From an optimization exercise on the open Yosys and OpenROAD flow, aimed at small area; shortcuts taken in it are not production practice.
RTL that was checked went through simulation tests only; none was proved equivalent to the original.
Not every run is shown, and edits may drop behaviour that the tests do not exercise.
The RTL of runs 2 to 5, 9 and 12 was laid out without a check of its function.

===== flow/config.mk =====
export PLATFORM = sky130hd
export DESIGN_NAME = fir
export DESIGN_NICKNAME = fir
export VERILOG_FILES = /design/flow/design.v
export SDC_FILE = /design/flow/constraint.sdc
export NUM_CORES = 4
export LEC_CHECK = 0
export CAP_MARGIN = 20
export CORE_MARGIN = 2
export CORE_UTILIZATION = 65
export SLEW_MARGIN = 20
export SYNTH_HIERARCHICAL = 1
export SYNTH_MINIMUM_KEEP_SIZE = 0

===== flow/constraint.sdc =====
create_clock -name core_clock -period 6.0 [get_ports {clk}]
set_input_delay 1.2000 -clock core_clock [delete_from_list [all_inputs] [get_ports {clk}]]
set_output_delay 1.2000 -clock core_clock [all_outputs]
set_load 0.01 [all_outputs]

===== flow/design.v =====
module fix_mult (s0, s1, s2, s3, z0, z1, z2, z3, a, b);
input  [15:0] s0, s1, s2, s3;
input  z0, z1, z2, z3;
output [25:0] a;
output [25:0] b;
wire w0 = ~s0[2];
wire w1, w2;
fa u1 (.a(w0), .b(s1[0]), .c(s3[0]), .s(w1), .co(w2));
wire w3 = ~w1;
wire w4, w5;
fa u2 (.a(s0[0]), .b(w3), .c(s2[2]), .s(w4), .co(w5));
wire w6 = s0[3] ^ s0[1];
wire w7 = s0[3] | s0[1];
wire w8, w9;
fa u3 (.a(w6), .b(w2), .c(s1[1]), .s(w8), .co(w9));
wire w10 = ~s2[3];
wire w11, w12;
fa u4 (.a(s3[1]), .b(w10), .c(w8), .s(w11), .co(w12));
wire w13, w14;
fa u5 (.a(s0[4]), .b(s0[2]), .c(w7), .s(w13), .co(w14));
wire w15 = ~w13;
wire w16, w17;
fa u6 (.a(w15), .b(s1[2]), .c(s3[2]), .s(w16), .co(w17));
wire w18 = ~s2[4];
wire w19, w20;
fa u7 (.a(w18), .b(w9), .c(w16), .s(w19), .co(w20));
wire w21 = s0[5] ^ s0[3];
wire w22 = s0[5] | s0[3];
wire w23 = ~w14;
wire w24, w25;
fa u8 (.a(s3[0]), .b(w21), .c(w23), .s(w24), .co(w25));
wire w26, w27;
fa u9 (.a(s1[3]), .b(s3[3]), .c(w24), .s(w26), .co(w27));
wire w28 = ~s2[5];
wire w29, w30;
fa u10 (.a(w28), .b(w17), .c(w26), .s(w29), .co(w30));
wire w31, w32;
fa u11 (.a(s0[6]), .b(s0[4]), .c(w22), .s(w31), .co(w32));
wire w33 = ~s3[1];
wire w34, w35;
fa u12 (.a(s1[0]), .b(w31), .c(w33), .s(w34), .co(w35));
wire w36, w37;
fa u13 (.a(w25), .b(s1[4]), .c(s3[4]), .s(w36), .co(w37));
wire w38 = ~s2[6];
wire w39, w40;
fa u14 (.a(w38), .b(w27), .c(w36), .s(w39), .co(w40));
wire w41 = ~w34;
wire w42, w43;
fa u15 (.a(w41), .b(w30), .c(w39), .s(w42), .co(w43));
wire w44, w45;
fa u16 (.a(s0[7]), .b(s0[5]), .c(w32), .s(w44), .co(w45));
wire w46 = ~s3[2];
wire w47, w48;
fa u17 (.a(s1[1]), .b(w46), .c(w44), .s(w47), .co(w48));
wire w49 = ~w35;
wire w50, w51;
fa u18 (.a(s1[5]), .b(s3[5]), .c(w49), .s(w50), .co(w51));
wire w52 = ~w37;
wire w53, w54;
fa u19 (.a(s2[7]), .b(w52), .c(w47), .s(w53), .co(w54));
wire w55 = ~w53;
wire w56, w57;
fa u20 (.a(w50), .b(w40), .c(w55), .s(w56), .co(w57));
wire w58, w59;
fa u21 (.a(s0[8]), .b(s0[6]), .c(s2[0]), .s(w58), .co(w59));
wire w60, w61;
fa u22 (.a(w58), .b(s1[2]), .c(w45), .s(w60), .co(w61));
wire w62, w63;
fa u23 (.a(s3[3]), .b(s1[6]), .c(s3[6]), .s(w62), .co(w63));
wire w64, w65;
fa u24 (.a(w48), .b(w60), .c(s2[8]), .s(w64), .co(w65));
wire w66 = ~w51;
wire w67, w68;
fa u25 (.a(w66), .b(w54), .c(w64), .s(w67), .co(w68));
wire w69 = ~w67;
wire w70, w71;
fa u26 (.a(w62), .b(w69), .c(w57), .s(w70), .co(w71));
wire w72, w73;
fa u27 (.a(s0[9]), .b(s0[7]), .c(s3[0]), .s(w72), .co(w73));
wire w74, w75;
fa u28 (.a(w59), .b(w72), .c(s2[1]), .s(w74), .co(w75));
wire w76 = ~s3[4];
wire w77, w78;
fa u29 (.a(s1[3]), .b(w76), .c(w74), .s(w77), .co(w78));
wire w79 = ~w61;
wire w80, w81;
fa u30 (.a(w79), .b(s1[7]), .c(s3[7]), .s(w80), .co(w81));
wire w82 = ~w63;
wire w83, w84;
fa u31 (.a(s2[9]), .b(w82), .c(w77), .s(w83), .co(w84));
wire w85 = ~w80;
wire w86, w87;
fa u32 (.a(w65), .b(w85), .c(w83), .s(w86), .co(w87));
wire w88 = ~w71;
wire w89, w90;
fa u33 (.a(w68), .b(w86), .c(w88), .s(w89), .co(w90));
wire w91, w92;
fa u34 (.a(s0[10]), .b(s0[8]), .c(w73), .s(w91), .co(w92));
wire w93, w94;
fa u35 (.a(s3[1]), .b(s2[2]), .c(s1[4]), .s(w93), .co(w94));
wire w95 = ~s3[5];
wire w96, w97;
fa u36 (.a(w91), .b(w75), .c(w95), .s(w96), .co(w97));
wire w98 = ~w93;
wire w99, w100;
fa u37 (.a(s1[8]), .b(s3[8]), .c(w98), .s(w99), .co(w100));
wire w101, w102;
fa u38 (.a(w78), .b(s2[10]), .c(w96), .s(w101), .co(w102));
wire w103 = ~w81;
wire w104, w105;
fa u39 (.a(w103), .b(w84), .c(w101), .s(w104), .co(w105));
wire w106 = ~w99;
wire w107, w108;
fa u40 (.a(w106), .b(w87), .c(w104), .s(w107), .co(w108));
wire w109, w110;
fa u41 (.a(s0[11]), .b(s0[9]), .c(s3[2]), .s(w109), .co(w110));
wire w111, w112;
fa u42 (.a(s2[3]), .b(w92), .c(s1[5]), .s(w111), .co(w112));
wire w113 = ~s3[6];
wire w114, w115;
fa u43 (.a(w113), .b(w109), .c(w94), .s(w114), .co(w115));
wire w116 = ~s1[9];
wire w117, w118;
fa u44 (.a(w116), .b(w97), .c(w111), .s(w117), .co(w118));
wire w119 = ~s3[9];
wire w120, w121;
fa u45 (.a(w119), .b(s2[11]), .c(w114), .s(w120), .co(w121));
wire w122 = ~w100;
wire w123, w124;
fa u46 (.a(w122), .b(w102), .c(w117), .s(w123), .co(w124));
wire w125, w126;
fa u47 (.a(w120), .b(w105), .c(w123), .s(w125), .co(w126));
wire w127, w128;
fa u48 (.a(s0[12]), .b(s0[10]), .c(s3[3]), .s(w127), .co(w128));
wire w129, w130;
fa u49 (.a(s2[4]), .b(w110), .c(s1[6]), .s(w129), .co(w130));
wire w131 = ~s3[7];
wire w132, w133;
fa u50 (.a(w131), .b(w127), .c(w112), .s(w132), .co(w133));
wire w134 = ~w129;
wire w135, w136;
fa u51 (.a(s1[10]), .b(s3[10]), .c(w134), .s(w135), .co(w136));
wire w137, w138;
fa u52 (.a(w115), .b(s2[12]), .c(w132), .s(w137), .co(w138));
wire w139 = ~w135;
wire w140, w141;
fa u53 (.a(w118), .b(w139), .c(w121), .s(w140), .co(w141));
wire w142, w143;
fa u54 (.a(w137), .b(w124), .c(w140), .s(w142), .co(w143));
wire w144, w145;
fa u55 (.a(s0[13]), .b(s0[11]), .c(s3[4]), .s(w144), .co(w145));
wire w146, w147;
fa u56 (.a(s2[5]), .b(w128), .c(s1[7]), .s(w146), .co(w147));
wire w148 = ~s3[8];
wire w149, w150;
fa u57 (.a(w148), .b(w144), .c(w130), .s(w149), .co(w150));
wire w151 = ~s1[11];
wire w152, w153;
fa u58 (.a(w151), .b(w146), .c(s2[13]), .s(w152), .co(w153));
wire w154 = ~s3[11];
wire w155, w156;
fa u59 (.a(w154), .b(w133), .c(w149), .s(w155), .co(w156));
wire w157 = ~w136;
wire w158, w159;
fa u60 (.a(w157), .b(w152), .c(w138), .s(w158), .co(w159));
wire w160, w161;
fa u61 (.a(w155), .b(w141), .c(w158), .s(w160), .co(w161));
wire w162, w163;
fa u62 (.a(s0[14]), .b(s0[12]), .c(s3[5]), .s(w162), .co(w163));
wire w164, w165;
fa u63 (.a(s2[6]), .b(w145), .c(s1[8]), .s(w164), .co(w165));
wire w166 = ~s3[9];
wire w167, w168;
fa u64 (.a(w166), .b(w162), .c(w147), .s(w167), .co(w168));
wire w169 = ~s2[14];
wire w170, w171;
fa u65 (.a(s1[12]), .b(w169), .c(s3[12]), .s(w170), .co(w171));
wire w172, w173;
fa u66 (.a(w164), .b(w150), .c(w167), .s(w172), .co(w173));
wire w174 = ~w170;
wire w175, w176;
fa u67 (.a(w153), .b(w174), .c(w156), .s(w175), .co(w176));
wire w177, w178;
fa u68 (.a(w172), .b(w159), .c(w175), .s(w177), .co(w178));
wire w179 = ~s0[15];
wire w180, w181;
fa u69 (.a(w179), .b(s0[13]), .c(z0), .s(w180), .co(w181));
wire w182, w183;
fa u70 (.a(w180), .b(s3[6]), .c(s2[7]), .s(w182), .co(w183));
wire w184 = ~s3[10];
wire w185, w186;
fa u71 (.a(w163), .b(s1[9]), .c(w184), .s(w185), .co(w186));
wire w187 = ~w182;
wire w188, w189;
fa u72 (.a(w187), .b(s1[13]), .c(s3[13]), .s(w188), .co(w189));
wire w190 = ~s2[15];
wire w191, w192;
fa u73 (.a(w165), .b(w190), .c(w168), .s(w191), .co(w192));
wire w193 = ~w185;
wire w194, w195;
fa u74 (.a(w193), .b(w171), .c(w188), .s(w194), .co(w195));
wire w196, w197;
fa u75 (.a(w173), .b(w191), .c(w176), .s(w196), .co(w197));
wire w198, w199;
fa u76 (.a(z2), .b(w178), .c(w196), .s(w198), .co(w199));
wire w200 = s0[14] ^ w181;
wire w201 = s0[14] | w181;
wire w202 = ~w200;
wire w203, w204;
fa u77 (.a(w202), .b(s3[7]), .c(s2[8]), .s(w203), .co(w204));
wire w205, w206;
fa u78 (.a(s3[11]), .b(s1[14]), .c(s3[14]), .s(w205), .co(w206));
wire w207, w208;
fa u79 (.a(s1[10]), .b(w183), .c(w203), .s(w207), .co(w208));
wire w209 = ~w186;
wire w210, w211;
fa u80 (.a(w209), .b(w189), .c(w205), .s(w210), .co(w211));
wire w212 = ~w207;
wire w213, w214;
fa u81 (.a(w212), .b(w195), .c(w210), .s(w213), .co(w214));
wire w215 = ~w213;
wire w216, w217;
fa u82 (.a(w192), .b(w215), .c(w197), .s(w216), .co(w217));
wire w218 = ~s0[15];
wire w219, w220;
fa u83 (.a(w218), .b(z0), .c(w201), .s(w219), .co(w220));
wire w221, w222;
fa u84 (.a(s3[8]), .b(w219), .c(s2[9]), .s(w221), .co(w222));
wire w223 = ~s3[12];
wire w224, w225;
fa u85 (.a(s1[11]), .b(w223), .c(w204), .s(w224), .co(w225));
wire w226, w227;
fa u86 (.a(s1[15]), .b(s3[15]), .c(w221), .s(w226), .co(w227));
wire w228 = ~w206;
wire w229, w230;
fa u87 (.a(w228), .b(w208), .c(w224), .s(w229), .co(w230));
wire w231 = ~w211;
wire w232, w233;
fa u88 (.a(w226), .b(w231), .c(w229), .s(w232), .co(w233));
wire w234, w235;
fa u89 (.a(z1), .b(z3), .c(w214), .s(w234), .co(w235));
wire w236 = ~w234;
wire w237, w238;
fa u90 (.a(w232), .b(w236), .c(w217), .s(w237), .co(w238));
wire w239 = w220 ^ s3[9];
wire w240 = w220 | s3[9];
wire w241 = ~s3[13];
wire w242, w243;
fa u91 (.a(s2[10]), .b(s1[12]), .c(w241), .s(w242), .co(w243));
wire w244 = ~w239;
wire w245, w246;
fa u92 (.a(w222), .b(w244), .c(w225), .s(w245), .co(w246));
wire w247, w248;
fa u93 (.a(w242), .b(w227), .c(w230), .s(w247), .co(w248));
wire w249, w250;
fa u94 (.a(w245), .b(w233), .c(w247), .s(w249), .co(w250));
wire w251 = ~w235;
wire w252, w253;
fa u95 (.a(w251), .b(w249), .c(w238), .s(w252), .co(w253));
wire w254, w255;
fa u96 (.a(s3[10]), .b(s2[11]), .c(w240), .s(w254), .co(w255));
wire w256 = ~s3[14];
wire w257, w258;
fa u97 (.a(s1[13]), .b(w256), .c(w254), .s(w257), .co(w258));
wire w259, w260;
fa u98 (.a(w243), .b(w246), .c(w257), .s(w259), .co(w260));
wire w261, w262;
fa u99 (.a(w248), .b(w259), .c(w250), .s(w261), .co(w262));
wire w263 = s3[11] ^ s1[14];
wire w264 = s3[11] | s1[14];
wire w265, w266;
fa u100 (.a(s2[12]), .b(s3[15]), .c(w255), .s(w265), .co(w266));
wire w267 = ~w263;
wire w268, w269;
fa u101 (.a(w267), .b(w258), .c(w265), .s(w268), .co(w269));
wire w270 = ~z3;
wire w271, w272;
fa u102 (.a(w270), .b(w260), .c(w268), .s(w271), .co(w272));
wire w273 = s2[13] ^ s3[12];
wire w274 = s2[13] | s3[12];
wire w275 = ~w264;
wire w276, w277;
fa u103 (.a(s1[15]), .b(w275), .c(w273), .s(w276), .co(w277));
wire w278 = ~w276;
wire w279, w280;
fa u104 (.a(w266), .b(w278), .c(z1), .s(w279), .co(w280));
wire w281, w282;
fa u105 (.a(w269), .b(w279), .c(w272), .s(w281), .co(w282));
wire w283, w284;
fa u106 (.a(s2[14]), .b(s3[13]), .c(w274), .s(w283), .co(w284));
wire w285 = ~w277;
wire w286, w287;
fa u107 (.a(w283), .b(w285), .c(w280), .s(w286), .co(w287));
wire w288 = ~s2[15];
wire w289, w290;
fa u108 (.a(s3[14]), .b(w288), .c(w284), .s(w289), .co(w290));
wire w291, w292;
fa u109 (.a(z2), .b(w289), .c(w287), .s(w291), .co(w292));
wire w293 = ~s3[15];
wire w294, w295;
fa u110 (.a(w293), .b(w290), .c(z3), .s(w294), .co(w295));
wire cp0_p0 = s0[0] ^ s2[0];
wire cp0_g0 = s0[0] & s2[0];
wire cp0_p1 = s0[1] ^ s2[1];
wire cp0_g1 = s0[1] & s2[1];
wire cp0_p2 = w4 ^ 1'b0;
wire cp0_g2 = w4 & 1'b0;
wire cp0_p3 = w5 ^ ~w11;
wire cp0_g3 = w5 & ~w11;
wire cp0_p4 = ~w12 ^ ~w19;
wire cp0_g4 = ~w12 & ~w19;
wire cp0_p5 = ~w20 ^ ~w29;
wire cp0_g5 = ~w20 & ~w29;
wire cp0_p6 = ~w42 ^ 1'b0;
wire cp0_g6 = ~w42 & 1'b0;
wire cp0_p7 = ~w43 ^ ~w56;
wire cp0_g7 = ~w43 & ~w56;
wire cp0_p8 = ~w70 ^ 1'b0;
wire cp0_g8 = ~w70 & 1'b0;
wire cp0_G1 = cp0_g1 | (cp0_p1 & cp0_g0);
wire cp0_G2 = cp0_g3 | (cp0_p3 & cp0_g2);
wire cp0_P2 = cp0_p3 & cp0_p2;
wire cp0_G3 = cp0_g5 | (cp0_p5 & cp0_g4);
wire cp0_P3 = cp0_p5 & cp0_p4;
wire cp0_G4 = cp0_g7 | (cp0_p7 & cp0_g6);
wire cp0_P4 = cp0_p7 & cp0_p6;
wire cp0_G5 = cp0_G2 | (cp0_P2 & cp0_G1);
wire cp0_G6 = cp0_G4 | (cp0_P4 & cp0_G3);
wire cp0_P6 = cp0_P4 & cp0_P3;
wire cp0_G7 = cp0_G6 | (cp0_P6 & cp0_G5);
wire cp0_G8 = cp0_G3 | (cp0_P3 & cp0_G5);
wire cp0_G9 = cp0_g2 | (cp0_p2 & cp0_G1);
wire cp0_G10 = cp0_g4 | (cp0_p4 & cp0_G5);
wire cp0_G11 = cp0_g6 | (cp0_p6 & cp0_G8);
wire cp0_G12 = cp0_g8 | (cp0_p8 & cp0_G7);
wire [8:0] cp0 = {cp0_p8 ^ cp0_G7, cp0_p7 ^ cp0_G11, cp0_p6 ^ cp0_G8, cp0_p5 ^ cp0_G10, cp0_p4 ^ cp0_G5, cp0_p3 ^ cp0_G9, cp0_p2 ^ cp0_G1, cp0_p1 ^ cp0_g0, cp0_p0};
wire cp0_co = cp0_G12;
wire cp1_p0 = w89 ^ 1'b0;
wire cp1_g0 = w89 & 1'b0;
wire cp1_p1 = w90 ^ w107;
wire cp1_g1 = w90 & w107;
wire cp1_p2 = w108 ^ w125;
wire cp1_g2 = w108 & w125;
wire cp1_p3 = w126 ^ w142;
wire cp1_g3 = w126 & w142;
wire cp1_p4 = w143 ^ w160;
wire cp1_g4 = w143 & w160;
wire cp1_p5 = w161 ^ w177;
wire cp1_g5 = w161 & w177;
wire cp1_p6 = ~w194 ^ w198;
wire cp1_g6 = ~w194 & w198;
wire cp1_p7 = w199 ^ w216;
wire cp1_g7 = w199 & w216;
wire cp1_G1 = cp1_g1 | (cp1_p1 & cp1_g0);
wire cp1_G2 = cp1_g3 | (cp1_p3 & cp1_g2);
wire cp1_P2 = cp1_p3 & cp1_p2;
wire cp1_G3 = cp1_g5 | (cp1_p5 & cp1_g4);
wire cp1_P3 = cp1_p5 & cp1_p4;
wire cp1_G4 = cp1_g7 | (cp1_p7 & cp1_g6);
wire cp1_P4 = cp1_p7 & cp1_p6;
wire cp1_G5 = cp1_G2 | (cp1_P2 & cp1_G1);
wire cp1_G6 = cp1_G4 | (cp1_P4 & cp1_G3);
wire cp1_P6 = cp1_P4 & cp1_P3;
wire cp1_G7 = cp1_G6 | (cp1_P6 & cp1_G5);
wire cp1_G8 = cp1_G3 | (cp1_P3 & cp1_G5);
wire cp1_G9 = cp1_g2 | (cp1_p2 & cp1_G1);
wire cp1_G10 = cp1_g4 | (cp1_p4 & cp1_G5);
wire cp1_G11 = cp1_g6 | (cp1_p6 & cp1_G8);
wire [7:0] cp1 = {cp1_p7 ^ cp1_G11, cp1_p6 ^ cp1_G8, cp1_p5 ^ cp1_G10, cp1_p4 ^ cp1_G5, cp1_p3 ^ cp1_G9, cp1_p2 ^ cp1_G1, cp1_p1 ^ cp1_g0, cp1_p0};
wire cp1_co = cp1_G7;
assign a = {1'b1, w292, w291, w282, w281, w262, w253, w252, w237, cp1[7], cp1[6], cp1[5], cp1[4], cp1[3], cp1[2], cp1[1], cp1[0], cp0[8], cp0[7], cp0[6], cp0[5], cp0[4], cp0[3], cp0[2], cp0[1], cp0[0]};
assign b = {w295, w294, 1'b0, w286, 1'b0, w271, w261, 1'b0, cp1_co, 1'b0, 1'b0, 1'b0, 1'b0, 1'b0, 1'b0, 1'b0, cp0_co, 1'b0, 1'b0, 1'b0, 1'b0, 1'b0, 1'b0, 1'b0, 1'b0, 1'b0};
endmodule
module fa (a, b, c, s, co);
input  a, b, c;
output s, co;
assign s  = a ^ b ^ c;
assign co = (a & b) | (a & c) | (b & c);
endmodule
module fir(
	out,
	x,
	clk,
	rest
	);
output [34:0] out;
input         rest;
input  [15:0] x;
input         clk;
reg  [15:0] r0, r1, r2, r3, r4, r5, r6, r7, r8, r9, r10, r11, r12, r13;
reg  [15:0] p;
reg  [2:0]  n;           
reg         z;           
reg  [2:0]  q;           
reg  [24:0] ra;
reg  [6:0] rb;
wire [25:0] l = {1'b1, ra[24], ra[23], ra[22], ra[21], ra[20], ra[19], ra[18], ra[17], ra[16], ra[15], ra[14], ra[13], ra[12], ra[11], ra[10], ra[9], ra[8], ra[7], ra[6], ra[5], ra[4], ra[3], ra[2], ra[1], ra[0]}
              + {rb[6], rb[5], 1'b0, rb[4], 1'b0, rb[3], rb[2], 1'b0, rb[1], 1'b0, 1'b0, 1'b0, 1'b0, 1'b0, 1'b0, 1'b0, rb[0], 1'b0, 1'b0, 1'b0, 1'b0, 1'b0, 1'b0, 1'b0, 1'b0, 1'b0};
wire [3:0] hi = {4{l[25]}} - {1'b0, q};
assign out = {hi, {4{l[25]}}, l, 1'b0} & {35{~z}};
wire [15:0] d7  = (rest && n == 3'd7) ? r6 : 16'd0;
wire [15:0] d14 = rest ? ~r13 : 16'd0;
wire t1_p0 = r8[0] ^ ~r13[0];
wire t1_g0 = r8[0] & ~r13[0];
wire t1_p1 = r8[1] ^ ~r13[1];
wire t1_g1 = r8[1] & ~r13[1];
wire t1_p2 = r8[2] ^ ~r13[2];
wire t1_g2 = r8[2] & ~r13[2];
wire t1_p3 = r8[3] ^ ~r13[3];
wire t1_g3 = r8[3] & ~r13[3];
wire t1_p4 = r8[4] ^ ~r13[4];
wire t1_g4 = r8[4] & ~r13[4];
wire t1_p5 = r8[5] ^ ~r13[5];
wire t1_g5 = r8[5] & ~r13[5];
wire t1_p6 = r8[6] ^ ~r13[6];
wire t1_g6 = r8[6] & ~r13[6];
wire t1_p7 = r8[7] ^ ~r13[7];
wire t1_g7 = r8[7] & ~r13[7];
wire t1_p8 = r8[8] ^ ~r13[8];
wire t1_g8 = r8[8] & ~r13[8];
wire t1_p9 = r8[9] ^ ~r13[9];
wire t1_g9 = r8[9] & ~r13[9];
wire t1_p10 = r8[10] ^ ~r13[10];
wire t1_g10 = r8[10] & ~r13[10];
wire t1_p11 = r8[11] ^ ~r13[11];
wire t1_g11 = r8[11] & ~r13[11];
wire t1_p12 = r8[12] ^ ~r13[12];
wire t1_g12 = r8[12] & ~r13[12];
wire t1_p13 = r8[13] ^ ~r13[13];
wire t1_g13 = r8[13] & ~r13[13];
wire t1_p14 = r8[14] ^ ~r13[14];
wire t1_g14 = r8[14] & ~r13[14];
wire t1_p15 = r8[15] ^ ~r13[15];
wire t1_g15 = r8[15] & ~r13[15];
wire t1_G1 = t1_g1 | (t1_p1 & t1_g0);
wire t1_G2 = t1_g3 | (t1_p3 & t1_g2);
wire t1_P2 = t1_p3 & t1_p2;
wire t1_G3 = t1_g5 | (t1_p5 & t1_g4);
wire t1_P3 = t1_p5 & t1_p4;
wire t1_G4 = t1_g7 | (t1_p7 & t1_g6);
wire t1_P4 = t1_p7 & t1_p6;
wire t1_G5 = t1_g9 | (t1_p9 & t1_g8);
wire t1_P5 = t1_p9 & t1_p8;
wire t1_G6 = t1_g11 | (t1_p11 & t1_g10);
wire t1_P6 = t1_p11 & t1_p10;
wire t1_G7 = t1_g13 | (t1_p13 & t1_g12);
wire t1_P7 = t1_p13 & t1_p12;
wire t1_G8 = t1_g15 | (t1_p15 & t1_g14);
wire t1_P8 = t1_p15 & t1_p14;
wire t1_G9 = t1_G2 | (t1_P2 & t1_G1);
wire t1_G10 = t1_G4 | (t1_P4 & t1_G3);
wire t1_P10 = t1_P4 & t1_P3;
wire t1_G11 = t1_G6 | (t1_P6 & t1_G5);
wire t1_P11 = t1_P6 & t1_P5;
wire t1_G12 = t1_G8 | (t1_P8 & t1_G7);
wire t1_P12 = t1_P8 & t1_P7;
wire t1_G13 = t1_G10 | (t1_P10 & t1_G9);
wire t1_G14 = t1_G12 | (t1_P12 & t1_G11);
wire t1_P14 = t1_P12 & t1_P11;
wire t1_G15 = t1_G14 | (t1_P14 & t1_G13);
wire t1_G16 = t1_G11 | (t1_P11 & t1_G13);
wire t1_G17 = t1_G3 | (t1_P3 & t1_G9);
wire t1_G18 = t1_G5 | (t1_P5 & t1_G13);
wire t1_G19 = t1_G7 | (t1_P7 & t1_G16);
wire t1_G20 = t1_g2 | (t1_p2 & t1_G1);
wire t1_G21 = t1_g4 | (t1_p4 & t1_G9);
wire t1_G22 = t1_g6 | (t1_p6 & t1_G17);
wire t1_G23 = t1_g8 | (t1_p8 & t1_G13);
wire t1_G24 = t1_g10 | (t1_p10 & t1_G18);
wire t1_G25 = t1_g12 | (t1_p12 & t1_G16);
wire t1_G26 = t1_g14 | (t1_p14 & t1_G19);
wire [15:0] t1 = {t1_p15 ^ t1_G26, t1_p14 ^ t1_G19, t1_p13 ^ t1_G25, t1_p12 ^ t1_G16, t1_p11 ^ t1_G24, t1_p10 ^ t1_G18, t1_p9 ^ t1_G23, t1_p8 ^ t1_G13, t1_p7 ^ t1_G22, t1_p6 ^ t1_G17, t1_p5 ^ t1_G21, t1_p4 ^ t1_G9, t1_p3 ^ t1_G20, t1_p2 ^ t1_G1, t1_p1 ^ t1_g0, t1_p0};
wire t1_co = t1_G15;
wire t2_p0 = ~r9[0] ^ r12[0];
wire t2_g0 = ~r9[0] & r12[0];
wire t2_p1 = ~r9[1] ^ r12[1];
wire t2_g1 = ~r9[1] & r12[1];
wire t2_p2 = ~r9[2] ^ r12[2];
wire t2_g2 = ~r9[2] & r12[2];
wire t2_p3 = ~r9[3] ^ r12[3];
wire t2_g3 = ~r9[3] & r12[3];
wire t2_p4 = ~r9[4] ^ r12[4];
wire t2_g4 = ~r9[4] & r12[4];
wire t2_p5 = ~r9[5] ^ r12[5];
wire t2_g5 = ~r9[5] & r12[5];
wire t2_p6 = ~r9[6] ^ r12[6];
wire t2_g6 = ~r9[6] & r12[6];
wire t2_p7 = ~r9[7] ^ r12[7];
wire t2_g7 = ~r9[7] & r12[7];
wire t2_p8 = ~r9[8] ^ r12[8];
wire t2_g8 = ~r9[8] & r12[8];
wire t2_p9 = ~r9[9] ^ r12[9];
wire t2_g9 = ~r9[9] & r12[9];
wire t2_p10 = ~r9[10] ^ r12[10];
wire t2_g10 = ~r9[10] & r12[10];
wire t2_p11 = ~r9[11] ^ r12[11];
wire t2_g11 = ~r9[11] & r12[11];
wire t2_p12 = ~r9[12] ^ r12[12];
wire t2_g12 = ~r9[12] & r12[12];
wire t2_p13 = ~r9[13] ^ r12[13];
wire t2_g13 = ~r9[13] & r12[13];
wire t2_p14 = ~r9[14] ^ r12[14];
wire t2_g14 = ~r9[14] & r12[14];
wire t2_p15 = ~r9[15] ^ r12[15];
wire t2_g15 = ~r9[15] & r12[15];
wire t2_G1 = t2_g1 | (t2_p1 & t2_g0);
wire t2_G2 = t2_g3 | (t2_p3 & t2_g2);
wire t2_P2 = t2_p3 & t2_p2;
wire t2_G3 = t2_g5 | (t2_p5 & t2_g4);
wire t2_P3 = t2_p5 & t2_p4;
wire t2_G4 = t2_g7 | (t2_p7 & t2_g6);
wire t2_P4 = t2_p7 & t2_p6;
wire t2_G5 = t2_g9 | (t2_p9 & t2_g8);
wire t2_P5 = t2_p9 & t2_p8;
wire t2_G6 = t2_g11 | (t2_p11 & t2_g10);
wire t2_P6 = t2_p11 & t2_p10;
wire t2_G7 = t2_g13 | (t2_p13 & t2_g12);
wire t2_P7 = t2_p13 & t2_p12;
wire t2_G8 = t2_g15 | (t2_p15 & t2_g14);
wire t2_P8 = t2_p15 & t2_p14;
wire t2_G9 = t2_G2 | (t2_P2 & t2_G1);
wire t2_G10 = t2_G4 | (t2_P4 & t2_G3);
wire t2_P10 = t2_P4 & t2_P3;
wire t2_G11 = t2_G6 | (t2_P6 & t2_G5);
wire t2_P11 = t2_P6 & t2_P5;
wire t2_G12 = t2_G8 | (t2_P8 & t2_G7);
wire t2_P12 = t2_P8 & t2_P7;
wire t2_G13 = t2_G10 | (t2_P10 & t2_G9);
wire t2_G14 = t2_G12 | (t2_P12 & t2_G11);
wire t2_P14 = t2_P12 & t2_P11;
wire t2_G15 = t2_G14 | (t2_P14 & t2_G13);
wire t2_G16 = t2_G11 | (t2_P11 & t2_G13);
wire t2_G17 = t2_G3 | (t2_P3 & t2_G9);
wire t2_G18 = t2_G5 | (t2_P5 & t2_G13);
wire t2_G19 = t2_G7 | (t2_P7 & t2_G16);
wire t2_G20 = t2_g2 | (t2_p2 & t2_G1);
wire t2_G21 = t2_g4 | (t2_p4 & t2_G9);
wire t2_G22 = t2_g6 | (t2_p6 & t2_G17);
wire t2_G23 = t2_g8 | (t2_p8 & t2_G13);
wire t2_G24 = t2_g10 | (t2_p10 & t2_G18);
wire t2_G25 = t2_g12 | (t2_p12 & t2_G16);
wire t2_G26 = t2_g14 | (t2_p14 & t2_G19);
wire [15:0] t2 = {t2_p15 ^ t2_G26, t2_p14 ^ t2_G19, t2_p13 ^ t2_G25, t2_p12 ^ t2_G16, t2_p11 ^ t2_G24, t2_p10 ^ t2_G18, t2_p9 ^ t2_G23, t2_p8 ^ t2_G13, t2_p7 ^ t2_G22, t2_p6 ^ t2_G17, t2_p5 ^ t2_G21, t2_p4 ^ t2_G9, t2_p3 ^ t2_G20, t2_p2 ^ t2_G1, t2_p1 ^ t2_g0, t2_p0};
wire t2_co = t2_G15;
wire t3_p0 = r10[0] ^ ~r11[0];
wire t3_g0 = r10[0] & ~r11[0];
wire t3_p1 = r10[1] ^ ~r11[1];
wire t3_g1 = r10[1] & ~r11[1];
wire t3_p2 = r10[2] ^ ~r11[2];
wire t3_g2 = r10[2] & ~r11[2];
wire t3_p3 = r10[3] ^ ~r11[3];
wire t3_g3 = r10[3] & ~r11[3];
wire t3_p4 = r10[4] ^ ~r11[4];
wire t3_g4 = r10[4] & ~r11[4];
wire t3_p5 = r10[5] ^ ~r11[5];
wire t3_g5 = r10[5] & ~r11[5];
wire t3_p6 = r10[6] ^ ~r11[6];
wire t3_g6 = r10[6] & ~r11[6];
wire t3_p7 = r10[7] ^ ~r11[7];
wire t3_g7 = r10[7] & ~r11[7];
wire t3_p8 = r10[8] ^ ~r11[8];
wire t3_g8 = r10[8] & ~r11[8];
wire t3_p9 = r10[9] ^ ~r11[9];
wire t3_g9 = r10[9] & ~r11[9];
wire t3_p10 = r10[10] ^ ~r11[10];
wire t3_g10 = r10[10] & ~r11[10];
wire t3_p11 = r10[11] ^ ~r11[11];
wire t3_g11 = r10[11] & ~r11[11];
wire t3_p12 = r10[12] ^ ~r11[12];
wire t3_g12 = r10[12] & ~r11[12];
wire t3_p13 = r10[13] ^ ~r11[13];
wire t3_g13 = r10[13] & ~r11[13];
wire t3_p14 = r10[14] ^ ~r11[14];
wire t3_g14 = r10[14] & ~r11[14];
wire t3_p15 = r10[15] ^ ~r11[15];
wire t3_g15 = r10[15] & ~r11[15];
wire t3_G1 = t3_g1 | (t3_p1 & t3_g0);
wire t3_G2 = t3_g3 | (t3_p3 & t3_g2);
wire t3_P2 = t3_p3 & t3_p2;
wire t3_G3 = t3_g5 | (t3_p5 & t3_g4);
wire t3_P3 = t3_p5 & t3_p4;
wire t3_G4 = t3_g7 | (t3_p7 & t3_g6);
wire t3_P4 = t3_p7 & t3_p6;
wire t3_G5 = t3_g9 | (t3_p9 & t3_g8);
wire t3_P5 = t3_p9 & t3_p8;
wire t3_G6 = t3_g11 | (t3_p11 & t3_g10);
wire t3_P6 = t3_p11 & t3_p10;
wire t3_G7 = t3_g13 | (t3_p13 & t3_g12);
wire t3_P7 = t3_p13 & t3_p12;
wire t3_G8 = t3_g15 | (t3_p15 & t3_g14);
wire t3_P8 = t3_p15 & t3_p14;
wire t3_G9 = t3_G2 | (t3_P2 & t3_G1);
wire t3_G10 = t3_G4 | (t3_P4 & t3_G3);
wire t3_P10 = t3_P4 & t3_P3;
wire t3_G11 = t3_G6 | (t3_P6 & t3_G5);
wire t3_P11 = t3_P6 & t3_P5;
wire t3_G12 = t3_G8 | (t3_P8 & t3_G7);
wire t3_P12 = t3_P8 & t3_P7;
wire t3_G13 = t3_G10 | (t3_P10 & t3_G9);
wire t3_G14 = t3_G12 | (t3_P12 & t3_G11);
wire t3_P14 = t3_P12 & t3_P11;
wire t3_G15 = t3_G14 | (t3_P14 & t3_G13);
wire t3_G16 = t3_G11 | (t3_P11 & t3_G13);
wire t3_G17 = t3_G3 | (t3_P3 & t3_G9);
wire t3_G18 = t3_G5 | (t3_P5 & t3_G13);
wire t3_G19 = t3_G7 | (t3_P7 & t3_G16);
wire t3_G20 = t3_g2 | (t3_p2 & t3_G1);
wire t3_G21 = t3_g4 | (t3_p4 & t3_G9);
wire t3_G22 = t3_g6 | (t3_p6 & t3_G17);
wire t3_G23 = t3_g8 | (t3_p8 & t3_G13);
wire t3_G24 = t3_g10 | (t3_p10 & t3_G18);
wire t3_G25 = t3_g12 | (t3_p12 & t3_G16);
wire t3_G26 = t3_g14 | (t3_p14 & t3_G19);
wire [15:0] t3 = {t3_p15 ^ t3_G26, t3_p14 ^ t3_G19, t3_p13 ^ t3_G25, t3_p12 ^ t3_G16, t3_p11 ^ t3_G24, t3_p10 ^ t3_G18, t3_p9 ^ t3_G23, t3_p8 ^ t3_G13, t3_p7 ^ t3_G22, t3_p6 ^ t3_G17, t3_p5 ^ t3_G21, t3_p4 ^ t3_G9, t3_p3 ^ t3_G20, t3_p2 ^ t3_G1, t3_p1 ^ t3_g0, t3_p0};
wire t3_co = t3_G15;
wire pn_p0 = d7[0] ^ d14[0];
wire pn_g0 = d7[0] & d14[0];
wire pn_p1 = d7[1] ^ d14[1];
wire pn_g1 = d7[1] & d14[1];
wire pn_p2 = d7[2] ^ d14[2];
wire pn_g2 = d7[2] & d14[2];
wire pn_p3 = d7[3] ^ d14[3];
wire pn_g3 = d7[3] & d14[3];
wire pn_p4 = d7[4] ^ d14[4];
wire pn_g4 = d7[4] & d14[4];
wire pn_p5 = d7[5] ^ d14[5];
wire pn_g5 = d7[5] & d14[5];
wire pn_p6 = d7[6] ^ d14[6];
wire pn_g6 = d7[6] & d14[6];
wire pn_p7 = d7[7] ^ d14[7];
wire pn_g7 = d7[7] & d14[7];
wire pn_p8 = d7[8] ^ d14[8];
wire pn_g8 = d7[8] & d14[8];
wire pn_p9 = d7[9] ^ d14[9];
wire pn_g9 = d7[9] & d14[9];
wire pn_p10 = d7[10] ^ d14[10];
wire pn_g10 = d7[10] & d14[10];
wire pn_p11 = d7[11] ^ d14[11];
wire pn_g11 = d7[11] & d14[11];
wire pn_p12 = d7[12] ^ d14[12];
wire pn_g12 = d7[12] & d14[12];
wire pn_p13 = d7[13] ^ d14[13];
wire pn_g13 = d7[13] & d14[13];
wire pn_p14 = d7[14] ^ d14[14];
wire pn_g14 = d7[14] & d14[14];
wire pn_p15 = d7[15] ^ d14[15];
wire pn_g15 = d7[15] & d14[15];
wire pn_G1 = pn_g1 | (pn_p1 & pn_g0);
wire pn_G2 = pn_g3 | (pn_p3 & pn_g2);
wire pn_P2 = pn_p3 & pn_p2;
wire pn_G3 = pn_g5 | (pn_p5 & pn_g4);
wire pn_P3 = pn_p5 & pn_p4;
wire pn_G4 = pn_g7 | (pn_p7 & pn_g6);
wire pn_P4 = pn_p7 & pn_p6;
wire pn_G5 = pn_g9 | (pn_p9 & pn_g8);
wire pn_P5 = pn_p9 & pn_p8;
wire pn_G6 = pn_g11 | (pn_p11 & pn_g10);
wire pn_P6 = pn_p11 & pn_p10;
wire pn_G7 = pn_g13 | (pn_p13 & pn_g12);
wire pn_P7 = pn_p13 & pn_p12;
wire pn_G8 = pn_g15 | (pn_p15 & pn_g14);
wire pn_P8 = pn_p15 & pn_p14;
wire pn_G9 = pn_G2 | (pn_P2 & pn_G1);
wire pn_G10 = pn_G4 | (pn_P4 & pn_G3);
wire pn_P10 = pn_P4 & pn_P3;
wire pn_G11 = pn_G6 | (pn_P6 & pn_G5);
wire pn_P11 = pn_P6 & pn_P5;
wire pn_G12 = pn_G8 | (pn_P8 & pn_G7);
wire pn_P12 = pn_P8 & pn_P7;
wire pn_G13 = pn_G10 | (pn_P10 & pn_G9);
wire pn_G14 = pn_G12 | (pn_P12 & pn_G11);
wire pn_P14 = pn_P12 & pn_P11;
wire pn_G15 = pn_G14 | (pn_P14 & pn_G13);
wire pn_G16 = pn_G11 | (pn_P11 & pn_G13);
wire pn_G17 = pn_G3 | (pn_P3 & pn_G9);
wire pn_G18 = pn_G5 | (pn_P5 & pn_G13);
wire pn_G19 = pn_G7 | (pn_P7 & pn_G16);
wire pn_G20 = pn_g2 | (pn_p2 & pn_G1);
wire pn_G21 = pn_g4 | (pn_p4 & pn_G9);
wire pn_G22 = pn_g6 | (pn_p6 & pn_G17);
wire pn_G23 = pn_g8 | (pn_p8 & pn_G13);
wire pn_G24 = pn_g10 | (pn_p10 & pn_G18);
wire pn_G25 = pn_g12 | (pn_p12 & pn_G16);
wire pn_G26 = pn_g14 | (pn_p14 & pn_G19);
wire [15:0] pn = {pn_p15 ^ pn_G26, pn_p14 ^ pn_G19, pn_p13 ^ pn_G25, pn_p12 ^ pn_G16, pn_p11 ^ pn_G24, pn_p10 ^ pn_G18, pn_p9 ^ pn_G23, pn_p8 ^ pn_G13, pn_p7 ^ pn_G22, pn_p6 ^ pn_G17, pn_p5 ^ pn_G21, pn_p4 ^ pn_G9, pn_p3 ^ pn_G20, pn_p2 ^ pn_G1, pn_p1 ^ pn_g0, pn_p0};
wire pn_co = pn_G15;
wire z0 = p[15]  & ~|p[14:0];
wire z1 = t1[15] & ~|t1[14:0];
wire z2 = t2[15] & ~|t2[14:0];
wire z3 = t3[15] & ~|t3[14:0];
wire [2:0] qn = z0 + z1 + z2 + z3;
wire [25:0] an, bn;
fix_mult core (.s0(p), .s1(t1), .s2(t2), .s3(t3), .z0(z0), .z1(z1), .z2(z2), .z3(z3), .a(an), .b(bn));
always @(posedge clk) begin
	r0  <= x;
	r1  <= r0;
	r2  <= r1;
	r3  <= r2;
	r4  <= r3;
	r5  <= r4;
	r6  <= r5;
	r7  <= ~d7;
	r8  <= rest ? ~r7  : 16'd0;
	r9  <= ~(rest ? r8  : 16'd0);
	r10 <= rest ? ~r9  : 16'd0;
	r11 <= ~(rest ? r10 : 16'd0);
	r12 <= rest ? ~r11 : 16'd0;
	r13 <= ~(rest ? r12 : 16'd0);
	p   <= pn;
	z   <= ~rest;
	q   <= qn;
	ra  <= {an[24], an[23], an[22], an[21], an[20], an[19], an[18], an[17], an[16], an[15], an[14], an[13], an[12], an[11], an[10], an[9], an[8], an[7], an[6], an[5], an[4], an[3], an[2], an[1], an[0]};
	rb  <= {bn[25], bn[24], bn[22], bn[20], bn[19], bn[17], bn[9]};
	if (!rest)
		n <= 3'd0;
	else if (n != 3'd7)
		n <= n + 3'd1;
end
endmodule

===== flow/run.sh =====
#!/bin/bash
# synth_recipe.tcl (not shown) runs the flow's synth.tcl, then flattens the netlist and writes it again
# the make line also repeats each setting of config.mk as NAME=value (left out here)
make -C /OpenROAD-flow-scripts/flow DESIGN_CONFIG=/design/flow/config.mk WORK_HOME=/design/flow/orfs CLKGATE_MAP_FILE= SYNTH_SCRIPT=/design/flow/synth_recipe.tcl finish

==> run_1/clk_routes.png <==
(3 px per µm)
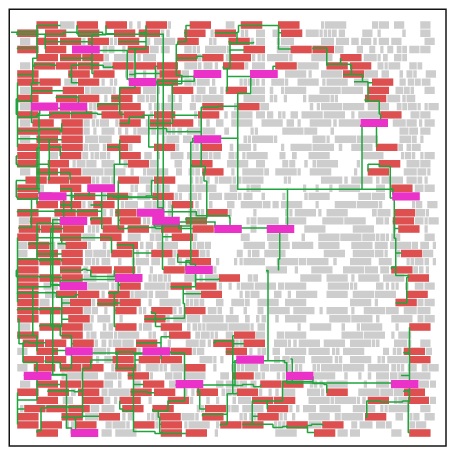
[clock drivers] magenta | count: 27
[clock wires] green | length: 3,010 µm
[flip-flops] red | count: 279
flops lie	widely spread
routed clock nets	28
worst skew pair latency: 0.54 ns

==> run_1/layer_met2.png <==
(4 px per µm) Cells faint in the background.
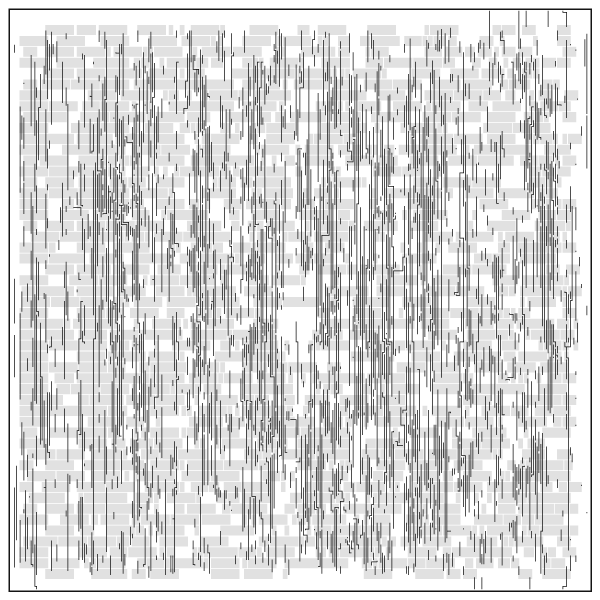
share of all routed wire	49%
wire length on this layer	12,700 µm
final wirelength: 26,100 µm
met2 Use GR: 0.456

==> run_1/layer_met3.png <==
(2 px per µm) Cells faint in the background.
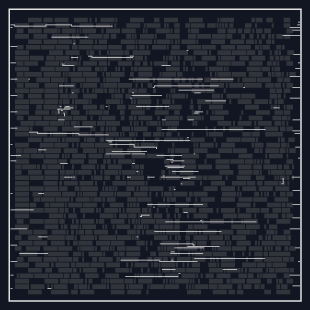
wire length on this layer	1,050 µm
longest straight run	51.8 µm
routed vias: 7,727
met3 GRT Util: 0.0374

==> run_1/sizes.png <==
(3 px per µm)
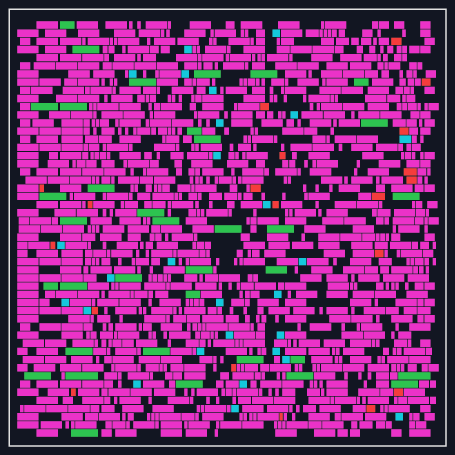
size	colour	cells	share
_0 and _1 cells	magenta	1,169	93%
_2 cells	red	20	1.6%
_3 and _4 cells	cyan	27	2.2%
_6 and larger	green	36	2.9%
P&R area growth vs syn: 12.8%
non-clock buffer count: 71
Worst Setup Slack, final: 0.303 ns
Final Cell Area: 14,600 µm²

[run 1: cell type report]
type,instances,area (µm²),share of cell area
inverters,205,769,0.0527
repair buffers,71,656,0.0449
clock inverters,13,145,0.00994
clock buffers,36,769,0.0527
well taps,265,332,0.0227
flip-flops and latches,279,5590,0.383
multi-input cells,648,6340,0.434
[run 1: worst paths after layout]
path	to	slack, ns
hold / removal	r5[4]	0.32
setup / recovery	ra[18]	0.30
setup reg to reg	ra[18]	0.30
hold reg to reg	r5[4]	0.32
[run 1: worst reg2reg max path: cells and delay by family, from the launching register on]
kind	cells	cell delay, ns
adders and majority gates	10	4.32
AOI/OAI and AO/OA	2	0.37
and+or+nand+nor	2	0.33
DFF	1	0.32
buffers and inverters	4	0.23
[run 1: routing by layer]
| metal | vias to the layer above | wire length, µm |
|---|---|---|
| met2 | 175 | 12700 |
| li1 | 3709 | - |
| met4 | 0 | 1050 |
| met3 | 73 | 1050 |
| met5 | - | 0 |
| met1 | 3770 | 11300 |
==> metrics.md, run 1 <==
| Metric | Value |
|---|---|
| Hold wc startpoint | r4[4] |
| Smallest hold slack | between 0.3 and 0.4 ns |
| Tmin final | 5.70 ns |
| Slowest-stage cell, CP | fa_1 |
| Status | no timing/DRC/antenna violations |
| Initial core utilization | 0.663 |
| Critical Path Start | r11[0] |
| Clk sinks | between 200 and 300 |
| GR Layer Usage met1 | 0.328 |
| Max Cap Viol | 0 |
| I/O Buffers | 51 |
| Post-DR wirelength/cell | 17.2 µm |
| Synth Warn # | 7 |
| Final Non-Filler Cells | 1,517 |
| Worst path buffer plus inverter count | 4 |
| Post-cts resize count | 0 |
| Endpoints failing hold | 0 |
| Final core occ | 0.748 |
| Cell depth of the worst hold path | 0 |
| First-pass GRT wire length | 42,900 µm |
| Worst Setup Start Kind | flip-flop |
| Unrepaired setup endpoints after global routing | no |
| Placed cell areas | 13,700 µm² |
| Vias per cell | 5.09 |
| Grt peak-use layer | met2 |
| Worst-margin pin slew | 0.624 ns |
| Crit path max fanout | 4 |
| Worst-case clock skew | about 0.01 ns |
| Cts hold-fix bufs | 0 |
| Routed Antenna Nets | 0 |
| Period utilization | 0.950 |
| GRT Util Overall | 0.260 |
| H-tree Lvls | 1 |
| CP Capture Type | flip-flop |
| Hold Path Class | reg2reg |
| Gate Count Post-Synth | 1,173 |
| Crit-path leading delay family | adder cells |
| Setup TNS | 0 ns |
| Root Driver | clkbuf_16 |
| Pre-CTS setup slack | 0.359 ns |
| Post-DP HPWL | 20,000 µm |
--- run 2 (changed files replaced; the others as in run 1) ---
==> flow/design.v <==
`timescale 1ms / 1us
module fix_mult ( clk,rst_n,in_a,in_b,y_out );  
  input clk,rst_n;
  input [15:0]   in_a,in_b;  
  output[31:0]   y_out;      
  reg[31:0]   y_out;          
  reg[15:0]   x1,x2,x3,x4;    
  reg         x5;             
  reg[29:0]   x6;             
  reg[31:0]   x7;             
 always@ (posedge clk )
	 begin
		if(!rst_n )               
			begin
			x1<=16'b0;
			x2<=16'b0;
			x3<=16'b0;
			x4<=16'b0;
			x5<=1'b0;
			x6<=30'b0;
			x7<=32'b0;
			y_out<=32'b0;
			end
		else
			 begin
			 x1<=in_a;              
			 x2<=in_b;
			 x3<=(x1[15]==0)?x1:{x1[15],~x1[14:0]+1'b1};      
			 x4<=(x2[15]==0)?x2:{x2[15],~x2[14:0]+1'b1};      
			 x5<=x3[15]^x4[15];                               
			 x6<=x3[14:0]*x4[14:0];                           
			 x7<={x5,x6,1'b0};                                
			 y_out<=(x7[31]==0)?x7:{x7[31],~x7[30:0]+1'b1};   
			 end
	 end
endmodule
`timescale 1ms / 1us
module fir(
	out,
	x,
	clk,
	rest
	);                  
output[34:0] out;
input rest;
input[15:0] x;                               
input clk;
reg  signed [15:0] x1,x2,x3,x4,x5,x6,x7,x8;  
reg  signed [15:0] s1,s2,s3,s4;              
wire signed [31:0] y1,y2,y3,y4,y5,y6,y7,y8;  
reg signed  [34:0] out;                      
reg signed  [33:0] out1,out2;                
  parameter [15:0] coeff1 = 16'd5;           
  parameter [15:0] coeff2 = 16'd60; 
  parameter [15:0] coeff3 = 16'd257; 
  parameter [15:0] coeff4 = 16'd476; 
  parameter [15:0] coeff5 = 16'd476; 
  parameter [15:0] coeff6 = 16'd257; 
  parameter [15:0] coeff7 = 16'd60; 
  parameter [15:0] coeff8 = 16'd5; 
always@(posedge clk)
      if(!rest)                             
		begin
		    x1<=16'd0;
			  x2<=16'd0;
			  x3<=16'd0;
			  x4<=16'd0;
			  x5<=16'd0;
			  x6<=16'd0;
			  x7<=16'd0;
			  x8<=16'd0;
			  s1<=16'd0;
			  s2<=16'd0;
        s3<=16'd0;
        s4<=16'd0;
        out1<=34'd0;
        out2<=34'd0;
        out<=35'd0;
		end
		else
      begin                   
           x1  <=  x;                      
           x2  <=  x1;
           x3  <=  x2;
           x4  <=  x3;
           x5  <=  x4;
           x6  <=  x5;
           x7  <=  x6;
           x8  <=  x7;
           s1  <=x1+x8;                   
           s2  <=x2+x7;
           s3  <=x3+x6;
           s4  <=x4+x5;
			     out1   <=  y1+y2;
           out2   <=  y3+y4;
           out    <= out1+out2;
      end
		fix_mult mult1(.clk(clk),.rst_n(rest),.in_a(coeff1),.in_b(s1),.y_out(y1));   
		fix_mult mult2(.clk(clk),.rst_n(rest),.in_a(coeff2),.in_b(s2),.y_out(y2));
		fix_mult mult3(.clk(clk),.rst_n(rest),.in_a(coeff3),.in_b(s3),.y_out(y3));
		fix_mult mult4(.clk(clk),.rst_n(rest),.in_a(coeff4),.in_b(s4),.y_out(y4));   
endmodule
==> flow/config.mk <==
export PLATFORM = sky130hd
export DESIGN_NAME = fir
export DESIGN_NICKNAME = fir
export VERILOG_FILES = /design/flow/design.v
export SDC_FILE = /design/flow/constraint.sdc
export NUM_CORES = 4
export LEC_CHECK = 0
export CAP_MARGIN = 20
export CORE_MARGIN = 2
export CORE_UTILIZATION = 40
export SLEW_MARGIN = 20
==> run_2/layer_met3.png <==
(1 px per µm) Cells faint in the background.
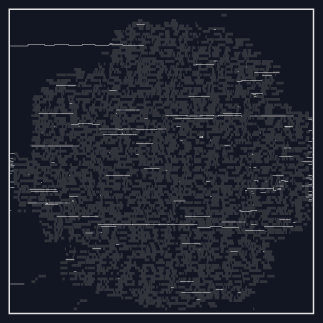
routed vias: 23,403
met3 GRT Util: 0.0231

==> run_2/by_instance.png <==
(2 px per µm)
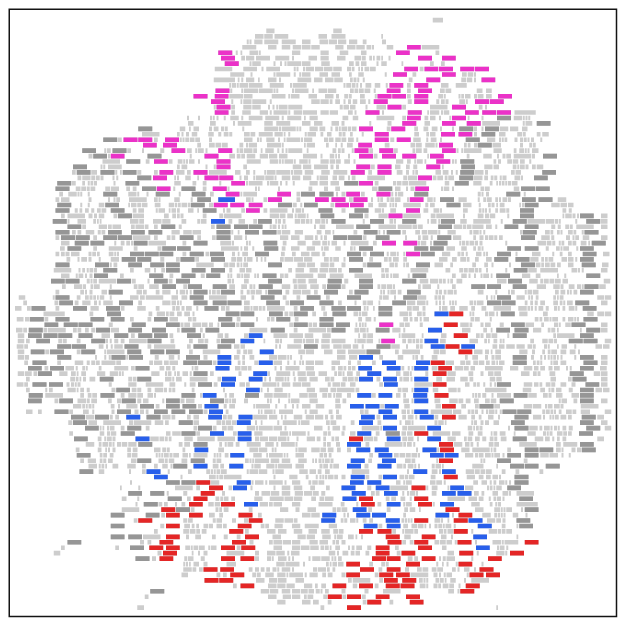
scope	colour	flops
mult2	blue	109
mult4	magenta	113
mult1	red	105
not coloured	403
final core occ: 0.452
Die Footprint: 91,700 µm²
Final Non-Filler Cells: 4,967

==> run_2/sizes.png <==
(1.5 px per µm)
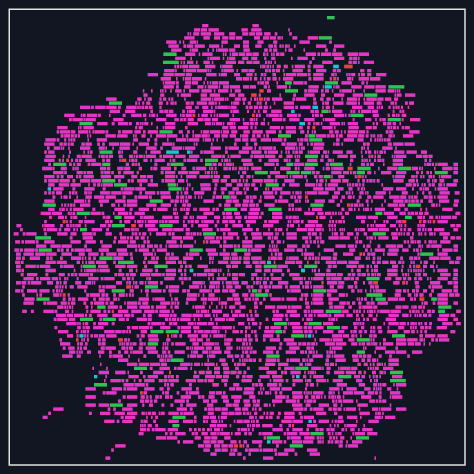
size	colour	cells	share
_2 cells	red	40	1.1%
_3 and _4 cells	cyan	17	0.45%
_0 and _1 cells	magenta	3,635	96%
_6 and larger	green	110	2.9%
Worst Setup Slack, final: 0.381 ns
non-clock buffer count: 56
P&R area growth vs syn: 11.9%
Final Cell Area: 40,000 µm²

==> metrics.md, run 2 <==
| Metric | Value |
|---|---|
| Worst-case clock skew | 0.0226 ns (+0.0127 ns) |
| Gate Count Post-Synth | 3,719 (+220%) |
| Worst Setup EP | mult4.x6[25] |
| Cts hold-fix bufs | 0 (unchanged) |
| Placer Congestion | about 0.82 |
| Routed Antenna Nets | 0 (unchanged) |
| Unrepaired setup endpoints after global routing | no |
| Worst-margin pin slew | 1.00 ns (+0.376 ns) |
| Core Area | 88,500 µm² |
| Endpoints failing hold | 0 (unchanged) |
| Post-DR wirelength/cell | 13.4 µm (-22%) |
| Slowest-stage cell, CP | fa_1 |
| Vias per cell | 4.71 (-7.5%) |
| Final wirelength | 66,400 µm (+150%) |
| Pre-CTS setup slack | 0.181 ns (-0.178 ns) |
| Critical Path Start | mult4.x4[4] |
| Period utilization | 0.936 (-0.0130) |
| R2r setup slk | 0.38 ns (+0.08 ns) |
| Worst skew pair latency | 0.62 ns (+0.08 ns) |
| Crit-path leading delay family | adder cells |
| I/O Buffers | 51 (unchanged) |
| Synth Warn # | 2 (-5) |
| Hold wc startpoint | s4[7] |
| Initial core utilization | 0.404 (-0.259) |
| Hold Path Class | reg2reg |
| First-pass GRT wire length | 112,000 µm (+160%) |
| Crit path max fanout | 6 (+2) |
| Top cells by area, synth | dfxtp_1 (41%), ha_1 (15%), and2_1 (7.4%) |
| Status | no timing/DRC/antenna violations |
| Setup TNS | 0 ns (unchanged) |
| Worst Setup Start Kind | flip-flop |
| Worst R2R End | mult4.x6[25] |
| Post-DP HPWL | 50,500 µm (+150%) |
| Worst path buffer plus inverter count | 5 (+1) |
| Clk sinks | 730 (+160%) |
| Post-cts resize count | 0 (unchanged) |
| Yosys cell types | 69 |
| Hold Path End | mult4.x2[7] |
| Critical Path Max Stage Delay | between 0.5 and 0.6 ns |
| H-tree Lvls | 3 (+2) |
| Placed cell areas | 37,300 µm² (+170%) |
| Smallest hold slack | 0.425 ns (+0.103 ns) |
run 2: logic make-up (layout without fill, tap and decap cells):
logic type,Yosys count,after routing
AO/OA/AOI/OAI,592,592
XOR/XNOR,288,288
adder cells (fa/ha/maj),506,506
buffers and inverters,351,434
flip-flops,730,730
multiplexers,17,17
other,1,1
AND/OR/NAND/NOR,1234,1234
run 2: layout make-up:
cell class | instances | area, µm² | area share
repair buffers | 56 | 578 | 0.0145
clock inverters | 31 | 434 | 0.0109
multi-input cells | 2638 | 19800 | 0.495
inverters | 235 | 890 | 0.0222
clock buffers | 112 | 2220 | 0.0555
well taps | 1165 | 1460 | 0.0364
flip-flops and latches | 730 | 14600 | 0.365
run 2: routing by layer:
| layer | routed length, µm | part of all wire | global-route usage | up-vias |
|---|---|---|---|---|
| met5 | 0 | 0 | 0 | - |
| met4 | 1460 | 0.022 | 0.0392 | 0 |
| met3 | 1650 | 0.025 | 0.0231 | 99 |
| met2 | 30700 | 0.46 | 0.251 | 238 |
| met1 | 32600 | 0.49 | 0.193 | 10573 |
| li1 | - | - | - | 12493 |
==> run_2/layer_met2.png <==
(2 px per µm) Cells faint in the background.
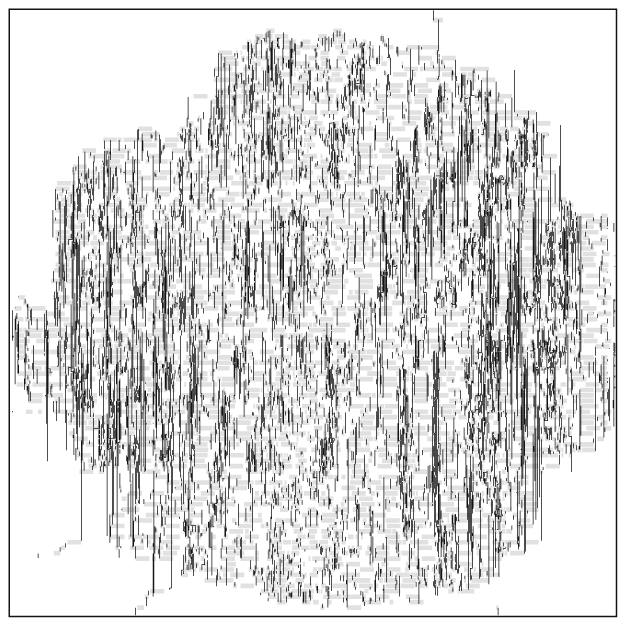

==> run 3: a larger rewrite; changed files in full <==
==> flow/design.v <==
module fix_mult (s0, s1, s2, s3, l);
input  [15:0] s0, s1, s2, s3;
output [25:0] l;
wire w0 = s0[2] ^ s0[0] ^ ~s1[0];
wire w1 = (s0[2] & s0[0]) | (s0[2] & ~s1[0]) | (s0[0] & ~s1[0]);
wire w2 = s2[2] ^ ~s3[0] ^ w0;
wire w3 = (s2[2] & ~s3[0]) | (s2[2] & w0) | (~s3[0] & w0);
wire w4 = ~(s0[3] ^ s0[1]);
wire w5 = s0[3] | s0[1];
wire w6 = w4 ^ ~s1[1] ^ s2[3];
wire w7 = (w4 & ~s1[1]) | (w4 & s2[3]) | (~s1[1] & s2[3]);
wire w8 = ~s3[1] ^ w1 ^ w6;
wire w9 = (~s3[1] & w1) | (~s3[1] & w6) | (w1 & w6);
wire w10 = s0[4] ^ s0[2] ^ w5;
wire w11 = (s0[4] & s0[2]) | (s0[4] & w5) | (s0[2] & w5);
wire w12 = w10 ^ ~s1[2] ^ s2[4];
wire w13 = (w10 & ~s1[2]) | (w10 & s2[4]) | (~s1[2] & s2[4]);
wire w14 = ~s3[2] ^ w7 ^ w12;
wire w15 = (~s3[2] & w7) | (~s3[2] & w12) | (w7 & w12);
wire w16 = ~(s0[5] ^ s0[3]);
wire w17 = s0[5] | s0[3];
wire w18 = w16 ^ w11 ^ ~s1[3];
wire w19 = (w16 & w11) | (w16 & ~s1[3]) | (w11 & ~s1[3]);
wire w20 = s2[5] ^ ~s3[0] ^ ~s3[3];
wire w21 = (s2[5] & ~s3[0]) | (s2[5] & ~s3[3]) | (~s3[0] & ~s3[3]);
wire w22 = w13 ^ w18 ^ w20;
wire w23 = (w13 & w18) | (w13 & w20) | (w18 & w20);
wire w24 = s0[6] ^ s0[4] ^ w17;
wire w25 = (s0[6] & s0[4]) | (s0[6] & w17) | (s0[4] & w17);
wire w26 = w24 ^ s1[0] ^ ~s1[4];
wire w27 = (w24 & s1[0]) | (w24 & ~s1[4]) | (s1[0] & ~s1[4]);
wire w28 = s2[6] ^ ~s3[1] ^ ~s3[4];
wire w29 = (s2[6] & ~s3[1]) | (s2[6] & ~s3[4]) | (~s3[1] & ~s3[4]);
wire w30 = w19 ^ w21 ^ w26;
wire w31 = (w19 & w21) | (w19 & w26) | (w21 & w26);
wire w32 = w28 ^ w23 ^ w30;
wire w33 = (w28 & w23) | (w28 & w30) | (w23 & w30);
wire w34 = s0[7] ^ s0[5] ^ w25;
wire w35 = (s0[7] & s0[5]) | (s0[7] & w25) | (s0[5] & w25);
wire w36 = w34 ^ s1[1] ^ ~s1[5];
wire w37 = (w34 & s1[1]) | (w34 & ~s1[5]) | (s1[1] & ~s1[5]);
wire w38 = s2[7] ^ ~s3[2] ^ ~s3[5];
wire w39 = (s2[7] & ~s3[2]) | (s2[7] & ~s3[5]) | (~s3[2] & ~s3[5]);
wire w40 = w27 ^ w29 ^ w36;
wire w41 = (w27 & w29) | (w27 & w36) | (w29 & w36);
wire w42 = w38 ^ w31 ^ w40;
wire w43 = (w38 & w31) | (w38 & w40) | (w31 & w40);
wire w44 = s0[8] ^ s0[6] ^ w35;
wire w45 = (s0[8] & s0[6]) | (s0[8] & w35) | (s0[6] & w35);
wire w46 = s1[2] ^ ~s1[6] ^ s2[8];
wire w47 = (s1[2] & ~s1[6]) | (s1[2] & s2[8]) | (~s1[6] & s2[8]);
wire w48 = s2[0] ^ ~s3[3] ^ ~s3[6];
wire w49 = (s2[0] & ~s3[3]) | (s2[0] & ~s3[6]) | (~s3[3] & ~s3[6]);
wire w50 = w44 ^ w37 ^ w39;
wire w51 = (w44 & w37) | (w44 & w39) | (w37 & w39);
wire w52 = w46 ^ w48 ^ w41;
wire w53 = (w46 & w48) | (w46 & w41) | (w48 & w41);
wire w54 = w50 ^ w43 ^ w52;
wire w55 = (w50 & w43) | (w50 & w52) | (w43 & w52);
wire w56 = s0[9] ^ s0[7] ^ s1[3];
wire w57 = (s0[9] & s0[7]) | (s0[9] & s1[3]) | (s0[7] & s1[3]);
wire w58 = ~s1[7] ^ s2[9] ^ s2[1];
wire w59 = (~s1[7] & s2[9]) | (~s1[7] & s2[1]) | (s2[9] & s2[1]);
wire w60 = s3[0] ^ ~s3[4] ^ ~s3[7];
wire w61 = (s3[0] & ~s3[4]) | (s3[0] & ~s3[7]) | (~s3[4] & ~s3[7]);
wire w62 = w45 ^ w47 ^ w49;
wire w63 = (w45 & w47) | (w45 & w49) | (w47 & w49);
wire w64 = w56 ^ w58 ^ w60;
wire w65 = (w56 & w58) | (w56 & w60) | (w58 & w60);
wire w66 = w51 ^ w62 ^ w64;
wire w67 = (w51 & w62) | (w51 & w64) | (w62 & w64);
wire w68 = w53 ^ w66 ^ w55;
wire w69 = (w53 & w66) | (w53 & w55) | (w66 & w55);
wire w70 = s0[10] ^ s0[8] ^ s1[4];
wire w71 = (s0[10] & s0[8]) | (s0[10] & s1[4]) | (s0[8] & s1[4]);
wire w72 = ~s1[8] ^ s2[10] ^ s2[2];
wire w73 = (~s1[8] & s2[10]) | (~s1[8] & s2[2]) | (s2[10] & s2[2]);
wire w74 = s3[1] ^ ~s3[5] ^ ~s3[8];
wire w75 = (s3[1] & ~s3[5]) | (s3[1] & ~s3[8]) | (~s3[5] & ~s3[8]);
wire w76 = w57 ^ w59 ^ w61;
wire w77 = (w57 & w59) | (w57 & w61) | (w59 & w61);
wire w78 = w70 ^ w72 ^ w74;
wire w79 = (w70 & w72) | (w70 & w74) | (w72 & w74);
wire w80 = w63 ^ w65 ^ w76;
wire w81 = (w63 & w65) | (w63 & w76) | (w65 & w76);
wire w82 = w78 ^ w67 ^ w80;
wire w83 = (w78 & w67) | (w78 & w80) | (w67 & w80);
wire w84 = s0[11] ^ s0[9] ^ s1[5];
wire w85 = (s0[11] & s0[9]) | (s0[11] & s1[5]) | (s0[9] & s1[5]);
wire w86 = ~s1[9] ^ s2[11] ^ s2[3];
wire w87 = (~s1[9] & s2[11]) | (~s1[9] & s2[3]) | (s2[11] & s2[3]);
wire w88 = s3[2] ^ ~s3[6] ^ ~s3[9];
wire w89 = (s3[2] & ~s3[6]) | (s3[2] & ~s3[9]) | (~s3[6] & ~s3[9]);
wire w90 = w71 ^ w73 ^ w75;
wire w91 = (w71 & w73) | (w71 & w75) | (w73 & w75);
wire w92 = w84 ^ w86 ^ w88;
wire w93 = (w84 & w86) | (w84 & w88) | (w86 & w88);
wire w94 = w77 ^ w79 ^ w90;
wire w95 = (w77 & w79) | (w77 & w90) | (w79 & w90);
wire w96 = w92 ^ w81 ^ w94;
wire w97 = (w92 & w81) | (w92 & w94) | (w81 & w94);
wire w98 = s0[12] ^ s0[10] ^ s1[6];
wire w99 = (s0[12] & s0[10]) | (s0[12] & s1[6]) | (s0[10] & s1[6]);
wire w100 = ~s1[10] ^ s2[12] ^ s2[4];
wire w101 = (~s1[10] & s2[12]) | (~s1[10] & s2[4]) | (s2[12] & s2[4]);
wire w102 = s3[3] ^ ~s3[7] ^ ~s3[10];
wire w103 = (s3[3] & ~s3[7]) | (s3[3] & ~s3[10]) | (~s3[7] & ~s3[10]);
wire w104 = w85 ^ w87 ^ w89;
wire w105 = (w85 & w87) | (w85 & w89) | (w87 & w89);
wire w106 = w98 ^ w100 ^ w102;
wire w107 = (w98 & w100) | (w98 & w102) | (w100 & w102);
wire w108 = w91 ^ w93 ^ w104;
wire w109 = (w91 & w93) | (w91 & w104) | (w93 & w104);
wire w110 = w106 ^ w95 ^ w108;
wire w111 = (w106 & w95) | (w106 & w108) | (w95 & w108);
wire w112 = s0[13] ^ s0[11] ^ s1[7];
wire w113 = (s0[13] & s0[11]) | (s0[13] & s1[7]) | (s0[11] & s1[7]);
wire w114 = ~s1[11] ^ s2[13] ^ s2[5];
wire w115 = (~s1[11] & s2[13]) | (~s1[11] & s2[5]) | (s2[13] & s2[5]);
wire w116 = s3[4] ^ ~s3[8] ^ ~s3[11];
wire w117 = (s3[4] & ~s3[8]) | (s3[4] & ~s3[11]) | (~s3[8] & ~s3[11]);
wire w118 = w99 ^ w101 ^ w103;
wire w119 = (w99 & w101) | (w99 & w103) | (w101 & w103);
wire w120 = w112 ^ w114 ^ w116;
wire w121 = (w112 & w114) | (w112 & w116) | (w114 & w116);
wire w122 = w105 ^ w107 ^ w118;
wire w123 = (w105 & w107) | (w105 & w118) | (w107 & w118);
wire w124 = w120 ^ w109 ^ w122;
wire w125 = (w120 & w109) | (w120 & w122) | (w109 & w122);
wire w126 = s0[14] ^ s0[12] ^ s1[8];
wire w127 = (s0[14] & s0[12]) | (s0[14] & s1[8]) | (s0[12] & s1[8]);
wire w128 = ~s1[12] ^ s2[14] ^ s2[6];
wire w129 = (~s1[12] & s2[14]) | (~s1[12] & s2[6]) | (s2[14] & s2[6]);
wire w130 = s3[5] ^ ~s3[9] ^ ~s3[12];
wire w131 = (s3[5] & ~s3[9]) | (s3[5] & ~s3[12]) | (~s3[9] & ~s3[12]);
wire w132 = w113 ^ w115 ^ w117;
wire w133 = (w113 & w115) | (w113 & w117) | (w115 & w117);
wire w134 = w126 ^ w128 ^ w130;
wire w135 = (w126 & w128) | (w126 & w130) | (w128 & w130);
wire w136 = w119 ^ w121 ^ w132;
wire w137 = (w119 & w121) | (w119 & w132) | (w121 & w132);
wire w138 = w134 ^ w123 ^ w136;
wire w139 = (w134 & w123) | (w134 & w136) | (w123 & w136);
wire w140 = ~s0[15] ^ s0[13] ^ s1[9];
wire w141 = (~s0[15] & s0[13]) | (~s0[15] & s1[9]) | (s0[13] & s1[9]);
wire w142 = ~s1[13] ^ s2[7] ^ s3[6];
wire w143 = (~s1[13] & s2[7]) | (~s1[13] & s3[6]) | (s2[7] & s3[6]);
wire w144 = ~s3[10] ^ ~s3[13] ^ ~s2[15];
wire w145 = (~s3[10] & ~s3[13]) | (~s3[10] & ~s2[15]) | (~s3[13] & ~s2[15]);
wire w146 = w127 ^ w129 ^ w131;
wire w147 = (w127 & w129) | (w127 & w131) | (w129 & w131);
wire w148 = w140 ^ w142 ^ w133;
wire w149 = (w140 & w142) | (w140 & w133) | (w142 & w133);
wire w150 = w135 ^ w144 ^ w146;
wire w151 = (w135 & w144) | (w135 & w146) | (w144 & w146);
wire w152 = w137 ^ w148 ^ w150;
wire w153 = (w137 & w148) | (w137 & w150) | (w148 & w150);
wire w154 = ~(s0[14] ^ s1[10]);
wire w155 = s0[14] | s1[10];
wire w156 = ~s1[14] ^ s2[8] ^ s3[7];
wire w157 = (~s1[14] & s2[8]) | (~s1[14] & s3[7]) | (s2[8] & s3[7]);
wire w158 = ~s3[11] ^ ~s3[14] ^ w141;
wire w159 = (~s3[11] & ~s3[14]) | (~s3[11] & w141) | (~s3[14] & w141);
wire w160 = w143 ^ w154 ^ w156;
wire w161 = (w143 & w154) | (w143 & w156) | (w154 & w156);
wire w162 = w145 ^ w147 ^ w158;
wire w163 = (w145 & w147) | (w145 & w158) | (w147 & w158);
wire w164 = w160 ^ w149 ^ w151;
wire w165 = (w160 & w149) | (w160 & w151) | (w149 & w151);
wire w166 = w162 ^ w153 ^ w164;
wire w167 = (w162 & w153) | (w162 & w164) | (w153 & w164);
wire w168 = ~s0[15] ^ s1[11] ^ s2[9];
wire w169 = (~s0[15] & s1[11]) | (~s0[15] & s2[9]) | (s1[11] & s2[9]);
wire w170 = s3[8] ^ ~s3[12] ^ s1[15];
wire w171 = (s3[8] & ~s3[12]) | (s3[8] & s1[15]) | (~s3[12] & s1[15]);
wire w172 = s3[15] ^ w155 ^ w157;
wire w173 = (s3[15] & w155) | (s3[15] & w157) | (w155 & w157);
wire w174 = w168 ^ w159 ^ w161;
wire w175 = (w168 & w159) | (w168 & w161) | (w159 & w161);
wire w176 = w170 ^ w172 ^ w163;
wire w177 = (w170 & w172) | (w170 & w163) | (w172 & w163);
wire w178 = w174 ^ w165 ^ w176;
wire w179 = (w174 & w165) | (w174 & w176) | (w165 & w176);
wire w180 = s1[12] ^ s2[10] ^ s3[9];
wire w181 = (s1[12] & s2[10]) | (s1[12] & s3[9]) | (s2[10] & s3[9]);
wire w182 = ~s3[13] ^ w169 ^ w180;
wire w183 = (~s3[13] & w169) | (~s3[13] & w180) | (w169 & w180);
wire w184 = w171 ^ w173 ^ w182;
wire w185 = (w171 & w173) | (w171 & w182) | (w173 & w182);
wire w186 = w175 ^ w184 ^ w177;
wire w187 = (w175 & w184) | (w175 & w177) | (w184 & w177);
wire w188 = ~(s1[13] ^ s2[11]);
wire w189 = s1[13] | s2[11];
wire w190 = s3[10] ^ ~s3[14] ^ w181;
wire w191 = (s3[10] & ~s3[14]) | (s3[10] & w181) | (~s3[14] & w181);
wire w192 = w188 ^ w183 ^ w190;
wire w193 = (w188 & w183) | (w188 & w190) | (w183 & w190);
wire w194 = w185 ^ w192 ^ w187;
wire w195 = (w185 & w192) | (w185 & w187) | (w192 & w187);
wire w196 = s1[14] ^ s2[12] ^ s3[11];
wire w197 = (s1[14] & s2[12]) | (s1[14] & s3[11]) | (s2[12] & s3[11]);
wire w198 = s3[15] ^ w189 ^ w196;
wire w199 = (s3[15] & w189) | (s3[15] & w196) | (w189 & w196);
wire w200 = w191 ^ w198 ^ w193;
wire w201 = (w191 & w198) | (w191 & w193) | (w198 & w193);
wire w202 = s2[13] ^ s3[12] ^ ~s1[15];
wire w203 = (s2[13] & s3[12]) | (s2[13] & ~s1[15]) | (s3[12] & ~s1[15]);
wire w204 = w197 ^ w199 ^ w202;
wire w205 = (w197 & w199) | (w197 & w202) | (w199 & w202);
wire w206 = ~(s2[14] ^ s3[13]);
wire w207 = s2[14] | s3[13];
wire w208 = w206 ^ w203 ^ w205;
wire w209 = (w206 & w203) | (w206 & w205) | (w203 & w205);
wire w210 = s3[14] ^ ~s2[15] ^ w207;
wire w211 = (s3[14] & ~s2[15]) | (s3[14] & w207) | (~s2[15] & w207);
wire [25:0] cpa_a = {1'b1, ~s3[15], w209, w208, w201, w195, w194, w179, w167, w166, w139, w125, w111, w97, w83, w69, w68, w54, w33, w32, w15, w9, w3, w2, s0[1], s0[0]};
wire [25:0] cpa_b = {1'b0, w211, w210, 1'b0, w204, w200, 1'b0, w186, w178, 1'b0, w152, w138, w124, w110, w96, w82, 1'b0, 1'b0, w42, 1'b0, w22, w14, w8, 1'b0, s2[1], s2[0]};
assign l = cpa_a + cpa_b;
endmodule
module fir(
	out,
	x,
	clk,
	rest
	);
output [34:0] out;
input         rest;
input  [15:0] x;
input         clk;
reg  [15:0] r0, r1, r2, r3, r4, r5, r6, r7, r8, r9, r10, r11, r12, r13;
reg  [15:0] p;           
reg  [3:0]  n;           
reg  [25:0] l;           
reg  [2:0]  q;           
wire [3:0] hi = {4{l[25]}} - {1'b0, q};
assign out = {hi, {4{l[25]}}, l, 1'b0};
wire v6  = rest && n > 4'd6;
wire v13p = rest && n > 4'd13;
wire v8  = n > 4'd8;
wire v9  = n > 4'd9;
wire v10 = n > 4'd10;
wire v11 = n > 4'd11;
wire v12 = n > 4'd12;
wire v13 = n > 4'd13;
wire [15:0] m6  = r6  & {16{v6}};
wire [15:0] m13p = r13 & {16{v13p}};
wire [15:0] m8  = r8  & {16{v8}};
wire [15:0] m9  = r9  & {16{v9}};
wire [15:0] m10 = r10 & {16{v10}};
wire [15:0] m11 = r11 & {16{v11}};
wire [15:0] m12 = r12 & {16{v12}};
wire [15:0] m13 = r13 & {16{v13}};
wire [15:0] t1 = m8 + m13;
wire [15:0] t2 = m9 + m12;
wire [15:0] t3 = m10 + m11;
wire [15:0] pn = m6 + m13p;
wire z1 = t1[15] & ~|t1[14:0];
wire z2 = t2[15] & ~|t2[14:0];
wire z3 = t3[15] & ~|t3[14:0];
wire z0 = p[15] & ~|p[14:0];
wire [15:0] s0 = {p[15] & ~z0, p[14:0]};
wire [15:0] s1 = {t1[15] & ~z1, t1[14:0]};
wire [15:0] s2 = {t2[15] & ~z2, t2[14:0]};
wire [15:0] s3 = {t3[15] & ~z3, t3[14:0]};
wire [2:0] qn = z0 + z1 + z2 + z3;
wire [25:0] ln;
fix_mult core (.s0(s0), .s1(s1), .s2(s2), .s3(s3), .l(ln));
always @(posedge clk) begin
	r0  <= x;
	r1  <= r0;
	r2  <= r1;
	r3  <= r2;
	r4  <= r3;
	r5  <= r4;
	r6  <= r5;
	r7  <= r6;
	r8  <= r7;
	r9  <= r8;
	r10 <= r9;
	r11 <= r10;
	r12 <= r11;
	r13 <= r12;
	p   <= pn;
	l   <= ln & {26{rest}};
	q   <= qn & {3{rest}};
	if (!rest)
		n <= 4'd0;
	else if (n != 4'd14)
		n <= n + 4'd1;
end
endmodule
==> run_3/layer_met2.png <==
(3 px per µm) Cells faint in the background.
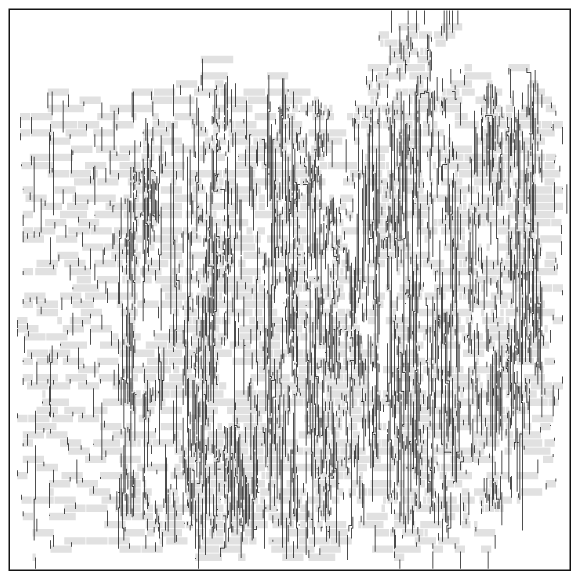
met2 Use GR: 0.326
routed vias: 9,556

==> run_3/clk_routes.png <==
(2 px per µm)
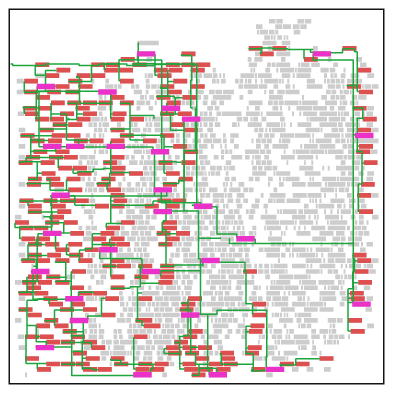
[flip-flops] red | count: 273
[clock wires] green | length: 3,340 µm
[clock drivers] magenta | count: 29
routed clock nets	30
worst-case clock skew: 0.0339 ns

==> run_3/sizes.png <==
(2 px per µm)
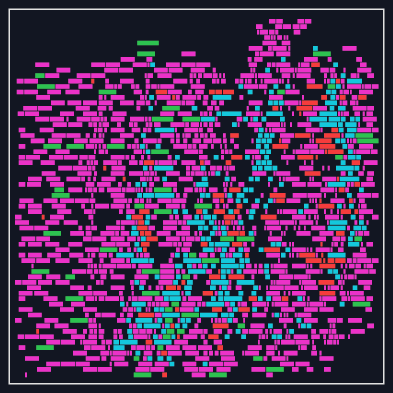
size	colour	cells	share
_2 cells	red	105	6.7%
_6 and larger	green	54	3.4%
_0 and _1 cells	magenta	1,133	72%
_3 and _4 cells	cyan	278	18%
Final Cell Area: 17,900 µm²
P&R area growth vs syn: 34.6%

==> metrics.md, run 3 <==
| Metric | Value |
|---|---|
| Status | finished with violations |
| Violated Checks | negative setup slack |
| Yosys cell types | 77 (+12%) |
| Smallest hold slack | 0.293 ns (-0.132 ns) |
| Critical Path Max Stage Delay | 0.53 ns (about the same) |
| Slowest-stage cell, CP | fa_1 |
| Clk sinks | 273 (-63%) |
| Post-DP HPWL | 24,300 µm (-52%) |
| R2r setup slk | -0.21 ns (-0.59 ns) |
| Final wirelength | 31,600 µm (-52%) |
| H-tree Lvls | 1 (-2) |
| Hold wc startpoint | r4[6] |
| Placed cell areas | 15,800 µm² (-58%) |
| Placer Congestion | 0.853 (+4.3%) |
| Vias per cell | 4.75 (+0.75%) |
| Met3 GRT Util | 0.0237 (+0.000640) |
| Met3 WL post-DR | 1200 µm (-28%) |
| Core Area | 32,700 µm² (-63%) |
| Hold Path Class | reg2reg |
| Worst Setup Start Kind | flip-flop |
| Worst Setup Slack, final | -0.208 ns (-0.589 ns) |
| Final core occ | 0.548 (+0.0965) |
| Grt peak-use layer | met2 |
| Top sig layer | met4 |
| Endpoints failing hold | 0 (unchanged) |
| Final setup fails | 11 |
| Unrepaired setup endpoints after global routing | yes |
| Critical Path Start | n[1] |
| Period utilization | 1.03 (+0.0982) |
| Post-cts resize count | 115 (+115) |
| Setup TNS | -1.31 ns (-1.31 ns) |
| Gate Count Post-Synth | 1,269 (-66%) |
| Crit-path leading delay family | adder cells |
| Post-DR wirelength/cell | 15.7 µm (+17%) |
| Met2 wire length | 15,500 µm (-49%) |
| Worst-margin pin slew | 0.592 ns (-0.408 ns) |
| Final Non-Filler Cells | 2,013 (-59%) |
| Synth Warn # | 1 (-1) |
| Die Footprint | 34,800 µm² (-62%) |
| Initial core utilization | 0.407 (+0.00370) |
| Hold Path End | r5[6] |
| Worst skew pair latency | 0.58 ns (-0.04 ns) |
| Top cells by area, synth | dfxtp_1 (41%), fa_1 (16%), ha_1 (8.7%) |
| First-pass GRT wire length | 51,000 µm (-54%) |
==> run 3: cell types whose count changed in the layout (fill, tap and decap cells not counted), moves of 127 or more <==
cell     before  now
a21oi_1     152   25
and2_1      421   89
buf_4         3  203
dfxtp_1     729  271
ha_1        430   68
nand2_1     184   38
nor2_1      339   65
xor2_1      164   23
==> run 3: through the flow <==
stage               setup slack, ns
global route                 -0.440
detailed placement           -0.390
floorplan                  0.000774
CTS                         -0.0971
finish                       -0.208
global placement             -0.341
==> run 3: kinds of logic after synthesis <==
group / Yosys count / synth area share
multiplexers: 3 / 0.00225
XOR/XNOR: 71 / 0.0472
buffers and inverters: 195 / 0.0564
other: 1 / 0.000281
adder cells (fa/ha/maj): 201 / 0.250
AND/OR/NAND/NOR: 368 / 0.153
flip-flops: 273 / 0.410
AO/OA/AOI/OAI: 157 / 0.0806
==> run 3: final cells by class <==
type,instances,area [µm²],share of cell area
Clock inverter,16,188,0.0105
Clock buffer,38,831,0.0463
Tap cell,442,553,0.0308
Antenna cell,1,2.50,0.000140
Sequential cell,273,5470,0.305
Inverter,174,663,0.0370
Multi-Input combinational cell,801,8040,0.448
Timing Repair Buffer,268,2190,0.122
==> run_3/layer_met3.png <==
(2 px per µm) Cells faint in the background.
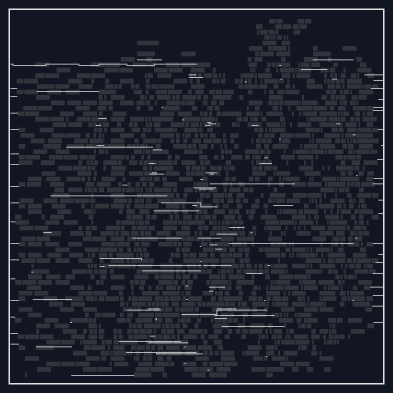

==> run 4: a larger rewrite; changed files in full <==
==> flow/design.v <==
module fix_mult (s0, s1, s2, s3, lo, hi, c);
input  [15:0] s0, s1, s2, s3;
output [12:0] lo;
output [12:0] hi;
output c;
wire w0, w1;
fa u1 (.a(s0[2]), .b(s0[0]), .c(s2[2]), .s(w0), .co(w1));
wire w2 = ~w0;
wire w3, w4;
fa u2 (.a(s1[0]), .b(s3[0]), .c(w2), .s(w3), .co(w4));
wire w5 = s0[3] ^ s0[1];
wire w6 = s0[3] | s0[1];
wire w7, w8;
fa u3 (.a(w5), .b(s1[1]), .c(s3[1]), .s(w7), .co(w8));
wire w9 = ~w7;
wire w10, w11;
fa u4 (.a(s2[3]), .b(w1), .c(w9), .s(w10), .co(w11));
wire w12, w13;
fa u5 (.a(s0[4]), .b(s0[2]), .c(w6), .s(w12), .co(w13));
wire w14 = ~s1[2];
wire w15, w16;
fa u6 (.a(w12), .b(w14), .c(s2[4]), .s(w15), .co(w16));
wire w17 = ~w15;
wire w18, w19;
fa u7 (.a(s3[2]), .b(w8), .c(w17), .s(w18), .co(w19));
wire w20 = s0[5] ^ s0[3];
wire w21 = s0[5] | s0[3];
wire w22, w23;
fa u8 (.a(w20), .b(s1[3]), .c(s3[0]), .s(w22), .co(w23));
wire w24 = ~s3[3];
wire w25, w26;
fa u9 (.a(w13), .b(s2[5]), .c(w24), .s(w25), .co(w26));
wire w27 = ~w22;
wire w28, w29;
fa u10 (.a(w27), .b(w16), .c(w25), .s(w28), .co(w29));
wire w30, w31;
fa u11 (.a(s0[6]), .b(s0[4]), .c(w21), .s(w30), .co(w31));
wire w32, w33;
fa u12 (.a(w30), .b(s1[0]), .c(s2[6]), .s(w32), .co(w33));
wire w34, w35;
fa u13 (.a(s1[4]), .b(s3[1]), .c(s3[4]), .s(w34), .co(w35));
wire w36 = ~w32;
wire w37, w38;
fa u14 (.a(w23), .b(w36), .c(w34), .s(w37), .co(w38));
wire w39 = ~w37;
wire w40, w41;
fa u15 (.a(w26), .b(w39), .c(w29), .s(w40), .co(w41));
wire w42, w43;
fa u16 (.a(s0[7]), .b(s0[5]), .c(w31), .s(w42), .co(w43));
wire w44, w45;
fa u17 (.a(w42), .b(s1[1]), .c(s2[7]), .s(w44), .co(w45));
wire w46, w47;
fa u18 (.a(s1[5]), .b(s3[2]), .c(s3[5]), .s(w46), .co(w47));
wire w48 = ~w35;
wire w49, w50;
fa u19 (.a(w33), .b(w48), .c(w44), .s(w49), .co(w50));
wire w51 = ~w49;
wire w52, w53;
fa u20 (.a(w46), .b(w38), .c(w51), .s(w52), .co(w53));
wire w54, w55;
fa u21 (.a(s0[8]), .b(s0[6]), .c(w43), .s(w54), .co(w55));
wire w56, w57;
fa u22 (.a(w54), .b(s1[2]), .c(s2[8]), .s(w56), .co(w57));
wire w58, w59;
fa u23 (.a(s1[6]), .b(s3[3]), .c(s3[6]), .s(w58), .co(w59));
wire w60, w61;
fa u24 (.a(s2[0]), .b(w45), .c(w56), .s(w60), .co(w61));
wire w62 = ~w60;
wire w63, w64;
fa u25 (.a(w47), .b(w58), .c(w62), .s(w63), .co(w64));
wire w65 = ~w50;
wire w66, w67;
fa u26 (.a(w65), .b(w63), .c(w53), .s(w66), .co(w67));
wire w68, w69;
fa u27 (.a(s0[9]), .b(s0[7]), .c(w55), .s(w68), .co(w69));
wire w70, w71;
fa u28 (.a(s1[3]), .b(s2[9]), .c(s2[1]), .s(w70), .co(w71));
wire w72, w73;
fa u29 (.a(s1[7]), .b(s3[4]), .c(s3[7]), .s(w72), .co(w73));
wire w74, w75;
fa u30 (.a(s3[0]), .b(w68), .c(w57), .s(w74), .co(w75));
wire w76 = ~w70;
wire w77, w78;
fa u31 (.a(w59), .b(w76), .c(w72), .s(w77), .co(w78));
wire w79 = ~w77;
wire w80, w81;
fa u32 (.a(w61), .b(w74), .c(w79), .s(w80), .co(w81));
wire w82 = ~w80;
wire w83, w84;
fa u33 (.a(w64), .b(w82), .c(w67), .s(w83), .co(w84));
wire w85, w86;
fa u34 (.a(s0[10]), .b(s0[8]), .c(s1[4]), .s(w85), .co(w86));
wire w87, w88;
fa u35 (.a(s2[10]), .b(s2[2]), .c(s3[1]), .s(w87), .co(w88));
wire w89, w90;
fa u36 (.a(s1[8]), .b(s3[5]), .c(s3[8]), .s(w89), .co(w90));
wire w91, w92;
fa u37 (.a(w69), .b(w71), .c(w85), .s(w91), .co(w92));
wire w93 = ~w87;
wire w94, w95;
fa u38 (.a(w73), .b(w93), .c(w89), .s(w94), .co(w95));
wire w96 = ~w78;
wire w97, w98;
fa u39 (.a(w75), .b(w91), .c(w96), .s(w97), .co(w98));
wire w99 = ~w94;
wire w100, w101;
fa u40 (.a(w99), .b(w81), .c(w97), .s(w100), .co(w101));
wire w102, w103;
fa u41 (.a(s0[11]), .b(s0[9]), .c(s1[5]), .s(w102), .co(w103));
wire w104, w105;
fa u42 (.a(s2[11]), .b(s2[3]), .c(s3[2]), .s(w104), .co(w105));
wire w106, w107;
fa u43 (.a(s1[9]), .b(s3[6]), .c(s3[9]), .s(w106), .co(w107));
wire w108, w109;
fa u44 (.a(w86), .b(w88), .c(w102), .s(w108), .co(w109));
wire w110 = ~w104;
wire w111, w112;
fa u45 (.a(w90), .b(w110), .c(w106), .s(w111), .co(w112));
wire w113 = ~w95;
wire w114, w115;
fa u46 (.a(w92), .b(w108), .c(w113), .s(w114), .co(w115));
wire w116 = ~w111;
wire w117, w118;
fa u47 (.a(w116), .b(w98), .c(w114), .s(w117), .co(w118));
wire w119, w120;
fa u48 (.a(s0[12]), .b(s0[10]), .c(s1[6]), .s(w119), .co(w120));
wire w121, w122;
fa u49 (.a(s2[12]), .b(s2[4]), .c(s3[3]), .s(w121), .co(w122));
wire w123, w124;
fa u50 (.a(s1[10]), .b(s3[7]), .c(s3[10]), .s(w123), .co(w124));
wire w125, w126;
fa u51 (.a(w103), .b(w105), .c(w119), .s(w125), .co(w126));
wire w127 = ~w121;
wire w128, w129;
fa u52 (.a(w107), .b(w127), .c(w123), .s(w128), .co(w129));
wire w130 = ~w112;
wire w131, w132;
fa u53 (.a(w109), .b(w125), .c(w130), .s(w131), .co(w132));
wire w133 = ~w128;
wire w134, w135;
fa u54 (.a(w133), .b(w115), .c(w131), .s(w134), .co(w135));
wire w136, w137;
fa u55 (.a(s0[13]), .b(s0[11]), .c(s1[7]), .s(w136), .co(w137));
wire w138, w139;
fa u56 (.a(s2[13]), .b(s2[5]), .c(s3[4]), .s(w138), .co(w139));
wire w140, w141;
fa u57 (.a(s1[11]), .b(s3[8]), .c(s3[11]), .s(w140), .co(w141));
wire w142, w143;
fa u58 (.a(w120), .b(w122), .c(w136), .s(w142), .co(w143));
wire w144 = ~w138;
wire w145, w146;
fa u59 (.a(w124), .b(w144), .c(w140), .s(w145), .co(w146));
wire w147 = ~w129;
wire w148, w149;
fa u60 (.a(w126), .b(w142), .c(w147), .s(w148), .co(w149));
wire w150 = ~w145;
wire w151, w152;
fa u61 (.a(w150), .b(w132), .c(w148), .s(w151), .co(w152));
wire w153, w154;
fa u62 (.a(s0[14]), .b(s0[12]), .c(s1[8]), .s(w153), .co(w154));
wire w155, w156;
fa u63 (.a(s2[14]), .b(s2[6]), .c(s3[5]), .s(w155), .co(w156));
wire w157, w158;
fa u64 (.a(s1[12]), .b(s3[9]), .c(s3[12]), .s(w157), .co(w158));
wire w159, w160;
fa u65 (.a(w137), .b(w139), .c(w153), .s(w159), .co(w160));
wire w161 = ~w155;
wire w162, w163;
fa u66 (.a(w141), .b(w161), .c(w157), .s(w162), .co(w163));
wire w164 = ~w146;
wire w165, w166;
fa u67 (.a(w143), .b(w159), .c(w164), .s(w165), .co(w166));
wire w167 = ~w162;
wire w168, w169;
fa u68 (.a(w167), .b(w149), .c(w165), .s(w168), .co(w169));
wire w170, w171;
fa u69 (.a(s0[13]), .b(s1[9]), .c(s2[7]), .s(w170), .co(w171));
wire w172, w173;
fa u70 (.a(s0[15]), .b(s1[13]), .c(s3[10]), .s(w172), .co(w173));
wire w174, w175;
fa u71 (.a(s3[6]), .b(w154), .c(w156), .s(w174), .co(w175));
wire w176, w177;
fa u72 (.a(s3[13]), .b(w158), .c(w172), .s(w176), .co(w177));
wire w178, w179;
fa u73 (.a(w170), .b(w160), .c(w174), .s(w178), .co(w179));
wire w180, w181;
fa u74 (.a(s2[15]), .b(w176), .c(w163), .s(w180), .co(w181));
wire w182 = ~w180;
wire w183, w184;
fa u75 (.a(w178), .b(w182), .c(w166), .s(w183), .co(w184));
wire w185 = s0[14] ^ s1[10];
wire w186 = s0[14] | s1[10];
wire w187, w188;
fa u76 (.a(s1[14]), .b(s3[11]), .c(s3[14]), .s(w187), .co(w188));
wire w189, w190;
fa u77 (.a(s2[8]), .b(s3[7]), .c(w171), .s(w189), .co(w190));
wire w191, w192;
fa u78 (.a(w173), .b(w185), .c(w187), .s(w191), .co(w192));
wire w193 = ~w177;
wire w194, w195;
fa u79 (.a(w175), .b(w193), .c(w189), .s(w194), .co(w195));
wire w196 = ~w179;
wire w197, w198;
fa u80 (.a(w191), .b(w196), .c(w181), .s(w197), .co(w198));
wire w199 = ~w197;
wire w200, w201;
fa u81 (.a(w194), .b(w199), .c(w184), .s(w200), .co(w201));
wire w202, w203;
fa u82 (.a(s1[11]), .b(s2[9]), .c(s3[8]), .s(w202), .co(w203));
wire w204 = ~w186;
wire w205, w206;
fa u83 (.a(s0[15]), .b(s3[12]), .c(w204), .s(w205), .co(w206));
wire w207, w208;
fa u84 (.a(w202), .b(s1[15]), .c(s3[15]), .s(w207), .co(w208));
wire w209, w210;
fa u85 (.a(w188), .b(w205), .c(w192), .s(w209), .co(w210));
wire w211, w212;
fa u86 (.a(w190), .b(w207), .c(w195), .s(w211), .co(w212));
wire w213 = ~w211;
wire w214, w215;
fa u87 (.a(w209), .b(w213), .c(w198), .s(w214), .co(w215));
wire w216, w217;
fa u88 (.a(s1[12]), .b(s2[10]), .c(s3[9]), .s(w216), .co(w217));
wire w218 = ~s3[13];
wire w219, w220;
fa u89 (.a(w218), .b(w203), .c(w216), .s(w219), .co(w220));
wire w221 = ~w206;
wire w222, w223;
fa u90 (.a(w221), .b(w208), .c(w219), .s(w222), .co(w223));
wire w224 = ~w210;
wire w225, w226;
fa u91 (.a(w224), .b(w222), .c(w212), .s(w225), .co(w226));
wire w227 = s1[13] ^ s2[11];
wire w228 = s1[13] | s2[11];
wire w229 = ~s3[14];
wire w230, w231;
fa u92 (.a(s3[10]), .b(w229), .c(w217), .s(w230), .co(w231));
wire w232 = ~w227;
wire w233, w234;
fa u93 (.a(w232), .b(w220), .c(w230), .s(w233), .co(w234));
wire w235, w236;
fa u94 (.a(w223), .b(w233), .c(w226), .s(w235), .co(w236));
wire w237, w238;
fa u95 (.a(s1[14]), .b(s2[12]), .c(s3[11]), .s(w237), .co(w238));
wire w239, w240;
fa u96 (.a(w228), .b(w237), .c(s3[15]), .s(w239), .co(w240));
wire w241, w242;
fa u97 (.a(w231), .b(w239), .c(w234), .s(w241), .co(w242));
wire w243, w244;
fa u98 (.a(s2[13]), .b(s3[12]), .c(w238), .s(w243), .co(w244));
wire w245 = ~s1[15];
wire w246, w247;
fa u99 (.a(w245), .b(w243), .c(w240), .s(w246), .co(w247));
wire w248 = s2[14] ^ s3[13];
wire w249 = s2[14] | s3[13];
wire w250 = ~w248;
wire w251, w252;
fa u100 (.a(w250), .b(w244), .c(w247), .s(w251), .co(w252));
wire w253 = ~s2[15];
wire w254, w255;
fa u101 (.a(s3[14]), .b(w249), .c(w253), .s(w254), .co(w255));
wire cpl_p0 = s0[0] ^ s2[0];
wire cpl_g0 = s0[0] & s2[0];
wire cpl_p1 = s0[1] ^ s2[1];
wire cpl_g1 = s0[1] & s2[1];
wire cpl_p2 = ~w3 ^ 1'b0;
wire cpl_g2 = ~w3 & 1'b0;
wire cpl_p3 = ~w4 ^ w10;
wire cpl_g3 = ~w4 & w10;
wire cpl_p4 = w11 ^ ~w18;
wire cpl_g4 = w11 & ~w18;
wire cpl_p5 = ~w19 ^ w28;
wire cpl_g5 = ~w19 & w28;
wire cpl_p6 = w40 ^ 1'b0;
wire cpl_g6 = w40 & 1'b0;
wire cpl_p7 = w41 ^ ~w52;
wire cpl_g7 = w41 & ~w52;
wire cpl_p8 = ~w66 ^ 1'b0;
wire cpl_g8 = ~w66 & 1'b0;
wire cpl_p9 = ~w83 ^ 1'b0;
wire cpl_g9 = ~w83 & 1'b0;
wire cpl_p10 = ~w84 ^ w100;
wire cpl_g10 = ~w84 & w100;
wire cpl_p11 = w101 ^ w117;
wire cpl_g11 = w101 & w117;
wire cpl_p12 = w118 ^ w134;
wire cpl_g12 = w118 & w134;
wire cpl_G1 = cpl_g1 | (cpl_p1 & cpl_g0);
wire cpl_G2 = cpl_g3 | (cpl_p3 & cpl_g2);
wire cpl_P2 = cpl_p3 & cpl_p2;
wire cpl_G3 = cpl_g5 | (cpl_p5 & cpl_g4);
wire cpl_P3 = cpl_p5 & cpl_p4;
wire cpl_G4 = cpl_g7 | (cpl_p7 & cpl_g6);
wire cpl_P4 = cpl_p7 & cpl_p6;
wire cpl_G5 = cpl_g9 | (cpl_p9 & cpl_g8);
wire cpl_P5 = cpl_p9 & cpl_p8;
wire cpl_G6 = cpl_g11 | (cpl_p11 & cpl_g10);
wire cpl_P6 = cpl_p11 & cpl_p10;
wire cpl_G7 = cpl_G2 | (cpl_P2 & cpl_G1);
wire cpl_G8 = cpl_G4 | (cpl_P4 & cpl_G3);
wire cpl_P8 = cpl_P4 & cpl_P3;
wire cpl_G9 = cpl_G6 | (cpl_P6 & cpl_G5);
wire cpl_P9 = cpl_P6 & cpl_P5;
wire cpl_G10 = cpl_G8 | (cpl_P8 & cpl_G7);
wire cpl_G11 = cpl_G9 | (cpl_P9 & cpl_G10);
wire cpl_G12 = cpl_G3 | (cpl_P3 & cpl_G7);
wire cpl_G13 = cpl_G5 | (cpl_P5 & cpl_G10);
wire cpl_G14 = cpl_g2 | (cpl_p2 & cpl_G1);
wire cpl_G15 = cpl_g4 | (cpl_p4 & cpl_G7);
wire cpl_G16 = cpl_g6 | (cpl_p6 & cpl_G12);
wire cpl_G17 = cpl_g8 | (cpl_p8 & cpl_G10);
wire cpl_G18 = cpl_g10 | (cpl_p10 & cpl_G13);
wire cpl_G19 = cpl_g12 | (cpl_p12 & cpl_G11);
wire [12:0] cpl = {cpl_p12 ^ cpl_G11, cpl_p11 ^ cpl_G18, cpl_p10 ^ cpl_G13, cpl_p9 ^ cpl_G17, cpl_p8 ^ cpl_G10, cpl_p7 ^ cpl_G16, cpl_p6 ^ cpl_G12, cpl_p5 ^ cpl_G15, cpl_p4 ^ cpl_G7, cpl_p3 ^ cpl_G14, cpl_p2 ^ cpl_G1, cpl_p1 ^ cpl_g0, cpl_p0};
wire cpl_co = cpl_G19;
wire cph_p0 = w135 ^ w151;
wire cph_g0 = w135 & w151;
wire cph_p1 = w152 ^ w168;
wire cph_g1 = w152 & w168;
wire cph_p2 = w169 ^ w183;
wire cph_g2 = w169 & w183;
wire cph_p3 = w200 ^ 1'b0;
wire cph_g3 = w200 & 1'b0;
wire cph_p4 = w201 ^ ~w214;
wire cph_g4 = w201 & ~w214;
wire cph_p5 = ~w215 ^ w225;
wire cph_g5 = ~w215 & w225;
wire cph_p6 = w235 ^ 1'b0;
wire cph_g6 = w235 & 1'b0;
wire cph_p7 = w236 ^ w241;
wire cph_g7 = w236 & w241;
wire cph_p8 = w242 ^ w246;
wire cph_g8 = w242 & w246;
wire cph_p9 = w251 ^ 1'b0;
wire cph_g9 = w251 & 1'b0;
wire cph_p10 = w252 ^ w254;
wire cph_g10 = w252 & w254;
wire cph_p11 = ~s3[15] ^ w255;
wire cph_g11 = ~s3[15] & w255;
wire cph_p12 = 1'b1 ^ 1'b0;
wire cph_g12 = 1'b1 & 1'b0;
wire cph_G1 = cph_g1 | (cph_p1 & cph_g0);
wire cph_G2 = cph_g3 | (cph_p3 & cph_g2);
wire cph_P2 = cph_p3 & cph_p2;
wire cph_G3 = cph_g5 | (cph_p5 & cph_g4);
wire cph_P3 = cph_p5 & cph_p4;
wire cph_G4 = cph_g7 | (cph_p7 & cph_g6);
wire cph_P4 = cph_p7 & cph_p6;
wire cph_G5 = cph_g9 | (cph_p9 & cph_g8);
wire cph_P5 = cph_p9 & cph_p8;
wire cph_G6 = cph_g11 | (cph_p11 & cph_g10);
wire cph_P6 = cph_p11 & cph_p10;
wire cph_G7 = cph_G2 | (cph_P2 & cph_G1);
wire cph_G8 = cph_G4 | (cph_P4 & cph_G3);
wire cph_P8 = cph_P4 & cph_P3;
wire cph_G9 = cph_G6 | (cph_P6 & cph_G5);
wire cph_P9 = cph_P6 & cph_P5;
wire cph_G10 = cph_G8 | (cph_P8 & cph_G7);
wire cph_G11 = cph_G9 | (cph_P9 & cph_G10);
wire cph_G12 = cph_G3 | (cph_P3 & cph_G7);
wire cph_G13 = cph_G5 | (cph_P5 & cph_G10);
wire cph_G14 = cph_g2 | (cph_p2 & cph_G1);
wire cph_G15 = cph_g4 | (cph_p4 & cph_G7);
wire cph_G16 = cph_g6 | (cph_p6 & cph_G12);
wire cph_G17 = cph_g8 | (cph_p8 & cph_G10);
wire cph_G18 = cph_g10 | (cph_p10 & cph_G13);
wire cph_G19 = cph_g12 | (cph_p12 & cph_G11);
wire [12:0] cph = {cph_p12 ^ cph_G11, cph_p11 ^ cph_G18, cph_p10 ^ cph_G13, cph_p9 ^ cph_G17, cph_p8 ^ cph_G10, cph_p7 ^ cph_G16, cph_p6 ^ cph_G12, cph_p5 ^ cph_G15, cph_p4 ^ cph_G7, cph_p3 ^ cph_G14, cph_p2 ^ cph_G1, cph_p1 ^ cph_g0, cph_p0};
wire cph_co = cph_G19;
assign lo = cpl;
assign hi = cph;
assign c = cpl_co;
endmodule
module fa (a, b, c, s, co);
input  a, b, c;
output s, co;
assign s  = a ^ b ^ c;
assign co = (a & b) | (a & c) | (b & c);
endmodule
module fir(
	out,
	x,
	clk,
	rest
	);
output [34:0] out;
input         rest;
input  [15:0] x;
input         clk;
reg  [15:0] r0, r1, r2, r3, r4, r5, r6, r7, r8, r9, r10, r11, r12, r13;
reg  [15:0] p;
reg  [2:0]  n;           
reg         z;           
reg  [2:0]  q;           
reg  [12:0] llo;
reg  [12:0] lhi;        
reg         lc;
wire [25:0] l = {lhi + {12'd0, lc}, llo};
wire [3:0] hi = {4{l[25]}} - {1'b0, q};
assign out = {hi, {4{l[25]}}, l, 1'b0} & {35{~z}};
wire [15:0] d7  = (rest && n == 3'd7) ? r6 : 16'd0;
wire [15:0] d14 = rest ? r13 : 16'd0;
wire t1_p0 = r8[0] ^ r13[0];
wire t1_g0 = r8[0] & r13[0];
wire t1_p1 = r8[1] ^ r13[1];
wire t1_g1 = r8[1] & r13[1];
wire t1_p2 = r8[2] ^ r13[2];
wire t1_g2 = r8[2] & r13[2];
wire t1_p3 = r8[3] ^ r13[3];
wire t1_g3 = r8[3] & r13[3];
wire t1_p4 = r8[4] ^ r13[4];
wire t1_g4 = r8[4] & r13[4];
wire t1_p5 = r8[5] ^ r13[5];
wire t1_g5 = r8[5] & r13[5];
wire t1_p6 = r8[6] ^ r13[6];
wire t1_g6 = r8[6] & r13[6];
wire t1_p7 = r8[7] ^ r13[7];
wire t1_g7 = r8[7] & r13[7];
wire t1_p8 = r8[8] ^ r13[8];
wire t1_g8 = r8[8] & r13[8];
wire t1_p9 = r8[9] ^ r13[9];
wire t1_g9 = r8[9] & r13[9];
wire t1_p10 = r8[10] ^ r13[10];
wire t1_g10 = r8[10] & r13[10];
wire t1_p11 = r8[11] ^ r13[11];
wire t1_g11 = r8[11] & r13[11];
wire t1_p12 = r8[12] ^ r13[12];
wire t1_g12 = r8[12] & r13[12];
wire t1_p13 = r8[13] ^ r13[13];
wire t1_g13 = r8[13] & r13[13];
wire t1_p14 = r8[14] ^ r13[14];
wire t1_g14 = r8[14] & r13[14];
wire t1_p15 = r8[15] ^ r13[15];
wire t1_g15 = r8[15] & r13[15];
wire t1_G1 = t1_g1 | (t1_p1 & t1_g0);
wire t1_G2 = t1_g3 | (t1_p3 & t1_g2);
wire t1_P2 = t1_p3 & t1_p2;
wire t1_G3 = t1_g5 | (t1_p5 & t1_g4);
wire t1_P3 = t1_p5 & t1_p4;
wire t1_G4 = t1_g7 | (t1_p7 & t1_g6);
wire t1_P4 = t1_p7 & t1_p6;
wire t1_G5 = t1_g9 | (t1_p9 & t1_g8);
wire t1_P5 = t1_p9 & t1_p8;
wire t1_G6 = t1_g11 | (t1_p11 & t1_g10);
wire t1_P6 = t1_p11 & t1_p10;
wire t1_G7 = t1_g13 | (t1_p13 & t1_g12);
wire t1_P7 = t1_p13 & t1_p12;
wire t1_G8 = t1_g15 | (t1_p15 & t1_g14);
wire t1_P8 = t1_p15 & t1_p14;
wire t1_G9 = t1_G2 | (t1_P2 & t1_G1);
wire t1_G10 = t1_G4 | (t1_P4 & t1_G3);
wire t1_P10 = t1_P4 & t1_P3;
wire t1_G11 = t1_G6 | (t1_P6 & t1_G5);
wire t1_P11 = t1_P6 & t1_P5;
wire t1_G12 = t1_G8 | (t1_P8 & t1_G7);
wire t1_P12 = t1_P8 & t1_P7;
wire t1_G13 = t1_G10 | (t1_P10 & t1_G9);
wire t1_G14 = t1_G12 | (t1_P12 & t1_G11);
wire t1_P14 = t1_P12 & t1_P11;
wire t1_G15 = t1_G14 | (t1_P14 & t1_G13);
wire t1_G16 = t1_G11 | (t1_P11 & t1_G13);
wire t1_G17 = t1_G3 | (t1_P3 & t1_G9);
wire t1_G18 = t1_G5 | (t1_P5 & t1_G13);
wire t1_G19 = t1_G7 | (t1_P7 & t1_G16);
wire t1_G20 = t1_g2 | (t1_p2 & t1_G1);
wire t1_G21 = t1_g4 | (t1_p4 & t1_G9);
wire t1_G22 = t1_g6 | (t1_p6 & t1_G17);
wire t1_G23 = t1_g8 | (t1_p8 & t1_G13);
wire t1_G24 = t1_g10 | (t1_p10 & t1_G18);
wire t1_G25 = t1_g12 | (t1_p12 & t1_G16);
wire t1_G26 = t1_g14 | (t1_p14 & t1_G19);
wire [15:0] t1 = {t1_p15 ^ t1_G26, t1_p14 ^ t1_G19, t1_p13 ^ t1_G25, t1_p12 ^ t1_G16, t1_p11 ^ t1_G24, t1_p10 ^ t1_G18, t1_p9 ^ t1_G23, t1_p8 ^ t1_G13, t1_p7 ^ t1_G22, t1_p6 ^ t1_G17, t1_p5 ^ t1_G21, t1_p4 ^ t1_G9, t1_p3 ^ t1_G20, t1_p2 ^ t1_G1, t1_p1 ^ t1_g0, t1_p0};
wire t1_co = t1_G15;
wire t2_p0 = r9[0] ^ r12[0];
wire t2_g0 = r9[0] & r12[0];
wire t2_p1 = r9[1] ^ r12[1];
wire t2_g1 = r9[1] & r12[1];
wire t2_p2 = r9[2] ^ r12[2];
wire t2_g2 = r9[2] & r12[2];
wire t2_p3 = r9[3] ^ r12[3];
wire t2_g3 = r9[3] & r12[3];
wire t2_p4 = r9[4] ^ r12[4];
wire t2_g4 = r9[4] & r12[4];
wire t2_p5 = r9[5] ^ r12[5];
wire t2_g5 = r9[5] & r12[5];
wire t2_p6 = r9[6] ^ r12[6];
wire t2_g6 = r9[6] & r12[6];
wire t2_p7 = r9[7] ^ r12[7];
wire t2_g7 = r9[7] & r12[7];
wire t2_p8 = r9[8] ^ r12[8];
wire t2_g8 = r9[8] & r12[8];
wire t2_p9 = r9[9] ^ r12[9];
wire t2_g9 = r9[9] & r12[9];
wire t2_p10 = r9[10] ^ r12[10];
wire t2_g10 = r9[10] & r12[10];
wire t2_p11 = r9[11] ^ r12[11];
wire t2_g11 = r9[11] & r12[11];
wire t2_p12 = r9[12] ^ r12[12];
wire t2_g12 = r9[12] & r12[12];
wire t2_p13 = r9[13] ^ r12[13];
wire t2_g13 = r9[13] & r12[13];
wire t2_p14 = r9[14] ^ r12[14];
wire t2_g14 = r9[14] & r12[14];
wire t2_p15 = r9[15] ^ r12[15];
wire t2_g15 = r9[15] & r12[15];
wire t2_G1 = t2_g1 | (t2_p1 & t2_g0);
wire t2_G2 = t2_g3 | (t2_p3 & t2_g2);
wire t2_P2 = t2_p3 & t2_p2;
wire t2_G3 = t2_g5 | (t2_p5 & t2_g4);
wire t2_P3 = t2_p5 & t2_p4;
wire t2_G4 = t2_g7 | (t2_p7 & t2_g6);
wire t2_P4 = t2_p7 & t2_p6;
wire t2_G5 = t2_g9 | (t2_p9 & t2_g8);
wire t2_P5 = t2_p9 & t2_p8;
wire t2_G6 = t2_g11 | (t2_p11 & t2_g10);
wire t2_P6 = t2_p11 & t2_p10;
wire t2_G7 = t2_g13 | (t2_p13 & t2_g12);
wire t2_P7 = t2_p13 & t2_p12;
wire t2_G8 = t2_g15 | (t2_p15 & t2_g14);
wire t2_P8 = t2_p15 & t2_p14;
wire t2_G9 = t2_G2 | (t2_P2 & t2_G1);
wire t2_G10 = t2_G4 | (t2_P4 & t2_G3);
wire t2_P10 = t2_P4 & t2_P3;
wire t2_G11 = t2_G6 | (t2_P6 & t2_G5);
wire t2_P11 = t2_P6 & t2_P5;
wire t2_G12 = t2_G8 | (t2_P8 & t2_G7);
wire t2_P12 = t2_P8 & t2_P7;
wire t2_G13 = t2_G10 | (t2_P10 & t2_G9);
wire t2_G14 = t2_G12 | (t2_P12 & t2_G11);
wire t2_P14 = t2_P12 & t2_P11;
wire t2_G15 = t2_G14 | (t2_P14 & t2_G13);
wire t2_G16 = t2_G11 | (t2_P11 & t2_G13);
wire t2_G17 = t2_G3 | (t2_P3 & t2_G9);
wire t2_G18 = t2_G5 | (t2_P5 & t2_G13);
wire t2_G19 = t2_G7 | (t2_P7 & t2_G16);
wire t2_G20 = t2_g2 | (t2_p2 & t2_G1);
wire t2_G21 = t2_g4 | (t2_p4 & t2_G9);
wire t2_G22 = t2_g6 | (t2_p6 & t2_G17);
wire t2_G23 = t2_g8 | (t2_p8 & t2_G13);
wire t2_G24 = t2_g10 | (t2_p10 & t2_G18);
wire t2_G25 = t2_g12 | (t2_p12 & t2_G16);
wire t2_G26 = t2_g14 | (t2_p14 & t2_G19);
wire [15:0] t2 = {t2_p15 ^ t2_G26, t2_p14 ^ t2_G19, t2_p13 ^ t2_G25, t2_p12 ^ t2_G16, t2_p11 ^ t2_G24, t2_p10 ^ t2_G18, t2_p9 ^ t2_G23, t2_p8 ^ t2_G13, t2_p7 ^ t2_G22, t2_p6 ^ t2_G17, t2_p5 ^ t2_G21, t2_p4 ^ t2_G9, t2_p3 ^ t2_G20, t2_p2 ^ t2_G1, t2_p1 ^ t2_g0, t2_p0};
wire t2_co = t2_G15;
wire t3_p0 = r10[0] ^ r11[0];
wire t3_g0 = r10[0] & r11[0];
wire t3_p1 = r10[1] ^ r11[1];
wire t3_g1 = r10[1] & r11[1];
wire t3_p2 = r10[2] ^ r11[2];
wire t3_g2 = r10[2] & r11[2];
wire t3_p3 = r10[3] ^ r11[3];
wire t3_g3 = r10[3] & r11[3];
wire t3_p4 = r10[4] ^ r11[4];
wire t3_g4 = r10[4] & r11[4];
wire t3_p5 = r10[5] ^ r11[5];
wire t3_g5 = r10[5] & r11[5];
wire t3_p6 = r10[6] ^ r11[6];
wire t3_g6 = r10[6] & r11[6];
wire t3_p7 = r10[7] ^ r11[7];
wire t3_g7 = r10[7] & r11[7];
wire t3_p8 = r10[8] ^ r11[8];
wire t3_g8 = r10[8] & r11[8];
wire t3_p9 = r10[9] ^ r11[9];
wire t3_g9 = r10[9] & r11[9];
wire t3_p10 = r10[10] ^ r11[10];
wire t3_g10 = r10[10] & r11[10];
wire t3_p11 = r10[11] ^ r11[11];
wire t3_g11 = r10[11] & r11[11];
wire t3_p12 = r10[12] ^ r11[12];
wire t3_g12 = r10[12] & r11[12];
wire t3_p13 = r10[13] ^ r11[13];
wire t3_g13 = r10[13] & r11[13];
wire t3_p14 = r10[14] ^ r11[14];
wire t3_g14 = r10[14] & r11[14];
wire t3_p15 = r10[15] ^ r11[15];
wire t3_g15 = r10[15] & r11[15];
wire t3_G1 = t3_g1 | (t3_p1 & t3_g0);
wire t3_G2 = t3_g3 | (t3_p3 & t3_g2);
wire t3_P2 = t3_p3 & t3_p2;
wire t3_G3 = t3_g5 | (t3_p5 & t3_g4);
wire t3_P3 = t3_p5 & t3_p4;
wire t3_G4 = t3_g7 | (t3_p7 & t3_g6);
wire t3_P4 = t3_p7 & t3_p6;
wire t3_G5 = t3_g9 | (t3_p9 & t3_g8);
wire t3_P5 = t3_p9 & t3_p8;
wire t3_G6 = t3_g11 | (t3_p11 & t3_g10);
wire t3_P6 = t3_p11 & t3_p10;
wire t3_G7 = t3_g13 | (t3_p13 & t3_g12);
wire t3_P7 = t3_p13 & t3_p12;
wire t3_G8 = t3_g15 | (t3_p15 & t3_g14);
wire t3_P8 = t3_p15 & t3_p14;
wire t3_G9 = t3_G2 | (t3_P2 & t3_G1);
wire t3_G10 = t3_G4 | (t3_P4 & t3_G3);
wire t3_P10 = t3_P4 & t3_P3;
wire t3_G11 = t3_G6 | (t3_P6 & t3_G5);
wire t3_P11 = t3_P6 & t3_P5;
wire t3_G12 = t3_G8 | (t3_P8 & t3_G7);
wire t3_P12 = t3_P8 & t3_P7;
wire t3_G13 = t3_G10 | (t3_P10 & t3_G9);
wire t3_G14 = t3_G12 | (t3_P12 & t3_G11);
wire t3_P14 = t3_P12 & t3_P11;
wire t3_G15 = t3_G14 | (t3_P14 & t3_G13);
wire t3_G16 = t3_G11 | (t3_P11 & t3_G13);
wire t3_G17 = t3_G3 | (t3_P3 & t3_G9);
wire t3_G18 = t3_G5 | (t3_P5 & t3_G13);
wire t3_G19 = t3_G7 | (t3_P7 & t3_G16);
wire t3_G20 = t3_g2 | (t3_p2 & t3_G1);
wire t3_G21 = t3_g4 | (t3_p4 & t3_G9);
wire t3_G22 = t3_g6 | (t3_p6 & t3_G17);
wire t3_G23 = t3_g8 | (t3_p8 & t3_G13);
wire t3_G24 = t3_g10 | (t3_p10 & t3_G18);
wire t3_G25 = t3_g12 | (t3_p12 & t3_G16);
wire t3_G26 = t3_g14 | (t3_p14 & t3_G19);
wire [15:0] t3 = {t3_p15 ^ t3_G26, t3_p14 ^ t3_G19, t3_p13 ^ t3_G25, t3_p12 ^ t3_G16, t3_p11 ^ t3_G24, t3_p10 ^ t3_G18, t3_p9 ^ t3_G23, t3_p8 ^ t3_G13, t3_p7 ^ t3_G22, t3_p6 ^ t3_G17, t3_p5 ^ t3_G21, t3_p4 ^ t3_G9, t3_p3 ^ t3_G20, t3_p2 ^ t3_G1, t3_p1 ^ t3_g0, t3_p0};
wire t3_co = t3_G15;
wire pn_p0 = d7[0] ^ d14[0];
wire pn_g0 = d7[0] & d14[0];
wire pn_p1 = d7[1] ^ d14[1];
wire pn_g1 = d7[1] & d14[1];
wire pn_p2 = d7[2] ^ d14[2];
wire pn_g2 = d7[2] & d14[2];
wire pn_p3 = d7[3] ^ d14[3];
wire pn_g3 = d7[3] & d14[3];
wire pn_p4 = d7[4] ^ d14[4];
wire pn_g4 = d7[4] & d14[4];
wire pn_p5 = d7[5] ^ d14[5];
wire pn_g5 = d7[5] & d14[5];
wire pn_p6 = d7[6] ^ d14[6];
wire pn_g6 = d7[6] & d14[6];
wire pn_p7 = d7[7] ^ d14[7];
wire pn_g7 = d7[7] & d14[7];
wire pn_p8 = d7[8] ^ d14[8];
wire pn_g8 = d7[8] & d14[8];
wire pn_p9 = d7[9] ^ d14[9];
wire pn_g9 = d7[9] & d14[9];
wire pn_p10 = d7[10] ^ d14[10];
wire pn_g10 = d7[10] & d14[10];
wire pn_p11 = d7[11] ^ d14[11];
wire pn_g11 = d7[11] & d14[11];
wire pn_p12 = d7[12] ^ d14[12];
wire pn_g12 = d7[12] & d14[12];
wire pn_p13 = d7[13] ^ d14[13];
wire pn_g13 = d7[13] & d14[13];
wire pn_p14 = d7[14] ^ d14[14];
wire pn_g14 = d7[14] & d14[14];
wire pn_p15 = d7[15] ^ d14[15];
wire pn_g15 = d7[15] & d14[15];
wire pn_G1 = pn_g1 | (pn_p1 & pn_g0);
wire pn_G2 = pn_g3 | (pn_p3 & pn_g2);
wire pn_P2 = pn_p3 & pn_p2;
wire pn_G3 = pn_g5 | (pn_p5 & pn_g4);
wire pn_P3 = pn_p5 & pn_p4;
wire pn_G4 = pn_g7 | (pn_p7 & pn_g6);
wire pn_P4 = pn_p7 & pn_p6;
wire pn_G5 = pn_g9 | (pn_p9 & pn_g8);
wire pn_P5 = pn_p9 & pn_p8;
wire pn_G6 = pn_g11 | (pn_p11 & pn_g10);
wire pn_P6 = pn_p11 & pn_p10;
wire pn_G7 = pn_g13 | (pn_p13 & pn_g12);
wire pn_P7 = pn_p13 & pn_p12;
wire pn_G8 = pn_g15 | (pn_p15 & pn_g14);
wire pn_P8 = pn_p15 & pn_p14;
wire pn_G9 = pn_G2 | (pn_P2 & pn_G1);
wire pn_G10 = pn_G4 | (pn_P4 & pn_G3);
wire pn_P10 = pn_P4 & pn_P3;
wire pn_G11 = pn_G6 | (pn_P6 & pn_G5);
wire pn_P11 = pn_P6 & pn_P5;
wire pn_G12 = pn_G8 | (pn_P8 & pn_G7);
wire pn_P12 = pn_P8 & pn_P7;
wire pn_G13 = pn_G10 | (pn_P10 & pn_G9);
wire pn_G14 = pn_G12 | (pn_P12 & pn_G11);
wire pn_P14 = pn_P12 & pn_P11;
wire pn_G15 = pn_G14 | (pn_P14 & pn_G13);
wire pn_G16 = pn_G11 | (pn_P11 & pn_G13);
wire pn_G17 = pn_G3 | (pn_P3 & pn_G9);
wire pn_G18 = pn_G5 | (pn_P5 & pn_G13);
wire pn_G19 = pn_G7 | (pn_P7 & pn_G16);
wire pn_G20 = pn_g2 | (pn_p2 & pn_G1);
wire pn_G21 = pn_g4 | (pn_p4 & pn_G9);
wire pn_G22 = pn_g6 | (pn_p6 & pn_G17);
wire pn_G23 = pn_g8 | (pn_p8 & pn_G13);
wire pn_G24 = pn_g10 | (pn_p10 & pn_G18);
wire pn_G25 = pn_g12 | (pn_p12 & pn_G16);
wire pn_G26 = pn_g14 | (pn_p14 & pn_G19);
wire [15:0] pn = {pn_p15 ^ pn_G26, pn_p14 ^ pn_G19, pn_p13 ^ pn_G25, pn_p12 ^ pn_G16, pn_p11 ^ pn_G24, pn_p10 ^ pn_G18, pn_p9 ^ pn_G23, pn_p8 ^ pn_G13, pn_p7 ^ pn_G22, pn_p6 ^ pn_G17, pn_p5 ^ pn_G21, pn_p4 ^ pn_G9, pn_p3 ^ pn_G20, pn_p2 ^ pn_G1, pn_p1 ^ pn_g0, pn_p0};
wire pn_co = pn_G15;
wire z0 = p[15]  & ~|p[14:0];
wire z1 = t1[15] & ~|t1[14:0];
wire z2 = t2[15] & ~|t2[14:0];
wire z3 = t3[15] & ~|t3[14:0];
wire [15:0] s0 = {p[15]  & ~z0, p[14:0]};
wire [15:0] s1 = {t1[15] & ~z1, t1[14:0]};
wire [15:0] s2 = {t2[15] & ~z2, t2[14:0]};
wire [15:0] s3 = {t3[15] & ~z3, t3[14:0]};
wire [2:0] qn = z0 + z1 + z2 + z3;
wire [12:0] lon;
wire [12:0] hin;
wire cn;
fix_mult core (.s0(s0), .s1(s1), .s2(s2), .s3(s3), .lo(lon), .hi(hin), .c(cn));
always @(posedge clk) begin
	r0  <= x;
	r1  <= r0;
	r2  <= r1;
	r3  <= r2;
	r4  <= r3;
	r5  <= r4;
	r6  <= r5;
	r7  <= d7;
	r8  <= rest ? r7  : 16'd0;
	r9  <= rest ? r8  : 16'd0;
	r10 <= rest ? r9  : 16'd0;
	r11 <= rest ? r10 : 16'd0;
	r12 <= rest ? r11 : 16'd0;
	r13 <= rest ? r12 : 16'd0;
	p   <= pn;
	z   <= ~rest;
	q   <= qn;
	llo <= lon;
	lhi <= hin;
	lc  <= cn;
	if (!rest)
		n <= 3'd0;
	else if (n != 3'd7)
		n <= n + 3'd1;
end
endmodule
==> flow/config.mk <==
export PLATFORM = sky130hd
export DESIGN_NAME = fir
export DESIGN_NICKNAME = fir
export VERILOG_FILES = /design/flow/design.v
export SDC_FILE = /design/flow/constraint.sdc
export NUM_CORES = 4
export LEC_CHECK = 0
export CAP_MARGIN = 20
export CORE_MARGIN = 2
export CORE_UTILIZATION = 65
export CTS_BUF_LIST = sky130_fd_sc_hd__clkbuf_4
export SLEW_MARGIN = 20
export SYNTH_HIERARCHICAL = 1
export SYNTH_MINIMUM_KEEP_SIZE = 0
==> run_4/layer_met3.png <==
(3 px per µm) Cells faint in the background.
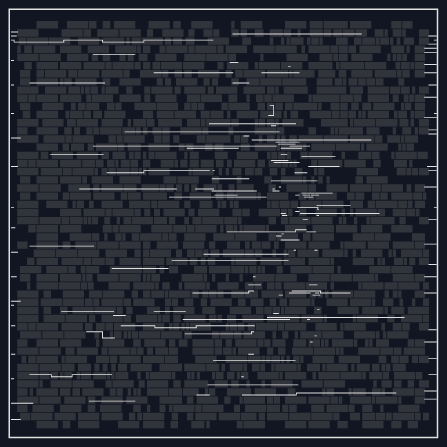
nets with wire on the layer	97
share of all routed wire	5.8%
wire length on this layer	1,390 µm
main direction	horizontal
final wirelength: 24,200 µm
routed vias: 7,602
met3 GRT Util: 0.0680

==> run_4/clk_routes.png <==
(3 px per µm)
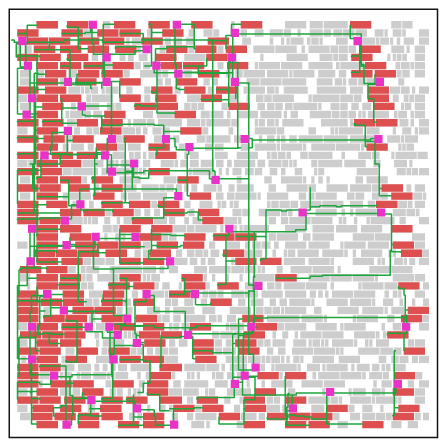
[flip-flops] red | count: 274
[clock wires] green | length: 3,560 µm
[clock drivers] magenta | count: 68
routed clock nets	69
worst skew pair latency: 0.68 ns
worst-case clock skew: 0.0568 ns

==> run_4/layer_met2.png <==
(4 px per µm) Cells faint in the background.
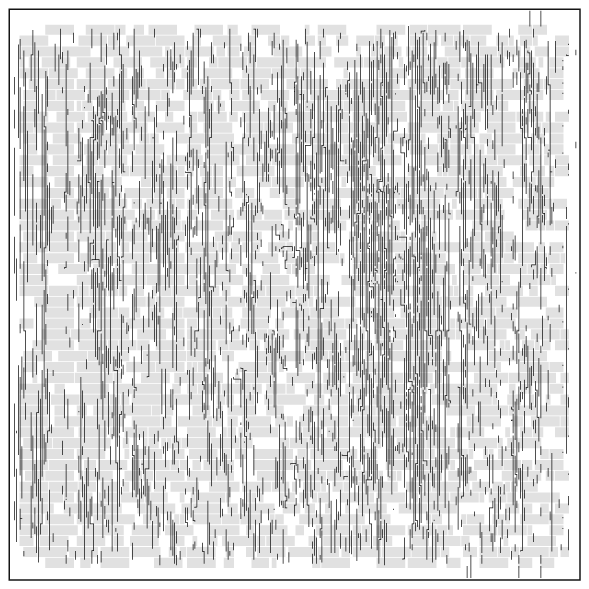
share of all routed wire	49%
longest straight run	64.9 µm
main direction	vertical
nets with wire on the layer	1,257
wire length on this layer	12,000 µm
met2 Use GR: 0.439

==> metrics.md, run 4 <==
| Metric | Value |
|---|---|
| Placed cell areas | 13,600 µm² (-14%) |
| Slowest-stage cell, CP | fa_2 |
| Critical Path Max Stage Delay | 0.52 ns (about the same) |
| Post-DR wirelength/cell | 16.3 µm (+3.6%) |
| Violated Checks | negative setup slack |
| Placer Congestion | 0.925 (+8.5%) |
| Worst Setup Slack, final | -0.0885 ns (+0.120 ns) |
| Ant. Diodes | 0 (-1) |
| Hold wc startpoint | r2[3] |
| Period utilization | 1.01 (-0.0199) |
| Crit-path leading delay family | adder cells |
| Post-cts resize count | 26 (-77%) |
| First-pass GRT wire length | 39,400 µm (-23%) |
| Status | finished with violations |
| Fmax achieved | 0.164 GHz |
| Worst-margin pin slew | 0.822 ns (+0.230 ns) |
| Worst Setup Start Kind | flip-flop |
| Crit path max fanout | 4 |
| Gate Count Post-Synth | 1,043 (-18%) |
| Met2 wire length | 12,000 µm (-23%) |
| Final Cell Area | 14,700 µm² (-18%) |
| Largest family of logic cells by synthesized area | adder cells |
| Compound-gate portion of the synthesized area | 0.0429 (-0.0377) |
| Final Non-Filler Cells | 1,487 (-26%) |
| Endpoints failing hold | 0 (unchanged) |
| Post-synthesis mux area share | 0.00161 (-0.000644) |
| Die Footprint | 20,200 µm² (-42%) |
| Post-DP HPWL | 18,000 µm (-26%) |
| Synth Warn # | 7 (+6) |
| Met3 WL post-DR | 1390 µm (+16%) |
| Top cells by area, synth | dfxtp_1 (44%), fa_1 (23%), ha_1 (8.6%) |
| Worst EP required | ~6.5 ns |
| Post-Synth Simple-Gate Area | 0.110 (-0.0430) |
| Xor-xnor portion of the synthesized cell area | 0.0380 (-0.00920) |
| Yosys cell types | 47 (-39%) |
| R2r setup slk | -0.09 ns (+0.12 ns) |
| Grt peak-use layer | met2 |
| H-tree Lvls | 3 (+2) |
| Hold Path Class | reg2reg |
| Final setup fails | 4 (-7) |
| Unrepaired setup endpoints after global routing | yes |
| Top sig layer | met4 |
| Initial core utilization | 0.665 (+0.257) |
| Clk sinks | 274 (+0.37%) |
-- run 4: cell count changes after synthesis, moves of 13 or more --
cell	previous run	this run
inv_1	173	126
a21oi_1	37	21
and3_1	40	14
nand2_1	41	23
xnor2_1	42	23
fa_1	108	144
nor3_1	25	8
nor2_1	73	54
o21ai_0	30	17
-- run 4: layout make-up --
| class | instances | area (µm²) | share of cell area |
|---|---|---|---|
| Timing Repair Buffer | 127 | 1090 | 0.0739 |
| Inverter | 126 | 473 | 0.0321 |
| Clock buffer | 93 | 698 | 0.0475 |
| Clock inverter | 16 | 133 | 0.00902 |
| Tap cell | 234 | 293 | 0.0199 |
| Multi-Input combinational cell | 617 | 6540 | 0.445 |
| Sequential cell | 274 | 5490 | 0.373 |
-- run 4: metrics by stage --
| stage | util | setup slack [ns] | setup TNS [ns] |
|---|---|---|---|
| global placement | 0.728 | -0.225 | -0.536 |
| detailed placement | 0.728 | -0.280 | -0.867 |
| global route | 0.786 | -0.313 | -1.32 |
| floorplan | - | 0.000883 | 0 |
| CTS | 0.783 | -0.0827 | -0.221 |
| finish | 0.786 | -0.0885 | -0.184 |
==> run_4/sizes.png <==
(3 px per µm)
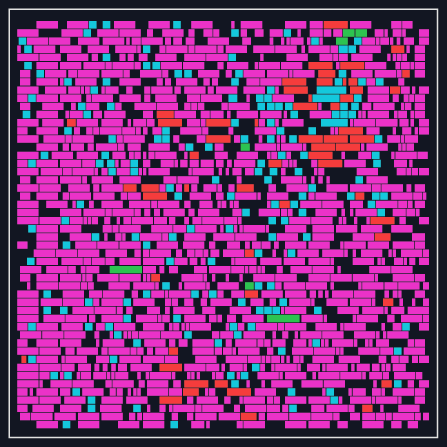

--- run 5 (diff from run 4) ---
--- a/flow/config.mk
+++ b/flow/config.mk
@@ -9,4 +9,3 @@
 export CORE_MARGIN = 2
-export CORE_UTILIZATION = 65
-export CTS_BUF_LIST = sky130_fd_sc_hd__clkbuf_4
+export CORE_UTILIZATION = 40
 export SLEW_MARGIN = 20
==> run_5/sizes.png <==
(2 px per µm)
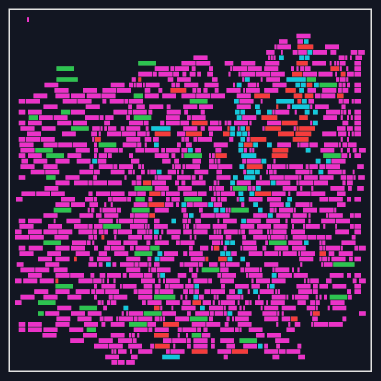
size	colour	cells	share
_6 and larger	green	43	3.6%
_0 and _1 cells	magenta	1,010	84%
_3 and _4 cells	cyan	92	7.6%
_2 cells	red	58	4.8%
Worst Setup Slack, final: -0.0790 ns
non-clock buffer count: 132
Final Cell Area: 15,200 µm²
P&R area growth vs syn: 22.1%

==> run_5/clk_routes.png <==
(2 px per µm)
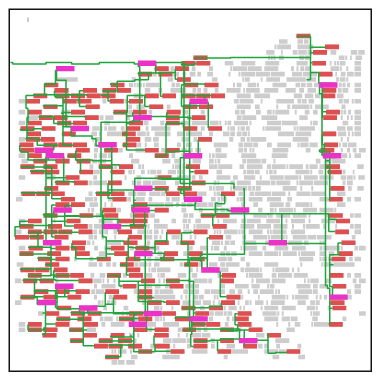
[clock drivers] magenta | count: 29
[flip-flops] red | count: 274
[clock wires] green | length: 3,390 µm
flops lie	widely spread
routed clock nets	30
worst skew pair latency: 0.56 ns

==> metrics.md, run 5 <==
| Metric | Value |
|---|---|
| Status | finished with violations |
| Violated Checks | negative setup slack |
| Worst-margin pin slew | 0.684 ns (-0.138 ns) |
| Placed cell areas | 13,800 µm² (+1.7%) |
| Worst EP required | 6.45 ns (-0.06 ns) |
| Top cells by area, synth | dfxtp_1 (44%), fa_1 (23%), ha_1 (8.6%) |
| Final core occ | 0.496 (-0.290) |
| Post-DR wirelength/cell | 14.7 µm (-9.5%) |
| Critical-path cell list | ha_4 > fa_2 > a21o_1 > a21oi_2 > o21a_1 > o21ai_2 > a211o_1 > fa_2 > xnor2_4 > inv_2 > fa_1 > fa_1 > fa_2 > fa_2 > inv_2 > fa_2 > ha_4 > a2111oi_4 > o31ai_2 > and2_1 > fa_2 > xor2_1 |
| Synth Warn # | 7 (unchanged) |
| Gate Count Post-Synth | 1,043 (unchanged) |
| Met2 wire length | 10,600 µm (-11%) |
| Post-cts resize count | 26 (unchanged) |
| Fmax achieved | 0.165 GHz (+0.16%) |
| Crit-path leading delay family | adder cells |
| Worst Setup Start Kind | flip-flop |
| Placer Congestion | 0.858 (-7.3%) |
| Post-Synth Simple-Gate Area | 0.110 (unchanged) |
| Worst-case clock skew | 0.0152 ns (-0.0415 ns) |
| Worst Setup Slack, final | -0.0790 ns (+0.00953 ns) |
| H-tree Lvls | 1 (-2) |
| Die Footprint | 32,500 µm² (+61%) |
| Reg area | 5490 µm² (unchanged) |
| Compound-gate portion of the synthesized area | 0.0429 (unchanged) |
| Final wirelength | 23,500 µm (-2.7%) |
| Post-synthesis adder-cell area fraction | 0.317 |
| Tmin final | 6.08 ns |
| Xor-xnor portion of the synthesized cell area | 0.0380 (unchanged) |
| Critical Path Max Stage Delay | 0.53 ns (about the same) |
| Initial core utilization | 0.406 (-0.258) |
| Footprint of the multi-input gates | 6590 µm² (+0.73%) |
| TritonCTS clock tree | yes |
| Clk sinks | 274 (unchanged) |
| Post-synthesis mux area share | 0.00161 (unchanged) |
| First-pass GRT wire length | 39,000 µm (-0.89%) |
| Yosys cell types | 47 (unchanged) |
| Grt peak-use layer | met2 |
| Unrepaired setup endpoints after global routing | yes |
| Top sig layer | met4 |
| Slowest-stage cell, CP | fa_2 |
| CP Capture Type | flip-flop |
| Final setup fails | 4 (unchanged) |
| Commonest non-fill, non-tap cell in the layout | dfxtp_1 |
| Crit path max fanout | 2 (-2) |
| Clk pin slew, worst setup/hold paths | 0.06 ns |
| Met3 WL post-DR | 1140 µm (-18%) |
| Fillers | 2,769 |
| Ant. Diodes | 0 (unchanged) |
==> run_5/layer_met2.png <==
(3 px per µm) Cells faint in the background.
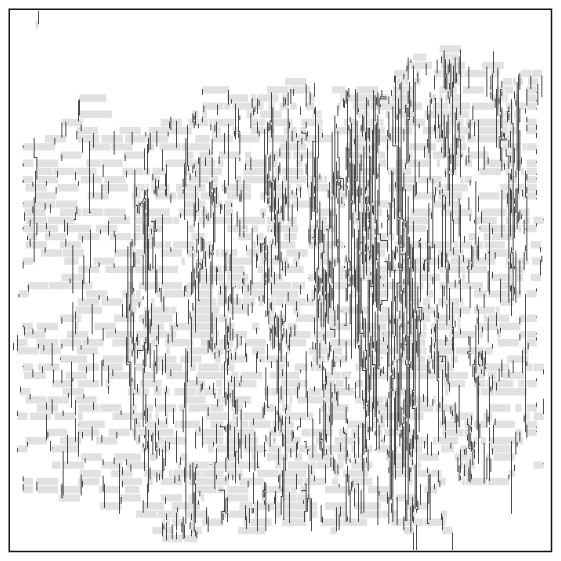
met2 Use GR: 0.248
routed vias: 7,208

run 5: cell counts after synthesis:
Identical to the previous run, type by type.
run 5: final cells by class:
class,instances,area share
inverters,126,0.0311
repair buffers,132,0.0733
flip-flops and latches,274,0.361
well taps,396,0.0326
clock buffers,42,0.0569
multi-input cells,617,0.434
clock inverters,12,0.0106
run 5: through the flow:
| stage | hold WS, ns | setup TNS, ns | worst slack [ns] | cells |
|---|---|---|---|---|
| 2_1_floorplan | 0.310 | 0 | 0.000883 | 1043 |
| 3_3_place_gp | 0.310 | -0.725 | -0.276 | 1526 |
| 3_5_place_dp | 0.312 | -1.02 | -0.360 | 1526 |
| 4_1_cts | 0.324 | -0.345 | -0.109 | 1597 |
| 5_1_grt | 0.327 | -0.987 | -0.242 | 1599 |
| 6_report | 0.322 | -0.181 | -0.0790 | 1599 |
run 5: path summary, 6_finish.rpt:
check,endpoint,slack (ns),cells past startpoint,from
setup / recovery,lhi[11],-0.08,22,r8[0]
hold / removal,r3[2],0.32,0,r2[2]
setup reg to reg,lhi[11],-0.08,22,r8[0]
hold reg to reg,r3[2],0.32,0,r2[2]
==> run_5/layer_met3.png <==
(2 px per µm) Cells faint in the background.
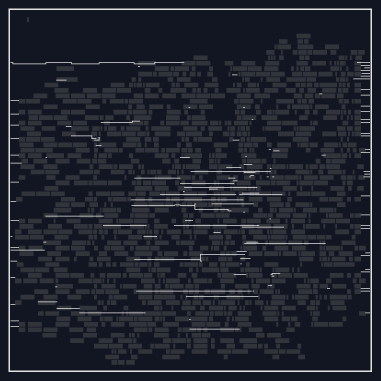

## Run 6: files that changed since run 5, shown whole
==> flow/design.v <==
module fix_mult (s0, s1, s2, s3, z0, z1, z2, z3, a, b);
input  [15:0] s0, s1, s2, s3;
input  z0, z1, z2, z3;
output [25:0] a;
output [25:0] b;
wire [15:0] ns0 = ~s0;
wire nz0 = ~z0;
wire [15:0] ns1 = ~s1;
wire nz1 = ~z1;
wire [15:0] ns2 = ~s2;
wire nz2 = ~z2;
wire [15:0] ns3 = ~s3;
wire nz3 = ~z3;
wire w0, w1;
fa u1 (.a(s0[2]), .b(s0[0]), .c(ns1[0]), .s(w0), .co(w1));
wire w2, w3;
fa u2 (.a(ns3[0]), .b(w0), .c(s2[2]), .s(w2), .co(w3));
wire w4 = s0[3] ^ s0[1];
wire w5 = s0[3] | s0[1];
wire w6, w7;
fa u3 (.a(w1), .b(ns1[1]), .c(ns3[1]), .s(w6), .co(w7));
wire w8 = ~w4;
wire w9, w10;
fa u4 (.a(w8), .b(s2[3]), .c(w3), .s(w9), .co(w10));
wire w11, w12;
fa u5 (.a(s0[4]), .b(s0[2]), .c(w5), .s(w11), .co(w12));
wire w13, w14;
fa u6 (.a(w11), .b(ns1[2]), .c(ns3[2]), .s(w13), .co(w14));
wire w15, w16;
fa u7 (.a(s2[4]), .b(w7), .c(w13), .s(w15), .co(w16));
wire w17 = s0[5] ^ s0[3];
wire w18 = s0[5] | s0[3];
wire w19 = ~w17;
wire w20, w21;
fa u8 (.a(ns3[0]), .b(w19), .c(w12), .s(w20), .co(w21));
wire w22, w23;
fa u9 (.a(w20), .b(ns1[3]), .c(ns3[3]), .s(w22), .co(w23));
wire w24, w25;
fa u10 (.a(s2[5]), .b(w14), .c(w22), .s(w24), .co(w25));
wire w26, w27;
fa u11 (.a(s0[6]), .b(s0[4]), .c(w18), .s(w26), .co(w27));
wire w28, w29;
fa u12 (.a(s1[0]), .b(w26), .c(ns3[1]), .s(w28), .co(w29));
wire w30, w31;
fa u13 (.a(w21), .b(ns1[4]), .c(ns3[4]), .s(w30), .co(w31));
wire w32, w33;
fa u14 (.a(s2[6]), .b(w28), .c(w23), .s(w32), .co(w33));
wire w34, w35;
fa u15 (.a(w30), .b(w25), .c(w32), .s(w34), .co(w35));
wire w36, w37;
fa u16 (.a(s0[7]), .b(s0[5]), .c(w27), .s(w36), .co(w37));
wire w38, w39;
fa u17 (.a(s1[1]), .b(ns3[2]), .c(w36), .s(w38), .co(w39));
wire w40, w41;
fa u18 (.a(w29), .b(ns1[5]), .c(ns3[5]), .s(w40), .co(w41));
wire w42, w43;
fa u19 (.a(s2[7]), .b(w38), .c(w31), .s(w42), .co(w43));
wire w44, w45;
fa u20 (.a(w40), .b(w33), .c(w42), .s(w44), .co(w45));
wire w46, w47;
fa u21 (.a(s0[8]), .b(s0[6]), .c(s2[0]), .s(w46), .co(w47));
wire w48, w49;
fa u22 (.a(w46), .b(s1[2]), .c(w37), .s(w48), .co(w49));
wire w50, w51;
fa u23 (.a(ns3[3]), .b(ns1[6]), .c(ns3[6]), .s(w50), .co(w51));
wire w52, w53;
fa u24 (.a(w39), .b(w48), .c(s2[8]), .s(w52), .co(w53));
wire w54, w55;
fa u25 (.a(w41), .b(w50), .c(w43), .s(w54), .co(w55));
wire w56, w57;
fa u26 (.a(w52), .b(w45), .c(w54), .s(w56), .co(w57));
wire w58, w59;
fa u27 (.a(s0[9]), .b(s0[7]), .c(s3[0]), .s(w58), .co(w59));
wire w60, w61;
fa u28 (.a(w47), .b(w58), .c(s2[1]), .s(w60), .co(w61));
wire w62, w63;
fa u29 (.a(s1[3]), .b(ns3[4]), .c(w60), .s(w62), .co(w63));
wire w64, w65;
fa u30 (.a(w49), .b(ns1[7]), .c(ns3[7]), .s(w64), .co(w65));
wire w66, w67;
fa u31 (.a(s2[9]), .b(w62), .c(w51), .s(w66), .co(w67));
wire w68, w69;
fa u32 (.a(w53), .b(w64), .c(w66), .s(w68), .co(w69));
wire w70, w71;
fa u33 (.a(w55), .b(w68), .c(w57), .s(w70), .co(w71));
wire w72, w73;
fa u34 (.a(s0[10]), .b(s0[8]), .c(w59), .s(w72), .co(w73));
wire w74, w75;
fa u35 (.a(s3[1]), .b(s2[2]), .c(s1[4]), .s(w74), .co(w75));
wire w76, w77;
fa u36 (.a(w72), .b(w61), .c(ns3[5]), .s(w76), .co(w77));
wire w78, w79;
fa u37 (.a(w74), .b(ns1[8]), .c(ns3[8]), .s(w78), .co(w79));
wire w80, w81;
fa u38 (.a(w63), .b(s2[10]), .c(w76), .s(w80), .co(w81));
wire w82, w83;
fa u39 (.a(w65), .b(w78), .c(w67), .s(w82), .co(w83));
wire w84, w85;
fa u40 (.a(w80), .b(w69), .c(w82), .s(w84), .co(w85));
wire w86, w87;
fa u41 (.a(s0[11]), .b(s0[9]), .c(s3[2]), .s(w86), .co(w87));
wire w88, w89;
fa u42 (.a(s2[3]), .b(w73), .c(s1[5]), .s(w88), .co(w89));
wire w90, w91;
fa u43 (.a(w86), .b(ns3[6]), .c(w75), .s(w90), .co(w91));
wire w92, w93;
fa u44 (.a(w88), .b(w77), .c(ns1[9]), .s(w92), .co(w93));
wire w94, w95;
fa u45 (.a(ns3[9]), .b(s2[11]), .c(w90), .s(w94), .co(w95));
wire w96, w97;
fa u46 (.a(w79), .b(w81), .c(w92), .s(w96), .co(w97));
wire w98, w99;
fa u47 (.a(w94), .b(w83), .c(w96), .s(w98), .co(w99));
wire w100, w101;
fa u48 (.a(s0[12]), .b(s0[10]), .c(s3[3]), .s(w100), .co(w101));
wire w102, w103;
fa u49 (.a(s2[4]), .b(w87), .c(s1[6]), .s(w102), .co(w103));
wire w104, w105;
fa u50 (.a(w100), .b(ns3[7]), .c(w89), .s(w104), .co(w105));
wire w106, w107;
fa u51 (.a(w102), .b(ns1[10]), .c(ns3[10]), .s(w106), .co(w107));
wire w108, w109;
fa u52 (.a(w91), .b(s2[12]), .c(w104), .s(w108), .co(w109));
wire w110, w111;
fa u53 (.a(w93), .b(w106), .c(w95), .s(w110), .co(w111));
wire w112, w113;
fa u54 (.a(w108), .b(w97), .c(w110), .s(w112), .co(w113));
wire w114, w115;
fa u55 (.a(s0[13]), .b(s0[11]), .c(s3[4]), .s(w114), .co(w115));
wire w116, w117;
fa u56 (.a(s2[5]), .b(w101), .c(s1[7]), .s(w116), .co(w117));
wire w118, w119;
fa u57 (.a(w114), .b(ns3[8]), .c(w103), .s(w118), .co(w119));
wire w120, w121;
fa u58 (.a(w116), .b(s2[13]), .c(ns1[11]), .s(w120), .co(w121));
wire w122, w123;
fa u59 (.a(ns3[11]), .b(w105), .c(w118), .s(w122), .co(w123));
wire w124, w125;
fa u60 (.a(w107), .b(w120), .c(w109), .s(w124), .co(w125));
wire w126, w127;
fa u61 (.a(w122), .b(w111), .c(w124), .s(w126), .co(w127));
wire w128, w129;
fa u62 (.a(s0[14]), .b(s0[12]), .c(s3[5]), .s(w128), .co(w129));
wire w130, w131;
fa u63 (.a(s2[6]), .b(w115), .c(s1[8]), .s(w130), .co(w131));
wire w132, w133;
fa u64 (.a(w128), .b(ns3[9]), .c(w117), .s(w132), .co(w133));
wire w134, w135;
fa u65 (.a(s2[14]), .b(w130), .c(ns1[12]), .s(w134), .co(w135));
wire w136, w137;
fa u66 (.a(ns3[12]), .b(w119), .c(w132), .s(w136), .co(w137));
wire w138, w139;
fa u67 (.a(w121), .b(w134), .c(w123), .s(w138), .co(w139));
wire w140, w141;
fa u68 (.a(w136), .b(w125), .c(w138), .s(w140), .co(w141));
wire w142, w143;
fa u69 (.a(s0[13]), .b(ns0[15]), .c(z0), .s(w142), .co(w143));
wire w144, w145;
fa u70 (.a(w142), .b(s3[6]), .c(s2[7]), .s(w144), .co(w145));
wire w146, w147;
fa u71 (.a(w129), .b(s1[9]), .c(ns3[10]), .s(w146), .co(w147));
wire w148, w149;
fa u72 (.a(w144), .b(w131), .c(ns1[13]), .s(w148), .co(w149));
wire w150, w151;
fa u73 (.a(ns3[13]), .b(ns2[15]), .c(w133), .s(w150), .co(w151));
wire w152, w153;
fa u74 (.a(w146), .b(w135), .c(w148), .s(w152), .co(w153));
wire w154, w155;
fa u75 (.a(w137), .b(w150), .c(w152), .s(w154), .co(w155));
wire w156, w157;
fa u76 (.a(w139), .b(z2), .c(w154), .s(w156), .co(w157));
wire w158 = s0[14] ^ w143;
wire w159 = s0[14] | w143;
wire w160 = ~w158;
wire w161, w162;
fa u77 (.a(w160), .b(s3[7]), .c(s2[8]), .s(w161), .co(w162));
wire w163, w164;
fa u78 (.a(s1[10]), .b(w145), .c(ns3[11]), .s(w163), .co(w164));
wire w165, w166;
fa u79 (.a(w161), .b(ns1[14]), .c(ns3[14]), .s(w165), .co(w166));
wire w167, w168;
fa u80 (.a(w147), .b(w163), .c(w149), .s(w167), .co(w168));
wire w169, w170;
fa u81 (.a(w165), .b(w151), .c(w153), .s(w169), .co(w170));
wire w171, w172;
fa u82 (.a(w167), .b(w155), .c(w169), .s(w171), .co(w172));
wire w173, w174;
fa u83 (.a(ns0[15]), .b(z0), .c(w159), .s(w173), .co(w174));
wire w175, w176;
fa u84 (.a(s3[8]), .b(w173), .c(s2[9]), .s(w175), .co(w176));
wire w177, w178;
fa u85 (.a(s1[11]), .b(w162), .c(ns3[12]), .s(w177), .co(w178));
wire w179, w180;
fa u86 (.a(s1[15]), .b(s3[15]), .c(w175), .s(w179), .co(w180));
wire w181, w182;
fa u87 (.a(w164), .b(w166), .c(w177), .s(w181), .co(w182));
wire w183, w184;
fa u88 (.a(w179), .b(w168), .c(w181), .s(w183), .co(w184));
wire w185, w186;
fa u89 (.a(nz1), .b(nz3), .c(w170), .s(w185), .co(w186));
wire w187, w188;
fa u90 (.a(w183), .b(w172), .c(w185), .s(w187), .co(w188));
wire w189 = w174 ^ s3[9];
wire w190 = w174 | s3[9];
wire w191, w192;
fa u91 (.a(s2[10]), .b(s1[12]), .c(ns3[13]), .s(w191), .co(w192));
wire w193 = ~w189;
wire w194, w195;
fa u92 (.a(w176), .b(w193), .c(w178), .s(w194), .co(w195));
wire w196, w197;
fa u93 (.a(w191), .b(w180), .c(w182), .s(w196), .co(w197));
wire w198, w199;
fa u94 (.a(w194), .b(w184), .c(w196), .s(w198), .co(w199));
wire w200, w201;
fa u95 (.a(w186), .b(w198), .c(w188), .s(w200), .co(w201));
wire w202, w203;
fa u96 (.a(s3[10]), .b(s2[11]), .c(w190), .s(w202), .co(w203));
wire w204, w205;
fa u97 (.a(s1[13]), .b(ns3[14]), .c(w202), .s(w204), .co(w205));
wire w206, w207;
fa u98 (.a(w192), .b(w195), .c(w204), .s(w206), .co(w207));
wire w208, w209;
fa u99 (.a(w197), .b(w206), .c(w199), .s(w208), .co(w209));
wire w210 = s3[11] ^ s1[14];
wire w211 = s3[11] | s1[14];
wire w212, w213;
fa u100 (.a(s2[12]), .b(s3[15]), .c(w203), .s(w212), .co(w213));
wire w214 = ~w210;
wire w215, w216;
fa u101 (.a(w214), .b(w205), .c(w212), .s(w215), .co(w216));
wire w217, w218;
fa u102 (.a(nz3), .b(w207), .c(w215), .s(w217), .co(w218));
wire w219 = s2[13] ^ s3[12];
wire w220 = s2[13] | s3[12];
wire w221 = ~w219;
wire w222, w223;
fa u103 (.a(ns1[15]), .b(w211), .c(w221), .s(w222), .co(w223));
wire w224, w225;
fa u104 (.a(w213), .b(w222), .c(z1), .s(w224), .co(w225));
wire w226, w227;
fa u105 (.a(w216), .b(w224), .c(w218), .s(w226), .co(w227));
wire w228, w229;
fa u106 (.a(s2[14]), .b(s3[13]), .c(w220), .s(w228), .co(w229));
wire w230, w231;
fa u107 (.a(w228), .b(w223), .c(w225), .s(w230), .co(w231));
wire w232, w233;
fa u108 (.a(s3[14]), .b(ns2[15]), .c(w229), .s(w232), .co(w233));
wire w234, w235;
fa u109 (.a(z2), .b(w232), .c(w231), .s(w234), .co(w235));
wire w236, w237;
fa u110 (.a(ns3[15]), .b(w233), .c(z3), .s(w236), .co(w237));
wire cp0_p0 = s0[0] ^ s2[0];
wire cp0_g0 = s0[0] & s2[0];
wire cp0_p1 = s0[1] ^ s2[1];
wire cp0_g1 = s0[1] & s2[1];
wire cp0_p2 = w2 ^ 1'b0;
wire cp0_g2 = w2 & 1'b0;
wire cp0_p3 = w6 ^ w9;
wire cp0_g3 = w6 & w9;
wire cp0_p4 = w10 ^ w15;
wire cp0_g4 = w10 & w15;
wire cp0_p5 = w16 ^ w24;
wire cp0_g5 = w16 & w24;
wire cp0_p6 = w34 ^ 1'b0;
wire cp0_g6 = w34 & 1'b0;
wire cp0_p7 = w35 ^ w44;
wire cp0_g7 = w35 & w44;
wire cp0_p8 = w56 ^ 1'b0;
wire cp0_g8 = w56 & 1'b0;
wire cp0_G1 = cp0_g1 | (cp0_p1 & cp0_g0);
wire cp0_G2 = cp0_g3 | (cp0_p3 & cp0_g2);
wire cp0_P2 = cp0_p3 & cp0_p2;
wire cp0_G3 = cp0_g5 | (cp0_p5 & cp0_g4);
wire cp0_P3 = cp0_p5 & cp0_p4;
wire cp0_G4 = cp0_g7 | (cp0_p7 & cp0_g6);
wire cp0_P4 = cp0_p7 & cp0_p6;
wire cp0_G5 = cp0_G2 | (cp0_P2 & cp0_G1);
wire cp0_G6 = cp0_G4 | (cp0_P4 & cp0_G3);
wire cp0_P6 = cp0_P4 & cp0_P3;
wire cp0_G7 = cp0_G6 | (cp0_P6 & cp0_G5);
wire cp0_G8 = cp0_G3 | (cp0_P3 & cp0_G5);
wire cp0_G9 = cp0_g2 | (cp0_p2 & cp0_G1);
wire cp0_G10 = cp0_g4 | (cp0_p4 & cp0_G5);
wire cp0_G11 = cp0_g6 | (cp0_p6 & cp0_G8);
wire cp0_G12 = cp0_g8 | (cp0_p8 & cp0_G7);
wire [8:0] cp0 = {cp0_p8 ^ cp0_G7, cp0_p7 ^ cp0_G11, cp0_p6 ^ cp0_G8, cp0_p5 ^ cp0_G10, cp0_p4 ^ cp0_G5, cp0_p3 ^ cp0_G9, cp0_p2 ^ cp0_G1, cp0_p1 ^ cp0_g0, cp0_p0};
wire cp0_co = cp0_G12;
wire cp1_p0 = w70 ^ 1'b0;
wire cp1_g0 = w70 & 1'b0;
wire cp1_p1 = w71 ^ w84;
wire cp1_g1 = w71 & w84;
wire cp1_p2 = w85 ^ w98;
wire cp1_g2 = w85 & w98;
wire cp1_p3 = w99 ^ w112;
wire cp1_g3 = w99 & w112;
wire cp1_p4 = w113 ^ w126;
wire cp1_g4 = w113 & w126;
wire cp1_p5 = w127 ^ w140;
wire cp1_g5 = w127 & w140;
wire cp1_p6 = w141 ^ w156;
wire cp1_g6 = w141 & w156;
wire cp1_p7 = w157 ^ w171;
wire cp1_g7 = w157 & w171;
wire cp1_G1 = cp1_g1 | (cp1_p1 & cp1_g0);
wire cp1_G2 = cp1_g3 | (cp1_p3 & cp1_g2);
wire cp1_P2 = cp1_p3 & cp1_p2;
wire cp1_G3 = cp1_g5 | (cp1_p5 & cp1_g4);
wire cp1_P3 = cp1_p5 & cp1_p4;
wire cp1_G4 = cp1_g7 | (cp1_p7 & cp1_g6);
wire cp1_P4 = cp1_p7 & cp1_p6;
wire cp1_G5 = cp1_G2 | (cp1_P2 & cp1_G1);
wire cp1_G6 = cp1_G4 | (cp1_P4 & cp1_G3);
wire cp1_P6 = cp1_P4 & cp1_P3;
wire cp1_G7 = cp1_G6 | (cp1_P6 & cp1_G5);
wire cp1_G8 = cp1_G3 | (cp1_P3 & cp1_G5);
wire cp1_G9 = cp1_g2 | (cp1_p2 & cp1_G1);
wire cp1_G10 = cp1_g4 | (cp1_p4 & cp1_G5);
wire cp1_G11 = cp1_g6 | (cp1_p6 & cp1_G8);
wire [7:0] cp1 = {cp1_p7 ^ cp1_G11, cp1_p6 ^ cp1_G8, cp1_p5 ^ cp1_G10, cp1_p4 ^ cp1_G5, cp1_p3 ^ cp1_G9, cp1_p2 ^ cp1_G1, cp1_p1 ^ cp1_g0, cp1_p0};
wire cp1_co = cp1_G7;
assign a = {1'b1, w235, w234, w227, w226, w209, w201, w200, w187, cp1[7], cp1[6], cp1[5], cp1[4], cp1[3], cp1[2], cp1[1], cp1[0], cp0[8], cp0[7], cp0[6], cp0[5], cp0[4], cp0[3], cp0[2], cp0[1], cp0[0]};
assign b = {w237, w236, 1'b0, w230, 1'b0, w217, w208, 1'b0, cp1_co, 1'b0, 1'b0, 1'b0, 1'b0, 1'b0, 1'b0, 1'b0, cp0_co, 1'b0, 1'b0, 1'b0, 1'b0, 1'b0, 1'b0, 1'b0, 1'b0, 1'b0};
endmodule
module fa (a, b, c, s, co);
input  a, b, c;
output s, co;
assign s  = a ^ b ^ c;
assign co = (a & b) | (a & c) | (b & c);
endmodule
module fir(
	out,
	x,
	clk,
	rest
	);
output [34:0] out;
input         rest;
input  [15:0] x;
input         clk;
reg  [15:0] r0, r1, r2, r3, r4, r5, r6, r7, r8, r9, r10, r11, r12, r13;
reg  [15:0] p;
reg  [2:0]  n;           
reg         z;           
reg  [2:0]  q;           
reg  [24:0] ra;
reg  [6:0] rb;
wire [25:0] l = {1'b1, ra[24], ra[23], ra[22], ra[21], ra[20], ra[19], ra[18], ra[17], ra[16], ra[15], ra[14], ra[13], ra[12], ra[11], ra[10], ra[9], ra[8], ra[7], ra[6], ra[5], ra[4], ra[3], ra[2], ra[1], ra[0]}
              + {rb[6], rb[5], 1'b0, rb[4], 1'b0, rb[3], rb[2], 1'b0, rb[1], 1'b0, 1'b0, 1'b0, 1'b0, 1'b0, 1'b0, 1'b0, rb[0], 1'b0, 1'b0, 1'b0, 1'b0, 1'b0, 1'b0, 1'b0, 1'b0, 1'b0};
wire [3:0] hi = {4{l[25]}} - {1'b0, q};
assign out = {hi, {4{l[25]}}, l, 1'b0} & {35{~z}};
wire [15:0] d7  = (rest && n == 3'd7) ? r6 : 16'd0;
wire [15:0] d14 = rest ? r13 : 16'd0;
wire t1_p0 = r8[0] ^ r13[0];
wire t1_g0 = r8[0] & r13[0];
wire t1_p1 = r8[1] ^ r13[1];
wire t1_g1 = r8[1] & r13[1];
wire t1_p2 = r8[2] ^ r13[2];
wire t1_g2 = r8[2] & r13[2];
wire t1_p3 = r8[3] ^ r13[3];
wire t1_g3 = r8[3] & r13[3];
wire t1_p4 = r8[4] ^ r13[4];
wire t1_g4 = r8[4] & r13[4];
wire t1_p5 = r8[5] ^ r13[5];
wire t1_g5 = r8[5] & r13[5];
wire t1_p6 = r8[6] ^ r13[6];
wire t1_g6 = r8[6] & r13[6];
wire t1_p7 = r8[7] ^ r13[7];
wire t1_g7 = r8[7] & r13[7];
wire t1_p8 = r8[8] ^ r13[8];
wire t1_g8 = r8[8] & r13[8];
wire t1_p9 = r8[9] ^ r13[9];
wire t1_g9 = r8[9] & r13[9];
wire t1_p10 = r8[10] ^ r13[10];
wire t1_g10 = r8[10] & r13[10];
wire t1_p11 = r8[11] ^ r13[11];
wire t1_g11 = r8[11] & r13[11];
wire t1_p12 = r8[12] ^ r13[12];
wire t1_g12 = r8[12] & r13[12];
wire t1_p13 = r8[13] ^ r13[13];
wire t1_g13 = r8[13] & r13[13];
wire t1_p14 = r8[14] ^ r13[14];
wire t1_g14 = r8[14] & r13[14];
wire t1_p15 = r8[15] ^ r13[15];
wire t1_g15 = r8[15] & r13[15];
wire t1_G1 = t1_g1 | (t1_p1 & t1_g0);
wire t1_G2 = t1_g3 | (t1_p3 & t1_g2);
wire t1_P2 = t1_p3 & t1_p2;
wire t1_G3 = t1_g5 | (t1_p5 & t1_g4);
wire t1_P3 = t1_p5 & t1_p4;
wire t1_G4 = t1_g7 | (t1_p7 & t1_g6);
wire t1_P4 = t1_p7 & t1_p6;
wire t1_G5 = t1_g9 | (t1_p9 & t1_g8);
wire t1_P5 = t1_p9 & t1_p8;
wire t1_G6 = t1_g11 | (t1_p11 & t1_g10);
wire t1_P6 = t1_p11 & t1_p10;
wire t1_G7 = t1_g13 | (t1_p13 & t1_g12);
wire t1_P7 = t1_p13 & t1_p12;
wire t1_G8 = t1_g15 | (t1_p15 & t1_g14);
wire t1_P8 = t1_p15 & t1_p14;
wire t1_G9 = t1_G2 | (t1_P2 & t1_G1);
wire t1_G10 = t1_G4 | (t1_P4 & t1_G3);
wire t1_P10 = t1_P4 & t1_P3;
wire t1_G11 = t1_G6 | (t1_P6 & t1_G5);
wire t1_P11 = t1_P6 & t1_P5;
wire t1_G12 = t1_G8 | (t1_P8 & t1_G7);
wire t1_P12 = t1_P8 & t1_P7;
wire t1_G13 = t1_G10 | (t1_P10 & t1_G9);
wire t1_G14 = t1_G12 | (t1_P12 & t1_G11);
wire t1_P14 = t1_P12 & t1_P11;
wire t1_G15 = t1_G14 | (t1_P14 & t1_G13);
wire t1_G16 = t1_G11 | (t1_P11 & t1_G13);
wire t1_G17 = t1_G3 | (t1_P3 & t1_G9);
wire t1_G18 = t1_G5 | (t1_P5 & t1_G13);
wire t1_G19 = t1_G7 | (t1_P7 & t1_G16);
wire t1_G20 = t1_g2 | (t1_p2 & t1_G1);
wire t1_G21 = t1_g4 | (t1_p4 & t1_G9);
wire t1_G22 = t1_g6 | (t1_p6 & t1_G17);
wire t1_G23 = t1_g8 | (t1_p8 & t1_G13);
wire t1_G24 = t1_g10 | (t1_p10 & t1_G18);
wire t1_G25 = t1_g12 | (t1_p12 & t1_G16);
wire t1_G26 = t1_g14 | (t1_p14 & t1_G19);
wire [15:0] t1 = {t1_p15 ^ t1_G26, t1_p14 ^ t1_G19, t1_p13 ^ t1_G25, t1_p12 ^ t1_G16, t1_p11 ^ t1_G24, t1_p10 ^ t1_G18, t1_p9 ^ t1_G23, t1_p8 ^ t1_G13, t1_p7 ^ t1_G22, t1_p6 ^ t1_G17, t1_p5 ^ t1_G21, t1_p4 ^ t1_G9, t1_p3 ^ t1_G20, t1_p2 ^ t1_G1, t1_p1 ^ t1_g0, t1_p0};
wire t1_co = t1_G15;
wire t2n_x0 = r9[0] ^ r12[0];
wire t2n_s0 = t2n_x0 ^ 1'b1;
wire t2n_g0 = (r9[0] & r12[0]) | (t2n_x0 & 1'b1);
wire t2n_p0 = 1'b0;
wire t2n_p1 = r9[1] ^ r12[1];
wire t2n_g1 = r9[1] & r12[1];
wire t2n_p2 = r9[2] ^ r12[2];
wire t2n_g2 = r9[2] & r12[2];
wire t2n_p3 = r9[3] ^ r12[3];
wire t2n_g3 = r9[3] & r12[3];
wire t2n_p4 = r9[4] ^ r12[4];
wire t2n_g4 = r9[4] & r12[4];
wire t2n_p5 = r9[5] ^ r12[5];
wire t2n_g5 = r9[5] & r12[5];
wire t2n_p6 = r9[6] ^ r12[6];
wire t2n_g6 = r9[6] & r12[6];
wire t2n_p7 = r9[7] ^ r12[7];
wire t2n_g7 = r9[7] & r12[7];
wire t2n_p8 = r9[8] ^ r12[8];
wire t2n_g8 = r9[8] & r12[8];
wire t2n_p9 = r9[9] ^ r12[9];
wire t2n_g9 = r9[9] & r12[9];
wire t2n_p10 = r9[10] ^ r12[10];
wire t2n_g10 = r9[10] & r12[10];
wire t2n_p11 = r9[11] ^ r12[11];
wire t2n_g11 = r9[11] & r12[11];
wire t2n_p12 = r9[12] ^ r12[12];
wire t2n_g12 = r9[12] & r12[12];
wire t2n_p13 = r9[13] ^ r12[13];
wire t2n_g13 = r9[13] & r12[13];
wire t2n_p14 = r9[14] ^ r12[14];
wire t2n_g14 = r9[14] & r12[14];
wire t2n_p15 = r9[15] ^ r12[15];
wire t2n_g15 = r9[15] & r12[15];
wire t2n_G1 = t2n_g1 | (t2n_p1 & t2n_g0);
wire t2n_G2 = t2n_g3 | (t2n_p3 & t2n_g2);
wire t2n_P2 = t2n_p3 & t2n_p2;
wire t2n_G3 = t2n_g5 | (t2n_p5 & t2n_g4);
wire t2n_P3 = t2n_p5 & t2n_p4;
wire t2n_G4 = t2n_g7 | (t2n_p7 & t2n_g6);
wire t2n_P4 = t2n_p7 & t2n_p6;
wire t2n_G5 = t2n_g9 | (t2n_p9 & t2n_g8);
wire t2n_P5 = t2n_p9 & t2n_p8;
wire t2n_G6 = t2n_g11 | (t2n_p11 & t2n_g10);
wire t2n_P6 = t2n_p11 & t2n_p10;
wire t2n_G7 = t2n_g13 | (t2n_p13 & t2n_g12);
wire t2n_P7 = t2n_p13 & t2n_p12;
wire t2n_G8 = t2n_g15 | (t2n_p15 & t2n_g14);
wire t2n_P8 = t2n_p15 & t2n_p14;
wire t2n_G9 = t2n_G2 | (t2n_P2 & t2n_G1);
wire t2n_G10 = t2n_G4 | (t2n_P4 & t2n_G3);
wire t2n_P10 = t2n_P4 & t2n_P3;
wire t2n_G11 = t2n_G6 | (t2n_P6 & t2n_G5);
wire t2n_P11 = t2n_P6 & t2n_P5;
wire t2n_G12 = t2n_G8 | (t2n_P8 & t2n_G7);
wire t2n_P12 = t2n_P8 & t2n_P7;
wire t2n_G13 = t2n_G10 | (t2n_P10 & t2n_G9);
wire t2n_G14 = t2n_G12 | (t2n_P12 & t2n_G11);
wire t2n_P14 = t2n_P12 & t2n_P11;
wire t2n_G15 = t2n_G14 | (t2n_P14 & t2n_G13);
wire t2n_G16 = t2n_G11 | (t2n_P11 & t2n_G13);
wire t2n_G17 = t2n_G3 | (t2n_P3 & t2n_G9);
wire t2n_G18 = t2n_G5 | (t2n_P5 & t2n_G13);
wire t2n_G19 = t2n_G7 | (t2n_P7 & t2n_G16);
wire t2n_G20 = t2n_g2 | (t2n_p2 & t2n_G1);
wire t2n_G21 = t2n_g4 | (t2n_p4 & t2n_G9);
wire t2n_G22 = t2n_g6 | (t2n_p6 & t2n_G17);
wire t2n_G23 = t2n_g8 | (t2n_p8 & t2n_G13);
wire t2n_G24 = t2n_g10 | (t2n_p10 & t2n_G18);
wire t2n_G25 = t2n_g12 | (t2n_p12 & t2n_G16);
wire t2n_G26 = t2n_g14 | (t2n_p14 & t2n_G19);
wire [15:0] t2n = {t2n_p15 ^ t2n_G26, t2n_p14 ^ t2n_G19, t2n_p13 ^ t2n_G25, t2n_p12 ^ t2n_G16, t2n_p11 ^ t2n_G24, t2n_p10 ^ t2n_G18, t2n_p9 ^ t2n_G23, t2n_p8 ^ t2n_G13, t2n_p7 ^ t2n_G22, t2n_p6 ^ t2n_G17, t2n_p5 ^ t2n_G21, t2n_p4 ^ t2n_G9, t2n_p3 ^ t2n_G20, t2n_p2 ^ t2n_G1, t2n_p1 ^ t2n_g0, t2n_s0};
wire t2n_co = t2n_G15;
wire t3_p0 = r10[0] ^ r11[0];
wire t3_g0 = r10[0] & r11[0];
wire t3_p1 = r10[1] ^ r11[1];
wire t3_g1 = r10[1] & r11[1];
wire t3_p2 = r10[2] ^ r11[2];
wire t3_g2 = r10[2] & r11[2];
wire t3_p3 = r10[3] ^ r11[3];
wire t3_g3 = r10[3] & r11[3];
wire t3_p4 = r10[4] ^ r11[4];
wire t3_g4 = r10[4] & r11[4];
wire t3_p5 = r10[5] ^ r11[5];
wire t3_g5 = r10[5] & r11[5];
wire t3_p6 = r10[6] ^ r11[6];
wire t3_g6 = r10[6] & r11[6];
wire t3_p7 = r10[7] ^ r11[7];
wire t3_g7 = r10[7] & r11[7];
wire t3_p8 = r10[8] ^ r11[8];
wire t3_g8 = r10[8] & r11[8];
wire t3_p9 = r10[9] ^ r11[9];
wire t3_g9 = r10[9] & r11[9];
wire t3_p10 = r10[10] ^ r11[10];
wire t3_g10 = r10[10] & r11[10];
wire t3_p11 = r10[11] ^ r11[11];
wire t3_g11 = r10[11] & r11[11];
wire t3_p12 = r10[12] ^ r11[12];
wire t3_g12 = r10[12] & r11[12];
wire t3_p13 = r10[13] ^ r11[13];
wire t3_g13 = r10[13] & r11[13];
wire t3_p14 = r10[14] ^ r11[14];
wire t3_g14 = r10[14] & r11[14];
wire t3_p15 = r10[15] ^ r11[15];
wire t3_g15 = r10[15] & r11[15];
wire t3_G1 = t3_g1 | (t3_p1 & t3_g0);
wire t3_G2 = t3_g3 | (t3_p3 & t3_g2);
wire t3_P2 = t3_p3 & t3_p2;
wire t3_G3 = t3_g5 | (t3_p5 & t3_g4);
wire t3_P3 = t3_p5 & t3_p4;
wire t3_G4 = t3_g7 | (t3_p7 & t3_g6);
wire t3_P4 = t3_p7 & t3_p6;
wire t3_G5 = t3_g9 | (t3_p9 & t3_g8);
wire t3_P5 = t3_p9 & t3_p8;
wire t3_G6 = t3_g11 | (t3_p11 & t3_g10);
wire t3_P6 = t3_p11 & t3_p10;
wire t3_G7 = t3_g13 | (t3_p13 & t3_g12);
wire t3_P7 = t3_p13 & t3_p12;
wire t3_G8 = t3_g15 | (t3_p15 & t3_g14);
wire t3_P8 = t3_p15 & t3_p14;
wire t3_G9 = t3_G2 | (t3_P2 & t3_G1);
wire t3_G10 = t3_G4 | (t3_P4 & t3_G3);
wire t3_P10 = t3_P4 & t3_P3;
wire t3_G11 = t3_G6 | (t3_P6 & t3_G5);
wire t3_P11 = t3_P6 & t3_P5;
wire t3_G12 = t3_G8 | (t3_P8 & t3_G7);
wire t3_P12 = t3_P8 & t3_P7;
wire t3_G13 = t3_G10 | (t3_P10 & t3_G9);
wire t3_G14 = t3_G12 | (t3_P12 & t3_G11);
wire t3_P14 = t3_P12 & t3_P11;
wire t3_G15 = t3_G14 | (t3_P14 & t3_G13);
wire t3_G16 = t3_G11 | (t3_P11 & t3_G13);
wire t3_G17 = t3_G3 | (t3_P3 & t3_G9);
wire t3_G18 = t3_G5 | (t3_P5 & t3_G13);
wire t3_G19 = t3_G7 | (t3_P7 & t3_G16);
wire t3_G20 = t3_g2 | (t3_p2 & t3_G1);
wire t3_G21 = t3_g4 | (t3_p4 & t3_G9);
wire t3_G22 = t3_g6 | (t3_p6 & t3_G17);
wire t3_G23 = t3_g8 | (t3_p8 & t3_G13);
wire t3_G24 = t3_g10 | (t3_p10 & t3_G18);
wire t3_G25 = t3_g12 | (t3_p12 & t3_G16);
wire t3_G26 = t3_g14 | (t3_p14 & t3_G19);
wire [15:0] t3 = {t3_p15 ^ t3_G26, t3_p14 ^ t3_G19, t3_p13 ^ t3_G25, t3_p12 ^ t3_G16, t3_p11 ^ t3_G24, t3_p10 ^ t3_G18, t3_p9 ^ t3_G23, t3_p8 ^ t3_G13, t3_p7 ^ t3_G22, t3_p6 ^ t3_G17, t3_p5 ^ t3_G21, t3_p4 ^ t3_G9, t3_p3 ^ t3_G20, t3_p2 ^ t3_G1, t3_p1 ^ t3_g0, t3_p0};
wire t3_co = t3_G15;
wire pn_p0 = d7[0] ^ d14[0];
wire pn_g0 = d7[0] & d14[0];
wire pn_p1 = d7[1] ^ d14[1];
wire pn_g1 = d7[1] & d14[1];
wire pn_p2 = d7[2] ^ d14[2];
wire pn_g2 = d7[2] & d14[2];
wire pn_p3 = d7[3] ^ d14[3];
wire pn_g3 = d7[3] & d14[3];
wire pn_p4 = d7[4] ^ d14[4];
wire pn_g4 = d7[4] & d14[4];
wire pn_p5 = d7[5] ^ d14[5];
wire pn_g5 = d7[5] & d14[5];
wire pn_p6 = d7[6] ^ d14[6];
wire pn_g6 = d7[6] & d14[6];
wire pn_p7 = d7[7] ^ d14[7];
wire pn_g7 = d7[7] & d14[7];
wire pn_p8 = d7[8] ^ d14[8];
wire pn_g8 = d7[8] & d14[8];
wire pn_p9 = d7[9] ^ d14[9];
wire pn_g9 = d7[9] & d14[9];
wire pn_p10 = d7[10] ^ d14[10];
wire pn_g10 = d7[10] & d14[10];
wire pn_p11 = d7[11] ^ d14[11];
wire pn_g11 = d7[11] & d14[11];
wire pn_p12 = d7[12] ^ d14[12];
wire pn_g12 = d7[12] & d14[12];
wire pn_p13 = d7[13] ^ d14[13];
wire pn_g13 = d7[13] & d14[13];
wire pn_p14 = d7[14] ^ d14[14];
wire pn_g14 = d7[14] & d14[14];
wire pn_p15 = d7[15] ^ d14[15];
wire pn_g15 = d7[15] & d14[15];
wire pn_G1 = pn_g1 | (pn_p1 & pn_g0);
wire pn_G2 = pn_g3 | (pn_p3 & pn_g2);
wire pn_P2 = pn_p3 & pn_p2;
wire pn_G3 = pn_g5 | (pn_p5 & pn_g4);
wire pn_P3 = pn_p5 & pn_p4;
wire pn_G4 = pn_g7 | (pn_p7 & pn_g6);
wire pn_P4 = pn_p7 & pn_p6;
wire pn_G5 = pn_g9 | (pn_p9 & pn_g8);
wire pn_P5 = pn_p9 & pn_p8;
wire pn_G6 = pn_g11 | (pn_p11 & pn_g10);
wire pn_P6 = pn_p11 & pn_p10;
wire pn_G7 = pn_g13 | (pn_p13 & pn_g12);
wire pn_P7 = pn_p13 & pn_p12;
wire pn_G8 = pn_g15 | (pn_p15 & pn_g14);
wire pn_P8 = pn_p15 & pn_p14;
wire pn_G9 = pn_G2 | (pn_P2 & pn_G1);
wire pn_G10 = pn_G4 | (pn_P4 & pn_G3);
wire pn_P10 = pn_P4 & pn_P3;
wire pn_G11 = pn_G6 | (pn_P6 & pn_G5);
wire pn_P11 = pn_P6 & pn_P5;
wire pn_G12 = pn_G8 | (pn_P8 & pn_G7);
wire pn_P12 = pn_P8 & pn_P7;
wire pn_G13 = pn_G10 | (pn_P10 & pn_G9);
wire pn_G14 = pn_G12 | (pn_P12 & pn_G11);
wire pn_P14 = pn_P12 & pn_P11;
wire pn_G15 = pn_G14 | (pn_P14 & pn_G13);
wire pn_G16 = pn_G11 | (pn_P11 & pn_G13);
wire pn_G17 = pn_G3 | (pn_P3 & pn_G9);
wire pn_G18 = pn_G5 | (pn_P5 & pn_G13);
wire pn_G19 = pn_G7 | (pn_P7 & pn_G16);
wire pn_G20 = pn_g2 | (pn_p2 & pn_G1);
wire pn_G21 = pn_g4 | (pn_p4 & pn_G9);
wire pn_G22 = pn_g6 | (pn_p6 & pn_G17);
wire pn_G23 = pn_g8 | (pn_p8 & pn_G13);
wire pn_G24 = pn_g10 | (pn_p10 & pn_G18);
wire pn_G25 = pn_g12 | (pn_p12 & pn_G16);
wire pn_G26 = pn_g14 | (pn_p14 & pn_G19);
wire [15:0] pn = {pn_p15 ^ pn_G26, pn_p14 ^ pn_G19, pn_p13 ^ pn_G25, pn_p12 ^ pn_G16, pn_p11 ^ pn_G24, pn_p10 ^ pn_G18, pn_p9 ^ pn_G23, pn_p8 ^ pn_G13, pn_p7 ^ pn_G22, pn_p6 ^ pn_G17, pn_p5 ^ pn_G21, pn_p4 ^ pn_G9, pn_p3 ^ pn_G20, pn_p2 ^ pn_G1, pn_p1 ^ pn_g0, pn_p0};
wire pn_co = pn_G15;
wire [15:0] t2 = ~t2n;    
wire z0 = p[15]  & ~|p[14:0];
wire z1 = t1[15] & ~|t1[14:0];
wire z2 = t2[15] & ~|t2[14:0];
wire z3 = t3[15] & ~|t3[14:0];
wire [2:0] qn = z0 + z1 + z2 + z3;
wire [25:0] an, bn;
fix_mult core (.s0(p), .s1(t1), .s2(t2), .s3(t3), .z0(z0), .z1(z1), .z2(z2), .z3(z3), .a(an), .b(bn));
always @(posedge clk) begin
	r0  <= x;
	r1  <= r0;
	r2  <= r1;
	r3  <= r2;
	r4  <= r3;
	r5  <= r4;
	r6  <= r5;
	r7  <= ~d7;
	r8  <= rest ? ~r7  : 16'd0;
	r9  <= ~(rest ? r8  : 16'd0);
	r10 <= rest ? ~r9  : 16'd0;
	r11 <= rest ? r10  : 16'd0;
	r12 <= ~(rest ? r11 : 16'd0);
	r13 <= rest ? ~r12 : 16'd0;
	p   <= pn;
	z   <= ~rest;
	q   <= qn;
	ra  <= {an[24], an[23], an[22], an[21], an[20], an[19], an[18], an[17], an[16], an[15], an[14], an[13], an[12], an[11], an[10], an[9], an[8], an[7], an[6], an[5], an[4], an[3], an[2], an[1], an[0]};
	rb  <= {bn[25], bn[24], bn[22], bn[20], bn[19], bn[17], bn[9]};
	if (!rest)
		n <= 3'd0;
	else if (n != 3'd7)
		n <= n + 3'd1;
end
endmodule
==> flow/config.mk <==
export PLATFORM = sky130hd
export DESIGN_NAME = fir
export DESIGN_NICKNAME = fir
export VERILOG_FILES = /design/flow/design.v
export SDC_FILE = /design/flow/constraint.sdc
export NUM_CORES = 4
export LEC_CHECK = 0
export CAP_MARGIN = 20
export CORE_MARGIN = 2
export CORE_UTILIZATION = 78
export CTS_BUF_LIST = sky130_fd_sc_hd__clkbuf_8
export CTS_CLUSTER_DIAMETER = 150
export CTS_CLUSTER_SIZE = 16
export SLEW_MARGIN = 20
export SYNTH_HIERARCHICAL = 1
export SYNTH_MINIMUM_KEEP_SIZE = 0
==> run_6/layer_met3.png <==
(3 px per µm) Cells faint in the background.
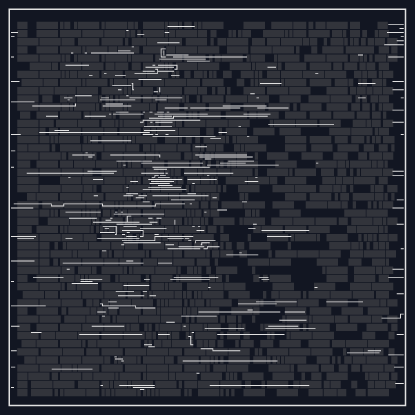
longest straight run	36.6 µm
nets with wire on the layer	193
main direction	horizontal
met3 GRT Util: 0.0467
routed vias: 7,946
final wirelength: 29,700 µm

==> run_6/sizes.png <==
(4 px per µm)
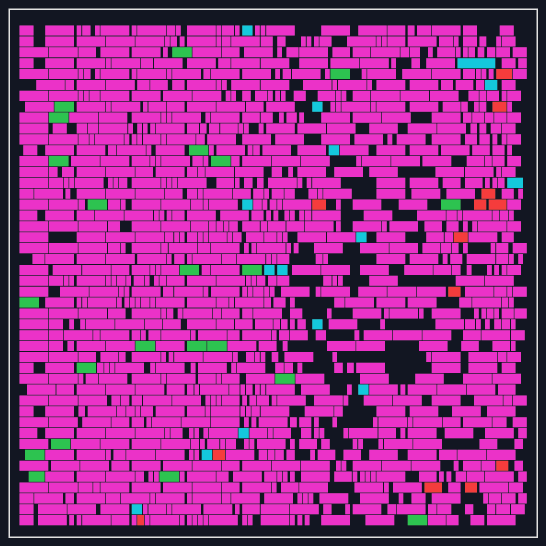
size	colour	cells	share
_2 cells	red	13	1.1%
_3 and _4 cells	cyan	15	1.3%
_6 and larger	green	22	1.9%
_0 and _1 cells	magenta	1,085	96%
non-clock buffer count: 63
Final Cell Area: 13,600 µm²
P&R area growth vs syn: 7.32%
Worst Setup Slack, final: 0.286 ns

==> metrics.md, run 6 <==
| Metric | Value |
|---|---|
| Status | no timing/DRC/antenna violations |
| Tmin final | 5.71 ns (-0.365 ns) |
| Ant. Diodes | 0 (unchanged) |
| Reg area | 5590 µm² (+1.8%) |
| Placer Congestion | 0.961 (+12%) |
| Tapcells | 216 (-45%) |
| Setup TNS | 0 ns (+0.181 ns) |
| Gate Count Post-Synth | 1,091 (+4.6%) |
| CP Capture Type | flip-flop |
| Clock-cell share | 0.0220 (-0.0455) |
| CTS Buf Count | 21 |
| Inverters | 146 (+16%) |
| NonClk Buf Share | 0.0437 (-0.0297) |
| Final setup fails | 0 (-4) |
| Clk sinks | 279 (+1.8%) |
| Top class by area | multi-input combinational cells |
| Worst-case clock skew | 0.0169 ns (+0.00165 ns) |
| Reg-to-reg startpoint | r8[0] |
| Post-DR wirelength/cell | 22.0 µm (+50%) |
| Routed Antenna Nets | 0 |
| Unrepaired setup endpoints after global routing | no |
| Worst EP required | 6.41 ns (-0.04 ns) |
| Clk pin slew, worst setup/hold paths | 0.10 ns (+0.04 ns) |
| Crit path max fanout | 3 (+1) |
| Post-cts resize count | 0 (-100%) |
| Footprint of the multi-input gates | 6330 µm² (-3.9%) |
| Commonest non-fill, non-tap cell in the layout | dfxtp_1 |
| Fmax achieved | 0.175 GHz (+6.4%) |
| Sequential cell count | 279 (+1.8%) |
| # clk buffers | 21 (-50%) |
| Worst skew pair latency | 0.53 ns (-0.03 ns) |
| Initial core utilization | 0.800 (+0.393) |
| H-tree Lvls | 1 (unchanged) |
| Hold wc startpoint | r2[4] |
| TritonCTS clock tree | yes |
| Synth Warn # | 7 (unchanged) |
| Fillers | 741 (-73%) |
| Die Footprint | 17,300 µm² (-47%) |
| Critical Path Start | r8[0] |
| #MultiIn Comb | 625 (+1.3%) |
| First-pass GRT wire length | 46,600 µm (+20%) |
| Worst-margin pin slew | 1.04 ns (+0.359 ns) |
| R2r setup slk | 0.29 ns (+0.37 ns) |
| Worst Setup Start Kind | flip-flop |
==> run_6/layer_met2.png <==
(4 px per µm) Cells faint in the background.
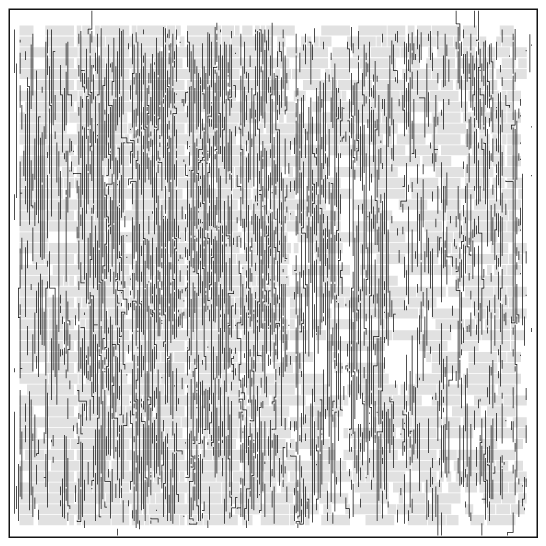
met2 Use GR: 0.624

[run 6: critical path: stages (launching register included)]
cell and delay, ns:
dfxtp_1 0.33, ha_1 0.20, fa_1 0.41, a21o_1 0.19
a21oi_2 0.29, o21a_1 0.26, o21ai_0 0.17, fa_1 0.64
fa_1 0.47, fa_1 0.44, fa_1 0.49, fa_1 0.40
fa_1 0.43, fa_1 0.44, fa_1 0.44
[run 6: worst paths after layout]
| path | to | cells after the start |
|---|---|---|
| max | ra[18] | 14 |
| min | r3[4] | 0 |
| max reg2reg | ra[18] | 14 |
| min reg2reg | r3[4] | 0 |
[run 6: through the flow]
| step | cell area (µm²) | cells | setup WS, ns |
|---|---|---|---|
| floorplan | 12700 | 1091 | 0.628 |
| global placement | 13300 | 1329 | 0.495 |
| detailed placement | 13300 | 1329 | 0.338 |
| CTS | 13600 | 1351 | 0.225 |
| global route | 13600 | 1351 | 0.0193 |
| finish | 13600 | 1351 | 0.286 |
[run 6: routing by layer]
layer	global-route usage	vias up	routed length [µm]
li1	-	3478	-
met1	0.427	3896	11300
met2	0.624	431	14900
met3	0.0467	141	1870
met4	0.170	0	1710
met5	0	-	0
==> run_6/clk_routes.png <==
(4 px per µm)
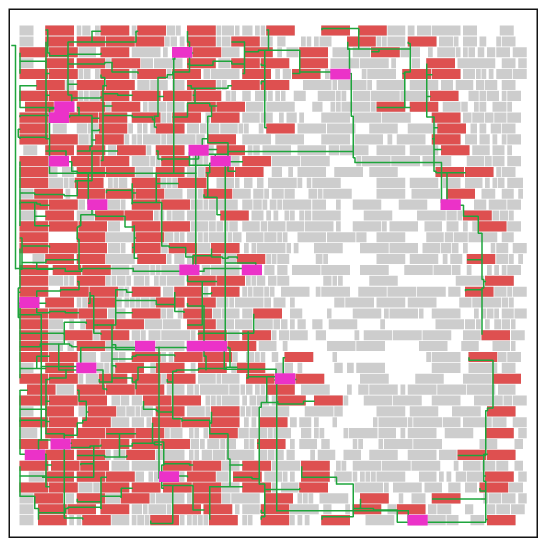

--- run 7 (diff from run 6) ---
--- a/flow/config.mk
+++ b/flow/config.mk
@@ -9,3 +9,3 @@
 export CORE_MARGIN = 2
-export CORE_UTILIZATION = 78
+export CORE_UTILIZATION = 65
 export CTS_BUF_LIST = sky130_fd_sc_hd__clkbuf_8
==> run_7/clk_routes.png <==
(3 px per µm)
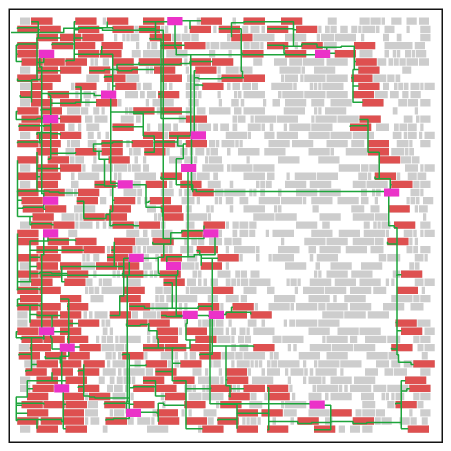
[clock wires] green | length: 2,690 µm
[clock drivers] magenta | count: 21
[flip-flops] red | count: 279
routed clock nets	22
flops lie	widely spread
worst-case clock skew: 0.0281 ns

==> run_7/sizes.png <==
(3 px per µm)
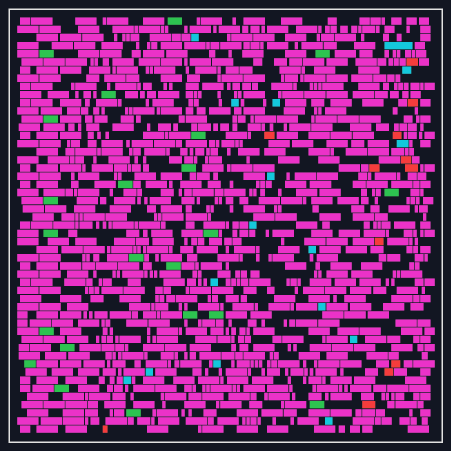
Final Cell Area: 13,700 µm²
P&R area growth vs syn: 7.83%
non-clock buffer count: 64
Worst Setup Slack, final: 0.400 ns

==> run_7/layer_met2.png <==
(4 px per µm) Cells faint in the background.
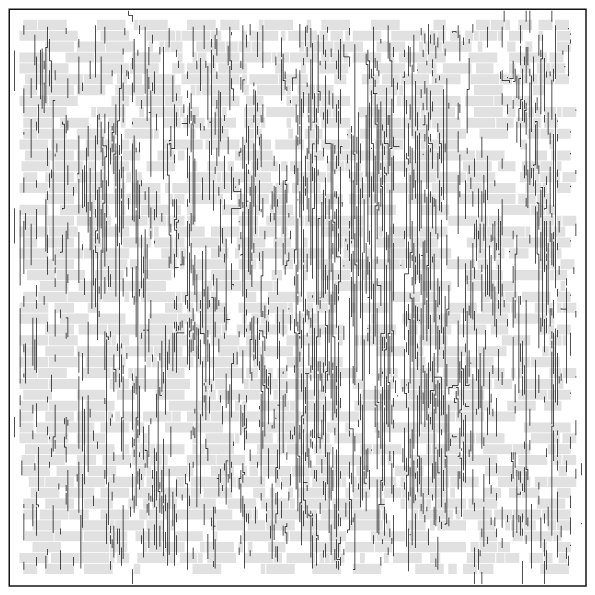
nets with wire on the layer	1,160
wire length on this layer	10,900 µm
longest straight run	59.3 µm
main direction	vertical
share of all routed wire	49%
final wirelength: 22,300 µm
routed vias: 6,998
met2 Use GR: 0.397

==> metrics.md, run 7 <==
| Metric | Value |
|---|---|
| Status | no timing/DRC/antenna violations |
| Worst skew pair latency | 0.53 ns (about the same) |
| Routed Antenna Nets | 0 (unchanged) |
| Critical-path cell list | inv_1 > ha_1 > fa_1 > nor2b_1 > o21ai_0 > a21oi_1 > a311o_1 > a21boi_0 > fa_1 > xor2_1 > fa_1 > fa_1 > fa_1 > ha_1 > a21o_1 > o21ba_2 > fa_1 > inv_1 |
| Number of setup buffers added after CTS | 0 |
| Initial antenna violation count | 0 |
| Root Driver | clkbuf_8 |
| Fmax achieved | 0.179 GHz (+2.0%) |
| Worst-margin pin slew | 0.631 ns (-0.412 ns) |
| Commonest non-fill, non-tap cell in the layout | dfxtp_1 |
| Synth Warn # | 7 (unchanged) |
| Critical Path Max Stage Delay | 0.54 ns (-0.10 ns) |
| Placer Congestion | 0.957 (-0.43%) |
| I/O Buffers | 51 |
| GRT overflow | 0 |
| Crit-path leading delay family | adder cells |
| CP dominant cell by count | fa_1 |
| Worst EP required | 6.48 ns (+0.07 ns) |
| Die Footprint | 20,700 µm² (+19%) |
| H-tree Lvls | 1 (unchanged) |
| Final setup fails | 0 (unchanged) |
| Footprint of the multi-input gates | 6330 µm² (about the same) |
| CP Capture Type | flip-flop |
| Clk sinks | 279 (unchanged) |
| Hold wc startpoint | r0[12] |
| Gate Count Post-Synth | 1,091 (unchanged) |
| First-pass GRT wire length | 36,700 µm (-21%) |
| Fillers | 1,425 (+92%) |
| Pre-CTS setup slack | 0.416 ns (+0.0786 ns) |
| Unrepaired setup endpoints after global routing | no |
| Mapped Avg Cell Area | 11.6 µm² |
| CTS Buf Count | 21 (unchanged) |
| Critical Path Start | r12[0] |
| Crit path max fanout | 4 (+1) |
| Setup TNS | 0 ns (unchanged) |
| Top register by number of flip-flops | ra |
| Reg-to-reg startpoint | r12[0] |
| Ant. Diodes | 0 (unchanged) |
| Worst path buffer plus inverter count | 2 (+2) |
| Tmin final | 5.60 ns (-0.114 ns) |
| TritonCTS clock tree | yes |
[run 7: cell count changes in the layout (fill, tap and decap cells not counted)]
| cell | before | now |
|---|---|---|
| buf_4 | 12 | 13 |
| a21oi_1 | 25 | 26 |
| a21oi_2 | 2 | 1 |
[run 7: layout make-up]
cell class / instances / share of cell area
multi-input combinational: 625 / 0.462
inverter: 146 / 0.0400
clock buffer: 21 / 0.0211
sequential: 279 / 0.408
tap: 265 / 0.0242
clock inverter: 1 / 0.000822
timing repair buffer: 64 / 0.0440
[run 7: final timing paths]
kind                                to  slack (ns)  cells after the start
worst max-delay path            ra[15]        0.40                     18
worst min-delay path            r1[12]        0.32                      0
worst max register to register  ra[15]        0.40                     18
worst min register to register  r1[12]        0.32                      0
[run 7: per-layer routing]
layer  up-vias  routed length [µm]  share of wire  track usage
met5         -                   0              0            0
met4         0                 530          0.024       0.0733
met3        35                1080          0.048       0.0297
met2       140               10900           0.49        0.397
met1      3350                9820           0.44        0.308
li1       3473                   -              -            -
[run 7: per-stage QoR]
step / std cells / area [µm²]
floorplan: 1091 / 12700
CTS: 1401 / 13700
detailed placement: 1379 / 13400
global placement: 1379 / 13400
finish: 1401 / 13700
global route: 1401 / 13700
==> run_7/layer_met3.png <==
(2 px per µm) Cells faint in the background.
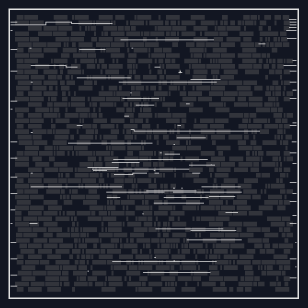

--- run 8 (diff from run 7) ---
==> flow/flow/run.sh (new file) <==
#!/bin/bash
# Own flow: the standard layout (standard.sh, all steps), except that the
# port buffers that global placement inserts (one per input and output port,
# as in the standard flow) are the library's smallest buffer, buf_1.
set -e
export BUFFER_PORTS_ARGS="-buffer_cell sky130_fd_sc_hd__buf_1"
bash standard.sh > standard.log 2>&1
==> flow/standard.sh (new file) <==
#!/bin/bash
# synth_recipe.tcl (not shown) runs the flow's synth.tcl, then flattens the netlist and writes it again
# the make line also repeats each setting of config.mk as NAME=value (left out here)
make -C /OpenROAD-flow-scripts/flow DESIGN_CONFIG=/design/flow/config.mk WORK_HOME=/design/flow/orfs CLKGATE_MAP_FILE= SYNTH_SCRIPT=/design/flow/synth_recipe.tcl "${@:-finish}"
removed: flow/run.sh
==> run_8/layer_met3.png <==
(2 px per µm) Cells faint in the background.
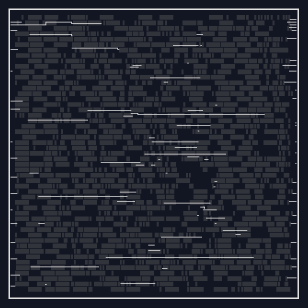
main direction	horizontal
share of all routed wire	3.5%
met3 GRT Util: 0.0307
final wirelength: 22,600 µm
routed vias: 7,042

==> run_8/layer_met2.png <==
(4 px per µm) Cells faint in the background.
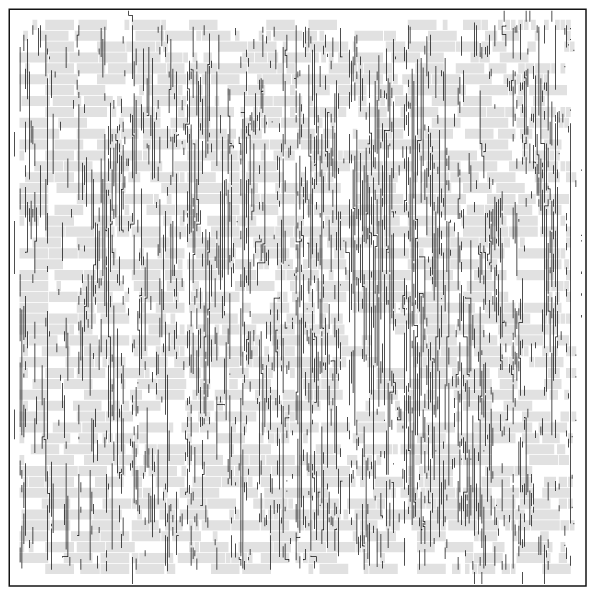
nets with wire on the layer	1,159
longest straight run	100 µm
main direction	vertical
share of all routed wire	48%
met2 Use GR: 0.396

==> metrics.md, run 8 <==
| Metric | Value |
|---|---|
| Worst path buffer plus inverter count | 2 (unchanged) |
| Top class by area | multi-input combinational cells |
| Multi-input gate share of total cell area | 0.473 (+0.0108) |
| Gate Count Post-Synth | 1,091 (unchanged) |
| Hold Path End | r5[8] |
| CTS Buf Count | 21 (unchanged) |
| CP dominant cell by count | fa_1 |
| Initial antenna violation count | 0 (unchanged) |
| Critical Path Start | r12[0] |
| Crit path max fanout | 4 (unchanged) |
| R2r setup slk | 0.35 ns (-0.05 ns) |
| Reg-to-reg startpoint | r12[0] |
| Fmax achieved | 0.177 GHz (-0.82%) |
| Cell depth of the worst hold path | 0 (unchanged) |
| Top register by number of flip-flops | ra |
| Final setup fails | 0 (unchanged) |
| Sequential cell count | 279 (unchanged) |
| H-tree Lvls | 1 (unchanged) |
| Tmin final | 5.65 ns (+0.0465 ns) |
| Number of setup buffers added after CTS | 0 (unchanged) |
| # clk buffers | 21 (unchanged) |
| Footprint of the multi-input gates | 6330 µm² (unchanged) |
| Status | no timing/DRC/antenna violations |
| Worst R2R End | ra[15] |
| Worst EP required | 6.47 ns (about the same) |
| #MultiIn Comb | 625 (unchanged) |
| Post-Place Cells | 1,379 (unchanged) |
| Clock-cell share | 0.0224 (+0.000512) |
| Commonest non-fill, non-tap cell in the layout | dfxtp_1 |
| Root Driver | clkbuf_8 |
| Synth Warn # | 7 (unchanged) |
| Ant. Diodes | 0 (unchanged) |
| Unrepaired setup endpoints after global routing | no |
| Seq area share | 0.417 (+0.00953) |
| Crit-path leading delay family | adder cells |
| Final Non-Filler Cells | 1,401 (unchanged) |
| Mapped Avg Cell Area | 11.6 µm² (unchanged) |
| Top sig layer | met4 |
| First-pass GRT wire length | 36,100 µm (-1.5%) |
| Wl on met1 | 10,400 µm (+5.9%) |
| Non-clock buffer count | 64 (unchanged) |
| Die Footprint | 20,700 µm² (unchanged) |
==> run_8/sizes.png <==
(3 px per µm)
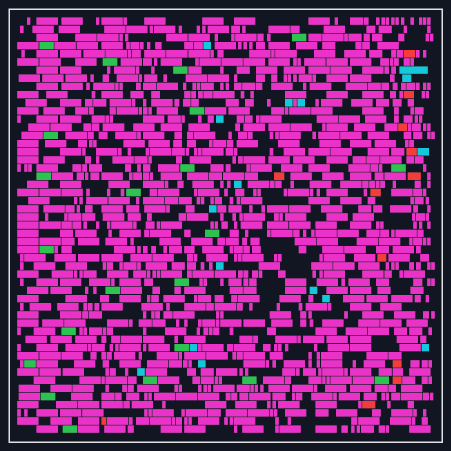
size	colour	cells	share
_0 and _1 cells	magenta	1,086	96%
_6 and larger	green	22	1.9%
_2 cells	red	12	1.1%
_3 and _4 cells	cyan	16	1.4%
Worst Setup Slack, final: 0.354 ns
Final Cell Area: 13,400 µm²
P&R area growth vs syn: 5.37%

-- run 8: changes by cell type in the layout (fill, tap and decap cells not counted), sizes merged --
cell,before,now
clkdlybuf4s50,50,0
clkbuf,21,22
buf,14,63
-- run 8: how the worst max path moves through the flow --
stage / end / slack [ns] / depth (start not counted)
final: ra[15] / 0.35 / 17
after global routing: ra[16] / 0.10 / 18
after CTS: ra[15] / 0.39 / 17
after detailed placement: ra[15] / 0.41 / 17
after global placement: ra[18] / 0.45 / 17
after floorplan: ra[18] / 0.63 / 15
-- run 8: per-stage QoR --
step / setup WS (ns) / instance area, µm² / hold slack (ns)
global placement: 0.451 / 13100 / 0.310
floorplan: 0.628 / 12700 / 0.310
CTS: 0.389 / 13400 / 0.325
global route: 0.102 / 13400 / 0.331
detailed placement: 0.407 / 13100 / 0.312
finish: 0.354 / 13400 / 0.321
==> run_8/clk_routes.png <==
(3 px per µm)
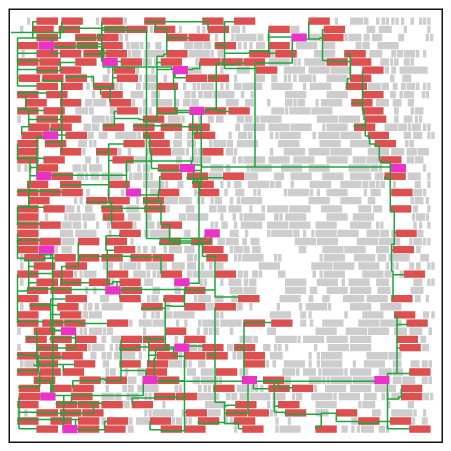

--- run 9 (diff from run 8) ---
--- a/flow/design.v
+++ b/flow/design.v
@@ -269,2 +269,18 @@
 wire cp0_g8 = w56 & 1'b0;
+wire cp0_p9 = w70 ^ 1'b0;
+wire cp0_g9 = w70 & 1'b0;
+wire cp0_p10 = w71 ^ w84;
+wire cp0_g10 = w71 & w84;
+wire cp0_p11 = w85 ^ w98;
+wire cp0_g11 = w85 & w98;
+wire cp0_p12 = w99 ^ w112;
+wire cp0_g12 = w99 & w112;
+wire cp0_p13 = w113 ^ w126;
+wire cp0_g13 = w113 & w126;
+wire cp0_p14 = w127 ^ w140;
+wire cp0_g14 = w127 & w140;
+wire cp0_p15 = w141 ^ w156;
+wire cp0_g15 = w141 & w156;
+wire cp0_p16 = w157 ^ w171;
+wire cp0_g16 = w157 & w171;
 wire cp0_G1 = cp0_g1 | (cp0_p1 & cp0_g0);
@@ -276,48 +292,45 @@
 wire cp0_P4 = cp0_p7 & cp0_p6;
-wire cp0_G5 = cp0_G2 | (cp0_P2 & cp0_G1);
-wire cp0_G6 = cp0_G4 | (cp0_P4 & cp0_G3);
-wire cp0_P6 = cp0_P4 & cp0_P3;
-wire cp0_G7 = cp0_G6 | (cp0_P6 & cp0_G5);
-wire cp0_G8 = cp0_G3 | (cp0_P3 & cp0_G5);
-wire cp0_G9 = cp0_g2 | (cp0_p2 & cp0_G1);
-wire cp0_G10 = cp0_g4 | (cp0_p4 & cp0_G5);
-wire cp0_G11 = cp0_g6 | (cp0_p6 & cp0_G8);
-wire cp0_G12 = cp0_g8 | (cp0_p8 & cp0_G7);
-wire [8:0] cp0 = {cp0_p8 ^ cp0_G7, cp0_p7 ^ cp0_G11, cp0_p6 ^ cp0_G8, cp0_p5 ^ cp0_G10, cp0_p4 ^ cp0_G5, cp0_p3 ^ cp0_G9, cp0_p2 ^ cp0_G1, cp0_p1 ^ cp0_g0, cp0_p0};
-wire cp0_co = cp0_G12;
-wire cp1_p0 = w70 ^ 1'b0;
-wire cp1_g0 = w70 & 1'b0;
-wire cp1_p1 = w71 ^ w84;
-wire cp1_g1 = w71 & w84;
-wire cp1_p2 = w85 ^ w98;
-wire cp1_g2 = w85 & w98;
-wire cp1_p3 = w99 ^ w112;
-wire cp1_g3 = w99 & w112;
-wire cp1_p4 = w113 ^ w126;
-wire cp1_g4 = w113 & w126;
-wire cp1_p5 = w127 ^ w140;
-wire cp1_g5 = w127 & w140;
-wire cp1_p6 = w141 ^ w156;
-wire cp1_g6 = w141 & w156;
-wire cp1_p7 = w157 ^ w171;
-wire cp1_g7 = w157 & w171;
-wire cp1_G1 = cp1_g1 | (cp1_p1 & cp1_g0);
-wire cp1_G2 = cp1_g3 | (cp1_p3 & cp1_g2);
-wire cp1_P2 = cp1_p3 & cp1_p2;
-wire cp1_G3 = cp1_g5 | (cp1_p5 & cp1_g4);
-wire cp1_P3 = cp1_p5 & cp1_p4;
-wire cp1_G4 = cp1_g7 | (cp1_p7 & cp1_g6);
-wire cp1_P4 = cp1_p7 & cp1_p6;
-wire cp1_G5 = cp1_G2 | (cp1_P2 & cp1_G1);
-wire cp1_G6 = cp1_G4 | (cp1_P4 & cp1_G3);
-wire cp1_P6 = cp1_P4 & cp1_P3;
-wire cp1_G7 = cp1_G6 | (cp1_P6 & cp1_G5);
-wire cp1_G8 = cp1_G3 | (cp1_P3 & cp1_G5);
-wire cp1_G9 = cp1_g2 | (cp1_p2 & cp1_G1);
-wire cp1_G10 = cp1_g4 | (cp1_p4 & cp1_G5);
-wire cp1_G11 = cp1_g6 | (cp1_p6 & cp1_G8);
-wire [7:0] cp1 = {cp1_p7 ^ cp1_G11, cp1_p6 ^ cp1_G8, cp1_p5 ^ cp1_G10, cp1_p4 ^ cp1_G5, cp1_p3 ^ cp1_G9, cp1_p2 ^ cp1_G1, cp1_p1 ^ cp1_g0, cp1_p0};
-wire cp1_co = cp1_G7;
-assign a = {1'b1, w235, w234, w227, w226, w209, w201, w200, w187, cp1[7], cp1[6], cp1[5], cp1[4], cp1[3], cp1[2], cp1[1], cp1[0], cp0[8], cp0[7], cp0[6], cp0[5], cp0[4], cp0[3], cp0[2], cp0[1], cp0[0]};
-assign b = {w237, w236, 1'b0, w230, 1'b0, w217, w208, 1'b0, cp1_co, 1'b0, 1'b0, 1'b0, 1'b0, 1'b0, 1'b0, 1'b0, cp0_co, 1'b0, 1'b0, 1'b0, 1'b0, 1'b0, 1'b0, 1'b0, 1'b0, 1'b0};
+wire cp0_G5 = cp0_g9 | (cp0_p9 & cp0_g8);
+wire cp0_P5 = cp0_p9 & cp0_p8;
+wire cp0_G6 = cp0_g11 | (cp0_p11 & cp0_g10);
+wire cp0_P6 = cp0_p11 & cp0_p10;
+wire cp0_G7 = cp0_g13 | (cp0_p13 & cp0_g12);
+wire cp0_P7 = cp0_p13 & cp0_p12;
+wire cp0_G8 = cp0_g15 | (cp0_p15 & cp0_g14);
+wire cp0_P8 = cp0_p15 & cp0_p14;
+wire cp0_G9 = cp0_G2 | (cp0_P2 & cp0_G1);
+wire cp0_G10 = cp0_G4 | (cp0_P4 & cp0_G3);
+wire cp0_P10 = cp0_P4 & cp0_P3;
+wire cp0_G11 = cp0_G6 | (cp0_P6 & cp0_G5);
+wire cp0_P11 = cp0_P6 & cp0_P5;
+wire cp0_G12 = cp0_G8 | (cp0_P8 & cp0_G7);
+wire cp0_P12 = cp0_P8 & cp0_P7;
+wire cp0_G13 = cp0_G10 | (cp0_P10 & cp0_G9);
+wire cp0_G14 = cp0_G12 | (cp0_P12 & cp0_G11);
+wire cp0_P14 = cp0_P12 & cp0_P11;
+wire cp0_G15 = cp0_G14 | (cp0_P14 & cp0_G13);
+wire cp0_G16 = cp0_G11 | (cp0_P11 & cp0_G13);
+wire cp0_G17 = cp0_G3 | (cp0_P3 & cp0_G9);
+wire cp0_G18 = cp0_G5 | (cp0_P5 & cp0_G13);
+wire cp0_G19 = cp0_G7 | (cp0_P7 & cp0_G16);
+wire cp0_fs2, cp0_G20;
+fa cp0_f2 (.a(w2), .b(1'b0), .c(cp0_G1), .s(cp0_fs2), .co(cp0_G20));
+wire cp0_fs4, cp0_G21;
+fa cp0_f4 (.a(w10), .b(w15), .c(cp0_G9), .s(cp0_fs4), .co(cp0_G21));
+wire cp0_fs6, cp0_G22;
+fa cp0_f6 (.a(w34), .b(1'b0), .c(cp0_G17), .s(cp0_fs6), .co(cp0_G22));
+wire cp0_fs8, cp0_G23;
+fa cp0_f8 (.a(w56), .b(1'b0), .c(cp0_G13), .s(cp0_fs8), .co(cp0_G23));
+wire cp0_fs10, cp0_G24;
+fa cp0_f10 (.a(w71), .b(w84), .c(cp0_G18), .s(cp0_fs10), .co(cp0_G24));
+wire cp0_fs12, cp0_G25;
+fa cp0_f12 (.a(w99), .b(w112), .c(cp0_G16), .s(cp0_fs12), .co(cp0_G25));
+wire cp0_fs14, cp0_G26;
+fa cp0_f14 (.a(w127), .b(w140), .c(cp0_G19), .s(cp0_fs14), .co(cp0_G26));
+wire cp0_fs16, cp0_G27;
+fa cp0_f16 (.a(w157), .b(w171), .c(cp0_G15), .s(cp0_fs16), .co(cp0_G27));
+wire [16:0] cp0 = {cp0_fs16, cp0_p15 ^ cp0_G26, cp0_fs14, cp0_p13 ^ cp0_G25, cp0_fs12, cp0_p11 ^ cp0_G24, cp0_fs10, cp0_p9 ^ cp0_G23, cp0_fs8, cp0_p7 ^ cp0_G22, cp0_fs6, cp0_p5 ^ cp0_G21, cp0_fs4, cp0_p3 ^ cp0_G20, cp0_fs2, cp0_p1 ^ cp0_g0, cp0_p0};
+wire cp0_co = cp0_G27;
+assign a = {1'b1, w235, w234, w227, w226, w209, w201, w200, w187, cp0[16], cp0[15], cp0[14], cp0[13], cp0[12], cp0[11], cp0[10], cp0[9], cp0[8], cp0[7], cp0[6], cp0[5], cp0[4], cp0[3], cp0[2], cp0[1], cp0[0]};
+assign b = {w237, w236, 1'b0, w230, 1'b0, w217, w208, 1'b0, cp0_co, 1'b0, 1'b0, 1'b0, 1'b0, 1'b0, 1'b0, 1'b0, 1'b0, 1'b0, 1'b0, 1'b0, 1'b0, 1'b0, 1'b0, 1'b0, 1'b0, 1'b0};
 endmodule
@@ -345,5 +358,5 @@
 reg  [24:0] ra;
-reg  [6:0] rb;
+reg  [5:0] rb;
 wire [25:0] l = {1'b1, ra[24], ra[23], ra[22], ra[21], ra[20], ra[19], ra[18], ra[17], ra[16], ra[15], ra[14], ra[13], ra[12], ra[11], ra[10], ra[9], ra[8], ra[7], ra[6], ra[5], ra[4], ra[3], ra[2], ra[1], ra[0]}
-              + {rb[6], rb[5], 1'b0, rb[4], 1'b0, rb[3], rb[2], 1'b0, rb[1], 1'b0, 1'b0, 1'b0, 1'b0, 1'b0, 1'b0, 1'b0, rb[0], 1'b0, 1'b0, 1'b0, 1'b0, 1'b0, 1'b0, 1'b0, 1'b0, 1'b0};
+              + {rb[5], rb[4], 1'b0, rb[3], 1'b0, rb[2], rb[1], 1'b0, rb[0], 1'b0, 1'b0, 1'b0, 1'b0, 1'b0, 1'b0, 1'b0, 1'b0, 1'b0, 1'b0, 1'b0, 1'b0, 1'b0, 1'b0, 1'b0, 1'b0, 1'b0};
 wire [3:0] hi = {4{l[25]}} - {1'b0, q};
@@ -414,10 +427,17 @@
 wire t1_G19 = t1_G7 | (t1_P7 & t1_G16);
-wire t1_G20 = t1_g2 | (t1_p2 & t1_G1);
-wire t1_G21 = t1_g4 | (t1_p4 & t1_G9);
-wire t1_G22 = t1_g6 | (t1_p6 & t1_G17);
-wire t1_G23 = t1_g8 | (t1_p8 & t1_G13);
-wire t1_G24 = t1_g10 | (t1_p10 & t1_G18);
-wire t1_G25 = t1_g12 | (t1_p12 & t1_G16);
-wire t1_G26 = t1_g14 | (t1_p14 & t1_G19);
-wire [15:0] t1 = {t1_p15 ^ t1_G26, t1_p14 ^ t1_G19, t1_p13 ^ t1_G25, t1_p12 ^ t1_G16, t1_p11 ^ t1_G24, t1_p10 ^ t1_G18, t1_p9 ^ t1_G23, t1_p8 ^ t1_G13, t1_p7 ^ t1_G22, t1_p6 ^ t1_G17, t1_p5 ^ t1_G21, t1_p4 ^ t1_G9, t1_p3 ^ t1_G20, t1_p2 ^ t1_G1, t1_p1 ^ t1_g0, t1_p0};
+wire t1_fs2, t1_G20;
+fa t1_f2 (.a(r8[2]), .b(r13[2]), .c(t1_G1), .s(t1_fs2), .co(t1_G20));
+wire t1_fs4, t1_G21;
+fa t1_f4 (.a(r8[4]), .b(r13[4]), .c(t1_G9), .s(t1_fs4), .co(t1_G21));
+wire t1_fs6, t1_G22;
+fa t1_f6 (.a(r8[6]), .b(r13[6]), .c(t1_G17), .s(t1_fs6), .co(t1_G22));
+wire t1_fs8, t1_G23;
+fa t1_f8 (.a(r8[8]), .b(r13[8]), .c(t1_G13), .s(t1_fs8), .co(t1_G23));
+wire t1_fs10, t1_G24;
+fa t1_f10 (.a(r8[10]), .b(r13[10]), .c(t1_G18), .s(t1_fs10), .co(t1_G24));
+wire t1_fs12, t1_G25;
+fa t1_f12 (.a(r8[12]), .b(r13[12]), .c(t1_G16), .s(t1_fs12), .co(t1_G25));
+wire t1_fs14, t1_G26;
+fa t1_f14 (.a(r8[14]), .b(r13[14]), .c(t1_G19), .s(t1_fs14), .co(t1_G26));
+wire [15:0] t1 = {t1_p15 ^ t1_G26, t1_fs14, t1_p13 ^ t1_G25, t1_fs12, t1_p11 ^ t1_G24, t1_fs10, t1_p9 ^ t1_G23, t1_fs8, t1_p7 ^ t1_G22, t1_fs6, t1_p5 ^ t1_G21, t1_fs4, t1_p3 ^ t1_G20, t1_fs2, t1_p1 ^ t1_g0, t1_p0};
 wire t1_co = t1_G15;
@@ -487,10 +507,17 @@
 wire t2n_G19 = t2n_G7 | (t2n_P7 & t2n_G16);
-wire t2n_G20 = t2n_g2 | (t2n_p2 & t2n_G1);
-wire t2n_G21 = t2n_g4 | (t2n_p4 & t2n_G9);
-wire t2n_G22 = t2n_g6 | (t2n_p6 & t2n_G17);
-wire t2n_G23 = t2n_g8 | (t2n_p8 & t2n_G13);
-wire t2n_G24 = t2n_g10 | (t2n_p10 & t2n_G18);
-wire t2n_G25 = t2n_g12 | (t2n_p12 & t2n_G16);
-wire t2n_G26 = t2n_g14 | (t2n_p14 & t2n_G19);
-wire [15:0] t2n = {t2n_p15 ^ t2n_G26, t2n_p14 ^ t2n_G19, t2n_p13 ^ t2n_G25, t2n_p12 ^ t2n_G16, t2n_p11 ^ t2n_G24, t2n_p10 ^ t2n_G18, t2n_p9 ^ t2n_G23, t2n_p8 ^ t2n_G13, t2n_p7 ^ t2n_G22, t2n_p6 ^ t2n_G17, t2n_p5 ^ t2n_G21, t2n_p4 ^ t2n_G9, t2n_p3 ^ t2n_G20, t2n_p2 ^ t2n_G1, t2n_p1 ^ t2n_g0, t2n_s0};
+wire t2n_fs2, t2n_G20;
+fa t2n_f2 (.a(r9[2]), .b(r12[2]), .c(t2n_G1), .s(t2n_fs2), .co(t2n_G20));
+wire t2n_fs4, t2n_G21;
+fa t2n_f4 (.a(r9[4]), .b(r12[4]), .c(t2n_G9), .s(t2n_fs4), .co(t2n_G21));
+wire t2n_fs6, t2n_G22;
+fa t2n_f6 (.a(r9[6]), .b(r12[6]), .c(t2n_G17), .s(t2n_fs6), .co(t2n_G22));
+wire t2n_fs8, t2n_G23;
+fa t2n_f8 (.a(r9[8]), .b(r12[8]), .c(t2n_G13), .s(t2n_fs8), .co(t2n_G23));
+wire t2n_fs10, t2n_G24;
+fa t2n_f10 (.a(r9[10]), .b(r12[10]), .c(t2n_G18), .s(t2n_fs10), .co(t2n_G24));
+wire t2n_fs12, t2n_G25;
+fa t2n_f12 (.a(r9[12]), .b(r12[12]), .c(t2n_G16), .s(t2n_fs12), .co(t2n_G25));
+wire t2n_fs14, t2n_G26;
+fa t2n_f14 (.a(r9[14]), .b(r12[14]), .c(t2n_G19), .s(t2n_fs14), .co(t2n_G26));
+wire [15:0] t2n = {t2n_p15 ^ t2n_G26, t2n_fs14, t2n_p13 ^ t2n_G25, t2n_fs12, t2n_p11 ^ t2n_G24, t2n_fs10, t2n_p9 ^ t2n_G23, t2n_fs8, t2n_p7 ^ t2n_G22, t2n_fs6, t2n_p5 ^ t2n_G21, t2n_fs4, t2n_p3 ^ t2n_G20, t2n_fs2, t2n_p1 ^ t2n_g0, t2n_s0};
 wire t2n_co = t2n_G15;
@@ -558,10 +585,17 @@
 wire t3_G19 = t3_G7 | (t3_P7 & t3_G16);
-wire t3_G20 = t3_g2 | (t3_p2 & t3_G1);
-wire t3_G21 = t3_g4 | (t3_p4 & t3_G9);
-wire t3_G22 = t3_g6 | (t3_p6 & t3_G17);
-wire t3_G23 = t3_g8 | (t3_p8 & t3_G13);
-wire t3_G24 = t3_g10 | (t3_p10 & t3_G18);
-wire t3_G25 = t3_g12 | (t3_p12 & t3_G16);
-wire t3_G26 = t3_g14 | (t3_p14 & t3_G19);
-wire [15:0] t3 = {t3_p15 ^ t3_G26, t3_p14 ^ t3_G19, t3_p13 ^ t3_G25, t3_p12 ^ t3_G16, t3_p11 ^ t3_G24, t3_p10 ^ t3_G18, t3_p9 ^ t3_G23, t3_p8 ^ t3_G13, t3_p7 ^ t3_G22, t3_p6 ^ t3_G17, t3_p5 ^ t3_G21, t3_p4 ^ t3_G9, t3_p3 ^ t3_G20, t3_p2 ^ t3_G1, t3_p1 ^ t3_g0, t3_p0};
+wire t3_fs2, t3_G20;
+fa t3_f2 (.a(r10[2]), .b(r11[2]), .c(t3_G1), .s(t3_fs2), .co(t3_G20));
+wire t3_fs4, t3_G21;
+fa t3_f4 (.a(r10[4]), .b(r11[4]), .c(t3_G9), .s(t3_fs4), .co(t3_G21));
+wire t3_fs6, t3_G22;
+fa t3_f6 (.a(r10[6]), .b(r11[6]), .c(t3_G17), .s(t3_fs6), .co(t3_G22));
+wire t3_fs8, t3_G23;
+fa t3_f8 (.a(r10[8]), .b(r11[8]), .c(t3_G13), .s(t3_fs8), .co(t3_G23));
+wire t3_fs10, t3_G24;
+fa t3_f10 (.a(r10[10]), .b(r11[10]), .c(t3_G18), .s(t3_fs10), .co(t3_G24));
+wire t3_fs12, t3_G25;
+fa t3_f12 (.a(r10[12]), .b(r11[12]), .c(t3_G16), .s(t3_fs12), .co(t3_G25));
+wire t3_fs14, t3_G26;
+fa t3_f14 (.a(r10[14]), .b(r11[14]), .c(t3_G19), .s(t3_fs14), .co(t3_G26));
+wire [15:0] t3 = {t3_p15 ^ t3_G26, t3_fs14, t3_p13 ^ t3_G25, t3_fs12, t3_p11 ^ t3_G24, t3_fs10, t3_p9 ^ t3_G23, t3_fs8, t3_p7 ^ t3_G22, t3_fs6, t3_p5 ^ t3_G21, t3_fs4, t3_p3 ^ t3_G20, t3_fs2, t3_p1 ^ t3_g0, t3_p0};
 wire t3_co = t3_G15;
@@ -629,10 +663,17 @@
 wire pn_G19 = pn_G7 | (pn_P7 & pn_G16);
-wire pn_G20 = pn_g2 | (pn_p2 & pn_G1);
-wire pn_G21 = pn_g4 | (pn_p4 & pn_G9);
-wire pn_G22 = pn_g6 | (pn_p6 & pn_G17);
-wire pn_G23 = pn_g8 | (pn_p8 & pn_G13);
-wire pn_G24 = pn_g10 | (pn_p10 & pn_G18);
-wire pn_G25 = pn_g12 | (pn_p12 & pn_G16);
-wire pn_G26 = pn_g14 | (pn_p14 & pn_G19);
-wire [15:0] pn = {pn_p15 ^ pn_G26, pn_p14 ^ pn_G19, pn_p13 ^ pn_G25, pn_p12 ^ pn_G16, pn_p11 ^ pn_G24, pn_p10 ^ pn_G18, pn_p9 ^ pn_G23, pn_p8 ^ pn_G13, pn_p7 ^ pn_G22, pn_p6 ^ pn_G17, pn_p5 ^ pn_G21, pn_p4 ^ pn_G9, pn_p3 ^ pn_G20, pn_p2 ^ pn_G1, pn_p1 ^ pn_g0, pn_p0};
+wire pn_fs2, pn_G20;
+fa pn_f2 (.a(d7[2]), .b(d14[2]), .c(pn_G1), .s(pn_fs2), .co(pn_G20));
+wire pn_fs4, pn_G21;
+fa pn_f4 (.a(d7[4]), .b(d14[4]), .c(pn_G9), .s(pn_fs4), .co(pn_G21));
+wire pn_fs6, pn_G22;
+fa pn_f6 (.a(d7[6]), .b(d14[6]), .c(pn_G17), .s(pn_fs6), .co(pn_G22));
+wire pn_fs8, pn_G23;
+fa pn_f8 (.a(d7[8]), .b(d14[8]), .c(pn_G13), .s(pn_fs8), .co(pn_G23));
+wire pn_fs10, pn_G24;
+fa pn_f10 (.a(d7[10]), .b(d14[10]), .c(pn_G18), .s(pn_fs10), .co(pn_G24));
+wire pn_fs12, pn_G25;
+fa pn_f12 (.a(d7[12]), .b(d14[12]), .c(pn_G16), .s(pn_fs12), .co(pn_G25));
+wire pn_fs14, pn_G26;
+fa pn_f14 (.a(d7[14]), .b(d14[14]), .c(pn_G19), .s(pn_fs14), .co(pn_G26));
+wire [15:0] pn = {pn_p15 ^ pn_G26, pn_fs14, pn_p13 ^ pn_G25, pn_fs12, pn_p11 ^ pn_G24, pn_fs10, pn_p9 ^ pn_G23, pn_fs8, pn_p7 ^ pn_G22, pn_fs6, pn_p5 ^ pn_G21, pn_fs4, pn_p3 ^ pn_G20, pn_fs2, pn_p1 ^ pn_g0, pn_p0};
 wire pn_co = pn_G15;
@@ -665,3 +706,3 @@
 	ra  <= {an[24], an[23], an[22], an[21], an[20], an[19], an[18], an[17], an[16], an[15], an[14], an[13], an[12], an[11], an[10], an[9], an[8], an[7], an[6], an[5], an[4], an[3], an[2], an[1], an[0]};
-	rb  <= {bn[25], bn[24], bn[22], bn[20], bn[19], bn[17], bn[9]};
+	rb  <= {bn[25], bn[24], bn[22], bn[20], bn[19], bn[17]};
 	if (!rest)
==> run_9/clk_routes.png <==
(3 px per µm)
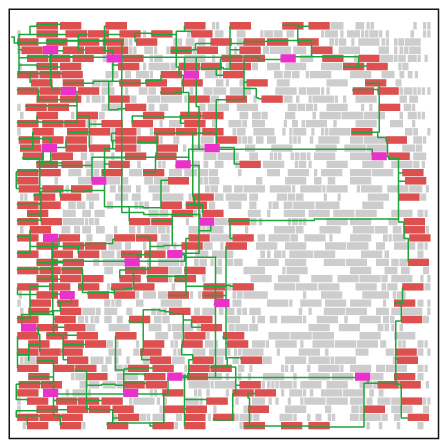
[clock wires] green | length: 2,740 µm
[clock drivers] magenta | count: 21
[flip-flops] red | count: 278
flops lie	widely spread
worst skew pair latency: 0.53 ns
worst-case clock skew: 0.0156 ns

==> run_9/layer_met2.png <==
(4 px per µm) Cells faint in the background.
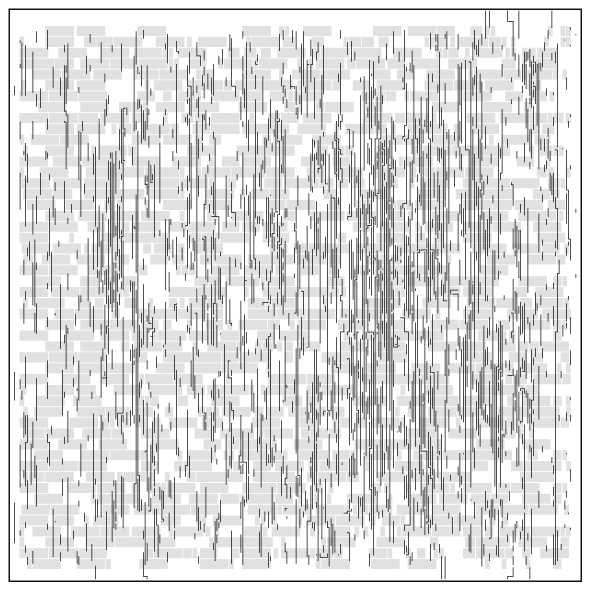
main direction	vertical
nets with wire on the layer	1,111
met2 Use GR: 0.380
final wirelength: 22,100 µm
routed vias: 6,800

==> metrics.md, run 9 <==
| Metric | Value |
|---|---|
| Commonest non-fill, non-tap cell in the layout | dfxtp_1 |
| R2r setup slk | 0.22 ns (-0.13 ns) |
| CP dominant cell by count | fa_1 |
| H-tree Lvls | 1 (unchanged) |
| Top sig layer | met4 |
| Met3 GRT Util | 0.0363 (+0.00568) |
| Top register by number of flip-flops | ra |
| Crit path max fanout | 2 (-2) |
| Unrepaired setup endpoints after global routing | no |
| Final setup fails | 0 (unchanged) |
| Worst Setup EP | ra[15] |
| Fmax achieved | 0.173 GHz (-2.3%) |
| Worst R2R End | ra[15] |
| Root Driver | clkbuf_8 |
| Gate Count Post-Synth | 1,028 (-5.8%) |
| CP Depth | 19 (+2) |
| Critical Path Start | r12[0] |
| Status | no timing/DRC/antenna violations |
| Smallest hold slack | 0.318 ns (-0.00226 ns) |
| Placed cell areas | 12,800 µm² (-2.0%) |
| First-pass GRT wire length | 36,100 µm (-0.21%) |
| Worst path buffer plus inverter count | 3 (+1) |
| Crit-path leading delay family | adder cells |
| Die Footprint | 20,300 µm² (-1.7%) |
==> run_9/sizes.png <==
(3 px per µm)
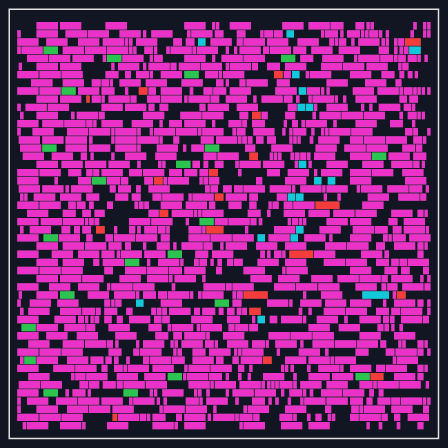
size	colour	cells	share
_2 cells	red	20	1.9%
_6 and larger	green	22	2.0%
_3 and _4 cells	cyan	18	1.7%
_0 and _1 cells	magenta	1,014	94%
Worst Setup Slack, final: 0.222 ns
P&R area growth vs syn: 5.43%
Final Cell Area: 13,200 µm²
non-clock buffer count: 67

[run 9: worst min-delay path by stage]
stage / endpoint / depth (start not counted) / slack [ns]
final: r4[3] / 0 / 0.32
after global routing: r4[3] / 0 / 0.32
after CTS: r4[3] / 0 / 0.32
after detailed placement: r4[3] / 0 / 0.31
after global placement: r5[14] / 0 / 0.31
after floorplan: r1[0] / 0 / 0.31
[run 9: timing repair]
| action | CTS | global route |
|---|---|---|
| gates resized for setup | 0 | 9 |
| setup buffers | 0 | 1 |
| setup endpoints to repair | 0 | 3 |
[run 9: per-stage QoR]
| stage | setup WS, ns | utilization | instances |
|---|---|---|---|
| after floorplan | 0.319 | - | 1030 |
| after global placement | 0.166 | 0.683 | 1285 |
| after detailed placement | 0.0539 | 0.683 | 1285 |
| after CTS | 0.0598 | 0.699 | 1307 |
| after global routing | 0.0102 | 0.701 | 1308 |
| final | 0.222 | 0.701 | 1308 |
[run 9: area by class of cell]
| type | count | area [µm²] |
|---|---|---|
| inverter | 113 | 424 |
| timing repair buffer | 67 | 313 |
| fill | 1395 | 5600 |
| multi-input combinational | 594 | 6270 |
| clock inverter | 1 | 11.3 |
| sequential | 278 | 5570 |
| clock buffer | 21 | 289 |
| tap | 234 | 293 |
==> run_9/layer_met3.png <==
(3 px per µm) Cells faint in the background.
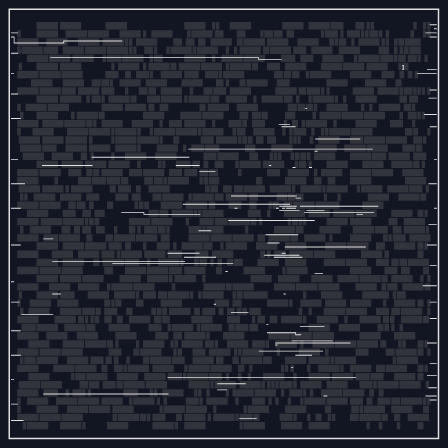

--- run 10 (diff from run 9) ---
--- a/flow/design.v
+++ b/flow/design.v
@@ -1,2 +1,3 @@
-module fix_mult (s0, s1, s2, s3, z0, z1, z2, z3, a, b);
+module fix_mult (s0, s1, s2, s3, z0, z1, z2, z3, a, b, c);
+output c;          
 input  [15:0] s0, s1, s2, s3;
@@ -281,6 +282,2 @@
 wire cp0_g14 = w127 & w140;
-wire cp0_p15 = w141 ^ w156;
-wire cp0_g15 = w141 & w156;
-wire cp0_p16 = w157 ^ w171;
-wire cp0_g16 = w157 & w171;
 wire cp0_G1 = cp0_g1 | (cp0_p1 & cp0_g0);
@@ -298,39 +295,31 @@
 wire cp0_P7 = cp0_p13 & cp0_p12;
-wire cp0_G8 = cp0_g15 | (cp0_p15 & cp0_g14);
-wire cp0_P8 = cp0_p15 & cp0_p14;
-wire cp0_G9 = cp0_G2 | (cp0_P2 & cp0_G1);
-wire cp0_G10 = cp0_G4 | (cp0_P4 & cp0_G3);
-wire cp0_P10 = cp0_P4 & cp0_P3;
-wire cp0_G11 = cp0_G6 | (cp0_P6 & cp0_G5);
-wire cp0_P11 = cp0_P6 & cp0_P5;
-wire cp0_G12 = cp0_G8 | (cp0_P8 & cp0_G7);
-wire cp0_P12 = cp0_P8 & cp0_P7;
-wire cp0_G13 = cp0_G10 | (cp0_P10 & cp0_G9);
-wire cp0_G14 = cp0_G12 | (cp0_P12 & cp0_G11);
-wire cp0_P14 = cp0_P12 & cp0_P11;
-wire cp0_G15 = cp0_G14 | (cp0_P14 & cp0_G13);
-wire cp0_G16 = cp0_G11 | (cp0_P11 & cp0_G13);
-wire cp0_G17 = cp0_G3 | (cp0_P3 & cp0_G9);
-wire cp0_G18 = cp0_G5 | (cp0_P5 & cp0_G13);
-wire cp0_G19 = cp0_G7 | (cp0_P7 & cp0_G16);
-wire cp0_fs2, cp0_G20;
-fa cp0_f2 (.a(w2), .b(1'b0), .c(cp0_G1), .s(cp0_fs2), .co(cp0_G20));
-wire cp0_fs4, cp0_G21;
-fa cp0_f4 (.a(w10), .b(w15), .c(cp0_G9), .s(cp0_fs4), .co(cp0_G21));
-wire cp0_fs6, cp0_G22;
-fa cp0_f6 (.a(w34), .b(1'b0), .c(cp0_G17), .s(cp0_fs6), .co(cp0_G22));
-wire cp0_fs8, cp0_G23;
-fa cp0_f8 (.a(w56), .b(1'b0), .c(cp0_G13), .s(cp0_fs8), .co(cp0_G23));
-wire cp0_fs10, cp0_G24;
-fa cp0_f10 (.a(w71), .b(w84), .c(cp0_G18), .s(cp0_fs10), .co(cp0_G24));
-wire cp0_fs12, cp0_G25;
-fa cp0_f12 (.a(w99), .b(w112), .c(cp0_G16), .s(cp0_fs12), .co(cp0_G25));
-wire cp0_fs14, cp0_G26;
-fa cp0_f14 (.a(w127), .b(w140), .c(cp0_G19), .s(cp0_fs14), .co(cp0_G26));
-wire cp0_fs16, cp0_G27;
-fa cp0_f16 (.a(w157), .b(w171), .c(cp0_G15), .s(cp0_fs16), .co(cp0_G27));
-wire [16:0] cp0 = {cp0_fs16, cp0_p15 ^ cp0_G26, cp0_fs14, cp0_p13 ^ cp0_G25, cp0_fs12, cp0_p11 ^ cp0_G24, cp0_fs10, cp0_p9 ^ cp0_G23, cp0_fs8, cp0_p7 ^ cp0_G22, cp0_fs6, cp0_p5 ^ cp0_G21, cp0_fs4, cp0_p3 ^ cp0_G20, cp0_fs2, cp0_p1 ^ cp0_g0, cp0_p0};
-wire cp0_co = cp0_G27;
-assign a = {1'b1, w235, w234, w227, w226, w209, w201, w200, w187, cp0[16], cp0[15], cp0[14], cp0[13], cp0[12], cp0[11], cp0[10], cp0[9], cp0[8], cp0[7], cp0[6], cp0[5], cp0[4], cp0[3], cp0[2], cp0[1], cp0[0]};
-assign b = {w237, w236, 1'b0, w230, 1'b0, w217, w208, 1'b0, cp0_co, 1'b0, 1'b0, 1'b0, 1'b0, 1'b0, 1'b0, 1'b0, 1'b0, 1'b0, 1'b0, 1'b0, 1'b0, 1'b0, 1'b0, 1'b0, 1'b0, 1'b0};
+wire cp0_G8 = cp0_G2 | (cp0_P2 & cp0_G1);
+wire cp0_G9 = cp0_G4 | (cp0_P4 & cp0_G3);
+wire cp0_P9 = cp0_P4 & cp0_P3;
+wire cp0_G10 = cp0_G6 | (cp0_P6 & cp0_G5);
+wire cp0_P10 = cp0_P6 & cp0_P5;
+wire cp0_G11 = cp0_G9 | (cp0_P9 & cp0_G8);
+wire cp0_G12 = cp0_G10 | (cp0_P10 & cp0_G11);
+wire cp0_G13 = cp0_G3 | (cp0_P3 & cp0_G8);
+wire cp0_G14 = cp0_G5 | (cp0_P5 & cp0_G11);
+wire cp0_G15 = cp0_G7 | (cp0_P7 & cp0_G12);
+wire cp0_fs2, cp0_G16;
+fa cp0_f2 (.a(w2), .b(1'b0), .c(cp0_G1), .s(cp0_fs2), .co(cp0_G16));
+wire cp0_fs4, cp0_G17;
+fa cp0_f4 (.a(w10), .b(w15), .c(cp0_G8), .s(cp0_fs4), .co(cp0_G17));
+wire cp0_fs6, cp0_G18;
+fa cp0_f6 (.a(w34), .b(1'b0), .c(cp0_G13), .s(cp0_fs6), .co(cp0_G18));
+wire cp0_fs8, cp0_G19;
+fa cp0_f8 (.a(w56), .b(1'b0), .c(cp0_G11), .s(cp0_fs8), .co(cp0_G19));
+wire cp0_fs10, cp0_G20;
+fa cp0_f10 (.a(w71), .b(w84), .c(cp0_G14), .s(cp0_fs10), .co(cp0_G20));
+wire cp0_fs12, cp0_G21;
+fa cp0_f12 (.a(w99), .b(w112), .c(cp0_G12), .s(cp0_fs12), .co(cp0_G21));
+wire cp0_fs14, cp0_G22;
+fa cp0_f14 (.a(w127), .b(w140), .c(cp0_G15), .s(cp0_fs14), .co(cp0_G22));
+wire [14:0] cp0 = {cp0_fs14, cp0_p13 ^ cp0_G21, cp0_fs12, cp0_p11 ^ cp0_G20, cp0_fs10, cp0_p9 ^ cp0_G19, cp0_fs8, cp0_p7 ^ cp0_G18, cp0_fs6, cp0_p5 ^ cp0_G17, cp0_fs4, cp0_p3 ^ cp0_G16, cp0_fs2, cp0_p1 ^ cp0_g0, cp0_p0};
+wire cp0_co = cp0_G22;
+assign a = {1'b1, w235, w234, w227, w226, w209, w201, w200, w187, w157, w141, cp0[14], cp0[13], cp0[12], cp0[11], cp0[10], cp0[9], cp0[8], cp0[7], cp0[6], cp0[5], cp0[4], cp0[3], cp0[2], cp0[1], cp0[0]};
+assign b = {w237, w236, 1'b0, w230, 1'b0, w217, w208, 1'b0, 1'b0, w171, w156, 1'b0, 1'b0, 1'b0, 1'b0, 1'b0, 1'b0, 1'b0, 1'b0, 1'b0, 1'b0, 1'b0, 1'b0, 1'b0, 1'b0, 1'b0};
+assign c = cp0_co;
 endmodule
@@ -358,5 +347,7 @@
 reg  [24:0] ra;
-reg  [5:0] rb;
+reg  [6:0] rb;
+reg         rc;
 wire [25:0] l = {1'b1, ra[24], ra[23], ra[22], ra[21], ra[20], ra[19], ra[18], ra[17], ra[16], ra[15], ra[14], ra[13], ra[12], ra[11], ra[10], ra[9], ra[8], ra[7], ra[6], ra[5], ra[4], ra[3], ra[2], ra[1], ra[0]}
-              + {rb[5], rb[4], 1'b0, rb[3], 1'b0, rb[2], rb[1], 1'b0, rb[0], 1'b0, 1'b0, 1'b0, 1'b0, 1'b0, 1'b0, 1'b0, 1'b0, 1'b0, 1'b0, 1'b0, 1'b0, 1'b0, 1'b0, 1'b0, 1'b0, 1'b0};
+              + {rb[6], rb[5], 1'b0, rb[4], 1'b0, rb[3], rb[2], 1'b0, 1'b0, rb[1], rb[0], 1'b0, 1'b0, 1'b0, 1'b0, 1'b0, 1'b0, 1'b0, 1'b0, 1'b0, 1'b0, 1'b0, 1'b0, 1'b0, 1'b0, 1'b0}
+              + {rc, 15'd0};
 wire [3:0] hi = {4{l[25]}} - {1'b0, q};
@@ -686,3 +677,4 @@
 wire [25:0] an, bn;
-fix_mult core (.s0(p), .s1(t1), .s2(t2), .s3(t3), .z0(z0), .z1(z1), .z2(z2), .z3(z3), .a(an), .b(bn));
+wire cn;
+fix_mult core (.s0(p), .s1(t1), .s2(t2), .s3(t3), .z0(z0), .z1(z1), .z2(z2), .z3(z3), .a(an), .b(bn), .c(cn));
 always @(posedge clk) begin
@@ -706,3 +698,4 @@
 	ra  <= {an[24], an[23], an[22], an[21], an[20], an[19], an[18], an[17], an[16], an[15], an[14], an[13], an[12], an[11], an[10], an[9], an[8], an[7], an[6], an[5], an[4], an[3], an[2], an[1], an[0]};
-	rb  <= {bn[25], bn[24], bn[22], bn[20], bn[19], bn[17]};
+	rb  <= {bn[25], bn[24], bn[22], bn[20], bn[19], bn[16], bn[15]};
+	rc  <= cn;
 	if (!rest)
==> run_10/layer_met3.png <==
(2 px per µm) Cells faint in the background.
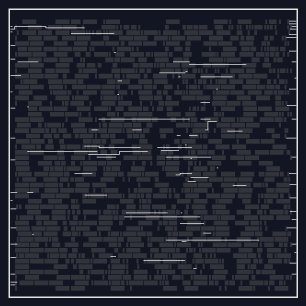
share of all routed wire	3.1%
nets with wire on the layer	68
wire length on this layer	680 µm
final wirelength: 22,000 µm
routed vias: 6,706
met3 GRT Util: 0.0319

==> run_10/layer_met2.png <==
(4 px per µm) Cells faint in the background.
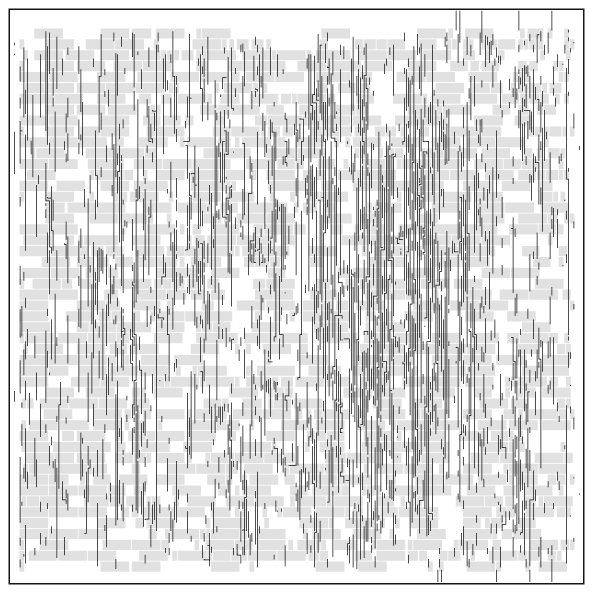
wire length on this layer	10,400 µm
main direction	vertical
met2 Use GR: 0.380

==> metrics.md, run 10 <==
| Metric | Value |
|---|---|
| CP dominant cell by count | fa_1 |
| Worst R2R End | ra[18] |
| Top register by number of flip-flops | ra |
| Max Slew Vio Count | 0 |
| Worst Setup EP | ra[18] |
| Critical Path Start | r12[0] |
| GRT Util Overall | 0.227 |
| Worst-case clock skew | 0.0209 ns (+0.00527 ns) |
| Unrepaired setup endpoints after global routing | no |
| Fmax achieved | 0.180 GHz (+3.9%) |
| Final setup fails | 0 (unchanged) |
| Number of setup buffers added after CTS | 0 (unchanged) |
| Gate Count Post-Synth | 1,030 (+0.19%) |
| Setup TNS | 0 ns |
| IO Count | 53 |
| H-tree Lvls | 1 (unchanged) |
| Critical Path Max Stage Delay | 0.57 ns |
| Crit path max fanout | 3 (+1) |
| Routed Antenna Nets | 0 |
| Worst skew pair latency | 0.56 ns (+0.03 ns) |
| GR Layer Usage met1 | 0.315 |
| Post-cts resize count | 0 (unchanged) |
| Worst path buffer plus inverter count | 2 (-1) |
| TritonCTS clock tree | yes |
| R2r setup slk | 0.44 ns (+0.22 ns) |
| Hold Path Class | reg2reg |
| Status | no timing/DRC/antenna violations |
| First-pass GRT wire length | 35,800 µm (-0.84%) |
| Final core occ | 0.700 (-0.00100) |
| Commonest non-fill, non-tap cell in the layout | dfxtp_1 |
| Crit-path leading delay family | adder cells |
| Root Driver | clkbuf_8 |
| Endpoints failing hold | 0 |
| Pre-CTS setup slack | 0.470 ns (+0.416 ns) |
| Die Footprint | 20,500 µm² (+0.90%) |
| CP Depth | 16 (-3) |
| Vias in the first global route | approximately 7,000 |
| Top sig layer | met4 |
| Worst-margin pin slew | 0.994 ns |
==> run_10/sizes.png <==
(3 px per µm)
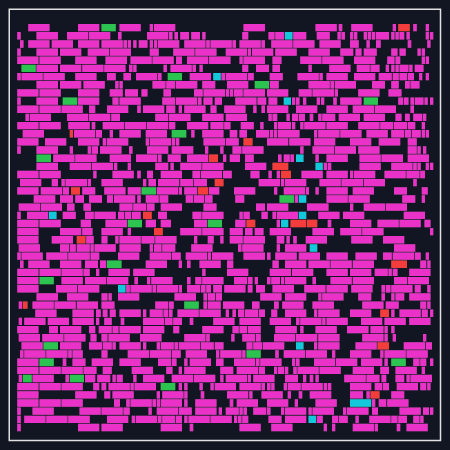
Worst Setup Slack, final: 0.440 ns
Final Cell Area: 13,200 µm²
P&R area growth vs syn: 5.01%
non-clock buffer count: 63

[run 10: changes by cell type in the layout (fill, tap and decap cells not counted), moves of 5 or more]
cell / delta
inv_1: -5
nand2_1: +6
a21oi_1: -7
o21ai_1: -6
[run 10: worst min-delay path by stage]
stage	startpoint	end	slack [ns]	depth (start not counted)
CTS	r3[1]	r4[1]	0.31	0
detailed placement	r2[0]	r3[0]	0.31	0
global placement	r4[0]	r5[0]	0.31	0
global route	r3[1]	r4[1]	0.31	0
floorplan	r0[0]	r1[0]	0.31	0
finish	r3[1]	r4[1]	0.31	0
[run 10: layout make-up]
type,count,area (µm²)
multi-input combinational,597,6310
timing repair buffer,63,283
clock buffer,21,289
inverter,108,405
fill,1420,5660
sequential,280,5610
clock inverter,2,16.3
tap,260,325
[run 10: through the flow]
| stage | cells | hold slack [ns] |
|---|---|---|
| after floorplan | 1032 | 0.310 |
| after global placement | 1308 | 0.310 |
| after detailed placement | 1308 | 0.312 |
| after CTS | 1331 | 0.315 |
| after global routing | 1331 | 0.311 |
| final | 1331 | 0.314 |
==> run_10/clk_routes.png <==
(3 px per µm)
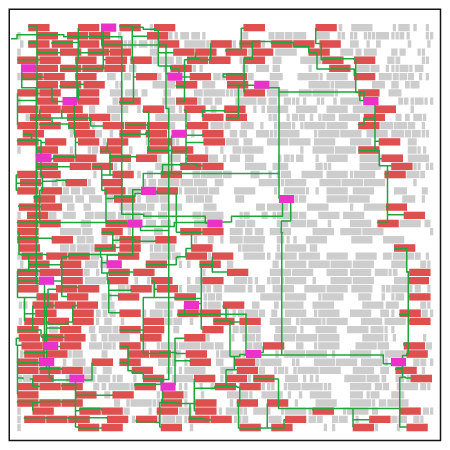

--- run 11 (diff from run 10) ---
==> flow/run.sh (new file) <==
#!/bin/bash
# synth_recipe.tcl (not shown) runs the flow's synth.tcl, then flattens the netlist and writes it again
# the make line also repeats each setting of config.mk as NAME=value (left out here)
make -C /OpenROAD-flow-scripts/flow DESIGN_CONFIG=/design/flow/config.mk WORK_HOME=/design/flow/orfs CLKGATE_MAP_FILE= SYNTH_SCRIPT=/design/flow/synth_recipe.tcl finish
removed: flow/flow/run.sh
removed: flow/standard.sh
==> run_11/clk_routes.png <==
(3 px per µm)
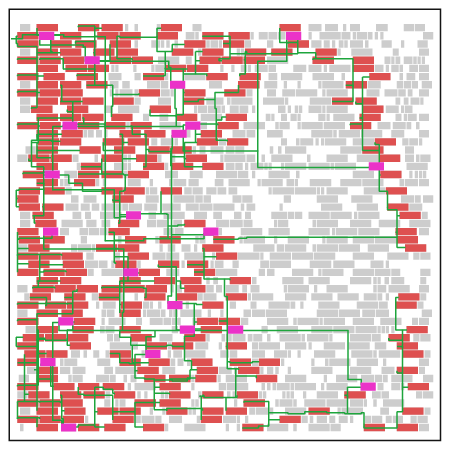
worst-case clock skew: 0.0270 ns

==> run_11/sizes.png <==
(3 px per µm)
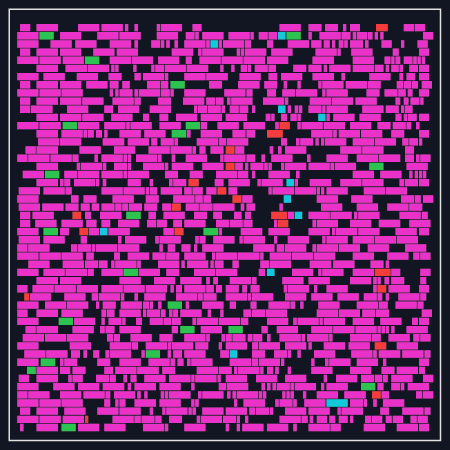
size	colour	cells	share
_2 cells	red	20	1.9%
_0 and _1 cells	magenta	1,015	95%
_6 and larger	green	22	2.1%
_3 and _4 cells	cyan	11	1.0%
P&R area growth vs syn: 7.32%
non-clock buffer count: 61
Final Cell Area: 13,500 µm²
Worst Setup Slack, final: 0.441 ns

==> run_11/layer_met2.png <==
(4 px per µm) Cells faint in the background.
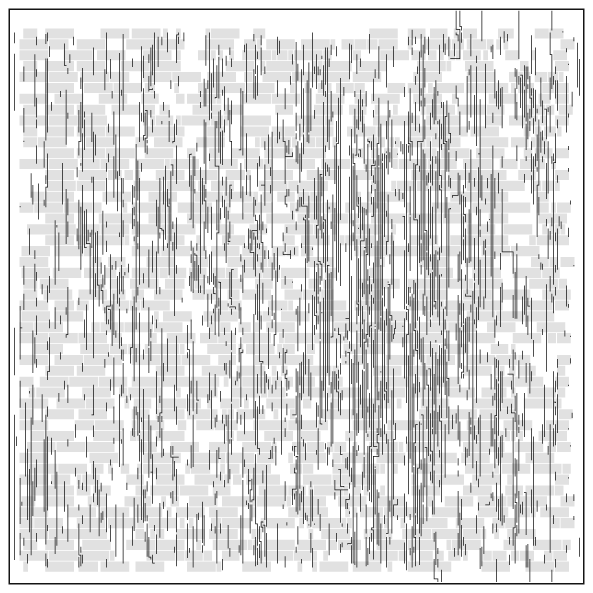
final wirelength: 22,200 µm
routed vias: 6,839

==> metrics.md, run 11 <==
| Metric | Value |
|---|---|
| Pre-CTS setup slack | 0.428 ns (-0.0414 ns) |
| Fmax achieved | 0.180 GHz (about the same) |
| Worst EP required | between 6 and 7 ns |
| Hold Path End | r5[4] |
| Crit path max fanout | 3 (unchanged) |
| Smallest hold slack | 0.316 ns (+0.00186 ns) |
| Chip width | between 100 and 150 µm |
| Endpoints failing hold | 0 (unchanged) |
| Status | no timing/DRC/antenna violations |
| Fillers | 1,379 (-2.9%) |
| R2r setup slk | 0.44 ns (about the same) |
| TritonCTS clock tree | yes |
| Routed Antenna Nets | 0 (unchanged) |
| Worst-margin pin slew | 1.02 ns (+0.0221 ns) |
| IO Count | 53 (unchanged) |
| Setup TNS | 0 ns (unchanged) |
| Critical Path Start | r8[0] |
| Commonest non-fill, non-tap cell in the layout | dfxtp_1 |
| First-pass GRT wire length | 36,600 µm (+2.4%) |
| H-tree Lvls | 1 (unchanged) |
| Root Driver | clkbuf_8 |
| Worst Setup EP | ra[18] |
| Core Area | 18,900 µm² |
| Final core occ | 0.716 (+0.0154) |
| Unrepaired setup endpoints after global routing | no |
| Final setup fails | 0 (unchanged) |
| Worst skew pair latency | 0.54 ns (-0.02 ns) |
| Post-cts resize count | 0 (unchanged) |
| Final Non-Filler Cells | 1,328 (-0.23%) |
| Post-Place Cells | 1,306 (-0.15%) |
| Worst R2R End | ra[18] |
| Vias in the first global route | 7,249 (+3.1%) |
| Cell depth of the worst hold path | 0 (unchanged) |
| Gate Count Post-Synth | 1,030 (unchanged) |
| Max Slew Vio Count | 0 (unchanged) |
| Die Footprint | 20,500 µm² (unchanged) |
| Hold Path Class | reg2reg |
| Die Y-Extent | roughly 140 µm |
-- run 11: critical path, stage by stage, from the launching register on --
cell,delay (ns)
dfxtp_1,0.36
ha_1,0.15
inv_1,0.05
fa_1,0.39
nor2b_1,0.12
o21ai_0,0.11
o21ai_0,0.44
a31o_2,0.26
fa_1,0.53
fa_1,0.44
fa_1,0.54
fa_1,0.43
fa_1,0.40
fa_1,0.42
fa_1,0.42
fa_1,0.42
-- run 11: layer usage --
metal | global-route usage | wire length [µm]
met5 | 0 | 0
met3 | 0.0379 | 943
met1 | 0.312 | 10100
met4 | 0.0748 | 597
met2 | 0.393 | 10600
-- run 11: layout make-up --
class / instances / area, µm² / area share
inverter: 108 / 405 / 0.0300
tap: 260 / 325 / 0.0241
clock inverter: 1 / 8.76 / 0.000648
timing repair buffer: 61 / 581 / 0.0429
multi-input combinational: 597 / 6310 / 0.467
clock buffer: 21 / 289 / 0.0214
sequential: 280 / 5610 / 0.414
==> run_11/layer_met3.png <==
(2 px per µm) Cells faint in the background.
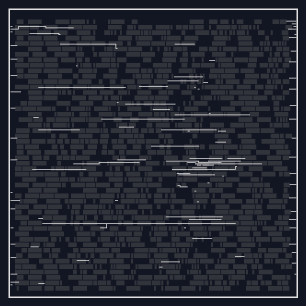

==> run 12: too many edits to list; what changed since run 11 <==
flow/design.v: 706 -> 709 lines; modules unchanged: 2
  fir: edited, 375 -> 378 lines
==> flow/flow/run.sh (new file) <==
#!/bin/bash
# Own flow: the standard layout (standard.sh, all steps), except that the
# port buffers that global placement inserts (one per input and output port,
# as in the standard flow) are the library's smallest buffer, buf_1.
set -e
export BUFFER_PORTS_ARGS="-buffer_cell sky130_fd_sc_hd__buf_1"
bash standard.sh > standard.log 2>&1
==> flow/standard.sh (new file) <==
#!/bin/bash
# synth_recipe.tcl (not shown) runs the flow's synth.tcl, then flattens the netlist and writes it again
# the make line also repeats each setting of config.mk as NAME=value (left out here)
make -C /OpenROAD-flow-scripts/flow DESIGN_CONFIG=/design/flow/config.mk WORK_HOME=/design/flow/orfs CLKGATE_MAP_FILE= SYNTH_SCRIPT=/design/flow/synth_recipe.tcl "${@:-finish}"
removed: flow/run.sh
==> run_12/layer_met3.png <==
(2 px per µm) Cells faint in the background.
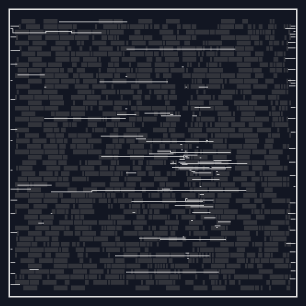
nets with wire on the layer	89
wire length on this layer	1,090 µm
longest straight run	77.0 µm
main direction	horizontal
share of all routed wire	5.0%
routed vias: 6,781
met3 GRT Util: 0.0312

==> run_12/layer_met2.png <==
(4 px per µm) Cells faint in the background.
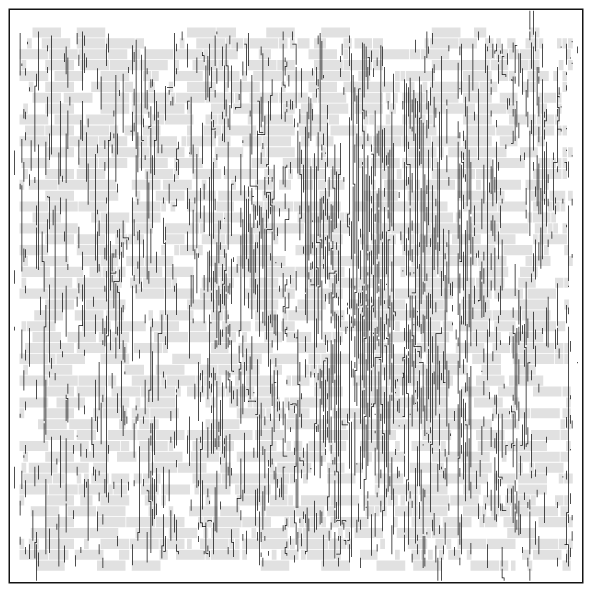
main direction	vertical
nets with wire on the layer	1,105
met2 Use GR: 0.387
final wirelength: 21,800 µm

==> metrics.md, run 12 <==
| Metric | Value |
|---|---|
| Worst skew pair latency | 0.53 ns (about the same) |
| First-pass GRT wire length | 36,000 µm (-1.6%) |
| Worst path buffer plus inverter count | 1 (unchanged) |
| Routed Antenna Nets | 0 (unchanged) |
| Smallest hold slack | 0.316 ns (-0.000127 ns) |
| Endpoints failing hold | 0 (unchanged) |
| Vias in the first global route | 7,203 (-0.63%) |
| Slowest-stage cell, CP | fa_1 |
| CTS Buf Count | 21 |
| Root Driver | clkbuf_8 |
| CP Depth | 15 (unchanged) |
| Die Footprint | 20,400 µm² (-0.36%) |
| Hold Path End | r4[2] |
| Post-DR wirelength/cell | 16.5 µm |
| Fmax achieved | 0.178 GHz (-1.2%) |
| Crit-path leading delay family | adder cells |
| Setup TNS | 0 ns (unchanged) |
| Period utilization | 0.938 |
| Placed cell areas | 12,900 µm² |
| Final Cell Area | 13,200 µm² (-2.8%) |
| Row cnt | 50 |
| Chip width | 143 µm (-0.18%) |
| Unrepaired setup endpoints after global routing | no |
| Layout cells sized above 1 | 0.0479 |
| Post-cts resize count | 0 (unchanged) |
| Post-Place Cells | 1,303 (-0.23%) |
| H-tree Lvls | 1 (unchanged) |
| Final Non-Filler Cells | 1,325 (-0.23%) |
| Worst-case clock skew | 0.0258 ns (-0.00120 ns) |
| Worst EP required | 6.40 ns (-0.03 ns) |
| Max Slew Vio Count | 0 (unchanged) |
| GRT overflow | 0 |
| Initial antenna violation count | 0 |
| CP dominant cell by count | fa_1 |
| Worst Setup EP | ra[18] |
| Pre-CTS setup slack | 0.430 ns (+0.00140 ns) |
| Die Y-Extent | 143 µm (-0.18%) |
| Worst Setup Slack, final | 0.372 ns (-0.0696 ns) |
| Fillers | 1,393 (+1.0%) |
| TritonCTS clock tree | yes |
| Critical Path Max Stage Delay | 0.57 ns (+0.03 ns) |
| Largest net degree at the start of global routing | 66 |
| Status | no timing/DRC/antenna violations |
| IO Count | 53 (unchanged) |
| Reg area | 5610 µm² (unchanged) |
| Gate Count Post-Synth | 1,030 (unchanged) |
| Commonest non-fill, non-tap cell in the layout | dfxtp_1 |
| Final core occ | 0.698 (-0.0175) |
| P&R area growth vs syn | 4.73% |
| Cell depth of the worst hold path | 0 (unchanged) |
| Critical-path cell list | ha_1 > inv_1 > fa_1 > nor2b_1 > o21ai_0 > o21ai_0 > fa_1 > xor2_1 > fa_1 > fa_1 > fa_1 > fa_1 > fa_1 > fa_1 > fa_1 |
| Footprint of the multi-input gates | 6260 µm² (-0.73%) |
| R2r setup slk | 0.37 ns (-0.07 ns) |
==> run_12/clk_routes.png <==
(3 px per µm)
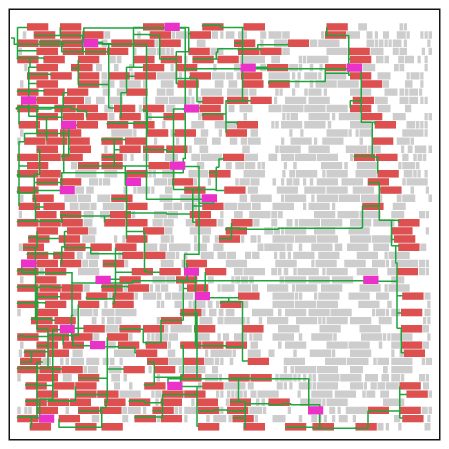
[clock drivers] magenta | count: 21
[flip-flops] red | count: 280
[clock wires] green | length: 2,710 µm
routed clock nets	22

## run 12: worst register-to-register path, delay by kind of cell (launching register included)
family          cells  cell delay, ns
xor+xnor            1            0.42
simple gates        1            0.12
fa+ha+maj          10            4.02
compound gates      2            0.55
flops               1            0.34
buf+inv             1            0.05
## run 12: final cells by class
cell class	count	share of cell area
Timing Repair Buffer	60	0.0198
Inverter	106	0.0303
Clock buffer	21	0.0220
Multi-Input combinational cell	597	0.476
Tap cell	260	0.0247
Sequential cell	280	0.426
Clock inverter	1	0.000666
## run 12: routing by layer
| metal | share of wire | wire length, µm | vias to the layer above | track usage |
|---|---|---|---|---|
| met5 | 0 | 0 | - | 0 |
| met4 | 0.028 | 614 | 0 | 0.0776 |
| met3 | 0.050 | 1090 | 47 | 0.0312 |
| met2 | 0.48 | 10400 | 167 | 0.387 |
| met1 | 0.45 | 9730 | 3290 | 0.309 |
| li1 | - | - | 3277 | - |
==> run_12/sizes.png <==
(3 px per µm)
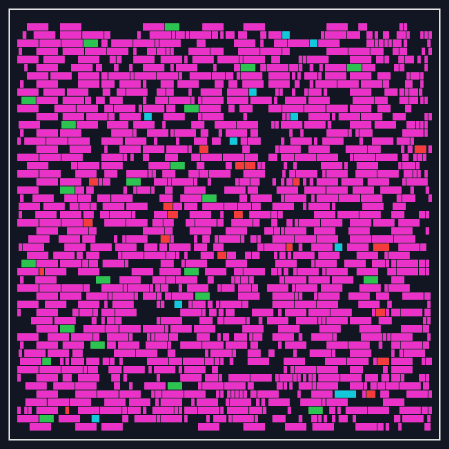

--- run 13 (diff from run 12) ---
--- a/flow/design.v
+++ b/flow/design.v
@@ -14,2 +14,8 @@
 wire nz3 = ~z3;
+wire qs0p = ~s0[15] | z0;    
+wire qs1p = ~s1[15] | z1;    
+wire qs1n = s1[15] & ~z1;    
+wire qs2p = ~s2[15] | z2;    
+wire qs3p = ~s3[15] | z3;    
+wire qs3n = s3[15] & ~z3;    
 wire w0, w1;
@@ -157,97 +163,76 @@
 wire w142, w143;
-fa u69 (.a(s0[13]), .b(ns0[15]), .c(z0), .s(w142), .co(w143));
+fa u69 (.a(s0[13]), .b(qs0p), .c(s3[6]), .s(w142), .co(w143));
 wire w144, w145;
-fa u70 (.a(w142), .b(s3[6]), .c(s2[7]), .s(w144), .co(w145));
+fa u70 (.a(s2[7]), .b(w129), .c(s1[9]), .s(w144), .co(w145));
 wire w146, w147;
-fa u71 (.a(w129), .b(s1[9]), .c(ns3[10]), .s(w146), .co(w147));
+fa u71 (.a(w142), .b(ns3[10]), .c(w131), .s(w146), .co(w147));
 wire w148, w149;
-fa u72 (.a(w144), .b(w131), .c(ns1[13]), .s(w148), .co(w149));
+fa u72 (.a(ns1[13]), .b(ns3[13]), .c(w144), .s(w148), .co(w149));
 wire w150, w151;
-fa u73 (.a(ns3[13]), .b(ns2[15]), .c(w133), .s(w150), .co(w151));
+fa u73 (.a(w133), .b(w146), .c(w135), .s(w150), .co(w151));
 wire w152, w153;
-fa u74 (.a(w146), .b(w135), .c(w148), .s(w152), .co(w153));
+fa u74 (.a(w148), .b(w137), .c(w150), .s(w152), .co(w153));
 wire w154, w155;
-fa u75 (.a(w137), .b(w150), .c(w152), .s(w154), .co(w155));
-wire w156, w157;
-fa u76 (.a(w139), .b(z2), .c(w154), .s(w156), .co(w157));
-wire w158 = s0[14] ^ w143;
-wire w159 = s0[14] | w143;
-wire w160 = ~w158;
-wire w161, w162;
-fa u77 (.a(w160), .b(s3[7]), .c(s2[8]), .s(w161), .co(w162));
+fa u75 (.a(w139), .b(qs2p), .c(w152), .s(w154), .co(w155));
+wire w156 = s0[14] ^ s3[7];
+wire w157 = s0[14] | s3[7];
+wire w158, w159;
+fa u76 (.a(s2[8]), .b(w143), .c(s1[10]), .s(w158), .co(w159));
+wire w160, w161;
+fa u77 (.a(ns3[11]), .b(ns1[14]), .c(ns3[14]), .s(w160), .co(w161));
+wire w162 = ~w156;
 wire w163, w164;
-fa u78 (.a(s1[10]), .b(w145), .c(ns3[11]), .s(w163), .co(w164));
+fa u78 (.a(w162), .b(w145), .c(w158), .s(w163), .co(w164));
 wire w165, w166;
-fa u79 (.a(w161), .b(ns1[14]), .c(ns3[14]), .s(w165), .co(w166));
+fa u79 (.a(w147), .b(w160), .c(w149), .s(w165), .co(w166));
 wire w167, w168;
-fa u80 (.a(w147), .b(w163), .c(w149), .s(w167), .co(w168));
+fa u80 (.a(w163), .b(w151), .c(w165), .s(w167), .co(w168));
 wire w169, w170;
-fa u81 (.a(w165), .b(w151), .c(w153), .s(w169), .co(w170));
+fa u81 (.a(w153), .b(w167), .c(w155), .s(w169), .co(w170));
 wire w171, w172;
-fa u82 (.a(w167), .b(w155), .c(w169), .s(w171), .co(w172));
+fa u82 (.a(qs0p), .b(s3[8]), .c(s2[9]), .s(w171), .co(w172));
 wire w173, w174;
-fa u83 (.a(ns0[15]), .b(z0), .c(w159), .s(w173), .co(w174));
+fa u83 (.a(w157), .b(s1[11]), .c(ns3[12]), .s(w173), .co(w174));
 wire w175, w176;
-fa u84 (.a(s3[8]), .b(w173), .c(s2[9]), .s(w175), .co(w176));
+fa u84 (.a(w171), .b(w159), .c(w161), .s(w175), .co(w176));
 wire w177, w178;
-fa u85 (.a(s1[11]), .b(w162), .c(ns3[12]), .s(w177), .co(w178));
+fa u85 (.a(w173), .b(w164), .c(w175), .s(w177), .co(w178));
 wire w179, w180;
-fa u86 (.a(s1[15]), .b(s3[15]), .c(w175), .s(w179), .co(w180));
+fa u86 (.a(w166), .b(qs1n), .c(qs3n), .s(w179), .co(w180));
 wire w181, w182;
-fa u87 (.a(w164), .b(w166), .c(w177), .s(w181), .co(w182));
+fa u87 (.a(w177), .b(w168), .c(w179), .s(w181), .co(w182));
 wire w183, w184;
-fa u88 (.a(w179), .b(w168), .c(w181), .s(w183), .co(w184));
+fa u88 (.a(s3[9]), .b(s2[10]), .c(s1[12]), .s(w183), .co(w184));
 wire w185, w186;
-fa u89 (.a(nz1), .b(nz3), .c(w170), .s(w185), .co(w186));
+fa u89 (.a(ns3[13]), .b(w172), .c(w183), .s(w185), .co(w186));
 wire w187, w188;
-fa u90 (.a(w183), .b(w172), .c(w185), .s(w187), .co(w188));
-wire w189 = w174 ^ s3[9];
-wire w190 = w174 | s3[9];
-wire w191, w192;
-fa u91 (.a(s2[10]), .b(s1[12]), .c(ns3[13]), .s(w191), .co(w192));
-wire w193 = ~w189;
-wire w194, w195;
-fa u92 (.a(w176), .b(w193), .c(w178), .s(w194), .co(w195));
+fa u90 (.a(w174), .b(w176), .c(w185), .s(w187), .co(w188));
+wire w189, w190;
+fa u91 (.a(w178), .b(w187), .c(w180), .s(w189), .co(w190));
+wire w191 = s3[10] ^ s2[11];
+wire w192 = s3[10] | s2[11];
+wire w193, w194;
+fa u92 (.a(s1[13]), .b(ns3[14]), .c(w184), .s(w193), .co(w194));
+wire w195 = ~w191;
 wire w196, w197;
-fa u93 (.a(w191), .b(w180), .c(w182), .s(w196), .co(w197));
+fa u93 (.a(w195), .b(w186), .c(w193), .s(w196), .co(w197));
 wire w198, w199;
-fa u94 (.a(w194), .b(w184), .c(w196), .s(w198), .co(w199));
+fa u94 (.a(w188), .b(w196), .c(w190), .s(w198), .co(w199));
 wire w200, w201;
-fa u95 (.a(w186), .b(w198), .c(w188), .s(w200), .co(w201));
+fa u95 (.a(s3[11]), .b(s1[14]), .c(s2[12]), .s(w200), .co(w201));
 wire w202, w203;
-fa u96 (.a(s3[10]), .b(s2[11]), .c(w190), .s(w202), .co(w203));
+fa u96 (.a(w192), .b(w200), .c(w194), .s(w202), .co(w203));
 wire w204, w205;
-fa u97 (.a(s1[13]), .b(ns3[14]), .c(w202), .s(w204), .co(w205));
+fa u97 (.a(w197), .b(w202), .c(qs3n), .s(w204), .co(w205));
 wire w206, w207;
-fa u98 (.a(w192), .b(w195), .c(w204), .s(w206), .co(w207));
+fa u98 (.a(s2[13]), .b(s3[12]), .c(w201), .s(w206), .co(w207));
 wire w208, w209;
-fa u99 (.a(w197), .b(w206), .c(w199), .s(w208), .co(w209));
-wire w210 = s3[11] ^ s1[14];
-wire w211 = s3[11] | s1[14];
-wire w212, w213;
-fa u100 (.a(s2[12]), .b(s3[15]), .c(w203), .s(w212), .co(w213));
-wire w214 = ~w210;
+fa u99 (.a(w206), .b(w203), .c(qs1p), .s(w208), .co(w209));
+wire w210 = s2[14] ^ s3[13];
+wire w211 = s2[14] | s3[13];
+wire w212 = ~w210;
+wire w213, w214;
+fa u100 (.a(w212), .b(w207), .c(w209), .s(w213), .co(w214));
 wire w215, w216;
-fa u101 (.a(w214), .b(w205), .c(w212), .s(w215), .co(w216));
-wire w217, w218;
-fa u102 (.a(nz3), .b(w207), .c(w215), .s(w217), .co(w218));
-wire w219 = s2[13] ^ s3[12];
-wire w220 = s2[13] | s3[12];
-wire w221 = ~w219;
-wire w222, w223;
-fa u103 (.a(ns1[15]), .b(w211), .c(w221), .s(w222), .co(w223));
-wire w224, w225;
-fa u104 (.a(w213), .b(w222), .c(z1), .s(w224), .co(w225));
-wire w226, w227;
-fa u105 (.a(w216), .b(w224), .c(w218), .s(w226), .co(w227));
-wire w228, w229;
-fa u106 (.a(s2[14]), .b(s3[13]), .c(w220), .s(w228), .co(w229));
-wire w230, w231;
-fa u107 (.a(w228), .b(w223), .c(w225), .s(w230), .co(w231));
-wire w232, w233;
-fa u108 (.a(s3[14]), .b(ns2[15]), .c(w229), .s(w232), .co(w233));
-wire w234, w235;
-fa u109 (.a(z2), .b(w232), .c(w231), .s(w234), .co(w235));
-wire w236, w237;
-fa u110 (.a(ns3[15]), .b(w233), .c(z3), .s(w236), .co(w237));
+fa u101 (.a(s3[14]), .b(w211), .c(qs2p), .s(w215), .co(w216));
 wire cp0_p0 = s0[0] ^ s2[0];
@@ -321,4 +306,4 @@
 wire cp0_co = cp0_G22;
-assign a = {1'b1, w235, w234, w227, w226, w209, w201, w200, w187, w157, w141, cp0[14], cp0[13], cp0[12], cp0[11], cp0[10], cp0[9], cp0[8], cp0[7], cp0[6], cp0[5], cp0[4], cp0[3], cp0[2], cp0[1], cp0[0]};
-assign b = {w237, w236, 1'b0, w230, 1'b0, w217, w208, 1'b0, 1'b0, w171, w156, 1'b0, 1'b0, 1'b0, 1'b0, 1'b0, 1'b0, 1'b0, 1'b0, 1'b0, 1'b0, 1'b0, 1'b0, 1'b0, 1'b0, 1'b0};
+assign a = {1'b1, qs3p, w214, w213, w205, w199, w198, w182, w170, w169, w141, cp0[14], cp0[13], cp0[12], cp0[11], cp0[10], cp0[9], cp0[8], cp0[7], cp0[6], cp0[5], cp0[4], cp0[3], cp0[2], cp0[1], cp0[0]};
+assign b = {1'b0, w216, w215, 1'b0, w208, w204, 1'b0, w189, w181, 1'b0, w154, 1'b0, 1'b0, 1'b0, 1'b0, 1'b0, 1'b0, 1'b0, 1'b0, 1'b0, 1'b0, 1'b0, 1'b0, 1'b0, 1'b0, 1'b0};
 assign c = cp0_co;
@@ -350,3 +335,3 @@
 wire [25:0] l = {1'b1, ra[24], ra[23], ra[22], ra[21], ra[20], ra[19], ra[18], ra[17], ra[16], ra[15], ra[14], ra[13], ra[12], ra[11], ra[10], ra[9], ra[8], ra[7], ra[6], ra[5], ra[4], ra[3], ra[2], ra[1], ra[0]}
-              + {rb[6], rb[5], 1'b0, rb[4], 1'b0, rb[3], rb[2], 1'b0, 1'b0, rb[1], rb[0], 1'b0, 1'b0, 1'b0, 1'b0, 1'b0, 1'b0, 1'b0, 1'b0, 1'b0, 1'b0, 1'b0, 1'b0, 1'b0, 1'b0, 1'b0}
+              + {1'b0, rb[6], rb[5], 1'b0, rb[4], rb[3], 1'b0, rb[2], rb[1], 1'b0, rb[0], 1'b0, 1'b0, 1'b0, 1'b0, 1'b0, 1'b0, 1'b0, 1'b0, 1'b0, 1'b0, 1'b0, 1'b0, 1'b0, 1'b0, 1'b0}
               + {rc, 15'd0};
@@ -701,3 +686,3 @@
 	ra  <= {an[24], an[23], an[22], an[21], an[20], an[19], an[18], an[17], an[16], an[15], an[14], an[13], an[12], an[11], an[10], an[9], an[8], an[7], an[6], an[5], an[4], an[3], an[2], an[1], an[0]};
-	rb  <= {bn[25], bn[24], bn[22], bn[20], bn[19], bn[16], bn[15]};
+	rb  <= {bn[24], bn[23], bn[21], bn[20], bn[18], bn[17], bn[15]};
 	rc  <= cn;
--- a/flow/config.mk
+++ b/flow/config.mk
@@ -9,3 +9,3 @@
 export CORE_MARGIN = 2
-export CORE_UTILIZATION = 65
+export CORE_UTILIZATION = 55
 export CTS_BUF_LIST = sky130_fd_sc_hd__clkbuf_8
==> run_13/sizes.png <==
(3 px per µm)
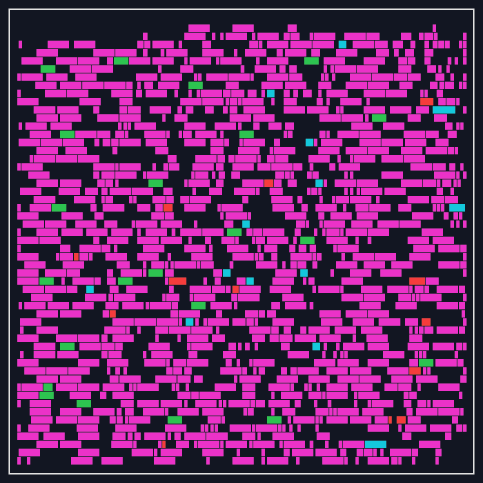
Worst Setup Slack, final: 0.310 ns
P&R area growth vs syn: 5.17%
Final Cell Area: 13,100 µm²

==> run_13/layer_met2.png <==
(4 px per µm) Cells faint in the background.
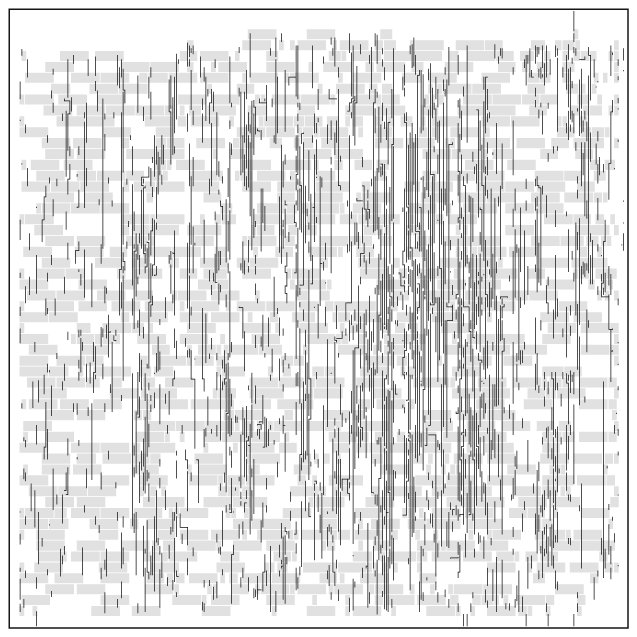
wire length on this layer	10,000 µm
main direction	vertical
longest straight run	49.3 µm
nets with wire on the layer	1,079
share of all routed wire	46%
met2 Use GR: 0.325
routed vias: 6,694
final wirelength: 21,800 µm

==> run_13/clk_routes.png <==
(3 px per µm)
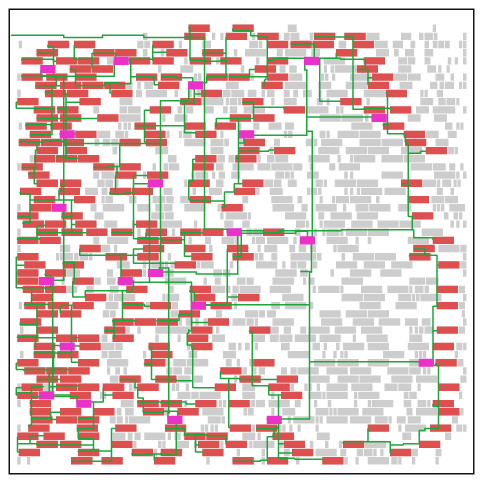
[clock wires] green | length: 2,980 µm
[flip-flops] red | count: 280
[clock drivers] magenta | count: 21
flops lie	widely spread
routed clock nets	22
worst-case clock skew: 0.0348 ns

==> metrics.md, run 13 <==
| Metric | Value |
|---|---|
| GRT overflow | 0 (unchanged) |
| Unrepaired setup endpoints after global routing | no |
| Critical-path cell list | inv_1 > ha_1 > inv_1 > fa_1 > a21o_1 > a41oi_1 > o221ai_1 > a31o_2 > fa_1 > xnor2_1 > inv_1 > fa_1 > fa_1 > fa_1 > ha_1 > nor2_1 > a311oi_2 > fa_1 |
| Status | no timing/DRC/antenna violations |
| Layout cells sized above 1 | 0.0460 (-0.00192) |
| First-pass GRT wire length | 36,300 µm (+0.80%) |
| Slowest-stage cell, CP | fa_1 |
| Post-Place Cells | 1,323 (+1.5%) |
| Row cnt | 54 (+8.0%) |
| CTS Buf Count | 21 (unchanged) |
| Final core occ | 0.593 (-0.105) |
| Largest net degree at the start of global routing | 57 (-14%) |
| Critical Path Max Stage Delay | 0.54 ns (-0.03 ns) |
| CP dominant cell by count | fa_1 |
| Routed Antenna Nets | 0 (unchanged) |
| Post-cts resize count | 0 (unchanged) |
| Gate Count Post-Synth | 1,029 (-0.097%) |
| Die Footprint | 23,800 µm² (+16%) |
| Commonest non-fill, non-tap cell in the layout | dfxtp_1 |
| Placed cell areas | 12,800 µm² (-0.75%) |
| Final Non-Filler Cells | 1,346 (+1.6%) |
| Endpoints failing hold | 0 (unchanged) |
| Die Y-Extent | 154 µm (+7.9%) |
| Max Slew Vio Count | 0 (unchanged) |
| Worst path buffer plus inverter count | 3 (+2) |
| Worst Setup EP | ra[14] |
| IO Count | 53 (unchanged) |
-- run 13: layout make-up --
type	instances	area, µm²
clock buffers	21	289
clock inverters	2	16.3
fillers	1896	8960
inverters	99	372
multi-input cells	603	6170
flip-flops and latches	280	5610
well taps	280	350
repair buffers	61	268
-- run 13: how the worst min path moves through the flow --
stage                        to  slack, ns  cells past startpoint
final                     r6[7]       0.31                      0
after global routing      r4[2]       0.31                      0
after CTS                 r4[2]       0.31                      0
after detailed placement  r5[4]       0.31                      0
after global placement    r5[7]       0.31                      0
after floorplan           r1[0]       0.31                      0
-- run 13: layer usage --
| metal | global-route usage | part of all wire |
|---|---|---|
| met5 | 0 | 0 |
| met2 | 0.325 | 0.46 |
| met4 | 0.0476 | 0.024 |
| met3 | 0.0294 | 0.042 |
| met1 | 0.265 | 0.47 |

static timing again, ports no longer ideal:
Ports are ideal in the flow. The routed layouts listed here were re-timed in OpenROAD.
Step 1 assumes that a clkbuf_16 drives the clock port and a buf_2 every other input.
Step 2 moves the port delays by t, midway between the first and last clock arrival at a register: inputs arrive t later, outputs are due t later. That takes back most of the time a late clock gives input paths.
a / b / c = ideal ports / drivers / drivers and shift; a / b = the first two.
| run | t (ns) | setup WS [ns] | worst setup path after step 2 |
|---|---|---|---|
| run 1 | 0.583 | 0.303 / 0.303 / 0.303 | register to register |
| run 2 | 0.674 | 0.381 / 0.381 / 0.381 | register to register |
| run 3 | 0.617 | -0.208 / -0.208 / -0.208 | register to register |
| run 4 | 0.685 | -0.088 / -0.088 / -0.088 | register to register |
| run 5 | 0.599 | -0.079 / -0.079 / -0.079 | register to register |
| run 6 | 0.562 | 0.286 / 0.286 / 0.286 | register to register |
| run 7 | 0.560 | 0.400 / 0.400 / 0.400 | register to register |
| run 8 | 0.559 | 0.354 / 0.354 / 0.354 | register to register |
| run 9 | 0.555 | 0.222 / 0.222 / 0.222 | register to register |
| run 10 | 0.580 | 0.440 / 0.440 / 0.440 | register to register |
| run 11 | 0.562 | 0.441 / 0.441 / 0.441 | register to register |
| run 12 | 0.557 | 0.372 / 0.372 / 0.372 | register to register |
| run 13 | 0.589 | 0.310 / 0.310 / 0.310 | register to register |
